Background: an optimization exercise with open tools, aiming at small area, a short achievable clock period and few clock cycles per item. Do not read the settings as production practice. RTL that was checked went through simulation tests only; none was proved equivalent to the original. The series may have gaps, and a smaller design here may also do less where the tests do not look. Only the layout flow was run in run 1; the RTL was not checked for function there.

### Clock wiring as the flow saved it, run 1

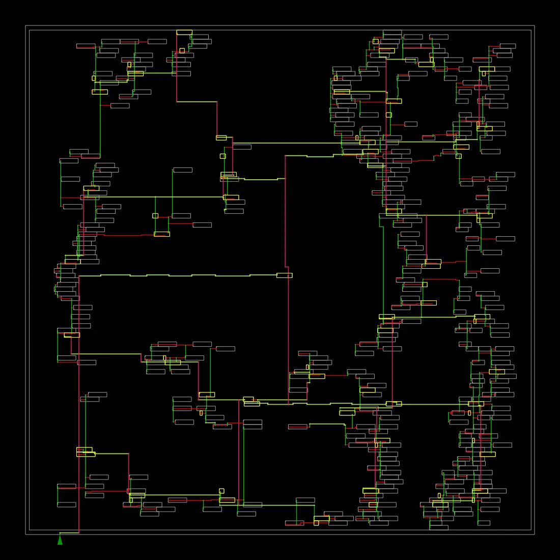
### Met3 routing, run 1

Bar = 100 µm. Cells faint in the background.
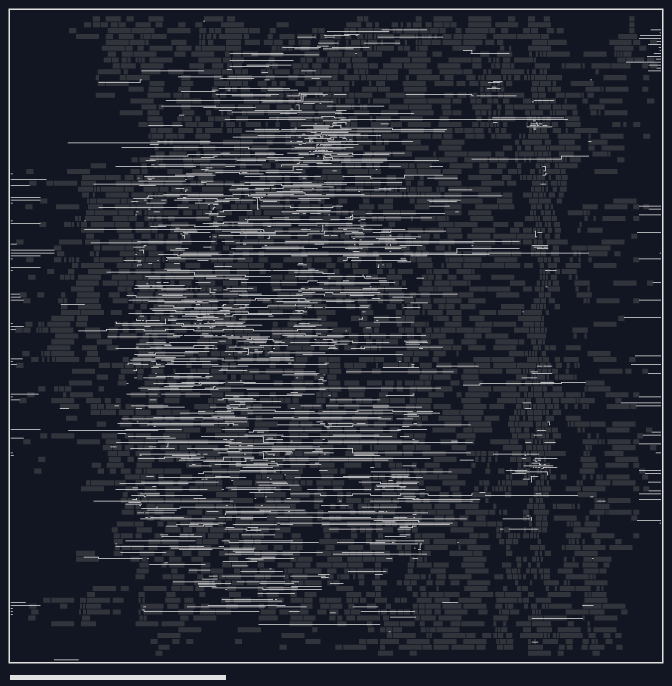
### Port wiring, run 1

Bar = 100 µm.
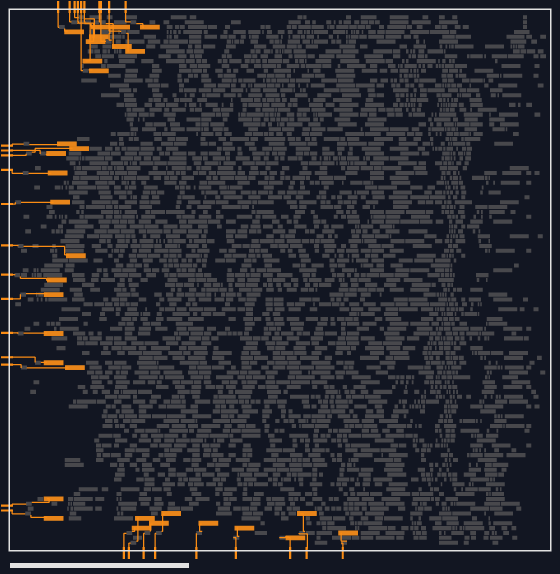
File: flow/flow/run.sh
#!/bin/bash
set -euo pipefail
sed '1s/-noshare /-noshare -noabc /' synth_recipe.tcl > flow_synth.tcl
grep -q -- '-noabc' flow_synth.tcl
bash standard.sh SYNTH_SCRIPT="$PWD/flow_synth.tcl" SETUP_SLACK_MARGIN=7.5 finish > standard_flow.log 2>&1
File: flow/standard.sh
#!/bin/bash
# synth_recipe.tcl (not shown) runs the flow's synth.tcl, then flattens the netlist and writes it again
# the make line also repeats each setting of config.mk as NAME=value (left out here)
make -C /OpenROAD-flow-scripts/flow DESIGN_CONFIG=/design/flow/config.mk WORK_HOME=/design/flow/orfs CLKGATE_MAP_FILE= SYNTH_SCRIPT=/design/flow/synth_recipe.tcl "${@:-finish}"
File: flow/config.mk
export PLATFORM = sky130hd
export DESIGN_NAME = mult_ex
export DESIGN_NICKNAME = mult_ex
export VERILOG_FILES = /design/flow/design.v
export SDC_FILE = /design/flow/constraint.sdc
export NUM_CORES = 4
export LEC_CHECK = 0
export ABC_CLOCK_PERIOD_IN_PS = 3000
export CAP_MARGIN = 20
export CORE_MARGIN = 2
export CORE_UTILIZATION = 40
export SLEW_MARGIN = 20
File: flow/constraint.sdc
create_clock -name core_clock -period 11.0 [get_ports {clk}]
set_input_delay 2.2000 -clock core_clock [delete_from_list [all_inputs] [get_ports {clk}]]
set_output_delay 2.2000 -clock core_clock [all_outputs]
set_load 0.01 [all_outputs]
File: flow/design.v
module mult_ex #(
    parameter WIDTH = 32
) (
    input  logic            clk,
    input  logic            rst_n,
    input  logic[WIDTH-1:0] a,
    input  logic[WIDTH-1:0] b,
    output logic[WIDTH-1:0] lo,
    output logic[WIDTH-1:0] hi,
    input  logic           valid_in,
    output logic           ready_out,
    output logic           valid_out,
    input  logic           ready_in
);
logic v0, v1, sv, head_v;
logic adv;
logic [WIDTH-1:0] a_r;
logic [63:0] res, skid, head;
logic [16:0] e_one, e_two, e_neg;
logic [16:0] n_one, n_two, n_neg;
logic pp1;
logic pp2;
logic pp3;
logic pp4;
logic pp5;
logic pp6;
logic pp7;
logic pp8;
logic pp9;
logic pp10;
logic pp11;
logic pp12;
logic pp13;
logic pp14;
logic pp15;
logic pp16;
logic pp17;
logic pp18;
logic pp19;
logic pp20;
logic pp21;
logic pp22;
logic pp23;
logic pp24;
logic pp25;
logic pp26;
logic pp27;
logic pp28;
logic pp29;
logic pp30;
logic pp31;
logic pp32;
logic pp33;
logic ns34;
logic pp35;
logic pp36;
logic pp37;
logic pp38;
logic pp39;
logic pp40;
logic pp41;
logic pp42;
logic pp43;
logic pp44;
logic pp45;
logic pp46;
logic pp47;
logic pp48;
logic pp49;
logic pp50;
logic pp51;
logic pp52;
logic pp53;
logic pp54;
logic pp55;
logic pp56;
logic pp57;
logic pp58;
logic pp59;
logic pp60;
logic pp61;
logic pp62;
logic pp63;
logic pp64;
logic pp65;
logic pp66;
logic pp67;
logic ns68;
logic pp69;
logic pp70;
logic pp71;
logic pp72;
logic pp73;
logic pp74;
logic pp75;
logic pp76;
logic pp77;
logic pp78;
logic pp79;
logic pp80;
logic pp81;
logic pp82;
logic pp83;
logic pp84;
logic pp85;
logic pp86;
logic pp87;
logic pp88;
logic pp89;
logic pp90;
logic pp91;
logic pp92;
logic pp93;
logic pp94;
logic pp95;
logic pp96;
logic pp97;
logic pp98;
logic pp99;
logic pp100;
logic pp101;
logic ns102;
logic pp103;
logic pp104;
logic pp105;
logic pp106;
logic pp107;
logic pp108;
logic pp109;
logic pp110;
logic pp111;
logic pp112;
logic pp113;
logic pp114;
logic pp115;
logic pp116;
logic pp117;
logic pp118;
logic pp119;
logic pp120;
logic pp121;
logic pp122;
logic pp123;
logic pp124;
logic pp125;
logic pp126;
logic pp127;
logic pp128;
logic pp129;
logic pp130;
logic pp131;
logic pp132;
logic pp133;
logic pp134;
logic pp135;
logic ns136;
logic pp137;
logic pp138;
logic pp139;
logic pp140;
logic pp141;
logic pp142;
logic pp143;
logic pp144;
logic pp145;
logic pp146;
logic pp147;
logic pp148;
logic pp149;
logic pp150;
logic pp151;
logic pp152;
logic pp153;
logic pp154;
logic pp155;
logic pp156;
logic pp157;
logic pp158;
logic pp159;
logic pp160;
logic pp161;
logic pp162;
logic pp163;
logic pp164;
logic pp165;
logic pp166;
logic pp167;
logic pp168;
logic pp169;
logic ns170;
logic pp171;
logic pp172;
logic pp173;
logic pp174;
logic pp175;
logic pp176;
logic pp177;
logic pp178;
logic pp179;
logic pp180;
logic pp181;
logic pp182;
logic pp183;
logic pp184;
logic pp185;
logic pp186;
logic pp187;
logic pp188;
logic pp189;
logic pp190;
logic pp191;
logic pp192;
logic pp193;
logic pp194;
logic pp195;
logic pp196;
logic pp197;
logic pp198;
logic pp199;
logic pp200;
logic pp201;
logic pp202;
logic pp203;
logic ns204;
logic pp205;
logic pp206;
logic pp207;
logic pp208;
logic pp209;
logic pp210;
logic pp211;
logic pp212;
logic pp213;
logic pp214;
logic pp215;
logic pp216;
logic pp217;
logic pp218;
logic pp219;
logic pp220;
logic pp221;
logic pp222;
logic pp223;
logic pp224;
logic pp225;
logic pp226;
logic pp227;
logic pp228;
logic pp229;
logic pp230;
logic pp231;
logic pp232;
logic pp233;
logic pp234;
logic pp235;
logic pp236;
logic pp237;
logic ns238;
logic pp239;
logic pp240;
logic pp241;
logic pp242;
logic pp243;
logic pp244;
logic pp245;
logic pp246;
logic pp247;
logic pp248;
logic pp249;
logic pp250;
logic pp251;
logic pp252;
logic pp253;
logic pp254;
logic pp255;
logic pp256;
logic pp257;
logic pp258;
logic pp259;
logic pp260;
logic pp261;
logic pp262;
logic pp263;
logic pp264;
logic pp265;
logic pp266;
logic pp267;
logic pp268;
logic pp269;
logic pp270;
logic pp271;
logic ns272;
logic pp273;
logic pp274;
logic pp275;
logic pp276;
logic pp277;
logic pp278;
logic pp279;
logic pp280;
logic pp281;
logic pp282;
logic pp283;
logic pp284;
logic pp285;
logic pp286;
logic pp287;
logic pp288;
logic pp289;
logic pp290;
logic pp291;
logic pp292;
logic pp293;
logic pp294;
logic pp295;
logic pp296;
logic pp297;
logic pp298;
logic pp299;
logic pp300;
logic pp301;
logic pp302;
logic pp303;
logic pp304;
logic pp305;
logic ns306;
logic pp307;
logic pp308;
logic pp309;
logic pp310;
logic pp311;
logic pp312;
logic pp313;
logic pp314;
logic pp315;
logic pp316;
logic pp317;
logic pp318;
logic pp319;
logic pp320;
logic pp321;
logic pp322;
logic pp323;
logic pp324;
logic pp325;
logic pp326;
logic pp327;
logic pp328;
logic pp329;
logic pp330;
logic pp331;
logic pp332;
logic pp333;
logic pp334;
logic pp335;
logic pp336;
logic pp337;
logic pp338;
logic pp339;
logic ns340;
logic pp341;
logic pp342;
logic pp343;
logic pp344;
logic pp345;
logic pp346;
logic pp347;
logic pp348;
logic pp349;
logic pp350;
logic pp351;
logic pp352;
logic pp353;
logic pp354;
logic pp355;
logic pp356;
logic pp357;
logic pp358;
logic pp359;
logic pp360;
logic pp361;
logic pp362;
logic pp363;
logic pp364;
logic pp365;
logic pp366;
logic pp367;
logic pp368;
logic pp369;
logic pp370;
logic pp371;
logic pp372;
logic pp373;
logic ns374;
logic pp375;
logic pp376;
logic pp377;
logic pp378;
logic pp379;
logic pp380;
logic pp381;
logic pp382;
logic pp383;
logic pp384;
logic pp385;
logic pp386;
logic pp387;
logic pp388;
logic pp389;
logic pp390;
logic pp391;
logic pp392;
logic pp393;
logic pp394;
logic pp395;
logic pp396;
logic pp397;
logic pp398;
logic pp399;
logic pp400;
logic pp401;
logic pp402;
logic pp403;
logic pp404;
logic pp405;
logic pp406;
logic pp407;
logic ns408;
logic pp409;
logic pp410;
logic pp411;
logic pp412;
logic pp413;
logic pp414;
logic pp415;
logic pp416;
logic pp417;
logic pp418;
logic pp419;
logic pp420;
logic pp421;
logic pp422;
logic pp423;
logic pp424;
logic pp425;
logic pp426;
logic pp427;
logic pp428;
logic pp429;
logic pp430;
logic pp431;
logic pp432;
logic pp433;
logic pp434;
logic pp435;
logic pp436;
logic pp437;
logic pp438;
logic pp439;
logic pp440;
logic pp441;
logic ns442;
logic pp443;
logic pp444;
logic pp445;
logic pp446;
logic pp447;
logic pp448;
logic pp449;
logic pp450;
logic pp451;
logic pp452;
logic pp453;
logic pp454;
logic pp455;
logic pp456;
logic pp457;
logic pp458;
logic pp459;
logic pp460;
logic pp461;
logic pp462;
logic pp463;
logic pp464;
logic pp465;
logic pp466;
logic pp467;
logic pp468;
logic pp469;
logic pp470;
logic pp471;
logic pp472;
logic pp473;
logic pp474;
logic pp475;
logic ns476;
logic pp477;
logic pp478;
logic pp479;
logic pp480;
logic pp481;
logic pp482;
logic pp483;
logic pp484;
logic pp485;
logic pp486;
logic pp487;
logic pp488;
logic pp489;
logic pp490;
logic pp491;
logic pp492;
logic pp493;
logic pp494;
logic pp495;
logic pp496;
logic pp497;
logic pp498;
logic pp499;
logic pp500;
logic pp501;
logic pp502;
logic pp503;
logic pp504;
logic pp505;
logic pp506;
logic pp507;
logic pp508;
logic pp509;
logic ns510;
logic pp511;
logic pp512;
logic pp513;
logic pp514;
logic pp515;
logic pp516;
logic pp517;
logic pp518;
logic pp519;
logic pp520;
logic pp521;
logic pp522;
logic pp523;
logic pp524;
logic pp525;
logic pp526;
logic pp527;
logic pp528;
logic pp529;
logic pp530;
logic pp531;
logic pp532;
logic pp533;
logic pp534;
logic pp535;
logic pp536;
logic pp537;
logic pp538;
logic pp539;
logic pp540;
logic pp541;
logic pp542;
logic pp543;
logic ns544;
logic pp545;
logic pp546;
logic pp547;
logic pp548;
logic pp549;
logic pp550;
logic pp551;
logic pp552;
logic pp553;
logic pp554;
logic pp555;
logic pp556;
logic pp557;
logic pp558;
logic pp559;
logic pp560;
logic pp561;
logic pp562;
logic pp563;
logic pp564;
logic pp565;
logic pp566;
logic pp567;
logic pp568;
logic pp569;
logic pp570;
logic pp571;
logic pp572;
logic pp573;
logic pp574;
logic pp575;
logic pp576;
logic s577;
logic c578;
logic s579;
logic c580;
logic s581;
logic c582;
logic s583;
logic c584;
logic s585;
logic c586;
logic s587;
logic c588;
logic s589;
logic c590;
logic s591;
logic c592;
logic s593;
logic c594;
logic s595;
logic c596;
logic s597;
logic c598;
logic s599;
logic c600;
logic s601;
logic c602;
logic s603;
logic c604;
logic s605;
logic c606;
logic s607;
logic c608;
logic s609;
logic c610;
logic s611;
logic c612;
logic s613;
logic c614;
logic s615;
logic c616;
logic s617;
logic c618;
logic s619;
logic c620;
logic s621;
logic c622;
logic s623;
logic c624;
logic s625;
logic c626;
logic s627;
logic c628;
logic s629;
logic c630;
logic s631;
logic c632;
logic s633;
logic c634;
logic s635;
logic c636;
logic s637;
logic c638;
logic s639;
logic c640;
logic s641;
logic c642;
logic s643;
logic c644;
logic s645;
logic c646;
logic s647;
logic c648;
logic s649;
logic c650;
logic s651;
logic c652;
logic s653;
logic c654;
logic s655;
logic c656;
logic s657;
logic c658;
logic s659;
logic c660;
logic s661;
logic c662;
logic s663;
logic c664;
logic s665;
logic c666;
logic s667;
logic c668;
logic s669;
logic c670;
logic s671;
logic c672;
logic s673;
logic c674;
logic s675;
logic c676;
logic s677;
logic c678;
logic s679;
logic c680;
logic s681;
logic c682;
logic s683;
logic c684;
logic s685;
logic c686;
logic s687;
logic c688;
logic s689;
logic c690;
logic s691;
logic c692;
logic s693;
logic c694;
logic s695;
logic c696;
logic s697;
logic c698;
logic s699;
logic c700;
logic s701;
logic c702;
logic s703;
logic c704;
logic s705;
logic c706;
logic s707;
logic c708;
logic s709;
logic c710;
logic s711;
logic c712;
logic s713;
logic c714;
logic s715;
logic c716;
logic s717;
logic c718;
logic s719;
logic c720;
logic s721;
logic c722;
logic s723;
logic c724;
logic s725;
logic c726;
logic s727;
logic c728;
logic s729;
logic c730;
logic s731;
logic c732;
logic s733;
logic c734;
logic s735;
logic c736;
logic s737;
logic c738;
logic s739;
logic c740;
logic s741;
logic c742;
logic s743;
logic c744;
logic s745;
logic c746;
logic s747;
logic c748;
logic s749;
logic c750;
logic s751;
logic c752;
logic s753;
logic c754;
logic s755;
logic c756;
logic s757;
logic c758;
logic s759;
logic c760;
logic s761;
logic c762;
logic s763;
logic c764;
logic s765;
logic c766;
logic s767;
logic c768;
logic s769;
logic c770;
logic s771;
logic c772;
logic s773;
logic c774;
logic s775;
logic c776;
logic s777;
logic c778;
logic s779;
logic c780;
logic s781;
logic c782;
logic s783;
logic c784;
logic s785;
logic c786;
logic s787;
logic c788;
logic s789;
logic c790;
logic s791;
logic c792;
logic s793;
logic c794;
logic s795;
logic c796;
logic s797;
logic c798;
logic s799;
logic c800;
logic s801;
logic c802;
logic s803;
logic c804;
logic s805;
logic c806;
logic s807;
logic c808;
logic s809;
logic c810;
logic s811;
logic c812;
logic s813;
logic c814;
logic s815;
logic c816;
logic s817;
logic c818;
logic s819;
logic c820;
logic s821;
logic c822;
logic s823;
logic c824;
logic s825;
logic c826;
logic s827;
logic c828;
logic s829;
logic c830;
logic s831;
logic c832;
logic s833;
logic c834;
logic s835;
logic c836;
logic s837;
logic c838;
logic s839;
logic c840;
logic s841;
logic c842;
logic s843;
logic c844;
logic s845;
logic c846;
logic s847;
logic c848;
logic s849;
logic c850;
logic s851;
logic c852;
logic s853;
logic c854;
logic s855;
logic c856;
logic s857;
logic c858;
logic s859;
logic c860;
logic s861;
logic c862;
logic s863;
logic c864;
logic s865;
logic c866;
logic s867;
logic c868;
logic s869;
logic c870;
logic s871;
logic c872;
logic s873;
logic c874;
logic s875;
logic c876;
logic s877;
logic c878;
logic s879;
logic c880;
logic s881;
logic c882;
logic s883;
logic c884;
logic s885;
logic c886;
logic s887;
logic c888;
logic s889;
logic c890;
logic s891;
logic c892;
logic s893;
logic c894;
logic s895;
logic c896;
logic s897;
logic c898;
logic s899;
logic c900;
logic s901;
logic c902;
logic s903;
logic c904;
logic s905;
logic c906;
logic s907;
logic c908;
logic s909;
logic c910;
logic s911;
logic c912;
logic s913;
logic c914;
logic s915;
logic c916;
logic s917;
logic c918;
logic s919;
logic c920;
logic s921;
logic c922;
logic s923;
logic c924;
logic s925;
logic c926;
logic s927;
logic c928;
logic s929;
logic c930;
logic s931;
logic c932;
logic s933;
logic c934;
logic s935;
logic c936;
logic s937;
logic c938;
logic s939;
logic c940;
logic s941;
logic c942;
logic s943;
logic c944;
logic s945;
logic c946;
logic s947;
logic c948;
logic s949;
logic c950;
logic s951;
logic c952;
logic s953;
logic c954;
logic s955;
logic c956;
logic s957;
logic c958;
logic s959;
logic c960;
logic s961;
logic c962;
logic s963;
logic c964;
logic s965;
logic c966;
logic s967;
logic c968;
logic s969;
logic c970;
logic s971;
logic c972;
logic s973;
logic c974;
logic s975;
logic c976;
logic s977;
logic c978;
logic s979;
logic c980;
logic s981;
logic c982;
logic s983;
logic c984;
logic s985;
logic c986;
logic s987;
logic c988;
logic s989;
logic c990;
logic s991;
logic c992;
logic s993;
logic c994;
logic s995;
logic c996;
logic s997;
logic c998;
logic s999;
logic c1000;
logic s1001;
logic c1002;
logic s1003;
logic c1004;
logic s1005;
logic c1006;
logic s1007;
logic c1008;
logic s1009;
logic c1010;
logic s1011;
logic c1012;
logic s1013;
logic c1014;
logic s1015;
logic c1016;
logic s1017;
logic c1018;
logic s1019;
logic c1020;
logic s1021;
logic c1022;
logic s1023;
logic c1024;
logic s1025;
logic c1026;
logic s1027;
logic c1028;
logic s1029;
logic c1030;
logic s1031;
logic c1032;
logic s1033;
logic c1034;
logic s1035;
logic c1036;
logic s1037;
logic c1038;
logic s1039;
logic c1040;
logic s1041;
logic c1042;
logic s1043;
logic c1044;
logic s1045;
logic c1046;
logic s1047;
logic c1048;
logic s1049;
logic c1050;
logic s1051;
logic c1052;
logic s1053;
logic c1054;
logic s1055;
logic c1056;
logic s1057;
logic c1058;
logic s1059;
logic c1060;
logic s1061;
logic c1062;
logic s1063;
logic c1064;
logic s1065;
logic c1066;
logic s1067;
logic c1068;
logic s1069;
logic c1070;
logic s1071;
logic c1072;
logic s1073;
logic c1074;
logic s1075;
logic c1076;
logic s1077;
logic c1078;
logic s1079;
logic c1080;
logic s1081;
logic c1082;
logic s1083;
logic c1084;
logic s1085;
logic c1086;
logic s1087;
logic c1088;
logic s1089;
logic c1090;
logic s1091;
logic c1092;
logic s1093;
logic c1094;
logic s1095;
logic c1096;
logic s1097;
logic c1098;
logic s1099;
logic c1100;
logic s1101;
logic c1102;
logic s1103;
logic c1104;
logic s1105;
logic c1106;
logic s1107;
logic c1108;
logic s1109;
logic c1110;
logic s1111;
logic c1112;
logic s1113;
logic c1114;
logic s1115;
logic c1116;
logic s1117;
logic c1118;
logic s1119;
logic c1120;
logic s1121;
logic c1122;
logic s1123;
logic c1124;
logic s1125;
logic c1126;
logic s1127;
logic c1128;
logic s1129;
logic c1130;
logic s1131;
logic c1132;
logic s1133;
logic c1134;
logic s1135;
logic c1136;
logic s1137;
logic c1138;
logic s1139;
logic c1140;
logic s1141;
logic c1142;
logic s1143;
logic c1144;
logic s1145;
logic c1146;
logic s1147;
logic c1148;
logic s1149;
logic c1150;
logic s1151;
logic c1152;
logic s1153;
logic c1154;
logic s1155;
logic c1156;
logic s1157;
logic c1158;
logic s1159;
logic c1160;
logic s1161;
logic c1162;
logic s1163;
logic c1164;
logic s1165;
logic c1166;
logic s1167;
logic c1168;
logic s1169;
logic c1170;
logic s1171;
logic c1172;
logic s1173;
logic c1174;
logic s1175;
logic c1176;
logic s1177;
logic c1178;
logic s1179;
logic c1180;
logic s1181;
logic c1182;
logic s1183;
logic c1184;
logic s1185;
logic c1186;
logic s1187;
logic c1188;
logic s1189;
logic c1190;
logic s1191;
logic c1192;
logic s1193;
logic c1194;
logic s1195;
logic c1196;
logic s1197;
logic c1198;
logic s1199;
logic c1200;
logic s1201;
logic c1202;
logic s1203;
logic c1204;
logic s1205;
logic c1206;
logic s1207;
logic c1208;
logic s1209;
logic c1210;
logic s1211;
logic c1212;
logic s1213;
logic c1214;
logic s1215;
logic c1216;
logic s1217;
logic c1218;
logic s1219;
logic c1220;
logic s1221;
logic c1222;
logic s1223;
logic c1224;
logic s1225;
logic c1226;
logic s1227;
logic c1228;
logic s1229;
logic c1230;
logic s1231;
logic c1232;
logic s1233;
logic c1234;
logic s1235;
logic c1236;
logic s1237;
logic c1238;
logic s1239;
logic c1240;
logic s1241;
logic c1242;
logic s1243;
logic c1244;
logic s1245;
logic c1246;
logic s1247;
logic c1248;
logic s1249;
logic c1250;
logic s1251;
logic c1252;
logic s1253;
logic c1254;
logic s1255;
logic c1256;
logic s1257;
logic c1258;
logic s1259;
logic c1260;
logic s1261;
logic c1262;
logic s1263;
logic c1264;
logic s1265;
logic c1266;
logic s1267;
logic c1268;
logic s1269;
logic c1270;
logic s1271;
logic c1272;
logic s1273;
logic c1274;
logic s1275;
logic c1276;
logic s1277;
logic c1278;
logic s1279;
logic c1280;
logic s1281;
logic c1282;
logic s1283;
logic c1284;
logic s1285;
logic c1286;
logic s1287;
logic c1288;
logic s1289;
logic c1290;
logic s1291;
logic c1292;
logic s1293;
logic c1294;
logic s1295;
logic c1296;
logic s1297;
logic c1298;
logic s1299;
logic c1300;
logic s1301;
logic c1302;
logic s1303;
logic c1304;
logic s1305;
logic c1306;
logic s1307;
logic c1308;
logic s1309;
logic c1310;
logic s1311;
logic c1312;
logic s1313;
logic c1314;
logic s1315;
logic c1316;
logic s1317;
logic c1318;
logic s1319;
logic c1320;
logic s1321;
logic c1322;
logic s1323;
logic c1324;
logic s1325;
logic c1326;
logic s1327;
logic c1328;
logic s1329;
logic c1330;
logic s1331;
logic c1332;
logic s1333;
logic c1334;
logic s1335;
logic c1336;
logic s1337;
logic c1338;
logic s1339;
logic c1340;
logic s1341;
logic c1342;
logic s1343;
logic c1344;
logic s1345;
logic c1346;
logic s1347;
logic c1348;
logic s1349;
logic c1350;
logic s1351;
logic c1352;
logic s1353;
logic c1354;
logic s1355;
logic c1356;
logic s1357;
logic c1358;
logic s1359;
logic c1360;
logic s1361;
logic c1362;
logic s1363;
logic c1364;
logic s1365;
logic c1366;
logic s1367;
logic c1368;
logic s1369;
logic c1370;
logic s1371;
logic c1372;
logic s1373;
logic c1374;
logic s1375;
logic c1376;
logic s1377;
logic c1378;
logic s1379;
logic c1380;
logic s1381;
logic c1382;
logic s1383;
logic c1384;
logic s1385;
logic c1386;
logic s1387;
logic c1388;
logic s1389;
logic c1390;
logic s1391;
logic c1392;
logic s1393;
logic c1394;
logic s1395;
logic c1396;
logic s1397;
logic c1398;
logic s1399;
logic c1400;
logic s1401;
logic c1402;
logic s1403;
logic c1404;
logic s1405;
logic c1406;
logic s1407;
logic c1408;
logic s1409;
logic c1410;
logic s1411;
logic c1412;
logic s1413;
logic c1414;
logic s1415;
logic c1416;
logic s1417;
logic c1418;
logic s1419;
logic c1420;
logic s1421;
logic c1422;
logic s1423;
logic c1424;
logic s1425;
logic c1426;
logic s1427;
logic c1428;
logic s1429;
logic c1430;
logic s1431;
logic c1432;
logic s1433;
logic c1434;
logic s1435;
logic c1436;
logic s1437;
logic c1438;
logic s1439;
logic c1440;
logic s1441;
logic c1442;
logic s1443;
logic c1444;
logic s1445;
logic c1446;
logic s1447;
logic c1448;
logic s1449;
logic c1450;
logic s1451;
logic c1452;
logic s1453;
logic c1454;
logic s1455;
logic c1456;
logic s1457;
logic c1458;
logic s1459;
logic c1460;
logic s1461;
logic c1462;
logic s1463;
logic c1464;
logic s1465;
logic c1466;
logic s1467;
logic c1468;
logic s1469;
logic c1470;
logic s1471;
logic c1472;
logic s1473;
logic c1474;
logic s1475;
logic c1476;
logic s1477;
logic c1478;
logic s1479;
logic c1480;
logic s1481;
logic c1482;
logic s1483;
logic c1484;
logic s1485;
logic c1486;
logic s1487;
logic c1488;
logic s1489;
logic c1490;
logic s1491;
logic c1492;
logic s1493;
logic c1494;
logic s1495;
logic c1496;
logic s1497;
logic c1498;
logic s1499;
logic c1500;
logic s1501;
logic c1502;
logic s1503;
logic c1504;
logic s1505;
logic c1506;
logic s1507;
logic c1508;
logic s1509;
logic c1510;
logic s1511;
logic c1512;
logic s1513;
logic c1514;
logic s1515;
logic c1516;
logic s1517;
logic c1518;
logic s1519;
logic c1520;
logic s1521;
logic c1522;
logic s1523;
logic c1524;
logic s1525;
logic c1526;
logic s1527;
logic c1528;
logic s1529;
logic c1530;
logic s1531;
logic c1532;
logic s1533;
logic c1534;
logic s1535;
logic c1536;
logic s1537;
logic c1538;
logic s1539;
logic c1540;
logic s1541;
logic c1542;
logic s1543;
logic c1544;
logic s1545;
logic c1546;
logic s1547;
logic c1548;
logic s1549;
logic c1550;
logic s1551;
logic c1552;
logic s1553;
logic c1554;
logic s1555;
logic c1556;
logic s1557;
logic c1558;
logic s1559;
logic c1560;
logic s1561;
logic c1562;
logic s1563;
logic c1564;
logic s1565;
logic c1566;
logic s1567;
logic c1568;
logic s1569;
logic c1570;
logic s1571;
logic c1572;
logic s1573;
logic c1574;
logic s1575;
logic c1576;
logic s1577;
logic c1578;
logic s1579;
logic c1580;
logic s1581;
logic c1582;
logic s1583;
logic c1584;
logic s1585;
logic c1586;
logic s1587;
logic c1588;
logic s1589;
logic c1590;
logic s1591;
logic c1592;
logic s1593;
logic c1594;
logic s1595;
logic c1596;
logic s1597;
logic c1598;
logic s1599;
logic c1600;
logic s1601;
logic c1602;
logic s1603;
logic c1604;
logic s1605;
logic c1606;
logic s1607;
logic c1608;
logic s1609;
logic c1610;
logic s1611;
logic c1612;
logic s1613;
logic c1614;
logic s1615;
logic c1616;
logic s1617;
logic c1618;
logic s1619;
logic c1620;
logic s1621;
logic c1622;
logic s1623;
logic c1624;
logic s1625;
logic c1626;
logic s1627;
logic c1628;
logic s1629;
logic c1630;
logic s1631;
logic c1632;
logic s1633;
logic c1634;
logic s1635;
logic c1636;
logic s1637;
logic c1638;
logic s1639;
logic c1640;
logic s1641;
logic c1642;
logic s1643;
logic c1644;
logic s1645;
logic c1646;
logic s1647;
logic c1648;
logic s1649;
logic c1650;
logic s1651;
logic c1652;
logic s1653;
logic c1654;
logic s1655;
logic c1656;
logic s1657;
logic c1658;
logic s1659;
logic c1660;
logic s1661;
logic c1662;
logic s1663;
logic c1664;
logic s1665;
logic c1666;
logic s1667;
logic c1668;
logic s1669;
logic c1670;
logic s1671;
logic c1672;
logic s1673;
logic c1674;
logic s1675;
logic c1676;
logic s1677;
logic c1678;
logic s1679;
logic c1680;
logic s1681;
logic c1682;
logic s1683;
logic c1684;
logic s1685;
logic c1686;
logic s1687;
logic c1688;
logic s1689;
logic c1690;
logic s1691;
logic c1692;
logic s1693;
logic c1694;
logic s1695;
logic c1696;
logic s1697;
logic c1698;
logic s1699;
logic c1700;
logic s1701;
logic c1702;
logic s1703;
logic c1704;
logic s1705;
logic c1706;
logic s1707;
logic c1708;
logic s1709;
logic c1710;
logic s1711;
logic c1712;
logic s1713;
logic c1714;
logic s1715;
logic c1716;
logic s1717;
logic c1718;
logic s1719;
logic c1720;
logic s1721;
logic c1722;
logic s1723;
logic c1724;
logic s1725;
logic c1726;
logic s1727;
logic c1728;
logic s1729;
logic c1730;
logic s1731;
logic c1732;
logic s1733;
logic c1734;
logic s1735;
logic c1736;
logic s1737;
logic c1738;
logic s1739;
logic c1740;
logic s1741;
logic c1742;
logic s1743;
logic c1744;
logic s1745;
logic c1746;
logic s1747;
logic c1748;
logic s1749;
logic c1750;
logic s1751;
logic c1752;
logic s1753;
logic c1754;
logic s1755;
logic c1756;
logic s1757;
logic c1758;
logic s1759;
logic c1760;
logic s1761;
logic c1762;
logic m_c0_0;
logic m_c0_1;
logic m_c1_0;
logic m_c2_0;
logic m_c3_0;
logic m_c3_1;
logic m_c4_0;
logic m_c5_0;
logic m_c5_1;
logic m_c6_0;
logic m_c6_1;
logic m_c7_0;
logic m_c8_0;
logic m_c8_1;
logic m_c9_0;
logic m_c9_1;
logic m_c10_0;
logic m_c10_1;
logic m_c11_0;
logic m_c12_0;
logic m_c12_1;
logic m_c13_0;
logic m_c13_1;
logic m_c14_0;
logic m_c14_1;
logic m_c15_0;
logic m_c15_1;
logic m_c16_0;
logic m_c16_1;
logic m_c17_0;
logic m_c18_0;
logic m_c18_1;
logic m_c19_0;
logic m_c19_1;
logic m_c20_0;
logic m_c20_1;
logic m_c21_0;
logic m_c21_1;
logic m_c22_0;
logic m_c22_1;
logic m_c23_0;
logic m_c23_1;
logic m_c24_0;
logic m_c24_1;
logic m_c25_0;
logic m_c25_1;
logic m_c26_0;
logic m_c26_1;
logic m_c26_2;
logic m_c27_0;
logic m_c27_1;
logic m_c28_0;
logic m_c28_1;
logic m_c28_2;
logic m_c29_0;
logic m_c29_1;
logic m_c29_2;
logic m_c30_0;
logic m_c30_1;
logic m_c30_2;
logic m_c31_0;
logic m_c31_1;
logic m_c31_2;
logic m_c32_0;
logic m_c32_1;
logic m_c32_2;
logic m_c33_0;
logic m_c33_1;
logic m_c33_2;
logic m_c34_0;
logic m_c34_1;
logic m_c34_2;
logic m_c35_0;
logic m_c35_1;
logic m_c35_2;
logic m_c36_0;
logic m_c36_1;
logic m_c36_2;
logic m_c37_0;
logic m_c37_1;
logic m_c37_2;
logic m_c38_0;
logic m_c38_1;
logic m_c38_2;
logic m_c39_0;
logic m_c39_1;
logic m_c39_2;
logic m_c40_0;
logic m_c40_1;
logic m_c40_2;
logic m_c41_0;
logic m_c41_1;
logic m_c41_2;
logic m_c42_0;
logic m_c42_1;
logic m_c42_2;
logic m_c43_0;
logic m_c43_1;
logic m_c44_0;
logic m_c44_1;
logic m_c45_0;
logic m_c45_1;
logic m_c46_0;
logic m_c46_1;
logic m_c47_0;
logic m_c47_1;
logic m_c48_0;
logic m_c48_1;
logic m_c49_0;
logic m_c49_1;
logic m_c50_0;
logic m_c50_1;
logic m_c51_0;
logic m_c51_1;
logic m_c52_0;
logic m_c52_1;
logic m_c53_0;
logic m_c53_1;
logic m_c54_0;
logic m_c54_1;
logic m_c55_0;
logic m_c55_1;
logic m_c56_0;
logic m_c56_1;
logic m_c57_0;
logic m_c57_1;
logic m_c58_0;
logic m_c58_1;
logic m_c59_0;
logic m_c59_1;
logic m_c60_0;
logic m_c60_1;
logic m_c61_0;
logic m_c61_1;
logic m_c62_0;
logic m_c62_1;
logic m_c63_0;
logic m_c63_1;
assign adv = !sv;
assign ready_out = !sv;
assign valid_out = head_v;
assign {hi, lo} = head;
logic [34:0] bx;
assign bx = {2'b00, b, 1'b0};
always_comb begin
    for (int i = 0; i < 17; i++) begin
        n_one[i] = bx[2*i+1] ^ bx[2*i];
        n_two[i] = (bx[2*i+2] & ~bx[2*i+1] & ~bx[2*i]) | (~bx[2*i+2] & bx[2*i+1] & bx[2*i]);
        n_neg[i] = bx[2*i+2];
    end
end
assign pp1 = ((e_one[0] & a_r[0]) | (e_two[0] & 1'b0)) ^ e_neg[0];
assign pp2 = ((e_one[0] & a_r[1]) | (e_two[0] & a_r[0])) ^ e_neg[0];
assign pp3 = ((e_one[0] & a_r[2]) | (e_two[0] & a_r[1])) ^ e_neg[0];
assign pp4 = ((e_one[0] & a_r[3]) | (e_two[0] & a_r[2])) ^ e_neg[0];
assign pp5 = ((e_one[0] & a_r[4]) | (e_two[0] & a_r[3])) ^ e_neg[0];
assign pp6 = ((e_one[0] & a_r[5]) | (e_two[0] & a_r[4])) ^ e_neg[0];
assign pp7 = ((e_one[0] & a_r[6]) | (e_two[0] & a_r[5])) ^ e_neg[0];
assign pp8 = ((e_one[0] & a_r[7]) | (e_two[0] & a_r[6])) ^ e_neg[0];
assign pp9 = ((e_one[0] & a_r[8]) | (e_two[0] & a_r[7])) ^ e_neg[0];
assign pp10 = ((e_one[0] & a_r[9]) | (e_two[0] & a_r[8])) ^ e_neg[0];
assign pp11 = ((e_one[0] & a_r[10]) | (e_two[0] & a_r[9])) ^ e_neg[0];
assign pp12 = ((e_one[0] & a_r[11]) | (e_two[0] & a_r[10])) ^ e_neg[0];
assign pp13 = ((e_one[0] & a_r[12]) | (e_two[0] & a_r[11])) ^ e_neg[0];
assign pp14 = ((e_one[0] & a_r[13]) | (e_two[0] & a_r[12])) ^ e_neg[0];
assign pp15 = ((e_one[0] & a_r[14]) | (e_two[0] & a_r[13])) ^ e_neg[0];
assign pp16 = ((e_one[0] & a_r[15]) | (e_two[0] & a_r[14])) ^ e_neg[0];
assign pp17 = ((e_one[0] & a_r[16]) | (e_two[0] & a_r[15])) ^ e_neg[0];
assign pp18 = ((e_one[0] & a_r[17]) | (e_two[0] & a_r[16])) ^ e_neg[0];
assign pp19 = ((e_one[0] & a_r[18]) | (e_two[0] & a_r[17])) ^ e_neg[0];
assign pp20 = ((e_one[0] & a_r[19]) | (e_two[0] & a_r[18])) ^ e_neg[0];
assign pp21 = ((e_one[0] & a_r[20]) | (e_two[0] & a_r[19])) ^ e_neg[0];
assign pp22 = ((e_one[0] & a_r[21]) | (e_two[0] & a_r[20])) ^ e_neg[0];
assign pp23 = ((e_one[0] & a_r[22]) | (e_two[0] & a_r[21])) ^ e_neg[0];
assign pp24 = ((e_one[0] & a_r[23]) | (e_two[0] & a_r[22])) ^ e_neg[0];
assign pp25 = ((e_one[0] & a_r[24]) | (e_two[0] & a_r[23])) ^ e_neg[0];
assign pp26 = ((e_one[0] & a_r[25]) | (e_two[0] & a_r[24])) ^ e_neg[0];
assign pp27 = ((e_one[0] & a_r[26]) | (e_two[0] & a_r[25])) ^ e_neg[0];
assign pp28 = ((e_one[0] & a_r[27]) | (e_two[0] & a_r[26])) ^ e_neg[0];
assign pp29 = ((e_one[0] & a_r[28]) | (e_two[0] & a_r[27])) ^ e_neg[0];
assign pp30 = ((e_one[0] & a_r[29]) | (e_two[0] & a_r[28])) ^ e_neg[0];
assign pp31 = ((e_one[0] & a_r[30]) | (e_two[0] & a_r[29])) ^ e_neg[0];
assign pp32 = ((e_one[0] & a_r[31]) | (e_two[0] & a_r[30])) ^ e_neg[0];
assign pp33 = ((e_one[0] & 1'b0) | (e_two[0] & a_r[31])) ^ e_neg[0];
assign ns34 = ~e_neg[0];
assign pp35 = ((e_one[1] & a_r[0]) | (e_two[1] & 1'b0)) ^ e_neg[1];
assign pp36 = ((e_one[1] & a_r[1]) | (e_two[1] & a_r[0])) ^ e_neg[1];
assign pp37 = ((e_one[1] & a_r[2]) | (e_two[1] & a_r[1])) ^ e_neg[1];
assign pp38 = ((e_one[1] & a_r[3]) | (e_two[1] & a_r[2])) ^ e_neg[1];
assign pp39 = ((e_one[1] & a_r[4]) | (e_two[1] & a_r[3])) ^ e_neg[1];
assign pp40 = ((e_one[1] & a_r[5]) | (e_two[1] & a_r[4])) ^ e_neg[1];
assign pp41 = ((e_one[1] & a_r[6]) | (e_two[1] & a_r[5])) ^ e_neg[1];
assign pp42 = ((e_one[1] & a_r[7]) | (e_two[1] & a_r[6])) ^ e_neg[1];
assign pp43 = ((e_one[1] & a_r[8]) | (e_two[1] & a_r[7])) ^ e_neg[1];
assign pp44 = ((e_one[1] & a_r[9]) | (e_two[1] & a_r[8])) ^ e_neg[1];
assign pp45 = ((e_one[1] & a_r[10]) | (e_two[1] & a_r[9])) ^ e_neg[1];
assign pp46 = ((e_one[1] & a_r[11]) | (e_two[1] & a_r[10])) ^ e_neg[1];
assign pp47 = ((e_one[1] & a_r[12]) | (e_two[1] & a_r[11])) ^ e_neg[1];
assign pp48 = ((e_one[1] & a_r[13]) | (e_two[1] & a_r[12])) ^ e_neg[1];
assign pp49 = ((e_one[1] & a_r[14]) | (e_two[1] & a_r[13])) ^ e_neg[1];
assign pp50 = ((e_one[1] & a_r[15]) | (e_two[1] & a_r[14])) ^ e_neg[1];
assign pp51 = ((e_one[1] & a_r[16]) | (e_two[1] & a_r[15])) ^ e_neg[1];
assign pp52 = ((e_one[1] & a_r[17]) | (e_two[1] & a_r[16])) ^ e_neg[1];
assign pp53 = ((e_one[1] & a_r[18]) | (e_two[1] & a_r[17])) ^ e_neg[1];
assign pp54 = ((e_one[1] & a_r[19]) | (e_two[1] & a_r[18])) ^ e_neg[1];
assign pp55 = ((e_one[1] & a_r[20]) | (e_two[1] & a_r[19])) ^ e_neg[1];
assign pp56 = ((e_one[1] & a_r[21]) | (e_two[1] & a_r[20])) ^ e_neg[1];
assign pp57 = ((e_one[1] & a_r[22]) | (e_two[1] & a_r[21])) ^ e_neg[1];
assign pp58 = ((e_one[1] & a_r[23]) | (e_two[1] & a_r[22])) ^ e_neg[1];
assign pp59 = ((e_one[1] & a_r[24]) | (e_two[1] & a_r[23])) ^ e_neg[1];
assign pp60 = ((e_one[1] & a_r[25]) | (e_two[1] & a_r[24])) ^ e_neg[1];
assign pp61 = ((e_one[1] & a_r[26]) | (e_two[1] & a_r[25])) ^ e_neg[1];
assign pp62 = ((e_one[1] & a_r[27]) | (e_two[1] & a_r[26])) ^ e_neg[1];
assign pp63 = ((e_one[1] & a_r[28]) | (e_two[1] & a_r[27])) ^ e_neg[1];
assign pp64 = ((e_one[1] & a_r[29]) | (e_two[1] & a_r[28])) ^ e_neg[1];
assign pp65 = ((e_one[1] & a_r[30]) | (e_two[1] & a_r[29])) ^ e_neg[1];
assign pp66 = ((e_one[1] & a_r[31]) | (e_two[1] & a_r[30])) ^ e_neg[1];
assign pp67 = ((e_one[1] & 1'b0) | (e_two[1] & a_r[31])) ^ e_neg[1];
assign ns68 = ~e_neg[1];
assign pp69 = ((e_one[2] & a_r[0]) | (e_two[2] & 1'b0)) ^ e_neg[2];
assign pp70 = ((e_one[2] & a_r[1]) | (e_two[2] & a_r[0])) ^ e_neg[2];
assign pp71 = ((e_one[2] & a_r[2]) | (e_two[2] & a_r[1])) ^ e_neg[2];
assign pp72 = ((e_one[2] & a_r[3]) | (e_two[2] & a_r[2])) ^ e_neg[2];
assign pp73 = ((e_one[2] & a_r[4]) | (e_two[2] & a_r[3])) ^ e_neg[2];
assign pp74 = ((e_one[2] & a_r[5]) | (e_two[2] & a_r[4])) ^ e_neg[2];
assign pp75 = ((e_one[2] & a_r[6]) | (e_two[2] & a_r[5])) ^ e_neg[2];
assign pp76 = ((e_one[2] & a_r[7]) | (e_two[2] & a_r[6])) ^ e_neg[2];
assign pp77 = ((e_one[2] & a_r[8]) | (e_two[2] & a_r[7])) ^ e_neg[2];
assign pp78 = ((e_one[2] & a_r[9]) | (e_two[2] & a_r[8])) ^ e_neg[2];
assign pp79 = ((e_one[2] & a_r[10]) | (e_two[2] & a_r[9])) ^ e_neg[2];
assign pp80 = ((e_one[2] & a_r[11]) | (e_two[2] & a_r[10])) ^ e_neg[2];
assign pp81 = ((e_one[2] & a_r[12]) | (e_two[2] & a_r[11])) ^ e_neg[2];
assign pp82 = ((e_one[2] & a_r[13]) | (e_two[2] & a_r[12])) ^ e_neg[2];
assign pp83 = ((e_one[2] & a_r[14]) | (e_two[2] & a_r[13])) ^ e_neg[2];
assign pp84 = ((e_one[2] & a_r[15]) | (e_two[2] & a_r[14])) ^ e_neg[2];
assign pp85 = ((e_one[2] & a_r[16]) | (e_two[2] & a_r[15])) ^ e_neg[2];
assign pp86 = ((e_one[2] & a_r[17]) | (e_two[2] & a_r[16])) ^ e_neg[2];
assign pp87 = ((e_one[2] & a_r[18]) | (e_two[2] & a_r[17])) ^ e_neg[2];
assign pp88 = ((e_one[2] & a_r[19]) | (e_two[2] & a_r[18])) ^ e_neg[2];
assign pp89 = ((e_one[2] & a_r[20]) | (e_two[2] & a_r[19])) ^ e_neg[2];
assign pp90 = ((e_one[2] & a_r[21]) | (e_two[2] & a_r[20])) ^ e_neg[2];
assign pp91 = ((e_one[2] & a_r[22]) | (e_two[2] & a_r[21])) ^ e_neg[2];
assign pp92 = ((e_one[2] & a_r[23]) | (e_two[2] & a_r[22])) ^ e_neg[2];
assign pp93 = ((e_one[2] & a_r[24]) | (e_two[2] & a_r[23])) ^ e_neg[2];
assign pp94 = ((e_one[2] & a_r[25]) | (e_two[2] & a_r[24])) ^ e_neg[2];
assign pp95 = ((e_one[2] & a_r[26]) | (e_two[2] & a_r[25])) ^ e_neg[2];
assign pp96 = ((e_one[2] & a_r[27]) | (e_two[2] & a_r[26])) ^ e_neg[2];
assign pp97 = ((e_one[2] & a_r[28]) | (e_two[2] & a_r[27])) ^ e_neg[2];
assign pp98 = ((e_one[2] & a_r[29]) | (e_two[2] & a_r[28])) ^ e_neg[2];
assign pp99 = ((e_one[2] & a_r[30]) | (e_two[2] & a_r[29])) ^ e_neg[2];
assign pp100 = ((e_one[2] & a_r[31]) | (e_two[2] & a_r[30])) ^ e_neg[2];
assign pp101 = ((e_one[2] & 1'b0) | (e_two[2] & a_r[31])) ^ e_neg[2];
assign ns102 = ~e_neg[2];
assign pp103 = ((e_one[3] & a_r[0]) | (e_two[3] & 1'b0)) ^ e_neg[3];
assign pp104 = ((e_one[3] & a_r[1]) | (e_two[3] & a_r[0])) ^ e_neg[3];
assign pp105 = ((e_one[3] & a_r[2]) | (e_two[3] & a_r[1])) ^ e_neg[3];
assign pp106 = ((e_one[3] & a_r[3]) | (e_two[3] & a_r[2])) ^ e_neg[3];
assign pp107 = ((e_one[3] & a_r[4]) | (e_two[3] & a_r[3])) ^ e_neg[3];
assign pp108 = ((e_one[3] & a_r[5]) | (e_two[3] & a_r[4])) ^ e_neg[3];
assign pp109 = ((e_one[3] & a_r[6]) | (e_two[3] & a_r[5])) ^ e_neg[3];
assign pp110 = ((e_one[3] & a_r[7]) | (e_two[3] & a_r[6])) ^ e_neg[3];
assign pp111 = ((e_one[3] & a_r[8]) | (e_two[3] & a_r[7])) ^ e_neg[3];
assign pp112 = ((e_one[3] & a_r[9]) | (e_two[3] & a_r[8])) ^ e_neg[3];
assign pp113 = ((e_one[3] & a_r[10]) | (e_two[3] & a_r[9])) ^ e_neg[3];
assign pp114 = ((e_one[3] & a_r[11]) | (e_two[3] & a_r[10])) ^ e_neg[3];
assign pp115 = ((e_one[3] & a_r[12]) | (e_two[3] & a_r[11])) ^ e_neg[3];
assign pp116 = ((e_one[3] & a_r[13]) | (e_two[3] & a_r[12])) ^ e_neg[3];
assign pp117 = ((e_one[3] & a_r[14]) | (e_two[3] & a_r[13])) ^ e_neg[3];
assign pp118 = ((e_one[3] & a_r[15]) | (e_two[3] & a_r[14])) ^ e_neg[3];
assign pp119 = ((e_one[3] & a_r[16]) | (e_two[3] & a_r[15])) ^ e_neg[3];
assign pp120 = ((e_one[3] & a_r[17]) | (e_two[3] & a_r[16])) ^ e_neg[3];
assign pp121 = ((e_one[3] & a_r[18]) | (e_two[3] & a_r[17])) ^ e_neg[3];
assign pp122 = ((e_one[3] & a_r[19]) | (e_two[3] & a_r[18])) ^ e_neg[3];
assign pp123 = ((e_one[3] & a_r[20]) | (e_two[3] & a_r[19])) ^ e_neg[3];
assign pp124 = ((e_one[3] & a_r[21]) | (e_two[3] & a_r[20])) ^ e_neg[3];
assign pp125 = ((e_one[3] & a_r[22]) | (e_two[3] & a_r[21])) ^ e_neg[3];
assign pp126 = ((e_one[3] & a_r[23]) | (e_two[3] & a_r[22])) ^ e_neg[3];
assign pp127 = ((e_one[3] & a_r[24]) | (e_two[3] & a_r[23])) ^ e_neg[3];
assign pp128 = ((e_one[3] & a_r[25]) | (e_two[3] & a_r[24])) ^ e_neg[3];
assign pp129 = ((e_one[3] & a_r[26]) | (e_two[3] & a_r[25])) ^ e_neg[3];
assign pp130 = ((e_one[3] & a_r[27]) | (e_two[3] & a_r[26])) ^ e_neg[3];
assign pp131 = ((e_one[3] & a_r[28]) | (e_two[3] & a_r[27])) ^ e_neg[3];
assign pp132 = ((e_one[3] & a_r[29]) | (e_two[3] & a_r[28])) ^ e_neg[3];
assign pp133 = ((e_one[3] & a_r[30]) | (e_two[3] & a_r[29])) ^ e_neg[3];
assign pp134 = ((e_one[3] & a_r[31]) | (e_two[3] & a_r[30])) ^ e_neg[3];
assign pp135 = ((e_one[3] & 1'b0) | (e_two[3] & a_r[31])) ^ e_neg[3];
assign ns136 = ~e_neg[3];
assign pp137 = ((e_one[4] & a_r[0]) | (e_two[4] & 1'b0)) ^ e_neg[4];
assign pp138 = ((e_one[4] & a_r[1]) | (e_two[4] & a_r[0])) ^ e_neg[4];
assign pp139 = ((e_one[4] & a_r[2]) | (e_two[4] & a_r[1])) ^ e_neg[4];
assign pp140 = ((e_one[4] & a_r[3]) | (e_two[4] & a_r[2])) ^ e_neg[4];
assign pp141 = ((e_one[4] & a_r[4]) | (e_two[4] & a_r[3])) ^ e_neg[4];
assign pp142 = ((e_one[4] & a_r[5]) | (e_two[4] & a_r[4])) ^ e_neg[4];
assign pp143 = ((e_one[4] & a_r[6]) | (e_two[4] & a_r[5])) ^ e_neg[4];
assign pp144 = ((e_one[4] & a_r[7]) | (e_two[4] & a_r[6])) ^ e_neg[4];
assign pp145 = ((e_one[4] & a_r[8]) | (e_two[4] & a_r[7])) ^ e_neg[4];
assign pp146 = ((e_one[4] & a_r[9]) | (e_two[4] & a_r[8])) ^ e_neg[4];
assign pp147 = ((e_one[4] & a_r[10]) | (e_two[4] & a_r[9])) ^ e_neg[4];
assign pp148 = ((e_one[4] & a_r[11]) | (e_two[4] & a_r[10])) ^ e_neg[4];
assign pp149 = ((e_one[4] & a_r[12]) | (e_two[4] & a_r[11])) ^ e_neg[4];
assign pp150 = ((e_one[4] & a_r[13]) | (e_two[4] & a_r[12])) ^ e_neg[4];
assign pp151 = ((e_one[4] & a_r[14]) | (e_two[4] & a_r[13])) ^ e_neg[4];
assign pp152 = ((e_one[4] & a_r[15]) | (e_two[4] & a_r[14])) ^ e_neg[4];
assign pp153 = ((e_one[4] & a_r[16]) | (e_two[4] & a_r[15])) ^ e_neg[4];
assign pp154 = ((e_one[4] & a_r[17]) | (e_two[4] & a_r[16])) ^ e_neg[4];
assign pp155 = ((e_one[4] & a_r[18]) | (e_two[4] & a_r[17])) ^ e_neg[4];
assign pp156 = ((e_one[4] & a_r[19]) | (e_two[4] & a_r[18])) ^ e_neg[4];
assign pp157 = ((e_one[4] & a_r[20]) | (e_two[4] & a_r[19])) ^ e_neg[4];
assign pp158 = ((e_one[4] & a_r[21]) | (e_two[4] & a_r[20])) ^ e_neg[4];
assign pp159 = ((e_one[4] & a_r[22]) | (e_two[4] & a_r[21])) ^ e_neg[4];
assign pp160 = ((e_one[4] & a_r[23]) | (e_two[4] & a_r[22])) ^ e_neg[4];
assign pp161 = ((e_one[4] & a_r[24]) | (e_two[4] & a_r[23])) ^ e_neg[4];
assign pp162 = ((e_one[4] & a_r[25]) | (e_two[4] & a_r[24])) ^ e_neg[4];
assign pp163 = ((e_one[4] & a_r[26]) | (e_two[4] & a_r[25])) ^ e_neg[4];
assign pp164 = ((e_one[4] & a_r[27]) | (e_two[4] & a_r[26])) ^ e_neg[4];
assign pp165 = ((e_one[4] & a_r[28]) | (e_two[4] & a_r[27])) ^ e_neg[4];
assign pp166 = ((e_one[4] & a_r[29]) | (e_two[4] & a_r[28])) ^ e_neg[4];
assign pp167 = ((e_one[4] & a_r[30]) | (e_two[4] & a_r[29])) ^ e_neg[4];
assign pp168 = ((e_one[4] & a_r[31]) | (e_two[4] & a_r[30])) ^ e_neg[4];
assign pp169 = ((e_one[4] & 1'b0) | (e_two[4] & a_r[31])) ^ e_neg[4];
assign ns170 = ~e_neg[4];
assign pp171 = ((e_one[5] & a_r[0]) | (e_two[5] & 1'b0)) ^ e_neg[5];
assign pp172 = ((e_one[5] & a_r[1]) | (e_two[5] & a_r[0])) ^ e_neg[5];
assign pp173 = ((e_one[5] & a_r[2]) | (e_two[5] & a_r[1])) ^ e_neg[5];
assign pp174 = ((e_one[5] & a_r[3]) | (e_two[5] & a_r[2])) ^ e_neg[5];
assign pp175 = ((e_one[5] & a_r[4]) | (e_two[5] & a_r[3])) ^ e_neg[5];
assign pp176 = ((e_one[5] & a_r[5]) | (e_two[5] & a_r[4])) ^ e_neg[5];
assign pp177 = ((e_one[5] & a_r[6]) | (e_two[5] & a_r[5])) ^ e_neg[5];
assign pp178 = ((e_one[5] & a_r[7]) | (e_two[5] & a_r[6])) ^ e_neg[5];
assign pp179 = ((e_one[5] & a_r[8]) | (e_two[5] & a_r[7])) ^ e_neg[5];
assign pp180 = ((e_one[5] & a_r[9]) | (e_two[5] & a_r[8])) ^ e_neg[5];
assign pp181 = ((e_one[5] & a_r[10]) | (e_two[5] & a_r[9])) ^ e_neg[5];
assign pp182 = ((e_one[5] & a_r[11]) | (e_two[5] & a_r[10])) ^ e_neg[5];
assign pp183 = ((e_one[5] & a_r[12]) | (e_two[5] & a_r[11])) ^ e_neg[5];
assign pp184 = ((e_one[5] & a_r[13]) | (e_two[5] & a_r[12])) ^ e_neg[5];
assign pp185 = ((e_one[5] & a_r[14]) | (e_two[5] & a_r[13])) ^ e_neg[5];
assign pp186 = ((e_one[5] & a_r[15]) | (e_two[5] & a_r[14])) ^ e_neg[5];
assign pp187 = ((e_one[5] & a_r[16]) | (e_two[5] & a_r[15])) ^ e_neg[5];
assign pp188 = ((e_one[5] & a_r[17]) | (e_two[5] & a_r[16])) ^ e_neg[5];
assign pp189 = ((e_one[5] & a_r[18]) | (e_two[5] & a_r[17])) ^ e_neg[5];
assign pp190 = ((e_one[5] & a_r[19]) | (e_two[5] & a_r[18])) ^ e_neg[5];
assign pp191 = ((e_one[5] & a_r[20]) | (e_two[5] & a_r[19])) ^ e_neg[5];
assign pp192 = ((e_one[5] & a_r[21]) | (e_two[5] & a_r[20])) ^ e_neg[5];
assign pp193 = ((e_one[5] & a_r[22]) | (e_two[5] & a_r[21])) ^ e_neg[5];
assign pp194 = ((e_one[5] & a_r[23]) | (e_two[5] & a_r[22])) ^ e_neg[5];
assign pp195 = ((e_one[5] & a_r[24]) | (e_two[5] & a_r[23])) ^ e_neg[5];
assign pp196 = ((e_one[5] & a_r[25]) | (e_two[5] & a_r[24])) ^ e_neg[5];
assign pp197 = ((e_one[5] & a_r[26]) | (e_two[5] & a_r[25])) ^ e_neg[5];
assign pp198 = ((e_one[5] & a_r[27]) | (e_two[5] & a_r[26])) ^ e_neg[5];
assign pp199 = ((e_one[5] & a_r[28]) | (e_two[5] & a_r[27])) ^ e_neg[5];
assign pp200 = ((e_one[5] & a_r[29]) | (e_two[5] & a_r[28])) ^ e_neg[5];
assign pp201 = ((e_one[5] & a_r[30]) | (e_two[5] & a_r[29])) ^ e_neg[5];
assign pp202 = ((e_one[5] & a_r[31]) | (e_two[5] & a_r[30])) ^ e_neg[5];
assign pp203 = ((e_one[5] & 1'b0) | (e_two[5] & a_r[31])) ^ e_neg[5];
assign ns204 = ~e_neg[5];
assign pp205 = ((e_one[6] & a_r[0]) | (e_two[6] & 1'b0)) ^ e_neg[6];
assign pp206 = ((e_one[6] & a_r[1]) | (e_two[6] & a_r[0])) ^ e_neg[6];
assign pp207 = ((e_one[6] & a_r[2]) | (e_two[6] & a_r[1])) ^ e_neg[6];
assign pp208 = ((e_one[6] & a_r[3]) | (e_two[6] & a_r[2])) ^ e_neg[6];
assign pp209 = ((e_one[6] & a_r[4]) | (e_two[6] & a_r[3])) ^ e_neg[6];
assign pp210 = ((e_one[6] & a_r[5]) | (e_two[6] & a_r[4])) ^ e_neg[6];
assign pp211 = ((e_one[6] & a_r[6]) | (e_two[6] & a_r[5])) ^ e_neg[6];
assign pp212 = ((e_one[6] & a_r[7]) | (e_two[6] & a_r[6])) ^ e_neg[6];
assign pp213 = ((e_one[6] & a_r[8]) | (e_two[6] & a_r[7])) ^ e_neg[6];
assign pp214 = ((e_one[6] & a_r[9]) | (e_two[6] & a_r[8])) ^ e_neg[6];
assign pp215 = ((e_one[6] & a_r[10]) | (e_two[6] & a_r[9])) ^ e_neg[6];
assign pp216 = ((e_one[6] & a_r[11]) | (e_two[6] & a_r[10])) ^ e_neg[6];
assign pp217 = ((e_one[6] & a_r[12]) | (e_two[6] & a_r[11])) ^ e_neg[6];
assign pp218 = ((e_one[6] & a_r[13]) | (e_two[6] & a_r[12])) ^ e_neg[6];
assign pp219 = ((e_one[6] & a_r[14]) | (e_two[6] & a_r[13])) ^ e_neg[6];
assign pp220 = ((e_one[6] & a_r[15]) | (e_two[6] & a_r[14])) ^ e_neg[6];
assign pp221 = ((e_one[6] & a_r[16]) | (e_two[6] & a_r[15])) ^ e_neg[6];
assign pp222 = ((e_one[6] & a_r[17]) | (e_two[6] & a_r[16])) ^ e_neg[6];
assign pp223 = ((e_one[6] & a_r[18]) | (e_two[6] & a_r[17])) ^ e_neg[6];
assign pp224 = ((e_one[6] & a_r[19]) | (e_two[6] & a_r[18])) ^ e_neg[6];
assign pp225 = ((e_one[6] & a_r[20]) | (e_two[6] & a_r[19])) ^ e_neg[6];
assign pp226 = ((e_one[6] & a_r[21]) | (e_two[6] & a_r[20])) ^ e_neg[6];
assign pp227 = ((e_one[6] & a_r[22]) | (e_two[6] & a_r[21])) ^ e_neg[6];
assign pp228 = ((e_one[6] & a_r[23]) | (e_two[6] & a_r[22])) ^ e_neg[6];
assign pp229 = ((e_one[6] & a_r[24]) | (e_two[6] & a_r[23])) ^ e_neg[6];
assign pp230 = ((e_one[6] & a_r[25]) | (e_two[6] & a_r[24])) ^ e_neg[6];
assign pp231 = ((e_one[6] & a_r[26]) | (e_two[6] & a_r[25])) ^ e_neg[6];
assign pp232 = ((e_one[6] & a_r[27]) | (e_two[6] & a_r[26])) ^ e_neg[6];
assign pp233 = ((e_one[6] & a_r[28]) | (e_two[6] & a_r[27])) ^ e_neg[6];
assign pp234 = ((e_one[6] & a_r[29]) | (e_two[6] & a_r[28])) ^ e_neg[6];
assign pp235 = ((e_one[6] & a_r[30]) | (e_two[6] & a_r[29])) ^ e_neg[6];
assign pp236 = ((e_one[6] & a_r[31]) | (e_two[6] & a_r[30])) ^ e_neg[6];
assign pp237 = ((e_one[6] & 1'b0) | (e_two[6] & a_r[31])) ^ e_neg[6];
assign ns238 = ~e_neg[6];
assign pp239 = ((e_one[7] & a_r[0]) | (e_two[7] & 1'b0)) ^ e_neg[7];
assign pp240 = ((e_one[7] & a_r[1]) | (e_two[7] & a_r[0])) ^ e_neg[7];
assign pp241 = ((e_one[7] & a_r[2]) | (e_two[7] & a_r[1])) ^ e_neg[7];
assign pp242 = ((e_one[7] & a_r[3]) | (e_two[7] & a_r[2])) ^ e_neg[7];
assign pp243 = ((e_one[7] & a_r[4]) | (e_two[7] & a_r[3])) ^ e_neg[7];
assign pp244 = ((e_one[7] & a_r[5]) | (e_two[7] & a_r[4])) ^ e_neg[7];
assign pp245 = ((e_one[7] & a_r[6]) | (e_two[7] & a_r[5])) ^ e_neg[7];
assign pp246 = ((e_one[7] & a_r[7]) | (e_two[7] & a_r[6])) ^ e_neg[7];
assign pp247 = ((e_one[7] & a_r[8]) | (e_two[7] & a_r[7])) ^ e_neg[7];
assign pp248 = ((e_one[7] & a_r[9]) | (e_two[7] & a_r[8])) ^ e_neg[7];
assign pp249 = ((e_one[7] & a_r[10]) | (e_two[7] & a_r[9])) ^ e_neg[7];
assign pp250 = ((e_one[7] & a_r[11]) | (e_two[7] & a_r[10])) ^ e_neg[7];
assign pp251 = ((e_one[7] & a_r[12]) | (e_two[7] & a_r[11])) ^ e_neg[7];
assign pp252 = ((e_one[7] & a_r[13]) | (e_two[7] & a_r[12])) ^ e_neg[7];
assign pp253 = ((e_one[7] & a_r[14]) | (e_two[7] & a_r[13])) ^ e_neg[7];
assign pp254 = ((e_one[7] & a_r[15]) | (e_two[7] & a_r[14])) ^ e_neg[7];
assign pp255 = ((e_one[7] & a_r[16]) | (e_two[7] & a_r[15])) ^ e_neg[7];
assign pp256 = ((e_one[7] & a_r[17]) | (e_two[7] & a_r[16])) ^ e_neg[7];
assign pp257 = ((e_one[7] & a_r[18]) | (e_two[7] & a_r[17])) ^ e_neg[7];
assign pp258 = ((e_one[7] & a_r[19]) | (e_two[7] & a_r[18])) ^ e_neg[7];
assign pp259 = ((e_one[7] & a_r[20]) | (e_two[7] & a_r[19])) ^ e_neg[7];
assign pp260 = ((e_one[7] & a_r[21]) | (e_two[7] & a_r[20])) ^ e_neg[7];
assign pp261 = ((e_one[7] & a_r[22]) | (e_two[7] & a_r[21])) ^ e_neg[7];
assign pp262 = ((e_one[7] & a_r[23]) | (e_two[7] & a_r[22])) ^ e_neg[7];
assign pp263 = ((e_one[7] & a_r[24]) | (e_two[7] & a_r[23])) ^ e_neg[7];
assign pp264 = ((e_one[7] & a_r[25]) | (e_two[7] & a_r[24])) ^ e_neg[7];
assign pp265 = ((e_one[7] & a_r[26]) | (e_two[7] & a_r[25])) ^ e_neg[7];
assign pp266 = ((e_one[7] & a_r[27]) | (e_two[7] & a_r[26])) ^ e_neg[7];
assign pp267 = ((e_one[7] & a_r[28]) | (e_two[7] & a_r[27])) ^ e_neg[7];
assign pp268 = ((e_one[7] & a_r[29]) | (e_two[7] & a_r[28])) ^ e_neg[7];
assign pp269 = ((e_one[7] & a_r[30]) | (e_two[7] & a_r[29])) ^ e_neg[7];
assign pp270 = ((e_one[7] & a_r[31]) | (e_two[7] & a_r[30])) ^ e_neg[7];
assign pp271 = ((e_one[7] & 1'b0) | (e_two[7] & a_r[31])) ^ e_neg[7];
assign ns272 = ~e_neg[7];
assign pp273 = ((e_one[8] & a_r[0]) | (e_two[8] & 1'b0)) ^ e_neg[8];
assign pp274 = ((e_one[8] & a_r[1]) | (e_two[8] & a_r[0])) ^ e_neg[8];
assign pp275 = ((e_one[8] & a_r[2]) | (e_two[8] & a_r[1])) ^ e_neg[8];
assign pp276 = ((e_one[8] & a_r[3]) | (e_two[8] & a_r[2])) ^ e_neg[8];
assign pp277 = ((e_one[8] & a_r[4]) | (e_two[8] & a_r[3])) ^ e_neg[8];
assign pp278 = ((e_one[8] & a_r[5]) | (e_two[8] & a_r[4])) ^ e_neg[8];
assign pp279 = ((e_one[8] & a_r[6]) | (e_two[8] & a_r[5])) ^ e_neg[8];
assign pp280 = ((e_one[8] & a_r[7]) | (e_two[8] & a_r[6])) ^ e_neg[8];
assign pp281 = ((e_one[8] & a_r[8]) | (e_two[8] & a_r[7])) ^ e_neg[8];
assign pp282 = ((e_one[8] & a_r[9]) | (e_two[8] & a_r[8])) ^ e_neg[8];
assign pp283 = ((e_one[8] & a_r[10]) | (e_two[8] & a_r[9])) ^ e_neg[8];
assign pp284 = ((e_one[8] & a_r[11]) | (e_two[8] & a_r[10])) ^ e_neg[8];
assign pp285 = ((e_one[8] & a_r[12]) | (e_two[8] & a_r[11])) ^ e_neg[8];
assign pp286 = ((e_one[8] & a_r[13]) | (e_two[8] & a_r[12])) ^ e_neg[8];
assign pp287 = ((e_one[8] & a_r[14]) | (e_two[8] & a_r[13])) ^ e_neg[8];
assign pp288 = ((e_one[8] & a_r[15]) | (e_two[8] & a_r[14])) ^ e_neg[8];
assign pp289 = ((e_one[8] & a_r[16]) | (e_two[8] & a_r[15])) ^ e_neg[8];
assign pp290 = ((e_one[8] & a_r[17]) | (e_two[8] & a_r[16])) ^ e_neg[8];
assign pp291 = ((e_one[8] & a_r[18]) | (e_two[8] & a_r[17])) ^ e_neg[8];
assign pp292 = ((e_one[8] & a_r[19]) | (e_two[8] & a_r[18])) ^ e_neg[8];
assign pp293 = ((e_one[8] & a_r[20]) | (e_two[8] & a_r[19])) ^ e_neg[8];
assign pp294 = ((e_one[8] & a_r[21]) | (e_two[8] & a_r[20])) ^ e_neg[8];
assign pp295 = ((e_one[8] & a_r[22]) | (e_two[8] & a_r[21])) ^ e_neg[8];
assign pp296 = ((e_one[8] & a_r[23]) | (e_two[8] & a_r[22])) ^ e_neg[8];
assign pp297 = ((e_one[8] & a_r[24]) | (e_two[8] & a_r[23])) ^ e_neg[8];
assign pp298 = ((e_one[8] & a_r[25]) | (e_two[8] & a_r[24])) ^ e_neg[8];
assign pp299 = ((e_one[8] & a_r[26]) | (e_two[8] & a_r[25])) ^ e_neg[8];
assign pp300 = ((e_one[8] & a_r[27]) | (e_two[8] & a_r[26])) ^ e_neg[8];
assign pp301 = ((e_one[8] & a_r[28]) | (e_two[8] & a_r[27])) ^ e_neg[8];
assign pp302 = ((e_one[8] & a_r[29]) | (e_two[8] & a_r[28])) ^ e_neg[8];
assign pp303 = ((e_one[8] & a_r[30]) | (e_two[8] & a_r[29])) ^ e_neg[8];
assign pp304 = ((e_one[8] & a_r[31]) | (e_two[8] & a_r[30])) ^ e_neg[8];
assign pp305 = ((e_one[8] & 1'b0) | (e_two[8] & a_r[31])) ^ e_neg[8];
assign ns306 = ~e_neg[8];
assign pp307 = ((e_one[9] & a_r[0]) | (e_two[9] & 1'b0)) ^ e_neg[9];
assign pp308 = ((e_one[9] & a_r[1]) | (e_two[9] & a_r[0])) ^ e_neg[9];
assign pp309 = ((e_one[9] & a_r[2]) | (e_two[9] & a_r[1])) ^ e_neg[9];
assign pp310 = ((e_one[9] & a_r[3]) | (e_two[9] & a_r[2])) ^ e_neg[9];
assign pp311 = ((e_one[9] & a_r[4]) | (e_two[9] & a_r[3])) ^ e_neg[9];
assign pp312 = ((e_one[9] & a_r[5]) | (e_two[9] & a_r[4])) ^ e_neg[9];
assign pp313 = ((e_one[9] & a_r[6]) | (e_two[9] & a_r[5])) ^ e_neg[9];
assign pp314 = ((e_one[9] & a_r[7]) | (e_two[9] & a_r[6])) ^ e_neg[9];
assign pp315 = ((e_one[9] & a_r[8]) | (e_two[9] & a_r[7])) ^ e_neg[9];
assign pp316 = ((e_one[9] & a_r[9]) | (e_two[9] & a_r[8])) ^ e_neg[9];
assign pp317 = ((e_one[9] & a_r[10]) | (e_two[9] & a_r[9])) ^ e_neg[9];
assign pp318 = ((e_one[9] & a_r[11]) | (e_two[9] & a_r[10])) ^ e_neg[9];
assign pp319 = ((e_one[9] & a_r[12]) | (e_two[9] & a_r[11])) ^ e_neg[9];
assign pp320 = ((e_one[9] & a_r[13]) | (e_two[9] & a_r[12])) ^ e_neg[9];
assign pp321 = ((e_one[9] & a_r[14]) | (e_two[9] & a_r[13])) ^ e_neg[9];
assign pp322 = ((e_one[9] & a_r[15]) | (e_two[9] & a_r[14])) ^ e_neg[9];
assign pp323 = ((e_one[9] & a_r[16]) | (e_two[9] & a_r[15])) ^ e_neg[9];
assign pp324 = ((e_one[9] & a_r[17]) | (e_two[9] & a_r[16])) ^ e_neg[9];
assign pp325 = ((e_one[9] & a_r[18]) | (e_two[9] & a_r[17])) ^ e_neg[9];
assign pp326 = ((e_one[9] & a_r[19]) | (e_two[9] & a_r[18])) ^ e_neg[9];
assign pp327 = ((e_one[9] & a_r[20]) | (e_two[9] & a_r[19])) ^ e_neg[9];
assign pp328 = ((e_one[9] & a_r[21]) | (e_two[9] & a_r[20])) ^ e_neg[9];
assign pp329 = ((e_one[9] & a_r[22]) | (e_two[9] & a_r[21])) ^ e_neg[9];
assign pp330 = ((e_one[9] & a_r[23]) | (e_two[9] & a_r[22])) ^ e_neg[9];
assign pp331 = ((e_one[9] & a_r[24]) | (e_two[9] & a_r[23])) ^ e_neg[9];
assign pp332 = ((e_one[9] & a_r[25]) | (e_two[9] & a_r[24])) ^ e_neg[9];
assign pp333 = ((e_one[9] & a_r[26]) | (e_two[9] & a_r[25])) ^ e_neg[9];
assign pp334 = ((e_one[9] & a_r[27]) | (e_two[9] & a_r[26])) ^ e_neg[9];
assign pp335 = ((e_one[9] & a_r[28]) | (e_two[9] & a_r[27])) ^ e_neg[9];
assign pp336 = ((e_one[9] & a_r[29]) | (e_two[9] & a_r[28])) ^ e_neg[9];
assign pp337 = ((e_one[9] & a_r[30]) | (e_two[9] & a_r[29])) ^ e_neg[9];
assign pp338 = ((e_one[9] & a_r[31]) | (e_two[9] & a_r[30])) ^ e_neg[9];
assign pp339 = ((e_one[9] & 1'b0) | (e_two[9] & a_r[31])) ^ e_neg[9];
assign ns340 = ~e_neg[9];
assign pp341 = ((e_one[10] & a_r[0]) | (e_two[10] & 1'b0)) ^ e_neg[10];
assign pp342 = ((e_one[10] & a_r[1]) | (e_two[10] & a_r[0])) ^ e_neg[10];
assign pp343 = ((e_one[10] & a_r[2]) | (e_two[10] & a_r[1])) ^ e_neg[10];
assign pp344 = ((e_one[10] & a_r[3]) | (e_two[10] & a_r[2])) ^ e_neg[10];
assign pp345 = ((e_one[10] & a_r[4]) | (e_two[10] & a_r[3])) ^ e_neg[10];
assign pp346 = ((e_one[10] & a_r[5]) | (e_two[10] & a_r[4])) ^ e_neg[10];
assign pp347 = ((e_one[10] & a_r[6]) | (e_two[10] & a_r[5])) ^ e_neg[10];
assign pp348 = ((e_one[10] & a_r[7]) | (e_two[10] & a_r[6])) ^ e_neg[10];
assign pp349 = ((e_one[10] & a_r[8]) | (e_two[10] & a_r[7])) ^ e_neg[10];
assign pp350 = ((e_one[10] & a_r[9]) | (e_two[10] & a_r[8])) ^ e_neg[10];
assign pp351 = ((e_one[10] & a_r[10]) | (e_two[10] & a_r[9])) ^ e_neg[10];
assign pp352 = ((e_one[10] & a_r[11]) | (e_two[10] & a_r[10])) ^ e_neg[10];
assign pp353 = ((e_one[10] & a_r[12]) | (e_two[10] & a_r[11])) ^ e_neg[10];
assign pp354 = ((e_one[10] & a_r[13]) | (e_two[10] & a_r[12])) ^ e_neg[10];
assign pp355 = ((e_one[10] & a_r[14]) | (e_two[10] & a_r[13])) ^ e_neg[10];
assign pp356 = ((e_one[10] & a_r[15]) | (e_two[10] & a_r[14])) ^ e_neg[10];
assign pp357 = ((e_one[10] & a_r[16]) | (e_two[10] & a_r[15])) ^ e_neg[10];
assign pp358 = ((e_one[10] & a_r[17]) | (e_two[10] & a_r[16])) ^ e_neg[10];
assign pp359 = ((e_one[10] & a_r[18]) | (e_two[10] & a_r[17])) ^ e_neg[10];
assign pp360 = ((e_one[10] & a_r[19]) | (e_two[10] & a_r[18])) ^ e_neg[10];
assign pp361 = ((e_one[10] & a_r[20]) | (e_two[10] & a_r[19])) ^ e_neg[10];
assign pp362 = ((e_one[10] & a_r[21]) | (e_two[10] & a_r[20])) ^ e_neg[10];
assign pp363 = ((e_one[10] & a_r[22]) | (e_two[10] & a_r[21])) ^ e_neg[10];
assign pp364 = ((e_one[10] & a_r[23]) | (e_two[10] & a_r[22])) ^ e_neg[10];
assign pp365 = ((e_one[10] & a_r[24]) | (e_two[10] & a_r[23])) ^ e_neg[10];
assign pp366 = ((e_one[10] & a_r[25]) | (e_two[10] & a_r[24])) ^ e_neg[10];
assign pp367 = ((e_one[10] & a_r[26]) | (e_two[10] & a_r[25])) ^ e_neg[10];
assign pp368 = ((e_one[10] & a_r[27]) | (e_two[10] & a_r[26])) ^ e_neg[10];
assign pp369 = ((e_one[10] & a_r[28]) | (e_two[10] & a_r[27])) ^ e_neg[10];
assign pp370 = ((e_one[10] & a_r[29]) | (e_two[10] & a_r[28])) ^ e_neg[10];
assign pp371 = ((e_one[10] & a_r[30]) | (e_two[10] & a_r[29])) ^ e_neg[10];
assign pp372 = ((e_one[10] & a_r[31]) | (e_two[10] & a_r[30])) ^ e_neg[10];
assign pp373 = ((e_one[10] & 1'b0) | (e_two[10] & a_r[31])) ^ e_neg[10];
assign ns374 = ~e_neg[10];
assign pp375 = ((e_one[11] & a_r[0]) | (e_two[11] & 1'b0)) ^ e_neg[11];
assign pp376 = ((e_one[11] & a_r[1]) | (e_two[11] & a_r[0])) ^ e_neg[11];
assign pp377 = ((e_one[11] & a_r[2]) | (e_two[11] & a_r[1])) ^ e_neg[11];
assign pp378 = ((e_one[11] & a_r[3]) | (e_two[11] & a_r[2])) ^ e_neg[11];
assign pp379 = ((e_one[11] & a_r[4]) | (e_two[11] & a_r[3])) ^ e_neg[11];
assign pp380 = ((e_one[11] & a_r[5]) | (e_two[11] & a_r[4])) ^ e_neg[11];
assign pp381 = ((e_one[11] & a_r[6]) | (e_two[11] & a_r[5])) ^ e_neg[11];
assign pp382 = ((e_one[11] & a_r[7]) | (e_two[11] & a_r[6])) ^ e_neg[11];
assign pp383 = ((e_one[11] & a_r[8]) | (e_two[11] & a_r[7])) ^ e_neg[11];
assign pp384 = ((e_one[11] & a_r[9]) | (e_two[11] & a_r[8])) ^ e_neg[11];
assign pp385 = ((e_one[11] & a_r[10]) | (e_two[11] & a_r[9])) ^ e_neg[11];
assign pp386 = ((e_one[11] & a_r[11]) | (e_two[11] & a_r[10])) ^ e_neg[11];
assign pp387 = ((e_one[11] & a_r[12]) | (e_two[11] & a_r[11])) ^ e_neg[11];
assign pp388 = ((e_one[11] & a_r[13]) | (e_two[11] & a_r[12])) ^ e_neg[11];
assign pp389 = ((e_one[11] & a_r[14]) | (e_two[11] & a_r[13])) ^ e_neg[11];
assign pp390 = ((e_one[11] & a_r[15]) | (e_two[11] & a_r[14])) ^ e_neg[11];
assign pp391 = ((e_one[11] & a_r[16]) | (e_two[11] & a_r[15])) ^ e_neg[11];
assign pp392 = ((e_one[11] & a_r[17]) | (e_two[11] & a_r[16])) ^ e_neg[11];
assign pp393 = ((e_one[11] & a_r[18]) | (e_two[11] & a_r[17])) ^ e_neg[11];
assign pp394 = ((e_one[11] & a_r[19]) | (e_two[11] & a_r[18])) ^ e_neg[11];
assign pp395 = ((e_one[11] & a_r[20]) | (e_two[11] & a_r[19])) ^ e_neg[11];
assign pp396 = ((e_one[11] & a_r[21]) | (e_two[11] & a_r[20])) ^ e_neg[11];
assign pp397 = ((e_one[11] & a_r[22]) | (e_two[11] & a_r[21])) ^ e_neg[11];
assign pp398 = ((e_one[11] & a_r[23]) | (e_two[11] & a_r[22])) ^ e_neg[11];
assign pp399 = ((e_one[11] & a_r[24]) | (e_two[11] & a_r[23])) ^ e_neg[11];
assign pp400 = ((e_one[11] & a_r[25]) | (e_two[11] & a_r[24])) ^ e_neg[11];
assign pp401 = ((e_one[11] & a_r[26]) | (e_two[11] & a_r[25])) ^ e_neg[11];
assign pp402 = ((e_one[11] & a_r[27]) | (e_two[11] & a_r[26])) ^ e_neg[11];
assign pp403 = ((e_one[11] & a_r[28]) | (e_two[11] & a_r[27])) ^ e_neg[11];
assign pp404 = ((e_one[11] & a_r[29]) | (e_two[11] & a_r[28])) ^ e_neg[11];
assign pp405 = ((e_one[11] & a_r[30]) | (e_two[11] & a_r[29])) ^ e_neg[11];
assign pp406 = ((e_one[11] & a_r[31]) | (e_two[11] & a_r[30])) ^ e_neg[11];
assign pp407 = ((e_one[11] & 1'b0) | (e_two[11] & a_r[31])) ^ e_neg[11];
assign ns408 = ~e_neg[11];
assign pp409 = ((e_one[12] & a_r[0]) | (e_two[12] & 1'b0)) ^ e_neg[12];
assign pp410 = ((e_one[12] & a_r[1]) | (e_two[12] & a_r[0])) ^ e_neg[12];
assign pp411 = ((e_one[12] & a_r[2]) | (e_two[12] & a_r[1])) ^ e_neg[12];
assign pp412 = ((e_one[12] & a_r[3]) | (e_two[12] & a_r[2])) ^ e_neg[12];
assign pp413 = ((e_one[12] & a_r[4]) | (e_two[12] & a_r[3])) ^ e_neg[12];
assign pp414 = ((e_one[12] & a_r[5]) | (e_two[12] & a_r[4])) ^ e_neg[12];
assign pp415 = ((e_one[12] & a_r[6]) | (e_two[12] & a_r[5])) ^ e_neg[12];
assign pp416 = ((e_one[12] & a_r[7]) | (e_two[12] & a_r[6])) ^ e_neg[12];
assign pp417 = ((e_one[12] & a_r[8]) | (e_two[12] & a_r[7])) ^ e_neg[12];
assign pp418 = ((e_one[12] & a_r[9]) | (e_two[12] & a_r[8])) ^ e_neg[12];
assign pp419 = ((e_one[12] & a_r[10]) | (e_two[12] & a_r[9])) ^ e_neg[12];
assign pp420 = ((e_one[12] & a_r[11]) | (e_two[12] & a_r[10])) ^ e_neg[12];
assign pp421 = ((e_one[12] & a_r[12]) | (e_two[12] & a_r[11])) ^ e_neg[12];
assign pp422 = ((e_one[12] & a_r[13]) | (e_two[12] & a_r[12])) ^ e_neg[12];
assign pp423 = ((e_one[12] & a_r[14]) | (e_two[12] & a_r[13])) ^ e_neg[12];
assign pp424 = ((e_one[12] & a_r[15]) | (e_two[12] & a_r[14])) ^ e_neg[12];
assign pp425 = ((e_one[12] & a_r[16]) | (e_two[12] & a_r[15])) ^ e_neg[12];
assign pp426 = ((e_one[12] & a_r[17]) | (e_two[12] & a_r[16])) ^ e_neg[12];
assign pp427 = ((e_one[12] & a_r[18]) | (e_two[12] & a_r[17])) ^ e_neg[12];
assign pp428 = ((e_one[12] & a_r[19]) | (e_two[12] & a_r[18])) ^ e_neg[12];
assign pp429 = ((e_one[12] & a_r[20]) | (e_two[12] & a_r[19])) ^ e_neg[12];
assign pp430 = ((e_one[12] & a_r[21]) | (e_two[12] & a_r[20])) ^ e_neg[12];
assign pp431 = ((e_one[12] & a_r[22]) | (e_two[12] & a_r[21])) ^ e_neg[12];
assign pp432 = ((e_one[12] & a_r[23]) | (e_two[12] & a_r[22])) ^ e_neg[12];
assign pp433 = ((e_one[12] & a_r[24]) | (e_two[12] & a_r[23])) ^ e_neg[12];
assign pp434 = ((e_one[12] & a_r[25]) | (e_two[12] & a_r[24])) ^ e_neg[12];
assign pp435 = ((e_one[12] & a_r[26]) | (e_two[12] & a_r[25])) ^ e_neg[12];
assign pp436 = ((e_one[12] & a_r[27]) | (e_two[12] & a_r[26])) ^ e_neg[12];
assign pp437 = ((e_one[12] & a_r[28]) | (e_two[12] & a_r[27])) ^ e_neg[12];
assign pp438 = ((e_one[12] & a_r[29]) | (e_two[12] & a_r[28])) ^ e_neg[12];
assign pp439 = ((e_one[12] & a_r[30]) | (e_two[12] & a_r[29])) ^ e_neg[12];
assign pp440 = ((e_one[12] & a_r[31]) | (e_two[12] & a_r[30])) ^ e_neg[12];
assign pp441 = ((e_one[12] & 1'b0) | (e_two[12] & a_r[31])) ^ e_neg[12];
assign ns442 = ~e_neg[12];
assign pp443 = ((e_one[13] & a_r[0]) | (e_two[13] & 1'b0)) ^ e_neg[13];
assign pp444 = ((e_one[13] & a_r[1]) | (e_two[13] & a_r[0])) ^ e_neg[13];
assign pp445 = ((e_one[13] & a_r[2]) | (e_two[13] & a_r[1])) ^ e_neg[13];
assign pp446 = ((e_one[13] & a_r[3]) | (e_two[13] & a_r[2])) ^ e_neg[13];
assign pp447 = ((e_one[13] & a_r[4]) | (e_two[13] & a_r[3])) ^ e_neg[13];
assign pp448 = ((e_one[13] & a_r[5]) | (e_two[13] & a_r[4])) ^ e_neg[13];
assign pp449 = ((e_one[13] & a_r[6]) | (e_two[13] & a_r[5])) ^ e_neg[13];
assign pp450 = ((e_one[13] & a_r[7]) | (e_two[13] & a_r[6])) ^ e_neg[13];
assign pp451 = ((e_one[13] & a_r[8]) | (e_two[13] & a_r[7])) ^ e_neg[13];
assign pp452 = ((e_one[13] & a_r[9]) | (e_two[13] & a_r[8])) ^ e_neg[13];
assign pp453 = ((e_one[13] & a_r[10]) | (e_two[13] & a_r[9])) ^ e_neg[13];
assign pp454 = ((e_one[13] & a_r[11]) | (e_two[13] & a_r[10])) ^ e_neg[13];
assign pp455 = ((e_one[13] & a_r[12]) | (e_two[13] & a_r[11])) ^ e_neg[13];
assign pp456 = ((e_one[13] & a_r[13]) | (e_two[13] & a_r[12])) ^ e_neg[13];
assign pp457 = ((e_one[13] & a_r[14]) | (e_two[13] & a_r[13])) ^ e_neg[13];
assign pp458 = ((e_one[13] & a_r[15]) | (e_two[13] & a_r[14])) ^ e_neg[13];
assign pp459 = ((e_one[13] & a_r[16]) | (e_two[13] & a_r[15])) ^ e_neg[13];
assign pp460 = ((e_one[13] & a_r[17]) | (e_two[13] & a_r[16])) ^ e_neg[13];
assign pp461 = ((e_one[13] & a_r[18]) | (e_two[13] & a_r[17])) ^ e_neg[13];
assign pp462 = ((e_one[13] & a_r[19]) | (e_two[13] & a_r[18])) ^ e_neg[13];
assign pp463 = ((e_one[13] & a_r[20]) | (e_two[13] & a_r[19])) ^ e_neg[13];
assign pp464 = ((e_one[13] & a_r[21]) | (e_two[13] & a_r[20])) ^ e_neg[13];
assign pp465 = ((e_one[13] & a_r[22]) | (e_two[13] & a_r[21])) ^ e_neg[13];
assign pp466 = ((e_one[13] & a_r[23]) | (e_two[13] & a_r[22])) ^ e_neg[13];
assign pp467 = ((e_one[13] & a_r[24]) | (e_two[13] & a_r[23])) ^ e_neg[13];
assign pp468 = ((e_one[13] & a_r[25]) | (e_two[13] & a_r[24])) ^ e_neg[13];
assign pp469 = ((e_one[13] & a_r[26]) | (e_two[13] & a_r[25])) ^ e_neg[13];
assign pp470 = ((e_one[13] & a_r[27]) | (e_two[13] & a_r[26])) ^ e_neg[13];
assign pp471 = ((e_one[13] & a_r[28]) | (e_two[13] & a_r[27])) ^ e_neg[13];
assign pp472 = ((e_one[13] & a_r[29]) | (e_two[13] & a_r[28])) ^ e_neg[13];
assign pp473 = ((e_one[13] & a_r[30]) | (e_two[13] & a_r[29])) ^ e_neg[13];
assign pp474 = ((e_one[13] & a_r[31]) | (e_two[13] & a_r[30])) ^ e_neg[13];
assign pp475 = ((e_one[13] & 1'b0) | (e_two[13] & a_r[31])) ^ e_neg[13];
assign ns476 = ~e_neg[13];
assign pp477 = ((e_one[14] & a_r[0]) | (e_two[14] & 1'b0)) ^ e_neg[14];
assign pp478 = ((e_one[14] & a_r[1]) | (e_two[14] & a_r[0])) ^ e_neg[14];
assign pp479 = ((e_one[14] & a_r[2]) | (e_two[14] & a_r[1])) ^ e_neg[14];
assign pp480 = ((e_one[14] & a_r[3]) | (e_two[14] & a_r[2])) ^ e_neg[14];
assign pp481 = ((e_one[14] & a_r[4]) | (e_two[14] & a_r[3])) ^ e_neg[14];
assign pp482 = ((e_one[14] & a_r[5]) | (e_two[14] & a_r[4])) ^ e_neg[14];
assign pp483 = ((e_one[14] & a_r[6]) | (e_two[14] & a_r[5])) ^ e_neg[14];
assign pp484 = ((e_one[14] & a_r[7]) | (e_two[14] & a_r[6])) ^ e_neg[14];
assign pp485 = ((e_one[14] & a_r[8]) | (e_two[14] & a_r[7])) ^ e_neg[14];
assign pp486 = ((e_one[14] & a_r[9]) | (e_two[14] & a_r[8])) ^ e_neg[14];
assign pp487 = ((e_one[14] & a_r[10]) | (e_two[14] & a_r[9])) ^ e_neg[14];
assign pp488 = ((e_one[14] & a_r[11]) | (e_two[14] & a_r[10])) ^ e_neg[14];
assign pp489 = ((e_one[14] & a_r[12]) | (e_two[14] & a_r[11])) ^ e_neg[14];
assign pp490 = ((e_one[14] & a_r[13]) | (e_two[14] & a_r[12])) ^ e_neg[14];
assign pp491 = ((e_one[14] & a_r[14]) | (e_two[14] & a_r[13])) ^ e_neg[14];
assign pp492 = ((e_one[14] & a_r[15]) | (e_two[14] & a_r[14])) ^ e_neg[14];
assign pp493 = ((e_one[14] & a_r[16]) | (e_two[14] & a_r[15])) ^ e_neg[14];
assign pp494 = ((e_one[14] & a_r[17]) | (e_two[14] & a_r[16])) ^ e_neg[14];
assign pp495 = ((e_one[14] & a_r[18]) | (e_two[14] & a_r[17])) ^ e_neg[14];
assign pp496 = ((e_one[14] & a_r[19]) | (e_two[14] & a_r[18])) ^ e_neg[14];
assign pp497 = ((e_one[14] & a_r[20]) | (e_two[14] & a_r[19])) ^ e_neg[14];
assign pp498 = ((e_one[14] & a_r[21]) | (e_two[14] & a_r[20])) ^ e_neg[14];
assign pp499 = ((e_one[14] & a_r[22]) | (e_two[14] & a_r[21])) ^ e_neg[14];
assign pp500 = ((e_one[14] & a_r[23]) | (e_two[14] & a_r[22])) ^ e_neg[14];
assign pp501 = ((e_one[14] & a_r[24]) | (e_two[14] & a_r[23])) ^ e_neg[14];
assign pp502 = ((e_one[14] & a_r[25]) | (e_two[14] & a_r[24])) ^ e_neg[14];
assign pp503 = ((e_one[14] & a_r[26]) | (e_two[14] & a_r[25])) ^ e_neg[14];
assign pp504 = ((e_one[14] & a_r[27]) | (e_two[14] & a_r[26])) ^ e_neg[14];
assign pp505 = ((e_one[14] & a_r[28]) | (e_two[14] & a_r[27])) ^ e_neg[14];
assign pp506 = ((e_one[14] & a_r[29]) | (e_two[14] & a_r[28])) ^ e_neg[14];
assign pp507 = ((e_one[14] & a_r[30]) | (e_two[14] & a_r[29])) ^ e_neg[14];
assign pp508 = ((e_one[14] & a_r[31]) | (e_two[14] & a_r[30])) ^ e_neg[14];
assign pp509 = ((e_one[14] & 1'b0) | (e_two[14] & a_r[31])) ^ e_neg[14];
assign ns510 = ~e_neg[14];
assign pp511 = ((e_one[15] & a_r[0]) | (e_two[15] & 1'b0)) ^ e_neg[15];
assign pp512 = ((e_one[15] & a_r[1]) | (e_two[15] & a_r[0])) ^ e_neg[15];
assign pp513 = ((e_one[15] & a_r[2]) | (e_two[15] & a_r[1])) ^ e_neg[15];
assign pp514 = ((e_one[15] & a_r[3]) | (e_two[15] & a_r[2])) ^ e_neg[15];
assign pp515 = ((e_one[15] & a_r[4]) | (e_two[15] & a_r[3])) ^ e_neg[15];
assign pp516 = ((e_one[15] & a_r[5]) | (e_two[15] & a_r[4])) ^ e_neg[15];
assign pp517 = ((e_one[15] & a_r[6]) | (e_two[15] & a_r[5])) ^ e_neg[15];
assign pp518 = ((e_one[15] & a_r[7]) | (e_two[15] & a_r[6])) ^ e_neg[15];
assign pp519 = ((e_one[15] & a_r[8]) | (e_two[15] & a_r[7])) ^ e_neg[15];
assign pp520 = ((e_one[15] & a_r[9]) | (e_two[15] & a_r[8])) ^ e_neg[15];
assign pp521 = ((e_one[15] & a_r[10]) | (e_two[15] & a_r[9])) ^ e_neg[15];
assign pp522 = ((e_one[15] & a_r[11]) | (e_two[15] & a_r[10])) ^ e_neg[15];
assign pp523 = ((e_one[15] & a_r[12]) | (e_two[15] & a_r[11])) ^ e_neg[15];
assign pp524 = ((e_one[15] & a_r[13]) | (e_two[15] & a_r[12])) ^ e_neg[15];
assign pp525 = ((e_one[15] & a_r[14]) | (e_two[15] & a_r[13])) ^ e_neg[15];
assign pp526 = ((e_one[15] & a_r[15]) | (e_two[15] & a_r[14])) ^ e_neg[15];
assign pp527 = ((e_one[15] & a_r[16]) | (e_two[15] & a_r[15])) ^ e_neg[15];
assign pp528 = ((e_one[15] & a_r[17]) | (e_two[15] & a_r[16])) ^ e_neg[15];
assign pp529 = ((e_one[15] & a_r[18]) | (e_two[15] & a_r[17])) ^ e_neg[15];
assign pp530 = ((e_one[15] & a_r[19]) | (e_two[15] & a_r[18])) ^ e_neg[15];
assign pp531 = ((e_one[15] & a_r[20]) | (e_two[15] & a_r[19])) ^ e_neg[15];
assign pp532 = ((e_one[15] & a_r[21]) | (e_two[15] & a_r[20])) ^ e_neg[15];
assign pp533 = ((e_one[15] & a_r[22]) | (e_two[15] & a_r[21])) ^ e_neg[15];
assign pp534 = ((e_one[15] & a_r[23]) | (e_two[15] & a_r[22])) ^ e_neg[15];
assign pp535 = ((e_one[15] & a_r[24]) | (e_two[15] & a_r[23])) ^ e_neg[15];
assign pp536 = ((e_one[15] & a_r[25]) | (e_two[15] & a_r[24])) ^ e_neg[15];
assign pp537 = ((e_one[15] & a_r[26]) | (e_two[15] & a_r[25])) ^ e_neg[15];
assign pp538 = ((e_one[15] & a_r[27]) | (e_two[15] & a_r[26])) ^ e_neg[15];
assign pp539 = ((e_one[15] & a_r[28]) | (e_two[15] & a_r[27])) ^ e_neg[15];
assign pp540 = ((e_one[15] & a_r[29]) | (e_two[15] & a_r[28])) ^ e_neg[15];
assign pp541 = ((e_one[15] & a_r[30]) | (e_two[15] & a_r[29])) ^ e_neg[15];
assign pp542 = ((e_one[15] & a_r[31]) | (e_two[15] & a_r[30])) ^ e_neg[15];
assign pp543 = ((e_one[15] & 1'b0) | (e_two[15] & a_r[31])) ^ e_neg[15];
assign ns544 = ~e_neg[15];
assign pp545 = e_one[16] & a_r[0];
assign pp546 = e_one[16] & a_r[1];
assign pp547 = e_one[16] & a_r[2];
assign pp548 = e_one[16] & a_r[3];
assign pp549 = e_one[16] & a_r[4];
assign pp550 = e_one[16] & a_r[5];
assign pp551 = e_one[16] & a_r[6];
assign pp552 = e_one[16] & a_r[7];
assign pp553 = e_one[16] & a_r[8];
assign pp554 = e_one[16] & a_r[9];
assign pp555 = e_one[16] & a_r[10];
assign pp556 = e_one[16] & a_r[11];
assign pp557 = e_one[16] & a_r[12];
assign pp558 = e_one[16] & a_r[13];
assign pp559 = e_one[16] & a_r[14];
assign pp560 = e_one[16] & a_r[15];
assign pp561 = e_one[16] & a_r[16];
assign pp562 = e_one[16] & a_r[17];
assign pp563 = e_one[16] & a_r[18];
assign pp564 = e_one[16] & a_r[19];
assign pp565 = e_one[16] & a_r[20];
assign pp566 = e_one[16] & a_r[21];
assign pp567 = e_one[16] & a_r[22];
assign pp568 = e_one[16] & a_r[23];
assign pp569 = e_one[16] & a_r[24];
assign pp570 = e_one[16] & a_r[25];
assign pp571 = e_one[16] & a_r[26];
assign pp572 = e_one[16] & a_r[27];
assign pp573 = e_one[16] & a_r[28];
assign pp574 = e_one[16] & a_r[29];
assign pp575 = e_one[16] & a_r[30];
assign pp576 = e_one[16] & a_r[31];
assign s577 = pp3 ^ pp35 ^ e_neg[1];
assign c578 = (pp3 & pp35) | (pp3 & e_neg[1]) | (pp35 & e_neg[1]);
assign s579 = pp4 ^ pp36;
assign c580 = pp4 & pp36;
assign s581 = pp5 ^ pp37 ^ pp69;
assign c582 = (pp5 & pp37) | (pp5 & pp69) | (pp37 & pp69);
assign s583 = pp6 ^ pp38 ^ pp70;
assign c584 = (pp6 & pp38) | (pp6 & pp70) | (pp38 & pp70);
assign s585 = pp7 ^ pp39 ^ pp71;
assign c586 = (pp7 & pp39) | (pp7 & pp71) | (pp39 & pp71);
assign s587 = pp103 ^ e_neg[3];
assign c588 = pp103 & e_neg[3];
assign s589 = pp8 ^ pp40 ^ pp72;
assign c590 = (pp8 & pp40) | (pp8 & pp72) | (pp40 & pp72);
assign s591 = pp9 ^ pp41 ^ pp73;
assign c592 = (pp9 & pp41) | (pp9 & pp73) | (pp41 & pp73);
assign s593 = pp105 ^ pp137 ^ e_neg[4];
assign c594 = (pp105 & pp137) | (pp105 & e_neg[4]) | (pp137 & e_neg[4]);
assign s595 = pp10 ^ pp42 ^ pp74;
assign c596 = (pp10 & pp42) | (pp10 & pp74) | (pp42 & pp74);
assign s597 = pp106 ^ pp138;
assign c598 = pp106 & pp138;
assign s599 = pp11 ^ pp43 ^ pp75;
assign c600 = (pp11 & pp43) | (pp11 & pp75) | (pp43 & pp75);
assign s601 = pp107 ^ pp139 ^ pp171;
assign c602 = (pp107 & pp139) | (pp107 & pp171) | (pp139 & pp171);
assign s603 = pp12 ^ pp44 ^ pp76;
assign c604 = (pp12 & pp44) | (pp12 & pp76) | (pp44 & pp76);
assign s605 = pp108 ^ pp140 ^ pp172;
assign c606 = (pp108 & pp140) | (pp108 & pp172) | (pp140 & pp172);
assign s607 = pp13 ^ pp45 ^ pp77;
assign c608 = (pp13 & pp45) | (pp13 & pp77) | (pp45 & pp77);
assign s609 = pp109 ^ pp141 ^ pp173;
assign c610 = (pp109 & pp141) | (pp109 & pp173) | (pp141 & pp173);
assign s611 = pp205 ^ e_neg[6];
assign c612 = pp205 & e_neg[6];
assign s613 = pp14 ^ pp46 ^ pp78;
assign c614 = (pp14 & pp46) | (pp14 & pp78) | (pp46 & pp78);
assign s615 = pp110 ^ pp142 ^ pp174;
assign c616 = (pp110 & pp142) | (pp110 & pp174) | (pp142 & pp174);
assign s617 = pp15 ^ pp47 ^ pp79;
assign c618 = (pp15 & pp47) | (pp15 & pp79) | (pp47 & pp79);
assign s619 = pp111 ^ pp143 ^ pp175;
assign c620 = (pp111 & pp143) | (pp111 & pp175) | (pp143 & pp175);
assign s621 = pp207 ^ pp239 ^ e_neg[7];
assign c622 = (pp207 & pp239) | (pp207 & e_neg[7]) | (pp239 & e_neg[7]);
assign s623 = pp16 ^ pp48 ^ pp80;
assign c624 = (pp16 & pp48) | (pp16 & pp80) | (pp48 & pp80);
assign s625 = pp112 ^ pp144 ^ pp176;
assign c626 = (pp112 & pp144) | (pp112 & pp176) | (pp144 & pp176);
assign s627 = pp208 ^ pp240;
assign c628 = pp208 & pp240;
assign s629 = pp17 ^ pp49 ^ pp81;
assign c630 = (pp17 & pp49) | (pp17 & pp81) | (pp49 & pp81);
assign s631 = pp113 ^ pp145 ^ pp177;
assign c632 = (pp113 & pp145) | (pp113 & pp177) | (pp145 & pp177);
assign s633 = pp209 ^ pp241 ^ pp273;
assign c634 = (pp209 & pp241) | (pp209 & pp273) | (pp241 & pp273);
assign s635 = pp18 ^ pp50 ^ pp82;
assign c636 = (pp18 & pp50) | (pp18 & pp82) | (pp50 & pp82);
assign s637 = pp114 ^ pp146 ^ pp178;
assign c638 = (pp114 & pp146) | (pp114 & pp178) | (pp146 & pp178);
assign s639 = pp210 ^ pp242 ^ pp274;
assign c640 = (pp210 & pp242) | (pp210 & pp274) | (pp242 & pp274);
assign s641 = pp19 ^ pp51 ^ pp83;
assign c642 = (pp19 & pp51) | (pp19 & pp83) | (pp51 & pp83);
assign s643 = pp115 ^ pp147 ^ pp179;
assign c644 = (pp115 & pp147) | (pp115 & pp179) | (pp147 & pp179);
assign s645 = pp211 ^ pp243 ^ pp275;
assign c646 = (pp211 & pp243) | (pp211 & pp275) | (pp243 & pp275);
assign s647 = pp307 ^ e_neg[9];
assign c648 = pp307 & e_neg[9];
assign s649 = pp20 ^ pp52 ^ pp84;
assign c650 = (pp20 & pp52) | (pp20 & pp84) | (pp52 & pp84);
assign s651 = pp116 ^ pp148 ^ pp180;
assign c652 = (pp116 & pp148) | (pp116 & pp180) | (pp148 & pp180);
assign s653 = pp212 ^ pp244 ^ pp276;
assign c654 = (pp212 & pp244) | (pp212 & pp276) | (pp244 & pp276);
assign s655 = pp21 ^ pp53 ^ pp85;
assign c656 = (pp21 & pp53) | (pp21 & pp85) | (pp53 & pp85);
assign s657 = pp117 ^ pp149 ^ pp181;
assign c658 = (pp117 & pp149) | (pp117 & pp181) | (pp149 & pp181);
assign s659 = pp213 ^ pp245 ^ pp277;
assign c660 = (pp213 & pp245) | (pp213 & pp277) | (pp245 & pp277);
assign s661 = pp309 ^ pp341 ^ e_neg[10];
assign c662 = (pp309 & pp341) | (pp309 & e_neg[10]) | (pp341 & e_neg[10]);
assign s663 = pp22 ^ pp54 ^ pp86;
assign c664 = (pp22 & pp54) | (pp22 & pp86) | (pp54 & pp86);
assign s665 = pp118 ^ pp150 ^ pp182;
assign c666 = (pp118 & pp150) | (pp118 & pp182) | (pp150 & pp182);
assign s667 = pp214 ^ pp246 ^ pp278;
assign c668 = (pp214 & pp246) | (pp214 & pp278) | (pp246 & pp278);
assign s669 = pp310 ^ pp342;
assign c670 = pp310 & pp342;
assign s671 = pp23 ^ pp55 ^ pp87;
assign c672 = (pp23 & pp55) | (pp23 & pp87) | (pp55 & pp87);
assign s673 = pp119 ^ pp151 ^ pp183;
assign c674 = (pp119 & pp151) | (pp119 & pp183) | (pp151 & pp183);
assign s675 = pp215 ^ pp247 ^ pp279;
assign c676 = (pp215 & pp247) | (pp215 & pp279) | (pp247 & pp279);
assign s677 = pp311 ^ pp343 ^ pp375;
assign c678 = (pp311 & pp343) | (pp311 & pp375) | (pp343 & pp375);
assign s679 = pp24 ^ pp56 ^ pp88;
assign c680 = (pp24 & pp56) | (pp24 & pp88) | (pp56 & pp88);
assign s681 = pp120 ^ pp152 ^ pp184;
assign c682 = (pp120 & pp152) | (pp120 & pp184) | (pp152 & pp184);
assign s683 = pp216 ^ pp248 ^ pp280;
assign c684 = (pp216 & pp248) | (pp216 & pp280) | (pp248 & pp280);
assign s685 = pp312 ^ pp344 ^ pp376;
assign c686 = (pp312 & pp344) | (pp312 & pp376) | (pp344 & pp376);
assign s687 = pp25 ^ pp57 ^ pp89;
assign c688 = (pp25 & pp57) | (pp25 & pp89) | (pp57 & pp89);
assign s689 = pp121 ^ pp153 ^ pp185;
assign c690 = (pp121 & pp153) | (pp121 & pp185) | (pp153 & pp185);
assign s691 = pp217 ^ pp249 ^ pp281;
assign c692 = (pp217 & pp249) | (pp217 & pp281) | (pp249 & pp281);
assign s693 = pp313 ^ pp345 ^ pp377;
assign c694 = (pp313 & pp345) | (pp313 & pp377) | (pp345 & pp377);
assign s695 = pp409 ^ e_neg[12];
assign c696 = pp409 & e_neg[12];
assign s697 = pp26 ^ pp58 ^ pp90;
assign c698 = (pp26 & pp58) | (pp26 & pp90) | (pp58 & pp90);
assign s699 = pp122 ^ pp154 ^ pp186;
assign c700 = (pp122 & pp154) | (pp122 & pp186) | (pp154 & pp186);
assign s701 = pp218 ^ pp250 ^ pp282;
assign c702 = (pp218 & pp250) | (pp218 & pp282) | (pp250 & pp282);
assign s703 = pp314 ^ pp346 ^ pp378;
assign c704 = (pp314 & pp346) | (pp314 & pp378) | (pp346 & pp378);
assign s705 = pp27 ^ pp59 ^ pp91;
assign c706 = (pp27 & pp59) | (pp27 & pp91) | (pp59 & pp91);
assign s707 = pp123 ^ pp155 ^ pp187;
assign c708 = (pp123 & pp155) | (pp123 & pp187) | (pp155 & pp187);
assign s709 = pp219 ^ pp251 ^ pp283;
assign c710 = (pp219 & pp251) | (pp219 & pp283) | (pp251 & pp283);
assign s711 = pp315 ^ pp347 ^ pp379;
assign c712 = (pp315 & pp347) | (pp315 & pp379) | (pp347 & pp379);
assign s713 = pp411 ^ pp443 ^ e_neg[13];
assign c714 = (pp411 & pp443) | (pp411 & e_neg[13]) | (pp443 & e_neg[13]);
assign s715 = pp28 ^ pp60 ^ pp92;
assign c716 = (pp28 & pp60) | (pp28 & pp92) | (pp60 & pp92);
assign s717 = pp124 ^ pp156 ^ pp188;
assign c718 = (pp124 & pp156) | (pp124 & pp188) | (pp156 & pp188);
assign s719 = pp220 ^ pp252 ^ pp284;
assign c720 = (pp220 & pp252) | (pp220 & pp284) | (pp252 & pp284);
assign s721 = pp316 ^ pp348 ^ pp380;
assign c722 = (pp316 & pp348) | (pp316 & pp380) | (pp348 & pp380);
assign s723 = pp412 ^ pp444;
assign c724 = pp412 & pp444;
assign s725 = pp29 ^ pp61 ^ pp93;
assign c726 = (pp29 & pp61) | (pp29 & pp93) | (pp61 & pp93);
assign s727 = pp125 ^ pp157 ^ pp189;
assign c728 = (pp125 & pp157) | (pp125 & pp189) | (pp157 & pp189);
assign s729 = pp221 ^ pp253 ^ pp285;
assign c730 = (pp221 & pp253) | (pp221 & pp285) | (pp253 & pp285);
assign s731 = pp317 ^ pp349 ^ pp381;
assign c732 = (pp317 & pp349) | (pp317 & pp381) | (pp349 & pp381);
assign s733 = pp413 ^ pp445 ^ pp477;
assign c734 = (pp413 & pp445) | (pp413 & pp477) | (pp445 & pp477);
assign s735 = pp30 ^ pp62 ^ pp94;
assign c736 = (pp30 & pp62) | (pp30 & pp94) | (pp62 & pp94);
assign s737 = pp126 ^ pp158 ^ pp190;
assign c738 = (pp126 & pp158) | (pp126 & pp190) | (pp158 & pp190);
assign s739 = pp222 ^ pp254 ^ pp286;
assign c740 = (pp222 & pp254) | (pp222 & pp286) | (pp254 & pp286);
assign s741 = pp318 ^ pp350 ^ pp382;
assign c742 = (pp318 & pp350) | (pp318 & pp382) | (pp350 & pp382);
assign s743 = pp414 ^ pp446 ^ pp478;
assign c744 = (pp414 & pp446) | (pp414 & pp478) | (pp446 & pp478);
assign s745 = pp31 ^ pp63 ^ pp95;
assign c746 = (pp31 & pp63) | (pp31 & pp95) | (pp63 & pp95);
assign s747 = pp127 ^ pp159 ^ pp191;
assign c748 = (pp127 & pp159) | (pp127 & pp191) | (pp159 & pp191);
assign s749 = pp223 ^ pp255 ^ pp287;
assign c750 = (pp223 & pp255) | (pp223 & pp287) | (pp255 & pp287);
assign s751 = pp319 ^ pp351 ^ pp383;
assign c752 = (pp319 & pp351) | (pp319 & pp383) | (pp351 & pp383);
assign s753 = pp415 ^ pp447 ^ pp479;
assign c754 = (pp415 & pp447) | (pp415 & pp479) | (pp447 & pp479);
assign s755 = pp511 ^ e_neg[15];
assign c756 = pp511 & e_neg[15];
assign s757 = pp32 ^ pp64 ^ pp96;
assign c758 = (pp32 & pp64) | (pp32 & pp96) | (pp64 & pp96);
assign s759 = pp128 ^ pp160 ^ pp192;
assign c760 = (pp128 & pp160) | (pp128 & pp192) | (pp160 & pp192);
assign s761 = pp224 ^ pp256 ^ pp288;
assign c762 = (pp224 & pp256) | (pp224 & pp288) | (pp256 & pp288);
assign s763 = pp320 ^ pp352 ^ pp384;
assign c764 = (pp320 & pp352) | (pp320 & pp384) | (pp352 & pp384);
assign s765 = pp416 ^ pp448 ^ pp480;
assign c766 = (pp416 & pp448) | (pp416 & pp480) | (pp448 & pp480);
assign s767 = pp33 ^ pp65 ^ pp97;
assign c768 = (pp33 & pp65) | (pp33 & pp97) | (pp65 & pp97);
assign s769 = pp129 ^ pp161 ^ pp193;
assign c770 = (pp129 & pp161) | (pp129 & pp193) | (pp161 & pp193);
assign s771 = pp225 ^ pp257 ^ pp289;
assign c772 = (pp225 & pp257) | (pp225 & pp289) | (pp257 & pp289);
assign s773 = pp321 ^ pp353 ^ pp385;
assign c774 = (pp321 & pp353) | (pp321 & pp385) | (pp353 & pp385);
assign s775 = pp417 ^ pp449 ^ pp481;
assign c776 = (pp417 & pp449) | (pp417 & pp481) | (pp449 & pp481);
assign s777 = pp513 ^ pp545;
assign c778 = pp513 & pp545;
assign s779 = ns34 ^ pp66 ^ pp98;
assign c780 = (ns34 & pp66) | (ns34 & pp98) | (pp66 & pp98);
assign s781 = pp130 ^ pp162 ^ pp194;
assign c782 = (pp130 & pp162) | (pp130 & pp194) | (pp162 & pp194);
assign s783 = pp226 ^ pp258 ^ pp290;
assign c784 = (pp226 & pp258) | (pp226 & pp290) | (pp258 & pp290);
assign s785 = pp322 ^ pp354 ^ pp386;
assign c786 = (pp322 & pp354) | (pp322 & pp386) | (pp354 & pp386);
assign s787 = pp418 ^ pp450 ^ pp482;
assign c788 = (pp418 & pp450) | (pp418 & pp482) | (pp450 & pp482);
assign s789 = pp514 ^ pp546 ^ 1'b1;
assign c790 = (pp514 & pp546) | (pp514 & 1'b1) | (pp546 & 1'b1);
assign s791 = pp67 ^ pp99 ^ pp131;
assign c792 = (pp67 & pp99) | (pp67 & pp131) | (pp99 & pp131);
assign s793 = pp163 ^ pp195 ^ pp227;
assign c794 = (pp163 & pp195) | (pp163 & pp227) | (pp195 & pp227);
assign s795 = pp259 ^ pp291 ^ pp323;
assign c796 = (pp259 & pp291) | (pp259 & pp323) | (pp291 & pp323);
assign s797 = pp355 ^ pp387 ^ pp419;
assign c798 = (pp355 & pp387) | (pp355 & pp419) | (pp387 & pp419);
assign s799 = pp451 ^ pp483 ^ pp515;
assign c800 = (pp451 & pp483) | (pp451 & pp515) | (pp483 & pp515);
assign s801 = pp547 ^ 1'b1;
assign c802 = pp547 & 1'b1;
assign s803 = ns68 ^ pp100 ^ pp132;
assign c804 = (ns68 & pp100) | (ns68 & pp132) | (pp100 & pp132);
assign s805 = pp164 ^ pp196 ^ pp228;
assign c806 = (pp164 & pp196) | (pp164 & pp228) | (pp196 & pp228);
assign s807 = pp260 ^ pp292 ^ pp324;
assign c808 = (pp260 & pp292) | (pp260 & pp324) | (pp292 & pp324);
assign s809 = pp356 ^ pp388 ^ pp420;
assign c810 = (pp356 & pp388) | (pp356 & pp420) | (pp388 & pp420);
assign s811 = pp452 ^ pp484 ^ pp516;
assign c812 = (pp452 & pp484) | (pp452 & pp516) | (pp484 & pp516);
assign s813 = pp101 ^ pp133 ^ pp165;
assign c814 = (pp101 & pp133) | (pp101 & pp165) | (pp133 & pp165);
assign s815 = pp197 ^ pp229 ^ pp261;
assign c816 = (pp197 & pp229) | (pp197 & pp261) | (pp229 & pp261);
assign s817 = pp293 ^ pp325 ^ pp357;
assign c818 = (pp293 & pp325) | (pp293 & pp357) | (pp325 & pp357);
assign s819 = pp389 ^ pp421 ^ pp453;
assign c820 = (pp389 & pp421) | (pp389 & pp453) | (pp421 & pp453);
assign s821 = pp485 ^ pp517 ^ pp549;
assign c822 = (pp485 & pp517) | (pp485 & pp549) | (pp517 & pp549);
assign s823 = ns102 ^ pp134 ^ pp166;
assign c824 = (ns102 & pp134) | (ns102 & pp166) | (pp134 & pp166);
assign s825 = pp198 ^ pp230 ^ pp262;
assign c826 = (pp198 & pp230) | (pp198 & pp262) | (pp230 & pp262);
assign s827 = pp294 ^ pp326 ^ pp358;
assign c828 = (pp294 & pp326) | (pp294 & pp358) | (pp326 & pp358);
assign s829 = pp390 ^ pp422 ^ pp454;
assign c830 = (pp390 & pp422) | (pp390 & pp454) | (pp422 & pp454);
assign s831 = pp486 ^ pp518 ^ pp550;
assign c832 = (pp486 & pp518) | (pp486 & pp550) | (pp518 & pp550);
assign s833 = pp135 ^ pp167 ^ pp199;
assign c834 = (pp135 & pp167) | (pp135 & pp199) | (pp167 & pp199);
assign s835 = pp231 ^ pp263 ^ pp295;
assign c836 = (pp231 & pp263) | (pp231 & pp295) | (pp263 & pp295);
assign s837 = pp327 ^ pp359 ^ pp391;
assign c838 = (pp327 & pp359) | (pp327 & pp391) | (pp359 & pp391);
assign s839 = pp423 ^ pp455 ^ pp487;
assign c840 = (pp423 & pp455) | (pp423 & pp487) | (pp455 & pp487);
assign s841 = pp519 ^ pp551 ^ 1'b1;
assign c842 = (pp519 & pp551) | (pp519 & 1'b1) | (pp551 & 1'b1);
assign s843 = ns136 ^ pp168 ^ pp200;
assign c844 = (ns136 & pp168) | (ns136 & pp200) | (pp168 & pp200);
assign s845 = pp232 ^ pp264 ^ pp296;
assign c846 = (pp232 & pp264) | (pp232 & pp296) | (pp264 & pp296);
assign s847 = pp328 ^ pp360 ^ pp392;
assign c848 = (pp328 & pp360) | (pp328 & pp392) | (pp360 & pp392);
assign s849 = pp424 ^ pp456 ^ pp488;
assign c850 = (pp424 & pp456) | (pp424 & pp488) | (pp456 & pp488);
assign s851 = pp520 ^ pp552;
assign c852 = pp520 & pp552;
assign s853 = pp169 ^ pp201 ^ pp233;
assign c854 = (pp169 & pp201) | (pp169 & pp233) | (pp201 & pp233);
assign s855 = pp265 ^ pp297 ^ pp329;
assign c856 = (pp265 & pp297) | (pp265 & pp329) | (pp297 & pp329);
assign s857 = pp361 ^ pp393 ^ pp425;
assign c858 = (pp361 & pp393) | (pp361 & pp425) | (pp393 & pp425);
assign s859 = pp457 ^ pp489 ^ pp521;
assign c860 = (pp457 & pp489) | (pp457 & pp521) | (pp489 & pp521);
assign s861 = pp553 ^ 1'b1;
assign c862 = pp553 & 1'b1;
assign s863 = ns170 ^ pp202 ^ pp234;
assign c864 = (ns170 & pp202) | (ns170 & pp234) | (pp202 & pp234);
assign s865 = pp266 ^ pp298 ^ pp330;
assign c866 = (pp266 & pp298) | (pp266 & pp330) | (pp298 & pp330);
assign s867 = pp362 ^ pp394 ^ pp426;
assign c868 = (pp362 & pp394) | (pp362 & pp426) | (pp394 & pp426);
assign s869 = pp458 ^ pp490 ^ pp522;
assign c870 = (pp458 & pp490) | (pp458 & pp522) | (pp490 & pp522);
assign s871 = pp203 ^ pp235 ^ pp267;
assign c872 = (pp203 & pp235) | (pp203 & pp267) | (pp235 & pp267);
assign s873 = pp299 ^ pp331 ^ pp363;
assign c874 = (pp299 & pp331) | (pp299 & pp363) | (pp331 & pp363);
assign s875 = pp395 ^ pp427 ^ pp459;
assign c876 = (pp395 & pp427) | (pp395 & pp459) | (pp427 & pp459);
assign s877 = pp491 ^ pp523 ^ pp555;
assign c878 = (pp491 & pp523) | (pp491 & pp555) | (pp523 & pp555);
assign s879 = ns204 ^ pp236 ^ pp268;
assign c880 = (ns204 & pp236) | (ns204 & pp268) | (pp236 & pp268);
assign s881 = pp300 ^ pp332 ^ pp364;
assign c882 = (pp300 & pp332) | (pp300 & pp364) | (pp332 & pp364);
assign s883 = pp396 ^ pp428 ^ pp460;
assign c884 = (pp396 & pp428) | (pp396 & pp460) | (pp428 & pp460);
assign s885 = pp492 ^ pp524 ^ pp556;
assign c886 = (pp492 & pp524) | (pp492 & pp556) | (pp524 & pp556);
assign s887 = pp237 ^ pp269 ^ pp301;
assign c888 = (pp237 & pp269) | (pp237 & pp301) | (pp269 & pp301);
assign s889 = pp333 ^ pp365 ^ pp397;
assign c890 = (pp333 & pp365) | (pp333 & pp397) | (pp365 & pp397);
assign s891 = pp429 ^ pp461 ^ pp493;
assign c892 = (pp429 & pp461) | (pp429 & pp493) | (pp461 & pp493);
assign s893 = pp525 ^ pp557 ^ 1'b1;
assign c894 = (pp525 & pp557) | (pp525 & 1'b1) | (pp557 & 1'b1);
assign s895 = ns238 ^ pp270 ^ pp302;
assign c896 = (ns238 & pp270) | (ns238 & pp302) | (pp270 & pp302);
assign s897 = pp334 ^ pp366 ^ pp398;
assign c898 = (pp334 & pp366) | (pp334 & pp398) | (pp366 & pp398);
assign s899 = pp430 ^ pp462 ^ pp494;
assign c900 = (pp430 & pp462) | (pp430 & pp494) | (pp462 & pp494);
assign s901 = pp526 ^ pp558;
assign c902 = pp526 & pp558;
assign s903 = pp271 ^ pp303 ^ pp335;
assign c904 = (pp271 & pp303) | (pp271 & pp335) | (pp303 & pp335);
assign s905 = pp367 ^ pp399 ^ pp431;
assign c906 = (pp367 & pp399) | (pp367 & pp431) | (pp399 & pp431);
assign s907 = pp463 ^ pp495 ^ pp527;
assign c908 = (pp463 & pp495) | (pp463 & pp527) | (pp495 & pp527);
assign s909 = pp559 ^ 1'b1;
assign c910 = pp559 & 1'b1;
assign s911 = ns272 ^ pp304 ^ pp336;
assign c912 = (ns272 & pp304) | (ns272 & pp336) | (pp304 & pp336);
assign s913 = pp368 ^ pp400 ^ pp432;
assign c914 = (pp368 & pp400) | (pp368 & pp432) | (pp400 & pp432);
assign s915 = pp464 ^ pp496 ^ pp528;
assign c916 = (pp464 & pp496) | (pp464 & pp528) | (pp496 & pp528);
assign s917 = pp305 ^ pp337 ^ pp369;
assign c918 = (pp305 & pp337) | (pp305 & pp369) | (pp337 & pp369);
assign s919 = pp401 ^ pp433 ^ pp465;
assign c920 = (pp401 & pp433) | (pp401 & pp465) | (pp433 & pp465);
assign s921 = pp497 ^ pp529 ^ pp561;
assign c922 = (pp497 & pp529) | (pp497 & pp561) | (pp529 & pp561);
assign s923 = ns306 ^ pp338 ^ pp370;
assign c924 = (ns306 & pp338) | (ns306 & pp370) | (pp338 & pp370);
assign s925 = pp402 ^ pp434 ^ pp466;
assign c926 = (pp402 & pp434) | (pp402 & pp466) | (pp434 & pp466);
assign s927 = pp498 ^ pp530 ^ pp562;
assign c928 = (pp498 & pp530) | (pp498 & pp562) | (pp530 & pp562);
assign s929 = pp339 ^ pp371 ^ pp403;
assign c930 = (pp339 & pp371) | (pp339 & pp403) | (pp371 & pp403);
assign s931 = pp435 ^ pp467 ^ pp499;
assign c932 = (pp435 & pp467) | (pp435 & pp499) | (pp467 & pp499);
assign s933 = pp531 ^ pp563 ^ 1'b1;
assign c934 = (pp531 & pp563) | (pp531 & 1'b1) | (pp563 & 1'b1);
assign s935 = ns340 ^ pp372 ^ pp404;
assign c936 = (ns340 & pp372) | (ns340 & pp404) | (pp372 & pp404);
assign s937 = pp436 ^ pp468 ^ pp500;
assign c938 = (pp436 & pp468) | (pp436 & pp500) | (pp468 & pp500);
assign s939 = pp532 ^ pp564;
assign c940 = pp532 & pp564;
assign s941 = pp373 ^ pp405 ^ pp437;
assign c942 = (pp373 & pp405) | (pp373 & pp437) | (pp405 & pp437);
assign s943 = pp469 ^ pp501 ^ pp533;
assign c944 = (pp469 & pp501) | (pp469 & pp533) | (pp501 & pp533);
assign s945 = pp565 ^ 1'b1;
assign c946 = pp565 & 1'b1;
assign s947 = ns374 ^ pp406 ^ pp438;
assign c948 = (ns374 & pp406) | (ns374 & pp438) | (pp406 & pp438);
assign s949 = pp470 ^ pp502 ^ pp534;
assign c950 = (pp470 & pp502) | (pp470 & pp534) | (pp502 & pp534);
assign s951 = pp407 ^ pp439 ^ pp471;
assign c952 = (pp407 & pp439) | (pp407 & pp471) | (pp439 & pp471);
assign s953 = pp503 ^ pp535 ^ pp567;
assign c954 = (pp503 & pp535) | (pp503 & pp567) | (pp535 & pp567);
assign s955 = ns408 ^ pp440 ^ pp472;
assign c956 = (ns408 & pp440) | (ns408 & pp472) | (pp440 & pp472);
assign s957 = pp504 ^ pp536 ^ pp568;
assign c958 = (pp504 & pp536) | (pp504 & pp568) | (pp536 & pp568);
assign s959 = pp441 ^ pp473 ^ pp505;
assign c960 = (pp441 & pp473) | (pp441 & pp505) | (pp473 & pp505);
assign s961 = pp537 ^ pp569 ^ 1'b1;
assign c962 = (pp537 & pp569) | (pp537 & 1'b1) | (pp569 & 1'b1);
assign s963 = ns442 ^ pp474 ^ pp506;
assign c964 = (ns442 & pp474) | (ns442 & pp506) | (pp474 & pp506);
assign s965 = pp538 ^ pp570;
assign c966 = pp538 & pp570;
assign s967 = pp475 ^ pp507 ^ pp539;
assign c968 = (pp475 & pp507) | (pp475 & pp539) | (pp507 & pp539);
assign s969 = pp571 ^ 1'b1;
assign c970 = pp571 & 1'b1;
assign s971 = ns476 ^ pp508 ^ pp540;
assign c972 = (ns476 & pp508) | (ns476 & pp540) | (pp508 & pp540);
assign s973 = pp509 ^ pp541 ^ pp573;
assign c974 = (pp509 & pp541) | (pp509 & pp573) | (pp541 & pp573);
assign s975 = ns510 ^ pp542 ^ pp574;
assign c976 = (ns510 & pp542) | (ns510 & pp574) | (pp542 & pp574);
assign s977 = pp543 ^ pp575 ^ 1'b1;
assign c978 = (pp543 & pp575) | (pp543 & 1'b1) | (pp575 & 1'b1);
assign s979 = ns544 ^ pp576;
assign c980 = ns544 & pp576;
assign s981 = s581 ^ e_neg[2] ^ c580;
assign c982 = (s581 & e_neg[2]) | (s581 & c580) | (e_neg[2] & c580);
assign s983 = s583 ^ c582;
assign c984 = s583 & c582;
assign s985 = s585 ^ s587 ^ c584;
assign c986 = (s585 & s587) | (s585 & c584) | (s587 & c584);
assign s987 = s589 ^ pp104 ^ c586;
assign c988 = (s589 & pp104) | (s589 & c586) | (pp104 & c586);
assign s989 = s591 ^ s593 ^ c590;
assign c990 = (s591 & s593) | (s591 & c590) | (s593 & c590);
assign s991 = s595 ^ s597 ^ c592;
assign c992 = (s595 & s597) | (s595 & c592) | (s597 & c592);
assign s993 = s599 ^ s601 ^ e_neg[5];
assign c994 = (s599 & s601) | (s599 & e_neg[5]) | (s601 & e_neg[5]);
assign s995 = c596 ^ c598;
assign c996 = c596 & c598;
assign s997 = s603 ^ s605 ^ c600;
assign c998 = (s603 & s605) | (s603 & c600) | (s605 & c600);
assign s999 = s607 ^ s609 ^ s611;
assign c1000 = (s607 & s609) | (s607 & s611) | (s609 & s611);
assign s1001 = c604 ^ c606;
assign c1002 = c604 & c606;
assign s1003 = s613 ^ s615 ^ pp206;
assign c1004 = (s613 & s615) | (s613 & pp206) | (s615 & pp206);
assign s1005 = c608 ^ c610 ^ c612;
assign c1006 = (c608 & c610) | (c608 & c612) | (c610 & c612);
assign s1007 = s617 ^ s619 ^ s621;
assign c1008 = (s617 & s619) | (s617 & s621) | (s619 & s621);
assign s1009 = c614 ^ c616;
assign c1010 = c614 & c616;
assign s1011 = s623 ^ s625 ^ s627;
assign c1012 = (s623 & s625) | (s623 & s627) | (s625 & s627);
assign s1013 = c618 ^ c620 ^ c622;
assign c1014 = (c618 & c620) | (c618 & c622) | (c620 & c622);
assign s1015 = s629 ^ s631 ^ s633;
assign c1016 = (s629 & s631) | (s629 & s633) | (s631 & s633);
assign s1017 = e_neg[8] ^ c624 ^ c626;
assign c1018 = (e_neg[8] & c624) | (e_neg[8] & c626) | (c624 & c626);
assign s1019 = s635 ^ s637 ^ s639;
assign c1020 = (s635 & s637) | (s635 & s639) | (s637 & s639);
assign s1021 = c630 ^ c632 ^ c634;
assign c1022 = (c630 & c632) | (c630 & c634) | (c632 & c634);
assign s1023 = s641 ^ s643 ^ s645;
assign c1024 = (s641 & s643) | (s641 & s645) | (s643 & s645);
assign s1025 = s647 ^ c636 ^ c638;
assign c1026 = (s647 & c636) | (s647 & c638) | (c636 & c638);
assign s1027 = s649 ^ s651 ^ s653;
assign c1028 = (s649 & s651) | (s649 & s653) | (s651 & s653);
assign s1029 = pp308 ^ c642 ^ c644;
assign c1030 = (pp308 & c642) | (pp308 & c644) | (c642 & c644);
assign s1031 = c646 ^ c648;
assign c1032 = c646 & c648;
assign s1033 = s655 ^ s657 ^ s659;
assign c1034 = (s655 & s657) | (s655 & s659) | (s657 & s659);
assign s1035 = s661 ^ c650 ^ c652;
assign c1036 = (s661 & c650) | (s661 & c652) | (c650 & c652);
assign s1037 = s663 ^ s665 ^ s667;
assign c1038 = (s663 & s665) | (s663 & s667) | (s665 & s667);
assign s1039 = s669 ^ c656 ^ c658;
assign c1040 = (s669 & c656) | (s669 & c658) | (c656 & c658);
assign s1041 = c660 ^ c662;
assign c1042 = c660 & c662;
assign s1043 = s671 ^ s673 ^ s675;
assign c1044 = (s671 & s673) | (s671 & s675) | (s673 & s675);
assign s1045 = s677 ^ e_neg[11] ^ c664;
assign c1046 = (s677 & e_neg[11]) | (s677 & c664) | (e_neg[11] & c664);
assign s1047 = c666 ^ c668 ^ c670;
assign c1048 = (c666 & c668) | (c666 & c670) | (c668 & c670);
assign s1049 = s679 ^ s681 ^ s683;
assign c1050 = (s679 & s681) | (s679 & s683) | (s681 & s683);
assign s1051 = s685 ^ c672 ^ c674;
assign c1052 = (s685 & c672) | (s685 & c674) | (c672 & c674);
assign s1053 = c676 ^ c678;
assign c1054 = c676 & c678;
assign s1055 = s687 ^ s689 ^ s691;
assign c1056 = (s687 & s689) | (s687 & s691) | (s689 & s691);
assign s1057 = s693 ^ s695 ^ c680;
assign c1058 = (s693 & s695) | (s693 & c680) | (s695 & c680);
assign s1059 = c682 ^ c684 ^ c686;
assign c1060 = (c682 & c684) | (c682 & c686) | (c684 & c686);
assign s1061 = s697 ^ s699 ^ s701;
assign c1062 = (s697 & s699) | (s697 & s701) | (s699 & s701);
assign s1063 = s703 ^ pp410 ^ c688;
assign c1064 = (s703 & pp410) | (s703 & c688) | (pp410 & c688);
assign s1065 = c690 ^ c692 ^ c694;
assign c1066 = (c690 & c692) | (c690 & c694) | (c692 & c694);
assign s1067 = s705 ^ s707 ^ s709;
assign c1068 = (s705 & s707) | (s705 & s709) | (s707 & s709);
assign s1069 = s711 ^ s713 ^ c698;
assign c1070 = (s711 & s713) | (s711 & c698) | (s713 & c698);
assign s1071 = c700 ^ c702 ^ c704;
assign c1072 = (c700 & c702) | (c700 & c704) | (c702 & c704);
assign s1073 = s715 ^ s717 ^ s719;
assign c1074 = (s715 & s717) | (s715 & s719) | (s717 & s719);
assign s1075 = s721 ^ s723 ^ c706;
assign c1076 = (s721 & s723) | (s721 & c706) | (s723 & c706);
assign s1077 = c708 ^ c710 ^ c712;
assign c1078 = (c708 & c710) | (c708 & c712) | (c710 & c712);
assign s1079 = s725 ^ s727 ^ s729;
assign c1080 = (s725 & s727) | (s725 & s729) | (s727 & s729);
assign s1081 = s731 ^ s733 ^ e_neg[14];
assign c1082 = (s731 & s733) | (s731 & e_neg[14]) | (s733 & e_neg[14]);
assign s1083 = c716 ^ c718 ^ c720;
assign c1084 = (c716 & c718) | (c716 & c720) | (c718 & c720);
assign s1085 = c722 ^ c724;
assign c1086 = c722 & c724;
assign s1087 = s735 ^ s737 ^ s739;
assign c1088 = (s735 & s737) | (s735 & s739) | (s737 & s739);
assign s1089 = s741 ^ s743 ^ c726;
assign c1090 = (s741 & s743) | (s741 & c726) | (s743 & c726);
assign s1091 = c728 ^ c730 ^ c732;
assign c1092 = (c728 & c730) | (c728 & c732) | (c730 & c732);
assign s1093 = s745 ^ s747 ^ s749;
assign c1094 = (s745 & s747) | (s745 & s749) | (s747 & s749);
assign s1095 = s751 ^ s753 ^ s755;
assign c1096 = (s751 & s753) | (s751 & s755) | (s753 & s755);
assign s1097 = c736 ^ c738 ^ c740;
assign c1098 = (c736 & c738) | (c736 & c740) | (c738 & c740);
assign s1099 = c742 ^ c744;
assign c1100 = c742 & c744;
assign s1101 = s757 ^ s759 ^ s761;
assign c1102 = (s757 & s759) | (s757 & s761) | (s759 & s761);
assign s1103 = s763 ^ s765 ^ pp512;
assign c1104 = (s763 & s765) | (s763 & pp512) | (s765 & pp512);
assign s1105 = c746 ^ c748 ^ c750;
assign c1106 = (c746 & c748) | (c746 & c750) | (c748 & c750);
assign s1107 = c752 ^ c754 ^ c756;
assign c1108 = (c752 & c754) | (c752 & c756) | (c754 & c756);
assign s1109 = s767 ^ s769 ^ s771;
assign c1110 = (s767 & s769) | (s767 & s771) | (s769 & s771);
assign s1111 = s773 ^ s775 ^ s777;
assign c1112 = (s773 & s775) | (s773 & s777) | (s775 & s777);
assign s1113 = c758 ^ c760 ^ c762;
assign c1114 = (c758 & c760) | (c758 & c762) | (c760 & c762);
assign s1115 = c764 ^ c766;
assign c1116 = c764 & c766;
assign s1117 = s779 ^ s781 ^ s783;
assign c1118 = (s779 & s781) | (s779 & s783) | (s781 & s783);
assign s1119 = s785 ^ s787 ^ s789;
assign c1120 = (s785 & s787) | (s785 & s789) | (s787 & s789);
assign s1121 = c768 ^ c770 ^ c772;
assign c1122 = (c768 & c770) | (c768 & c772) | (c770 & c772);
assign s1123 = c774 ^ c776 ^ c778;
assign c1124 = (c774 & c776) | (c774 & c778) | (c776 & c778);
assign s1125 = s791 ^ s793 ^ s795;
assign c1126 = (s791 & s793) | (s791 & s795) | (s793 & s795);
assign s1127 = s797 ^ s799 ^ s801;
assign c1128 = (s797 & s799) | (s797 & s801) | (s799 & s801);
assign s1129 = c780 ^ c782 ^ c784;
assign c1130 = (c780 & c782) | (c780 & c784) | (c782 & c784);
assign s1131 = c786 ^ c788 ^ c790;
assign c1132 = (c786 & c788) | (c786 & c790) | (c788 & c790);
assign s1133 = s803 ^ s805 ^ s807;
assign c1134 = (s803 & s805) | (s803 & s807) | (s805 & s807);
assign s1135 = s809 ^ s811 ^ pp548;
assign c1136 = (s809 & s811) | (s809 & pp548) | (s811 & pp548);
assign s1137 = c792 ^ c794 ^ c796;
assign c1138 = (c792 & c794) | (c792 & c796) | (c794 & c796);
assign s1139 = c798 ^ c800 ^ c802;
assign c1140 = (c798 & c800) | (c798 & c802) | (c800 & c802);
assign s1141 = s813 ^ s815 ^ s817;
assign c1142 = (s813 & s815) | (s813 & s817) | (s815 & s817);
assign s1143 = s819 ^ s821 ^ 1'b1;
assign c1144 = (s819 & s821) | (s819 & 1'b1) | (s821 & 1'b1);
assign s1145 = c804 ^ c806 ^ c808;
assign c1146 = (c804 & c806) | (c804 & c808) | (c806 & c808);
assign s1147 = c810 ^ c812;
assign c1148 = c810 & c812;
assign s1149 = s823 ^ s825 ^ s827;
assign c1150 = (s823 & s825) | (s823 & s827) | (s825 & s827);
assign s1151 = s829 ^ s831 ^ c814;
assign c1152 = (s829 & s831) | (s829 & c814) | (s831 & c814);
assign s1153 = c816 ^ c818 ^ c820;
assign c1154 = (c816 & c818) | (c816 & c820) | (c818 & c820);
assign s1155 = s833 ^ s835 ^ s837;
assign c1156 = (s833 & s835) | (s833 & s837) | (s835 & s837);
assign s1157 = s839 ^ s841 ^ c824;
assign c1158 = (s839 & s841) | (s839 & c824) | (s841 & c824);
assign s1159 = c826 ^ c828 ^ c830;
assign c1160 = (c826 & c828) | (c826 & c830) | (c828 & c830);
assign s1161 = s843 ^ s845 ^ s847;
assign c1162 = (s843 & s845) | (s843 & s847) | (s845 & s847);
assign s1163 = s849 ^ s851 ^ c834;
assign c1164 = (s849 & s851) | (s849 & c834) | (s851 & c834);
assign s1165 = c836 ^ c838 ^ c840;
assign c1166 = (c836 & c838) | (c836 & c840) | (c838 & c840);
assign s1167 = s853 ^ s855 ^ s857;
assign c1168 = (s853 & s855) | (s853 & s857) | (s855 & s857);
assign s1169 = s859 ^ s861 ^ c844;
assign c1170 = (s859 & s861) | (s859 & c844) | (s861 & c844);
assign s1171 = c846 ^ c848 ^ c850;
assign c1172 = (c846 & c848) | (c846 & c850) | (c848 & c850);
assign s1173 = s863 ^ s865 ^ s867;
assign c1174 = (s863 & s865) | (s863 & s867) | (s865 & s867);
assign s1175 = s869 ^ pp554 ^ c854;
assign c1176 = (s869 & pp554) | (s869 & c854) | (pp554 & c854);
assign s1177 = c856 ^ c858 ^ c860;
assign c1178 = (c856 & c858) | (c856 & c860) | (c858 & c860);
assign s1179 = s871 ^ s873 ^ s875;
assign c1180 = (s871 & s873) | (s871 & s875) | (s873 & s875);
assign s1181 = s877 ^ 1'b1 ^ c864;
assign c1182 = (s877 & 1'b1) | (s877 & c864) | (1'b1 & c864);
assign s1183 = c866 ^ c868 ^ c870;
assign c1184 = (c866 & c868) | (c866 & c870) | (c868 & c870);
assign s1185 = s879 ^ s881 ^ s883;
assign c1186 = (s879 & s881) | (s879 & s883) | (s881 & s883);
assign s1187 = s885 ^ c872 ^ c874;
assign c1188 = (s885 & c872) | (s885 & c874) | (c872 & c874);
assign s1189 = c876 ^ c878;
assign c1190 = c876 & c878;
assign s1191 = s887 ^ s889 ^ s891;
assign c1192 = (s887 & s889) | (s887 & s891) | (s889 & s891);
assign s1193 = s893 ^ c880 ^ c882;
assign c1194 = (s893 & c880) | (s893 & c882) | (c880 & c882);
assign s1195 = c884 ^ c886;
assign c1196 = c884 & c886;
assign s1197 = s895 ^ s897 ^ s899;
assign c1198 = (s895 & s897) | (s895 & s899) | (s897 & s899);
assign s1199 = s901 ^ c888 ^ c890;
assign c1200 = (s901 & c888) | (s901 & c890) | (c888 & c890);
assign s1201 = c892 ^ c894;
assign c1202 = c892 & c894;
assign s1203 = s903 ^ s905 ^ s907;
assign c1204 = (s903 & s905) | (s903 & s907) | (s905 & s907);
assign s1205 = s909 ^ c896 ^ c898;
assign c1206 = (s909 & c896) | (s909 & c898) | (c896 & c898);
assign s1207 = c900 ^ c902;
assign c1208 = c900 & c902;
assign s1209 = s911 ^ s913 ^ s915;
assign c1210 = (s911 & s913) | (s911 & s915) | (s913 & s915);
assign s1211 = pp560 ^ c904 ^ c906;
assign c1212 = (pp560 & c904) | (pp560 & c906) | (c904 & c906);
assign s1213 = c908 ^ c910;
assign c1214 = c908 & c910;
assign s1215 = s917 ^ s919 ^ s921;
assign c1216 = (s917 & s919) | (s917 & s921) | (s919 & s921);
assign s1217 = 1'b1 ^ c912 ^ c914;
assign c1218 = (1'b1 & c912) | (1'b1 & c914) | (c912 & c914);
assign s1219 = s923 ^ s925 ^ s927;
assign c1220 = (s923 & s925) | (s923 & s927) | (s925 & s927);
assign s1221 = c918 ^ c920 ^ c922;
assign c1222 = (c918 & c920) | (c918 & c922) | (c920 & c922);
assign s1223 = s929 ^ s931 ^ s933;
assign c1224 = (s929 & s931) | (s929 & s933) | (s931 & s933);
assign s1225 = c924 ^ c926 ^ c928;
assign c1226 = (c924 & c926) | (c924 & c928) | (c926 & c928);
assign s1227 = s935 ^ s937 ^ s939;
assign c1228 = (s935 & s937) | (s935 & s939) | (s937 & s939);
assign s1229 = c930 ^ c932 ^ c934;
assign c1230 = (c930 & c932) | (c930 & c934) | (c932 & c934);
assign s1231 = s941 ^ s943 ^ s945;
assign c1232 = (s941 & s943) | (s941 & s945) | (s943 & s945);
assign s1233 = c936 ^ c938 ^ c940;
assign c1234 = (c936 & c938) | (c936 & c940) | (c938 & c940);
assign s1235 = s947 ^ s949 ^ pp566;
assign c1236 = (s947 & s949) | (s947 & pp566) | (s949 & pp566);
assign s1237 = c942 ^ c944 ^ c946;
assign c1238 = (c942 & c944) | (c942 & c946) | (c944 & c946);
assign s1239 = s951 ^ s953 ^ 1'b1;
assign c1240 = (s951 & s953) | (s951 & 1'b1) | (s953 & 1'b1);
assign s1241 = c948 ^ c950;
assign c1242 = c948 & c950;
assign s1243 = s955 ^ s957 ^ c952;
assign c1244 = (s955 & s957) | (s955 & c952) | (s957 & c952);
assign s1245 = s959 ^ s961 ^ c956;
assign c1246 = (s959 & s961) | (s959 & c956) | (s961 & c956);
assign s1247 = s963 ^ s965 ^ c960;
assign c1248 = (s963 & s965) | (s963 & c960) | (s965 & c960);
assign s1249 = s967 ^ s969 ^ c964;
assign c1250 = (s967 & s969) | (s967 & c964) | (s969 & c964);
assign s1251 = s971 ^ pp572 ^ c968;
assign c1252 = (s971 & pp572) | (s971 & c968) | (pp572 & c968);
assign s1253 = s973 ^ 1'b1 ^ c972;
assign c1254 = (s973 & 1'b1) | (s973 & c972) | (1'b1 & c972);
assign s1255 = s975 ^ c974;
assign c1256 = s975 & c974;
assign s1257 = s977 ^ c976;
assign c1258 = s977 & c976;
assign s1259 = s979 ^ c978;
assign c1260 = s979 & c978;
assign s1261 = s987 ^ c588 ^ c986;
assign c1262 = (s987 & c588) | (s987 & c986) | (c588 & c986);
assign s1263 = s989 ^ c988;
assign c1264 = s989 & c988;
assign s1265 = s991 ^ c594 ^ c990;
assign c1266 = (s991 & c594) | (s991 & c990) | (c594 & c990);
assign s1267 = s993 ^ s995 ^ c992;
assign c1268 = (s993 & s995) | (s993 & c992) | (s995 & c992);
assign s1269 = s997 ^ c602 ^ c994;
assign c1270 = (s997 & c602) | (s997 & c994) | (c602 & c994);
assign s1271 = s999 ^ s1001 ^ c998;
assign c1272 = (s999 & s1001) | (s999 & c998) | (s1001 & c998);
assign s1273 = s1003 ^ s1005 ^ c1000;
assign c1274 = (s1003 & s1005) | (s1003 & c1000) | (s1005 & c1000);
assign s1275 = s1007 ^ s1009 ^ c1004;
assign c1276 = (s1007 & s1009) | (s1007 & c1004) | (s1009 & c1004);
assign s1277 = s1011 ^ s1013 ^ c1008;
assign c1278 = (s1011 & s1013) | (s1011 & c1008) | (s1013 & c1008);
assign s1279 = s1015 ^ s1017 ^ c628;
assign c1280 = (s1015 & s1017) | (s1015 & c628) | (s1017 & c628);
assign s1281 = c1012 ^ c1014;
assign c1282 = c1012 & c1014;
assign s1283 = s1019 ^ s1021 ^ c1016;
assign c1284 = (s1019 & s1021) | (s1019 & c1016) | (s1021 & c1016);
assign s1285 = s1023 ^ s1025 ^ c640;
assign c1286 = (s1023 & s1025) | (s1023 & c640) | (s1025 & c640);
assign s1287 = c1020 ^ c1022;
assign c1288 = c1020 & c1022;
assign s1289 = s1027 ^ s1029 ^ s1031;
assign c1290 = (s1027 & s1029) | (s1027 & s1031) | (s1029 & s1031);
assign s1291 = c1024 ^ c1026;
assign c1292 = c1024 & c1026;
assign s1293 = s1033 ^ s1035 ^ c654;
assign c1294 = (s1033 & s1035) | (s1033 & c654) | (s1035 & c654);
assign s1295 = c1028 ^ c1030 ^ c1032;
assign c1296 = (c1028 & c1030) | (c1028 & c1032) | (c1030 & c1032);
assign s1297 = s1037 ^ s1039 ^ s1041;
assign c1298 = (s1037 & s1039) | (s1037 & s1041) | (s1039 & s1041);
assign s1299 = c1034 ^ c1036;
assign c1300 = c1034 & c1036;
assign s1301 = s1043 ^ s1045 ^ s1047;
assign c1302 = (s1043 & s1045) | (s1043 & s1047) | (s1045 & s1047);
assign s1303 = c1038 ^ c1040 ^ c1042;
assign c1304 = (c1038 & c1040) | (c1038 & c1042) | (c1040 & c1042);
assign s1305 = s1049 ^ s1051 ^ s1053;
assign c1306 = (s1049 & s1051) | (s1049 & s1053) | (s1051 & s1053);
assign s1307 = c1044 ^ c1046 ^ c1048;
assign c1308 = (c1044 & c1046) | (c1044 & c1048) | (c1046 & c1048);
assign s1309 = s1055 ^ s1057 ^ s1059;
assign c1310 = (s1055 & s1057) | (s1055 & s1059) | (s1057 & s1059);
assign s1311 = c1050 ^ c1052 ^ c1054;
assign c1312 = (c1050 & c1052) | (c1050 & c1054) | (c1052 & c1054);
assign s1313 = s1061 ^ s1063 ^ s1065;
assign c1314 = (s1061 & s1063) | (s1061 & s1065) | (s1063 & s1065);
assign s1315 = c696 ^ c1056 ^ c1058;
assign c1316 = (c696 & c1056) | (c696 & c1058) | (c1056 & c1058);
assign s1317 = s1067 ^ s1069 ^ s1071;
assign c1318 = (s1067 & s1069) | (s1067 & s1071) | (s1069 & s1071);
assign s1319 = c1062 ^ c1064 ^ c1066;
assign c1320 = (c1062 & c1064) | (c1062 & c1066) | (c1064 & c1066);
assign s1321 = s1073 ^ s1075 ^ s1077;
assign c1322 = (s1073 & s1075) | (s1073 & s1077) | (s1075 & s1077);
assign s1323 = c714 ^ c1068 ^ c1070;
assign c1324 = (c714 & c1068) | (c714 & c1070) | (c1068 & c1070);
assign s1325 = s1079 ^ s1081 ^ s1083;
assign c1326 = (s1079 & s1081) | (s1079 & s1083) | (s1081 & s1083);
assign s1327 = s1085 ^ c1074 ^ c1076;
assign c1328 = (s1085 & c1074) | (s1085 & c1076) | (c1074 & c1076);
assign s1329 = s1087 ^ s1089 ^ s1091;
assign c1330 = (s1087 & s1089) | (s1087 & s1091) | (s1089 & s1091);
assign s1331 = c734 ^ c1080 ^ c1082;
assign c1332 = (c734 & c1080) | (c734 & c1082) | (c1080 & c1082);
assign s1333 = c1084 ^ c1086;
assign c1334 = c1084 & c1086;
assign s1335 = s1093 ^ s1095 ^ s1097;
assign c1336 = (s1093 & s1095) | (s1093 & s1097) | (s1095 & s1097);
assign s1337 = s1099 ^ c1088 ^ c1090;
assign c1338 = (s1099 & c1088) | (s1099 & c1090) | (c1088 & c1090);
assign s1339 = s1101 ^ s1103 ^ s1105;
assign c1340 = (s1101 & s1103) | (s1101 & s1105) | (s1103 & s1105);
assign s1341 = s1107 ^ c1094 ^ c1096;
assign c1342 = (s1107 & c1094) | (s1107 & c1096) | (c1094 & c1096);
assign s1343 = c1098 ^ c1100;
assign c1344 = c1098 & c1100;
assign s1345 = s1109 ^ s1111 ^ s1113;
assign c1346 = (s1109 & s1111) | (s1109 & s1113) | (s1111 & s1113);
assign s1347 = s1115 ^ c1102 ^ c1104;
assign c1348 = (s1115 & c1102) | (s1115 & c1104) | (c1102 & c1104);
assign s1349 = c1106 ^ c1108;
assign c1350 = c1106 & c1108;
assign s1351 = s1117 ^ s1119 ^ s1121;
assign c1352 = (s1117 & s1119) | (s1117 & s1121) | (s1119 & s1121);
assign s1353 = s1123 ^ c1110 ^ c1112;
assign c1354 = (s1123 & c1110) | (s1123 & c1112) | (c1110 & c1112);
assign s1355 = c1114 ^ c1116;
assign c1356 = c1114 & c1116;
assign s1357 = s1125 ^ s1127 ^ s1129;
assign c1358 = (s1125 & s1127) | (s1125 & s1129) | (s1127 & s1129);
assign s1359 = s1131 ^ c1118 ^ c1120;
assign c1360 = (s1131 & c1118) | (s1131 & c1120) | (c1118 & c1120);
assign s1361 = c1122 ^ c1124;
assign c1362 = c1122 & c1124;
assign s1363 = s1133 ^ s1135 ^ s1137;
assign c1364 = (s1133 & s1135) | (s1133 & s1137) | (s1135 & s1137);
assign s1365 = s1139 ^ c1126 ^ c1128;
assign c1366 = (s1139 & c1126) | (s1139 & c1128) | (c1126 & c1128);
assign s1367 = c1130 ^ c1132;
assign c1368 = c1130 & c1132;
assign s1369 = s1141 ^ s1143 ^ s1145;
assign c1370 = (s1141 & s1143) | (s1141 & s1145) | (s1143 & s1145);
assign s1371 = s1147 ^ c1134 ^ c1136;
assign c1372 = (s1147 & c1134) | (s1147 & c1136) | (c1134 & c1136);
assign s1373 = c1138 ^ c1140;
assign c1374 = c1138 & c1140;
assign s1375 = s1149 ^ s1151 ^ s1153;
assign c1376 = (s1149 & s1151) | (s1149 & s1153) | (s1151 & s1153);
assign s1377 = c822 ^ c1142 ^ c1144;
assign c1378 = (c822 & c1142) | (c822 & c1144) | (c1142 & c1144);
assign s1379 = c1146 ^ c1148;
assign c1380 = c1146 & c1148;
assign s1381 = s1155 ^ s1157 ^ s1159;
assign c1382 = (s1155 & s1157) | (s1155 & s1159) | (s1157 & s1159);
assign s1383 = c832 ^ c1150 ^ c1152;
assign c1384 = (c832 & c1150) | (c832 & c1152) | (c1150 & c1152);
assign s1385 = s1161 ^ s1163 ^ s1165;
assign c1386 = (s1161 & s1163) | (s1161 & s1165) | (s1163 & s1165);
assign s1387 = c842 ^ c1156 ^ c1158;
assign c1388 = (c842 & c1156) | (c842 & c1158) | (c1156 & c1158);
assign s1389 = s1167 ^ s1169 ^ s1171;
assign c1390 = (s1167 & s1169) | (s1167 & s1171) | (s1169 & s1171);
assign s1391 = c852 ^ c1162 ^ c1164;
assign c1392 = (c852 & c1162) | (c852 & c1164) | (c1162 & c1164);
assign s1393 = s1173 ^ s1175 ^ s1177;
assign c1394 = (s1173 & s1175) | (s1173 & s1177) | (s1175 & s1177);
assign s1395 = c862 ^ c1168 ^ c1170;
assign c1396 = (c862 & c1168) | (c862 & c1170) | (c1168 & c1170);
assign s1397 = s1179 ^ s1181 ^ s1183;
assign c1398 = (s1179 & s1181) | (s1179 & s1183) | (s1181 & s1183);
assign s1399 = c1174 ^ c1176 ^ c1178;
assign c1400 = (c1174 & c1176) | (c1174 & c1178) | (c1176 & c1178);
assign s1401 = s1185 ^ s1187 ^ s1189;
assign c1402 = (s1185 & s1187) | (s1185 & s1189) | (s1187 & s1189);
assign s1403 = c1180 ^ c1182 ^ c1184;
assign c1404 = (c1180 & c1182) | (c1180 & c1184) | (c1182 & c1184);
assign s1405 = s1191 ^ s1193 ^ s1195;
assign c1406 = (s1191 & s1193) | (s1191 & s1195) | (s1193 & s1195);
assign s1407 = c1186 ^ c1188 ^ c1190;
assign c1408 = (c1186 & c1188) | (c1186 & c1190) | (c1188 & c1190);
assign s1409 = s1197 ^ s1199 ^ s1201;
assign c1410 = (s1197 & s1199) | (s1197 & s1201) | (s1199 & s1201);
assign s1411 = c1192 ^ c1194 ^ c1196;
assign c1412 = (c1192 & c1194) | (c1192 & c1196) | (c1194 & c1196);
assign s1413 = s1203 ^ s1205 ^ s1207;
assign c1414 = (s1203 & s1205) | (s1203 & s1207) | (s1205 & s1207);
assign s1415 = c1198 ^ c1200 ^ c1202;
assign c1416 = (c1198 & c1200) | (c1198 & c1202) | (c1200 & c1202);
assign s1417 = s1209 ^ s1211 ^ s1213;
assign c1418 = (s1209 & s1211) | (s1209 & s1213) | (s1211 & s1213);
assign s1419 = c1204 ^ c1206 ^ c1208;
assign c1420 = (c1204 & c1206) | (c1204 & c1208) | (c1206 & c1208);
assign s1421 = s1215 ^ s1217 ^ c916;
assign c1422 = (s1215 & s1217) | (s1215 & c916) | (s1217 & c916);
assign s1423 = c1210 ^ c1212 ^ c1214;
assign c1424 = (c1210 & c1212) | (c1210 & c1214) | (c1212 & c1214);
assign s1425 = s1219 ^ s1221 ^ c1216;
assign c1426 = (s1219 & s1221) | (s1219 & c1216) | (s1221 & c1216);
assign s1427 = s1223 ^ s1225 ^ c1220;
assign c1428 = (s1223 & s1225) | (s1223 & c1220) | (s1225 & c1220);
assign s1429 = s1227 ^ s1229 ^ c1224;
assign c1430 = (s1227 & s1229) | (s1227 & c1224) | (s1229 & c1224);
assign s1431 = s1231 ^ s1233 ^ c1228;
assign c1432 = (s1231 & s1233) | (s1231 & c1228) | (s1233 & c1228);
assign s1433 = s1235 ^ s1237 ^ c1232;
assign c1434 = (s1235 & s1237) | (s1235 & c1232) | (s1237 & c1232);
assign s1435 = s1239 ^ s1241 ^ c1236;
assign c1436 = (s1239 & s1241) | (s1239 & c1236) | (s1241 & c1236);
assign s1437 = s1243 ^ c954 ^ c1240;
assign c1438 = (s1243 & c954) | (s1243 & c1240) | (c954 & c1240);
assign s1439 = s1245 ^ c958 ^ c1244;
assign c1440 = (s1245 & c958) | (s1245 & c1244) | (c958 & c1244);
assign s1441 = s1247 ^ c962 ^ c1246;
assign c1442 = (s1247 & c962) | (s1247 & c1246) | (c962 & c1246);
assign s1443 = s1249 ^ c966 ^ c1248;
assign c1444 = (s1249 & c966) | (s1249 & c1248) | (c966 & c1248);
assign s1445 = s1251 ^ c970 ^ c1250;
assign c1446 = (s1251 & c970) | (s1251 & c1250) | (c970 & c1250);
assign s1447 = s1253 ^ c1252;
assign c1448 = s1253 & c1252;
assign s1449 = s1255 ^ c1254;
assign c1450 = s1255 & c1254;
assign s1451 = s1257 ^ c1256;
assign c1452 = s1257 & c1256;
assign s1453 = s1259 ^ c1258;
assign c1454 = s1259 & c1258;
assign s1455 = s1269 ^ c996 ^ c1268;
assign c1456 = (s1269 & c996) | (s1269 & c1268) | (c996 & c1268);
assign s1457 = s1271 ^ c1270;
assign c1458 = s1271 & c1270;
assign s1459 = s1273 ^ c1002 ^ c1272;
assign c1460 = (s1273 & c1002) | (s1273 & c1272) | (c1002 & c1272);
assign s1461 = s1275 ^ c1006 ^ c1274;
assign c1462 = (s1275 & c1006) | (s1275 & c1274) | (c1006 & c1274);
assign s1463 = s1277 ^ c1010 ^ c1276;
assign c1464 = (s1277 & c1010) | (s1277 & c1276) | (c1010 & c1276);
assign s1465 = s1279 ^ s1281 ^ c1278;
assign c1466 = (s1279 & s1281) | (s1279 & c1278) | (s1281 & c1278);
assign s1467 = s1283 ^ c1018 ^ c1280;
assign c1468 = (s1283 & c1018) | (s1283 & c1280) | (c1018 & c1280);
assign s1469 = s1285 ^ s1287 ^ c1284;
assign c1470 = (s1285 & s1287) | (s1285 & c1284) | (s1287 & c1284);
assign s1471 = s1289 ^ s1291 ^ c1286;
assign c1472 = (s1289 & s1291) | (s1289 & c1286) | (s1291 & c1286);
assign s1473 = s1293 ^ s1295 ^ c1290;
assign c1474 = (s1293 & s1295) | (s1293 & c1290) | (s1295 & c1290);
assign s1475 = s1297 ^ s1299 ^ c1294;
assign c1476 = (s1297 & s1299) | (s1297 & c1294) | (s1299 & c1294);
assign s1477 = s1301 ^ s1303 ^ c1298;
assign c1478 = (s1301 & s1303) | (s1301 & c1298) | (s1303 & c1298);
assign s1479 = s1305 ^ s1307 ^ c1302;
assign c1480 = (s1305 & s1307) | (s1305 & c1302) | (s1307 & c1302);
assign s1481 = s1309 ^ s1311 ^ c1306;
assign c1482 = (s1309 & s1311) | (s1309 & c1306) | (s1311 & c1306);
assign s1483 = s1313 ^ s1315 ^ c1060;
assign c1484 = (s1313 & s1315) | (s1313 & c1060) | (s1315 & c1060);
assign s1485 = c1310 ^ c1312;
assign c1486 = c1310 & c1312;
assign s1487 = s1317 ^ s1319 ^ c1314;
assign c1488 = (s1317 & s1319) | (s1317 & c1314) | (s1319 & c1314);
assign s1489 = s1321 ^ s1323 ^ c1072;
assign c1490 = (s1321 & s1323) | (s1321 & c1072) | (s1323 & c1072);
assign s1491 = c1318 ^ c1320;
assign c1492 = c1318 & c1320;
assign s1493 = s1325 ^ s1327 ^ c1078;
assign c1494 = (s1325 & s1327) | (s1325 & c1078) | (s1327 & c1078);
assign s1495 = c1322 ^ c1324;
assign c1496 = c1322 & c1324;
assign s1497 = s1329 ^ s1331 ^ s1333;
assign c1498 = (s1329 & s1331) | (s1329 & s1333) | (s1331 & s1333);
assign s1499 = c1326 ^ c1328;
assign c1500 = c1326 & c1328;
assign s1501 = s1335 ^ s1337 ^ c1092;
assign c1502 = (s1335 & s1337) | (s1335 & c1092) | (s1337 & c1092);
assign s1503 = c1330 ^ c1332 ^ c1334;
assign c1504 = (c1330 & c1332) | (c1330 & c1334) | (c1332 & c1334);
assign s1505 = s1339 ^ s1341 ^ s1343;
assign c1506 = (s1339 & s1341) | (s1339 & s1343) | (s1341 & s1343);
assign s1507 = c1336 ^ c1338;
assign c1508 = c1336 & c1338;
assign s1509 = s1345 ^ s1347 ^ s1349;
assign c1510 = (s1345 & s1347) | (s1345 & s1349) | (s1347 & s1349);
assign s1511 = c1340 ^ c1342 ^ c1344;
assign c1512 = (c1340 & c1342) | (c1340 & c1344) | (c1342 & c1344);
assign s1513 = s1351 ^ s1353 ^ s1355;
assign c1514 = (s1351 & s1353) | (s1351 & s1355) | (s1353 & s1355);
assign s1515 = c1346 ^ c1348 ^ c1350;
assign c1516 = (c1346 & c1348) | (c1346 & c1350) | (c1348 & c1350);
assign s1517 = s1357 ^ s1359 ^ s1361;
assign c1518 = (s1357 & s1359) | (s1357 & s1361) | (s1359 & s1361);
assign s1519 = c1352 ^ c1354 ^ c1356;
assign c1520 = (c1352 & c1354) | (c1352 & c1356) | (c1354 & c1356);
assign s1521 = s1363 ^ s1365 ^ s1367;
assign c1522 = (s1363 & s1365) | (s1363 & s1367) | (s1365 & s1367);
assign s1523 = c1358 ^ c1360 ^ c1362;
assign c1524 = (c1358 & c1360) | (c1358 & c1362) | (c1360 & c1362);
assign s1525 = s1369 ^ s1371 ^ s1373;
assign c1526 = (s1369 & s1371) | (s1369 & s1373) | (s1371 & s1373);
assign s1527 = c1364 ^ c1366 ^ c1368;
assign c1528 = (c1364 & c1366) | (c1364 & c1368) | (c1366 & c1368);
assign s1529 = s1375 ^ s1377 ^ s1379;
assign c1530 = (s1375 & s1377) | (s1375 & s1379) | (s1377 & s1379);
assign s1531 = c1370 ^ c1372 ^ c1374;
assign c1532 = (c1370 & c1372) | (c1370 & c1374) | (c1372 & c1374);
assign s1533 = s1381 ^ s1383 ^ c1154;
assign c1534 = (s1381 & s1383) | (s1381 & c1154) | (s1383 & c1154);
assign s1535 = c1376 ^ c1378 ^ c1380;
assign c1536 = (c1376 & c1378) | (c1376 & c1380) | (c1378 & c1380);
assign s1537 = s1385 ^ s1387 ^ c1160;
assign c1538 = (s1385 & s1387) | (s1385 & c1160) | (s1387 & c1160);
assign s1539 = c1382 ^ c1384;
assign c1540 = c1382 & c1384;
assign s1541 = s1389 ^ s1391 ^ c1166;
assign c1542 = (s1389 & s1391) | (s1389 & c1166) | (s1391 & c1166);
assign s1543 = c1386 ^ c1388;
assign c1544 = c1386 & c1388;
assign s1545 = s1393 ^ s1395 ^ c1172;
assign c1546 = (s1393 & s1395) | (s1393 & c1172) | (s1395 & c1172);
assign s1547 = c1390 ^ c1392;
assign c1548 = c1390 & c1392;
assign s1549 = s1397 ^ s1399 ^ c1394;
assign c1550 = (s1397 & s1399) | (s1397 & c1394) | (s1399 & c1394);
assign s1551 = s1401 ^ s1403 ^ c1398;
assign c1552 = (s1401 & s1403) | (s1401 & c1398) | (s1403 & c1398);
assign s1553 = s1405 ^ s1407 ^ c1402;
assign c1554 = (s1405 & s1407) | (s1405 & c1402) | (s1407 & c1402);
assign s1555 = s1409 ^ s1411 ^ c1406;
assign c1556 = (s1409 & s1411) | (s1409 & c1406) | (s1411 & c1406);
assign s1557 = s1413 ^ s1415 ^ c1410;
assign c1558 = (s1413 & s1415) | (s1413 & c1410) | (s1415 & c1410);
assign s1559 = s1417 ^ s1419 ^ c1414;
assign c1560 = (s1417 & s1419) | (s1417 & c1414) | (s1419 & c1414);
assign s1561 = s1421 ^ s1423 ^ c1418;
assign c1562 = (s1421 & s1423) | (s1421 & c1418) | (s1423 & c1418);
assign s1563 = s1425 ^ c1218 ^ c1422;
assign c1564 = (s1425 & c1218) | (s1425 & c1422) | (c1218 & c1422);
assign s1565 = s1427 ^ c1222 ^ c1426;
assign c1566 = (s1427 & c1222) | (s1427 & c1426) | (c1222 & c1426);
assign s1567 = s1429 ^ c1226 ^ c1428;
assign c1568 = (s1429 & c1226) | (s1429 & c1428) | (c1226 & c1428);
assign s1569 = s1431 ^ c1230 ^ c1430;
assign c1570 = (s1431 & c1230) | (s1431 & c1430) | (c1230 & c1430);
assign s1571 = s1433 ^ c1234 ^ c1432;
assign c1572 = (s1433 & c1234) | (s1433 & c1432) | (c1234 & c1432);
assign s1573 = s1435 ^ c1238 ^ c1434;
assign c1574 = (s1435 & c1238) | (s1435 & c1434) | (c1238 & c1434);
assign s1575 = s1437 ^ c1242 ^ c1436;
assign c1576 = (s1437 & c1242) | (s1437 & c1436) | (c1242 & c1436);
assign s1577 = s1439 ^ c1438;
assign c1578 = s1439 & c1438;
assign s1579 = s1441 ^ c1440;
assign c1580 = s1441 & c1440;
assign s1581 = s1443 ^ c1442;
assign c1582 = s1443 & c1442;
assign s1583 = s1445 ^ c1444;
assign c1584 = s1445 & c1444;
assign s1585 = s1447 ^ c1446;
assign c1586 = s1447 & c1446;
assign s1587 = s1449 ^ c1448;
assign c1588 = s1449 & c1448;
assign s1589 = s1451 ^ c1450;
assign c1590 = s1451 & c1450;
assign s1591 = s1453 ^ c1452;
assign c1592 = s1453 & c1452;
assign s1593 = s1467 ^ c1282 ^ c1466;
assign c1594 = (s1467 & c1282) | (s1467 & c1466) | (c1282 & c1466);
assign s1595 = s1469 ^ c1468;
assign c1596 = s1469 & c1468;
assign s1597 = s1471 ^ c1288 ^ c1470;
assign c1598 = (s1471 & c1288) | (s1471 & c1470) | (c1288 & c1470);
assign s1599 = s1473 ^ c1292 ^ c1472;
assign c1600 = (s1473 & c1292) | (s1473 & c1472) | (c1292 & c1472);
assign s1601 = s1475 ^ c1296 ^ c1474;
assign c1602 = (s1475 & c1296) | (s1475 & c1474) | (c1296 & c1474);
assign s1603 = s1477 ^ c1300 ^ c1476;
assign c1604 = (s1477 & c1300) | (s1477 & c1476) | (c1300 & c1476);
assign s1605 = s1479 ^ c1304 ^ c1478;
assign c1606 = (s1479 & c1304) | (s1479 & c1478) | (c1304 & c1478);
assign s1607 = s1481 ^ c1308 ^ c1480;
assign c1608 = (s1481 & c1308) | (s1481 & c1480) | (c1308 & c1480);
assign s1609 = s1483 ^ s1485 ^ c1482;
assign c1610 = (s1483 & s1485) | (s1483 & c1482) | (s1485 & c1482);
assign s1611 = s1487 ^ c1316 ^ c1484;
assign c1612 = (s1487 & c1316) | (s1487 & c1484) | (c1316 & c1484);
assign s1613 = s1489 ^ s1491 ^ c1488;
assign c1614 = (s1489 & s1491) | (s1489 & c1488) | (s1491 & c1488);
assign s1615 = s1493 ^ s1495 ^ c1490;
assign c1616 = (s1493 & s1495) | (s1493 & c1490) | (s1495 & c1490);
assign s1617 = s1497 ^ s1499 ^ c1494;
assign c1618 = (s1497 & s1499) | (s1497 & c1494) | (s1499 & c1494);
assign s1619 = s1501 ^ s1503 ^ c1498;
assign c1620 = (s1501 & s1503) | (s1501 & c1498) | (s1503 & c1498);
assign s1621 = s1505 ^ s1507 ^ c1502;
assign c1622 = (s1505 & s1507) | (s1505 & c1502) | (s1507 & c1502);
assign s1623 = s1509 ^ s1511 ^ c1506;
assign c1624 = (s1509 & s1511) | (s1509 & c1506) | (s1511 & c1506);
assign s1625 = s1513 ^ s1515 ^ c1510;
assign c1626 = (s1513 & s1515) | (s1513 & c1510) | (s1515 & c1510);
assign s1627 = s1517 ^ s1519 ^ c1514;
assign c1628 = (s1517 & s1519) | (s1517 & c1514) | (s1519 & c1514);
assign s1629 = s1521 ^ s1523 ^ c1518;
assign c1630 = (s1521 & s1523) | (s1521 & c1518) | (s1523 & c1518);
assign s1631 = s1525 ^ s1527 ^ c1522;
assign c1632 = (s1525 & s1527) | (s1525 & c1522) | (s1527 & c1522);
assign s1633 = s1529 ^ s1531 ^ c1526;
assign c1634 = (s1529 & s1531) | (s1529 & c1526) | (s1531 & c1526);
assign s1635 = s1533 ^ s1535 ^ c1530;
assign c1636 = (s1533 & s1535) | (s1533 & c1530) | (s1535 & c1530);
assign s1637 = s1537 ^ s1539 ^ c1534;
assign c1638 = (s1537 & s1539) | (s1537 & c1534) | (s1539 & c1534);
assign s1639 = s1541 ^ s1543 ^ c1538;
assign c1640 = (s1541 & s1543) | (s1541 & c1538) | (s1543 & c1538);
assign s1641 = s1545 ^ s1547 ^ c1542;
assign c1642 = (s1545 & s1547) | (s1545 & c1542) | (s1547 & c1542);
assign s1643 = s1549 ^ c1396 ^ c1546;
assign c1644 = (s1549 & c1396) | (s1549 & c1546) | (c1396 & c1546);
assign s1645 = s1551 ^ c1400 ^ c1550;
assign c1646 = (s1551 & c1400) | (s1551 & c1550) | (c1400 & c1550);
assign s1647 = s1553 ^ c1404 ^ c1552;
assign c1648 = (s1553 & c1404) | (s1553 & c1552) | (c1404 & c1552);
assign s1649 = s1555 ^ c1408 ^ c1554;
assign c1650 = (s1555 & c1408) | (s1555 & c1554) | (c1408 & c1554);
assign s1651 = s1557 ^ c1412 ^ c1556;
assign c1652 = (s1557 & c1412) | (s1557 & c1556) | (c1412 & c1556);
assign s1653 = s1559 ^ c1416 ^ c1558;
assign c1654 = (s1559 & c1416) | (s1559 & c1558) | (c1416 & c1558);
assign s1655 = s1561 ^ c1420 ^ c1560;
assign c1656 = (s1561 & c1420) | (s1561 & c1560) | (c1420 & c1560);
assign s1657 = s1563 ^ c1424 ^ c1562;
assign c1658 = (s1563 & c1424) | (s1563 & c1562) | (c1424 & c1562);
assign s1659 = s1565 ^ c1564;
assign c1660 = s1565 & c1564;
assign s1661 = s1567 ^ c1566;
assign c1662 = s1567 & c1566;
assign s1663 = s1569 ^ c1568;
assign c1664 = s1569 & c1568;
assign s1665 = s1571 ^ c1570;
assign c1666 = s1571 & c1570;
assign s1667 = s1573 ^ c1572;
assign c1668 = s1573 & c1572;
assign s1669 = s1575 ^ c1574;
assign c1670 = s1575 & c1574;
assign s1671 = s1577 ^ c1576;
assign c1672 = s1577 & c1576;
assign s1673 = s1579 ^ c1578;
assign c1674 = s1579 & c1578;
assign s1675 = s1581 ^ c1580;
assign c1676 = s1581 & c1580;
assign s1677 = s1583 ^ c1582;
assign c1678 = s1583 & c1582;
assign s1679 = s1585 ^ c1584;
assign c1680 = s1585 & c1584;
assign s1681 = s1587 ^ c1586;
assign c1682 = s1587 & c1586;
assign s1683 = s1589 ^ c1588;
assign c1684 = s1589 & c1588;
assign s1685 = s1591 ^ c1590;
assign c1686 = s1591 & c1590;
assign s1687 = m_c26_0 ^ m_c26_1 ^ m_c26_2;
assign c1688 = (m_c26_0 & m_c26_1) | (m_c26_0 & m_c26_2) | (m_c26_1 & m_c26_2);
assign s1689 = m_c27_0 ^ m_c27_1;
assign c1690 = m_c27_0 & m_c27_1;
assign s1691 = m_c28_0 ^ m_c28_1 ^ m_c28_2;
assign c1692 = (m_c28_0 & m_c28_1) | (m_c28_0 & m_c28_2) | (m_c28_1 & m_c28_2);
assign s1693 = m_c29_0 ^ m_c29_1 ^ m_c29_2;
assign c1694 = (m_c29_0 & m_c29_1) | (m_c29_0 & m_c29_2) | (m_c29_1 & m_c29_2);
assign s1695 = m_c30_0 ^ m_c30_1 ^ m_c30_2;
assign c1696 = (m_c30_0 & m_c30_1) | (m_c30_0 & m_c30_2) | (m_c30_1 & m_c30_2);
assign s1697 = m_c31_0 ^ m_c31_1 ^ m_c31_2;
assign c1698 = (m_c31_0 & m_c31_1) | (m_c31_0 & m_c31_2) | (m_c31_1 & m_c31_2);
assign s1699 = m_c32_0 ^ m_c32_1 ^ m_c32_2;
assign c1700 = (m_c32_0 & m_c32_1) | (m_c32_0 & m_c32_2) | (m_c32_1 & m_c32_2);
assign s1701 = m_c33_0 ^ m_c33_1 ^ m_c33_2;
assign c1702 = (m_c33_0 & m_c33_1) | (m_c33_0 & m_c33_2) | (m_c33_1 & m_c33_2);
assign s1703 = m_c34_0 ^ m_c34_1 ^ m_c34_2;
assign c1704 = (m_c34_0 & m_c34_1) | (m_c34_0 & m_c34_2) | (m_c34_1 & m_c34_2);
assign s1705 = m_c35_0 ^ m_c35_1 ^ m_c35_2;
assign c1706 = (m_c35_0 & m_c35_1) | (m_c35_0 & m_c35_2) | (m_c35_1 & m_c35_2);
assign s1707 = m_c36_0 ^ m_c36_1 ^ m_c36_2;
assign c1708 = (m_c36_0 & m_c36_1) | (m_c36_0 & m_c36_2) | (m_c36_1 & m_c36_2);
assign s1709 = m_c37_0 ^ m_c37_1 ^ m_c37_2;
assign c1710 = (m_c37_0 & m_c37_1) | (m_c37_0 & m_c37_2) | (m_c37_1 & m_c37_2);
assign s1711 = m_c38_0 ^ m_c38_1 ^ m_c38_2;
assign c1712 = (m_c38_0 & m_c38_1) | (m_c38_0 & m_c38_2) | (m_c38_1 & m_c38_2);
assign s1713 = m_c39_0 ^ m_c39_1 ^ m_c39_2;
assign c1714 = (m_c39_0 & m_c39_1) | (m_c39_0 & m_c39_2) | (m_c39_1 & m_c39_2);
assign s1715 = m_c40_0 ^ m_c40_1 ^ m_c40_2;
assign c1716 = (m_c40_0 & m_c40_1) | (m_c40_0 & m_c40_2) | (m_c40_1 & m_c40_2);
assign s1717 = m_c41_0 ^ m_c41_1 ^ m_c41_2;
assign c1718 = (m_c41_0 & m_c41_1) | (m_c41_0 & m_c41_2) | (m_c41_1 & m_c41_2);
assign s1719 = m_c42_0 ^ m_c42_1 ^ m_c42_2;
assign c1720 = (m_c42_0 & m_c42_1) | (m_c42_0 & m_c42_2) | (m_c42_1 & m_c42_2);
assign s1721 = m_c43_0 ^ m_c43_1;
assign c1722 = m_c43_0 & m_c43_1;
assign s1723 = m_c44_0 ^ m_c44_1;
assign c1724 = m_c44_0 & m_c44_1;
assign s1725 = m_c45_0 ^ m_c45_1;
assign c1726 = m_c45_0 & m_c45_1;
assign s1727 = m_c46_0 ^ m_c46_1;
assign c1728 = m_c46_0 & m_c46_1;
assign s1729 = m_c47_0 ^ m_c47_1;
assign c1730 = m_c47_0 & m_c47_1;
assign s1731 = m_c48_0 ^ m_c48_1;
assign c1732 = m_c48_0 & m_c48_1;
assign s1733 = m_c49_0 ^ m_c49_1;
assign c1734 = m_c49_0 & m_c49_1;
assign s1735 = m_c50_0 ^ m_c50_1;
assign c1736 = m_c50_0 & m_c50_1;
assign s1737 = m_c51_0 ^ m_c51_1;
assign c1738 = m_c51_0 & m_c51_1;
assign s1739 = m_c52_0 ^ m_c52_1;
assign c1740 = m_c52_0 & m_c52_1;
assign s1741 = m_c53_0 ^ m_c53_1;
assign c1742 = m_c53_0 & m_c53_1;
assign s1743 = m_c54_0 ^ m_c54_1;
assign c1744 = m_c54_0 & m_c54_1;
assign s1745 = m_c55_0 ^ m_c55_1;
assign c1746 = m_c55_0 & m_c55_1;
assign s1747 = m_c56_0 ^ m_c56_1;
assign c1748 = m_c56_0 & m_c56_1;
assign s1749 = m_c57_0 ^ m_c57_1;
assign c1750 = m_c57_0 & m_c57_1;
assign s1751 = m_c58_0 ^ m_c58_1;
assign c1752 = m_c58_0 & m_c58_1;
assign s1753 = m_c59_0 ^ m_c59_1;
assign c1754 = m_c59_0 & m_c59_1;
assign s1755 = m_c60_0 ^ m_c60_1;
assign c1756 = m_c60_0 & m_c60_1;
assign s1757 = m_c61_0 ^ m_c61_1;
assign c1758 = m_c61_0 & m_c61_1;
assign s1759 = m_c62_0 ^ m_c62_1;
assign c1760 = m_c62_0 & m_c62_1;
assign s1761 = m_c63_0 ^ m_c63_1;
assign c1762 = m_c63_0 & m_c63_1;
assign res = {s1761, s1759, s1757, s1755, s1753, s1751, s1749, s1747, s1745, s1743, s1741, s1739, s1737, s1735, s1733, s1731, s1729, s1727, s1725, s1723, s1721, s1719, s1717, s1715, s1713, s1711, s1709, s1707, s1705, s1703, s1701, s1699, s1697, s1695, s1693, s1691, s1689, s1687, m_c25_0, m_c24_0, m_c23_0, m_c22_0, m_c21_0, m_c20_0, m_c19_0, m_c18_0, m_c17_0, m_c16_0, m_c15_0, m_c14_0, m_c13_0, m_c12_0, m_c11_0, m_c10_0, m_c9_0, m_c8_0, m_c7_0, m_c6_0, m_c5_0, m_c4_0, m_c3_0, m_c2_0, m_c1_0, m_c0_0} + {c1760, c1758, c1756, c1754, c1752, c1750, c1748, c1746, c1744, c1742, c1740, c1738, c1736, c1734, c1732, c1730, c1728, c1726, c1724, c1722, c1720, c1718, c1716, c1714, c1712, c1710, c1708, c1706, c1704, c1702, c1700, c1698, c1696, c1694, c1692, c1690, c1688, 1'b0, m_c25_1, m_c24_1, m_c23_1, m_c22_1, m_c21_1, m_c20_1, m_c19_1, m_c18_1, 1'b0, m_c16_1, m_c15_1, m_c14_1, m_c13_1, m_c12_1, 1'b0, m_c10_1, m_c9_1, m_c8_1, 1'b0, m_c6_1, m_c5_1, 1'b0, m_c3_1, 1'b0, 1'b0, m_c0_1};
always_ff @(posedge clk, negedge rst_n) begin
    if (!rst_n) begin
        v0 <= 1'b0;
        v1 <= 1'b0;
        sv <= 1'b0;
        head_v <= 1'b0;
    end else begin
        if (adv) begin
            v0 <= valid_in;
            v1 <= v0;
        end
        if (!head_v || ready_in) begin
            head_v <= sv | v1;
            sv <= 1'b0;
        end else if (adv && v1) begin
            sv <= 1'b1;
        end
    end
end
always_ff @(posedge clk) begin
    if (adv) begin
        a_r <= a;
        e_one <= n_one;
        e_two <= n_two;
        e_neg <= n_neg;
        m_c0_0 <= pp1;
        m_c0_1 <= e_neg[0];
        m_c1_0 <= pp2;
        m_c2_0 <= s577;
        m_c3_0 <= s579;
        m_c3_1 <= c578;
        m_c4_0 <= s981;
        m_c5_0 <= s983;
        m_c5_1 <= c982;
        m_c6_0 <= s985;
        m_c6_1 <= c984;
        m_c7_0 <= s1261;
        m_c8_0 <= s1263;
        m_c8_1 <= c1262;
        m_c9_0 <= s1265;
        m_c9_1 <= c1264;
        m_c10_0 <= s1267;
        m_c10_1 <= c1266;
        m_c11_0 <= s1455;
        m_c12_0 <= s1457;
        m_c12_1 <= c1456;
        m_c13_0 <= s1459;
        m_c13_1 <= c1458;
        m_c14_0 <= s1461;
        m_c14_1 <= c1460;
        m_c15_0 <= s1463;
        m_c15_1 <= c1462;
        m_c16_0 <= s1465;
        m_c16_1 <= c1464;
        m_c17_0 <= s1593;
        m_c18_0 <= s1595;
        m_c18_1 <= c1594;
        m_c19_0 <= s1597;
        m_c19_1 <= c1596;
        m_c20_0 <= s1599;
        m_c20_1 <= c1598;
        m_c21_0 <= s1601;
        m_c21_1 <= c1600;
        m_c22_0 <= s1603;
        m_c22_1 <= c1602;
        m_c23_0 <= s1605;
        m_c23_1 <= c1604;
        m_c24_0 <= s1607;
        m_c24_1 <= c1606;
        m_c25_0 <= s1609;
        m_c25_1 <= c1608;
        m_c26_0 <= s1611;
        m_c26_1 <= c1486;
        m_c26_2 <= c1610;
        m_c27_0 <= s1613;
        m_c27_1 <= c1612;
        m_c28_0 <= s1615;
        m_c28_1 <= c1492;
        m_c28_2 <= c1614;
        m_c29_0 <= s1617;
        m_c29_1 <= c1496;
        m_c29_2 <= c1616;
        m_c30_0 <= s1619;
        m_c30_1 <= c1500;
        m_c30_2 <= c1618;
        m_c31_0 <= s1621;
        m_c31_1 <= c1504;
        m_c31_2 <= c1620;
        m_c32_0 <= s1623;
        m_c32_1 <= c1508;
        m_c32_2 <= c1622;
        m_c33_0 <= s1625;
        m_c33_1 <= c1512;
        m_c33_2 <= c1624;
        m_c34_0 <= s1627;
        m_c34_1 <= c1516;
        m_c34_2 <= c1626;
        m_c35_0 <= s1629;
        m_c35_1 <= c1520;
        m_c35_2 <= c1628;
        m_c36_0 <= s1631;
        m_c36_1 <= c1524;
        m_c36_2 <= c1630;
        m_c37_0 <= s1633;
        m_c37_1 <= c1528;
        m_c37_2 <= c1632;
        m_c38_0 <= s1635;
        m_c38_1 <= c1532;
        m_c38_2 <= c1634;
        m_c39_0 <= s1637;
        m_c39_1 <= c1536;
        m_c39_2 <= c1636;
        m_c40_0 <= s1639;
        m_c40_1 <= c1540;
        m_c40_2 <= c1638;
        m_c41_0 <= s1641;
        m_c41_1 <= c1544;
        m_c41_2 <= c1640;
        m_c42_0 <= s1643;
        m_c42_1 <= c1548;
        m_c42_2 <= c1642;
        m_c43_0 <= s1645;
        m_c43_1 <= c1644;
        m_c44_0 <= s1647;
        m_c44_1 <= c1646;
        m_c45_0 <= s1649;
        m_c45_1 <= c1648;
        m_c46_0 <= s1651;
        m_c46_1 <= c1650;
        m_c47_0 <= s1653;
        m_c47_1 <= c1652;
        m_c48_0 <= s1655;
        m_c48_1 <= c1654;
        m_c49_0 <= s1657;
        m_c49_1 <= c1656;
        m_c50_0 <= s1659;
        m_c50_1 <= c1658;
        m_c51_0 <= s1661;
        m_c51_1 <= c1660;
        m_c52_0 <= s1663;
        m_c52_1 <= c1662;
        m_c53_0 <= s1665;
        m_c53_1 <= c1664;
        m_c54_0 <= s1667;
        m_c54_1 <= c1666;
        m_c55_0 <= s1669;
        m_c55_1 <= c1668;
        m_c56_0 <= s1671;
        m_c56_1 <= c1670;
        m_c57_0 <= s1673;
        m_c57_1 <= c1672;
        m_c58_0 <= s1675;
        m_c58_1 <= c1674;
        m_c59_0 <= s1677;
        m_c59_1 <= c1676;
        m_c60_0 <= s1679;
        m_c60_1 <= c1678;
        m_c61_0 <= s1681;
        m_c61_1 <= c1680;
        m_c62_0 <= s1683;
        m_c62_1 <= c1682;
        m_c63_0 <= s1685;
        m_c63_1 <= c1684;
    end
    if (!sv)
        skid <= res;
    if (!head_v || ready_in)
        head <= sv ? skid : res;
end
endmodule
==> out/results.ini, run 1 <==
[detailed_routing]
finalWirelength_um = 132000
drtAntennaViolNets = 0
wl_per_cell_um = 29.8
route.vias.total = 27523
drtIter0Drc = 2972
via_per_inst = 6.20
drc = 0
first_pass_iters = 6

[sta]
drv_slew = 0
finalHoldViolations = 0
fmax_mhz = 248
fin_crit_sh = 0.367
tightestPinTransition_ps = 1010
layout_min_cycle_time_ps = 4040
rsz0062_at_grt = true
finalSetupViolCount = 0
fin_tns_setup_ps = 0
maxSlewHeadroom = 0.327

[worst_setup_path]
timing.reg2reg.setup_slack_ps = 6960
rr_startpoint = e_one[6]
critPathKind = register to register
start_kind = register
cp.arrival_ps = 4360
required_ps = 11330
crit_path_max_fanout = 32
end_kind = register
cp-startpoint = e_one[6]

[hold_path]
hold_class = register to register
hp-start = skid[54]

[die]
initial_core_util = 0.402
rows = 109
io-pin-count = 134
die_h_um = 302
dieWidth_um = 302
dieArea_um2 = 91200
coreArea_um2 = 88200

[synth]
synthCells = 3152
synth_seq_cells = 350
netlist_area_um2 = 35500
ys_seq_area_frac = 0.277
synth_top_area_share = 0.265
synth-warning-count = 1
synth.largest_area_cell = fa_1
synthMostInstantiatedCell = xnor2_1
syn-num-nets = 3869
ys_top_cells_by_area = fa_1 (26%), edfxtp_1 (24%), xnor2_1 (13%)
synth.distinct_cells = 72
avgSynthCellArea_um2 = 11.3
ys.flop_type = edfxtp_1
async_reset_ff_frac = 0.0114
synth_common_cells = xnor2_1 (512), a22oi_1 (496), fa_1 (470), clkbuf_1 (300), edfxtp_1 (282)
synth_edf_count = 282

[place]
portBuffers = 133
place_hpwl_um = 73900
gp_congestion = 0.929

[global_routing]
grt_pass1_vias = 29168
antenna_found_initial = 8
grt_max_degree = 107
grt_overflow = 0
grt_usage = 0.283
grt_pass1_wl_um = 191000

[cts]
clockBufferDepth = 3
cts.clk_slew.worst_paths_ps = 60
cts-root-buf = clkbuf_16
cts_tree = built
htree_num_levels = 2
insertion_delay_ps = 610
holdBufCountCts = 0
cts_sinks = 350

[run_status]
outcome = timing/DRC/antenna clean

[finish]
drive_above_1_share = 0.334
area_delta_synth_final_pct = 30.1
final_core_util = 0.523
nNetsFinal = 3960

[job]
maxCapViolations = 0

Back to the opening pictures, 'Clock wiring as the flow saved it':
worst-case clock skew: 27.7 ps
Num CTS Buffers: 42

Back to the opening pictures, 'Met3 routing':
nets with wire on the layer = 459
longest straight run = 143 µm
main direction = horizontal

Back to the opening pictures, 'Port wiring':
a -> orange  # bits 32, direction input, edge 13 left, 10 top, 9 bottom, end cells 32, wire 704 µm

==> run 1: state kept, by name, summed over array words and instances (netlist names), 15 cells and up <==
name   flops
e_one     17
head      64
e_neg     15
a_r       32
e_two     16
skid      64
==> run 1: logic make-up (layout without fill, tap and decap cells) <==
logic type      after synthesis  count (layout)  synth area share
compound gates              767             767             0.154
xor+xnor                    588             588             0.145
fa+ha+maj                   649             649             0.328
buf+inv                     423             547            0.0451
flops                       350             350             0.277
mux                           7               7           0.00215
other cells                   0               1                 0
simple gates                368             368            0.0486
==> run 1: critical path: stages, from the launching register on <==
cell and delay (ps):
edfxtp_1 350, buf_8 350, a22oi_2 100, xnor2_1 280
fa_1 500, fa_1 550, fa_1 530, fa_2 600
fa_2 460
==> run 1: cells in the final DEF, fill, tap and decap left out, types with 23 or more instances in the layout <==
master / n
ha_4: 25
buf_12: 74
a22oi_2: 310
o21ai_0: 82
xor2_1: 74
xnor2_2: 182
nand2_1: 171
a22oi_1: 186
clkdlybuf4s50_1: 67
clkbuf_16: 54
edfxtp_1: 282
fa_2: 147
and2_1: 25
buf_6: 51
nor2_1: 56
dfxtp_1: 64
a21oi_1: 50
dlygate4sd2_1: 43
inv_1: 76
xnor2_1: 324
fa_1: 323
buf_8: 23
buf_4: 66
a21o_1: 29
ha_1: 149
==> run 1: worst paths after layout <==
check | to | depth (start not counted)
worst max register to register | m_c40_0 | 8
worst min register to register | skid[54] | 2
min in group asynchronous | sv | 1
max in group asynchronous | sv | 1
worst max-delay path | m_c40_0 | 8
worst min-delay path | skid[54] | 2
==> run 1: metrics by stage <==
stage / area [µm²] / hold WS (ps) / worst slack [ps] / std cells
2_1_floorplan: 40000 / 417 / 6860 / 3152
3_3_place_gp: 40200 / 447 / 6220 / 4207
3_5_place_dp: 40200 / 439 / 6180 / 4207
4_1_cts: 44400 / 461 / 7000 / 4392
5_1_grt: 46200 / 486 / 6930 / 4441
6_report: 46200 / 453 / 6960 / 4442
==> run 1: layer usage <==
| metal | global-route usage | share of wire | vias to the layer above |
|---|---|---|---|
| met5 | 0 | 0.00042 | - |
| li1 | - | - | 11248 |
| met1 | 0.370 | 0.39 | 14009 |
| met3 | 0.0847 | 0.12 | 498 |
| met2 | 0.432 | 0.44 | 1760 |
| met4 | 0.131 | 0.055 | 8 |
==> run 1: area by class of cell <==
| type | instances | area, µm² |
|---|---|---|
| antenna | 1 | 2.50 |
| clock buffer | 52 | 1160 |
| clock inverter | 25 | 220 |
| fill | 7376 | 42100 |
| inverter | 96 | 379 |
| multi-input combinational | 2379 | 28200 |
| sequential | 350 | 9850 |
| tap | 1165 | 1460 |
| timing repair buffer | 372 | 4840 |
| timing repair inverter | 2 | 17.5 |
==> run 1: timing repair <==
item	in CTS	in global routing
pin swaps	175	221
gates resized for setup	476	280
buffers inserted	90	38
cloned	18	11
endpoints found under the setup margin	224	152
### Signal wires by layer, run 1

Bar = 100 µm. Only two layers are drawn.
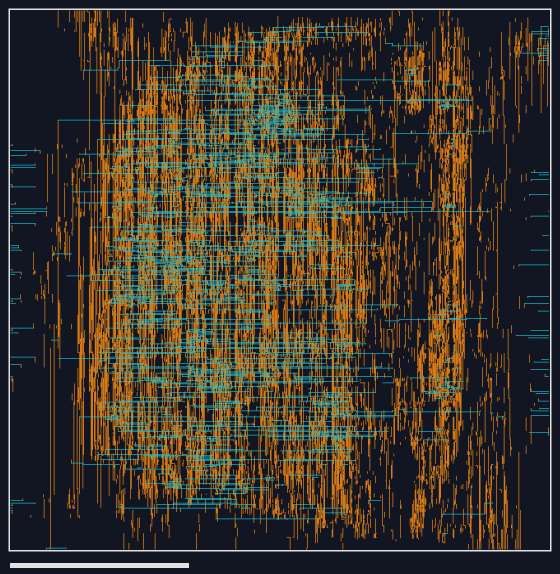

## Run 2: large edit since run 1, in outline
flow/design.v: 3866 -> 3932 lines; modules unchanged: 0
  mult_ex: edited, 3866 -> 3932 lines
==> flow/flow/run.sh (replaced) <==
#!/bin/bash
set -euo pipefail
bash standard.sh SETUP_SLACK_MARGIN=7.3 finish > standard_flow.log 2>&1
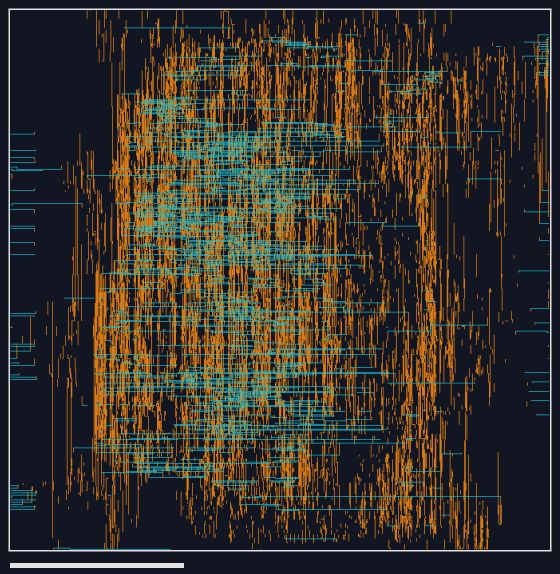
*Signal wires by layer, run 2*
Bar = 100 µm. Only two layers are drawn.
metal 2 -> orange  # wire length 51.7 mm
metal 3 -> cyan  # wire length 15200 µm

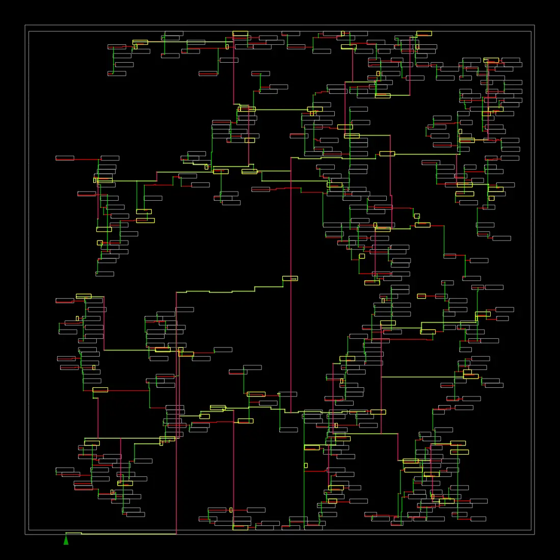
*Clock wiring as the flow saved it, run 2*
Num CTS Buffers: 47
CLK BUF: 60
Clk Latency, worst-skew pair: 610 ps

==> run 2 against run 1 <==
- cell count up 7.4%
- global-route usage down 3.4 points
- area after synthesis up 6.3%
- clock-buffer cell count up 8
- critical path depth up 5
==> out/results.ini, run 2 <==
[sta]
tightestPinTransition_ps = 823  ; -187 ps
fin_crit_sh = 0.360  ; -0.00669
fmax_mhz = 252  ; +1.9%
finalHoldViolations = 0  ; unchanged
maxSlewHeadroom = 0.452  ; +0.125
finalSetupViolCount = 0  ; unchanged
drv_slew = 0  ; unchanged
skew_ps = 20.8  ; -6.86 ps
layout_min_cycle_time_ps = 3960  ; -73.6 ps
fin_tns_setup_ps = 0  ; unchanged
rsz0062_at_grt = true

[worst_setup_path]
end_kind = register
crit_path_max_fanout = 5  ; -84%
timing.reg2reg.setup_slack_ps = 7040  ; +70 ps
start_kind = register
required_ps = 11350  ; +20 ps
cp-startpoint = m_c28_1
reg2reg_depth = 13  ; +5
r2r_end = head[57]
critPathKind = register to register
cp.arrival_ps = 4310  ; -50 ps
rr_startpoint = m_c28_1

[cts]
cts-root-buf = clkbuf_16
cts.clk_slew.worst_paths_ps = 60  ; about the same
cts_tree = built
clockBufferDepth = 3  ; unchanged
htree_num_levels = 2  ; unchanged
holdBufCountCts = 0  ; unchanged
cts_sinks = 383  ; +9.4%

[finish]
antenna_cells = 0  ; -1
final_core_util = 0.459  ; -0.0646
layout_common_cells = a22oi_1 (495), fa_1 (453), inv_1 (405)
layout_commonest_cell = a22oi_1
drive_above_1_share = 0.103  ; -0.231
area_delta_synth_final_pct = 13.6
design_area_um2 = 42900  ; -7.1%
nNetsFinal = 4176  ; +5.5%
reg_top3 = head x64, skid x64, a_r x32

[synth]
async_reset_ff_frac = 0.0104  ; -0.000985
synth_common_cells = a22oi_1 (496), fa_1 (465), inv_1 (407), xnor2_1 (328), edfxtp_1 (315)
synthCells = 3498  ; +11%
synth_edf_count = 315  ; +12%
synth_seq_cells = 383  ; +9.4%
synth-warning-count = 1  ; unchanged
avgSynthCellArea_um2 = 10.8  ; -4.2%
netlist_area_um2 = 37700  ; +6.3%
ys_top_cells_by_area = edfxtp_1 (25%), fa_1 (25%), a22oi_1 (9.9%)
synthMostInstantiatedCell = a22oi_1
synth_top_area_share = 0.251  ; -0.0144
synth.largest_area_cell = edfxtp_1
ys_seq_area_frac = 0.287  ; +0.00980
ys.flop_type = edfxtp_1
syn-num-nets = 4195  ; +8.4%
synth.distinct_cells = 81  ; +13%

[global_routing]
grt_pass1_vias = 28520  ; -2.2%
grt_usage = 0.249  ; -0.0338
grt_max_degree = 81  ; -24%
grt_overflow = 0  ; unchanged
antenna_found_initial = 7  ; -1
grt_pass1_wl_um = 183000  ; -3.9%

[die]
coreArea_um2 = 93500  ; +5.9%
dieWidth_um = 311  ; +3.1%
dieArea_um2 = 96800  ; +6.2%
io-pin-count = 134  ; unchanged
rows = 112  ; +2.8%
initial_core_util = 0.404  ; +0.00143
die_h_um = 311  ; +3.1%

[detailed_routing]
drtIter0Drc = 3192  ; +7.4%
drc = 0  ; unchanged
drtAntennaViolNets = 0  ; unchanged
wl_per_cell_um = 25.6  ; -14%
via_per_inst = 5.77  ; -6.9%
finalWirelength_um = 122000  ; -8.0%
route.vias.total = 27511  ; -0.044%
first_pass_iters = 9  ; +3

[place]
gp_congestion = 0.874  ; -5.9%
place_area_um2 = 39900  ; -0.57%
place_hpwl_um = 75300  ; +1.9%
portBuffers = 133  ; unchanged

[hold_path]
hold_class = register to register
min_path_cells = 2  ; unchanged
hp-start = skid[47]
holdPathEnd = skid[47]

[job]
maxCapViolations = 0  ; unchanged

[run_status]
outcome = timing/DRC/antenna clean

Testbench counts for the RTL of run 2, summed over its fixed seeds: cycles 2,072, items 2,048.
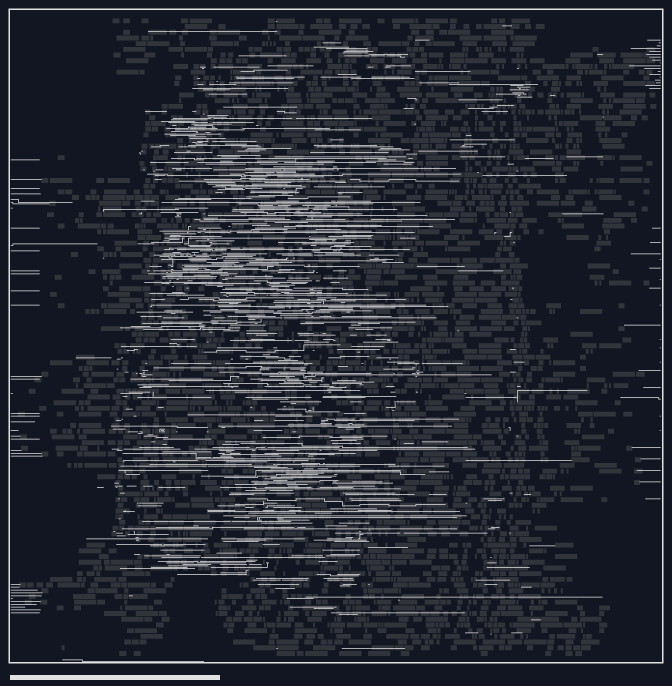
*Met3 routing, run 2*
Bar = 100 µm. Cells faint in the background.
share of all routed wire = 12%
nets with wire on the layer = 340

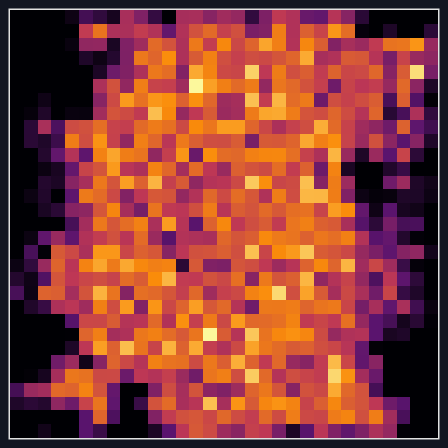
*Local utilization, run 2*
The die is cut into 31 by 31 equal tiles; black is low, pale yellow is high, 0 to 100% covered.
nearly empty tiles = 15%
emptiest ninth of the die = top left
tiles over 75% full = 8.0%
mean over tiles = 43%
fullest tile = 99%

run 2: cell count changes after synthesis, sizes merged, moves of 20 or more:
cell    previous run  this run
xnor2            512       328
inv               96       412
edfxtp           282       315
nor2              59        38
xor2              76       268
buf               26        46
run 2: final cells by class:
cell class                      count  area (µm²)
Fill cell                        8678       50600
Clock buffer                       60        1290
Timing Repair inverter              3        28.8
Sequential cell                   383       10800
Timing Repair Buffer              263        2550
Clock inverter                     26         290
Inverter                          414        1620
Multi-Input combinational cell   2367       24700
Tap cell                         1254        1570
run 2: per-stage QoR:
stage / hold slack (ps) / cells / setup WS, ps
2_1_floorplan: 412 / 3498 / 7080
3_3_place_gp: 437 / 4635 / 6490
3_5_place_dp: 441 / 4635 / 6470
4_1_cts: 454 / 4750 / 7080
5_1_grt: 468 / 4770 / 6990
6_report: 450 / 4770 / 7040
run 2: cell families after synthesis:
group / synth area share
buffers and inverters: 0.0774
AND/OR/NAND/NOR: 0.0476
XOR/XNOR: 0.138
AO/OA/AOI/OAI: 0.145
adder cells (fa/ha/maj): 0.301
flip-flops: 0.287
multiplexers: 0.00348
run 2: how the worst max path moves through the flow:
stage / to / slack [ps] / cells past startpoint
3_3_place_gp: head[61] / 6490 / 13
3_5_place_dp: m_c45_0 / 6470 / 7
4_1_cts: head[59] / 7080 / 15
2_1_floorplan: ready_out / 7080 / 3
6_report: head[57] / 7040 / 13
5_1_grt: head[57] / 6990 / 13
run 2: critical path, stage by stage (launching register included):
cell and delay [ps]:
edfxtp_1 390, fa_1 540, inv_1 50, fa_1 480, inv_2 50, ha_4 270
a21o_4 230, a31oi_2 220, o221ai_4 170, o211ai_1 450, nand3_2 230, a41oi_2 300
xor2_2 200, o21ai_1 110
run 2: metal layers:
layer	GRT usage	up-vias	share of wire
met5	0	-	0.00045
met1	0.333	13643	0.41
li1	-	11767	-
met3	0.0848	410	0.12
met2	0.367	1683	0.42
met4	0.105	8	0.046
run 2: repair_timing:
action | in CTS | in global routing
pin swaps | 41 | 30
gates cloned | 2 | 1
buffers inserted | 27 | 19
setup endpoints to repair | 312 | 102
resized for setup | 184 | 125

==> port drivers added, routing unchanged <==
Ports are ideal in the flow. The routed layouts listed here were re-timed in OpenROAD.
Step 1 sets driving cells, clkbuf_16 on the clock port and buf_2 on the other inputs (assumed; they add their load-dependent delay and slew).
Step 2 times the ports against the registers' clock, not the clock port: input delays grow and output delays shrink by t, the midpoint of the rising clock arrivals with the driver on.
Three values: no drivers, after step 1, after step 2; two values: the first two.
run	t, ns	setup slack, ns	worst setup path at the end	worst data-port slew with drivers (ns)
run 1	0.668	6.963 / 6.963 / 6.963	register to register	0.06
run 2	0.667	7.036 / 7.036 / 7.031	input to register	0.05
After both steps every run listed still meets setup and hold. The setup slack of run 2, which loses most, moves by 0.000 ns with the drivers and by -0.005 ns with both steps.
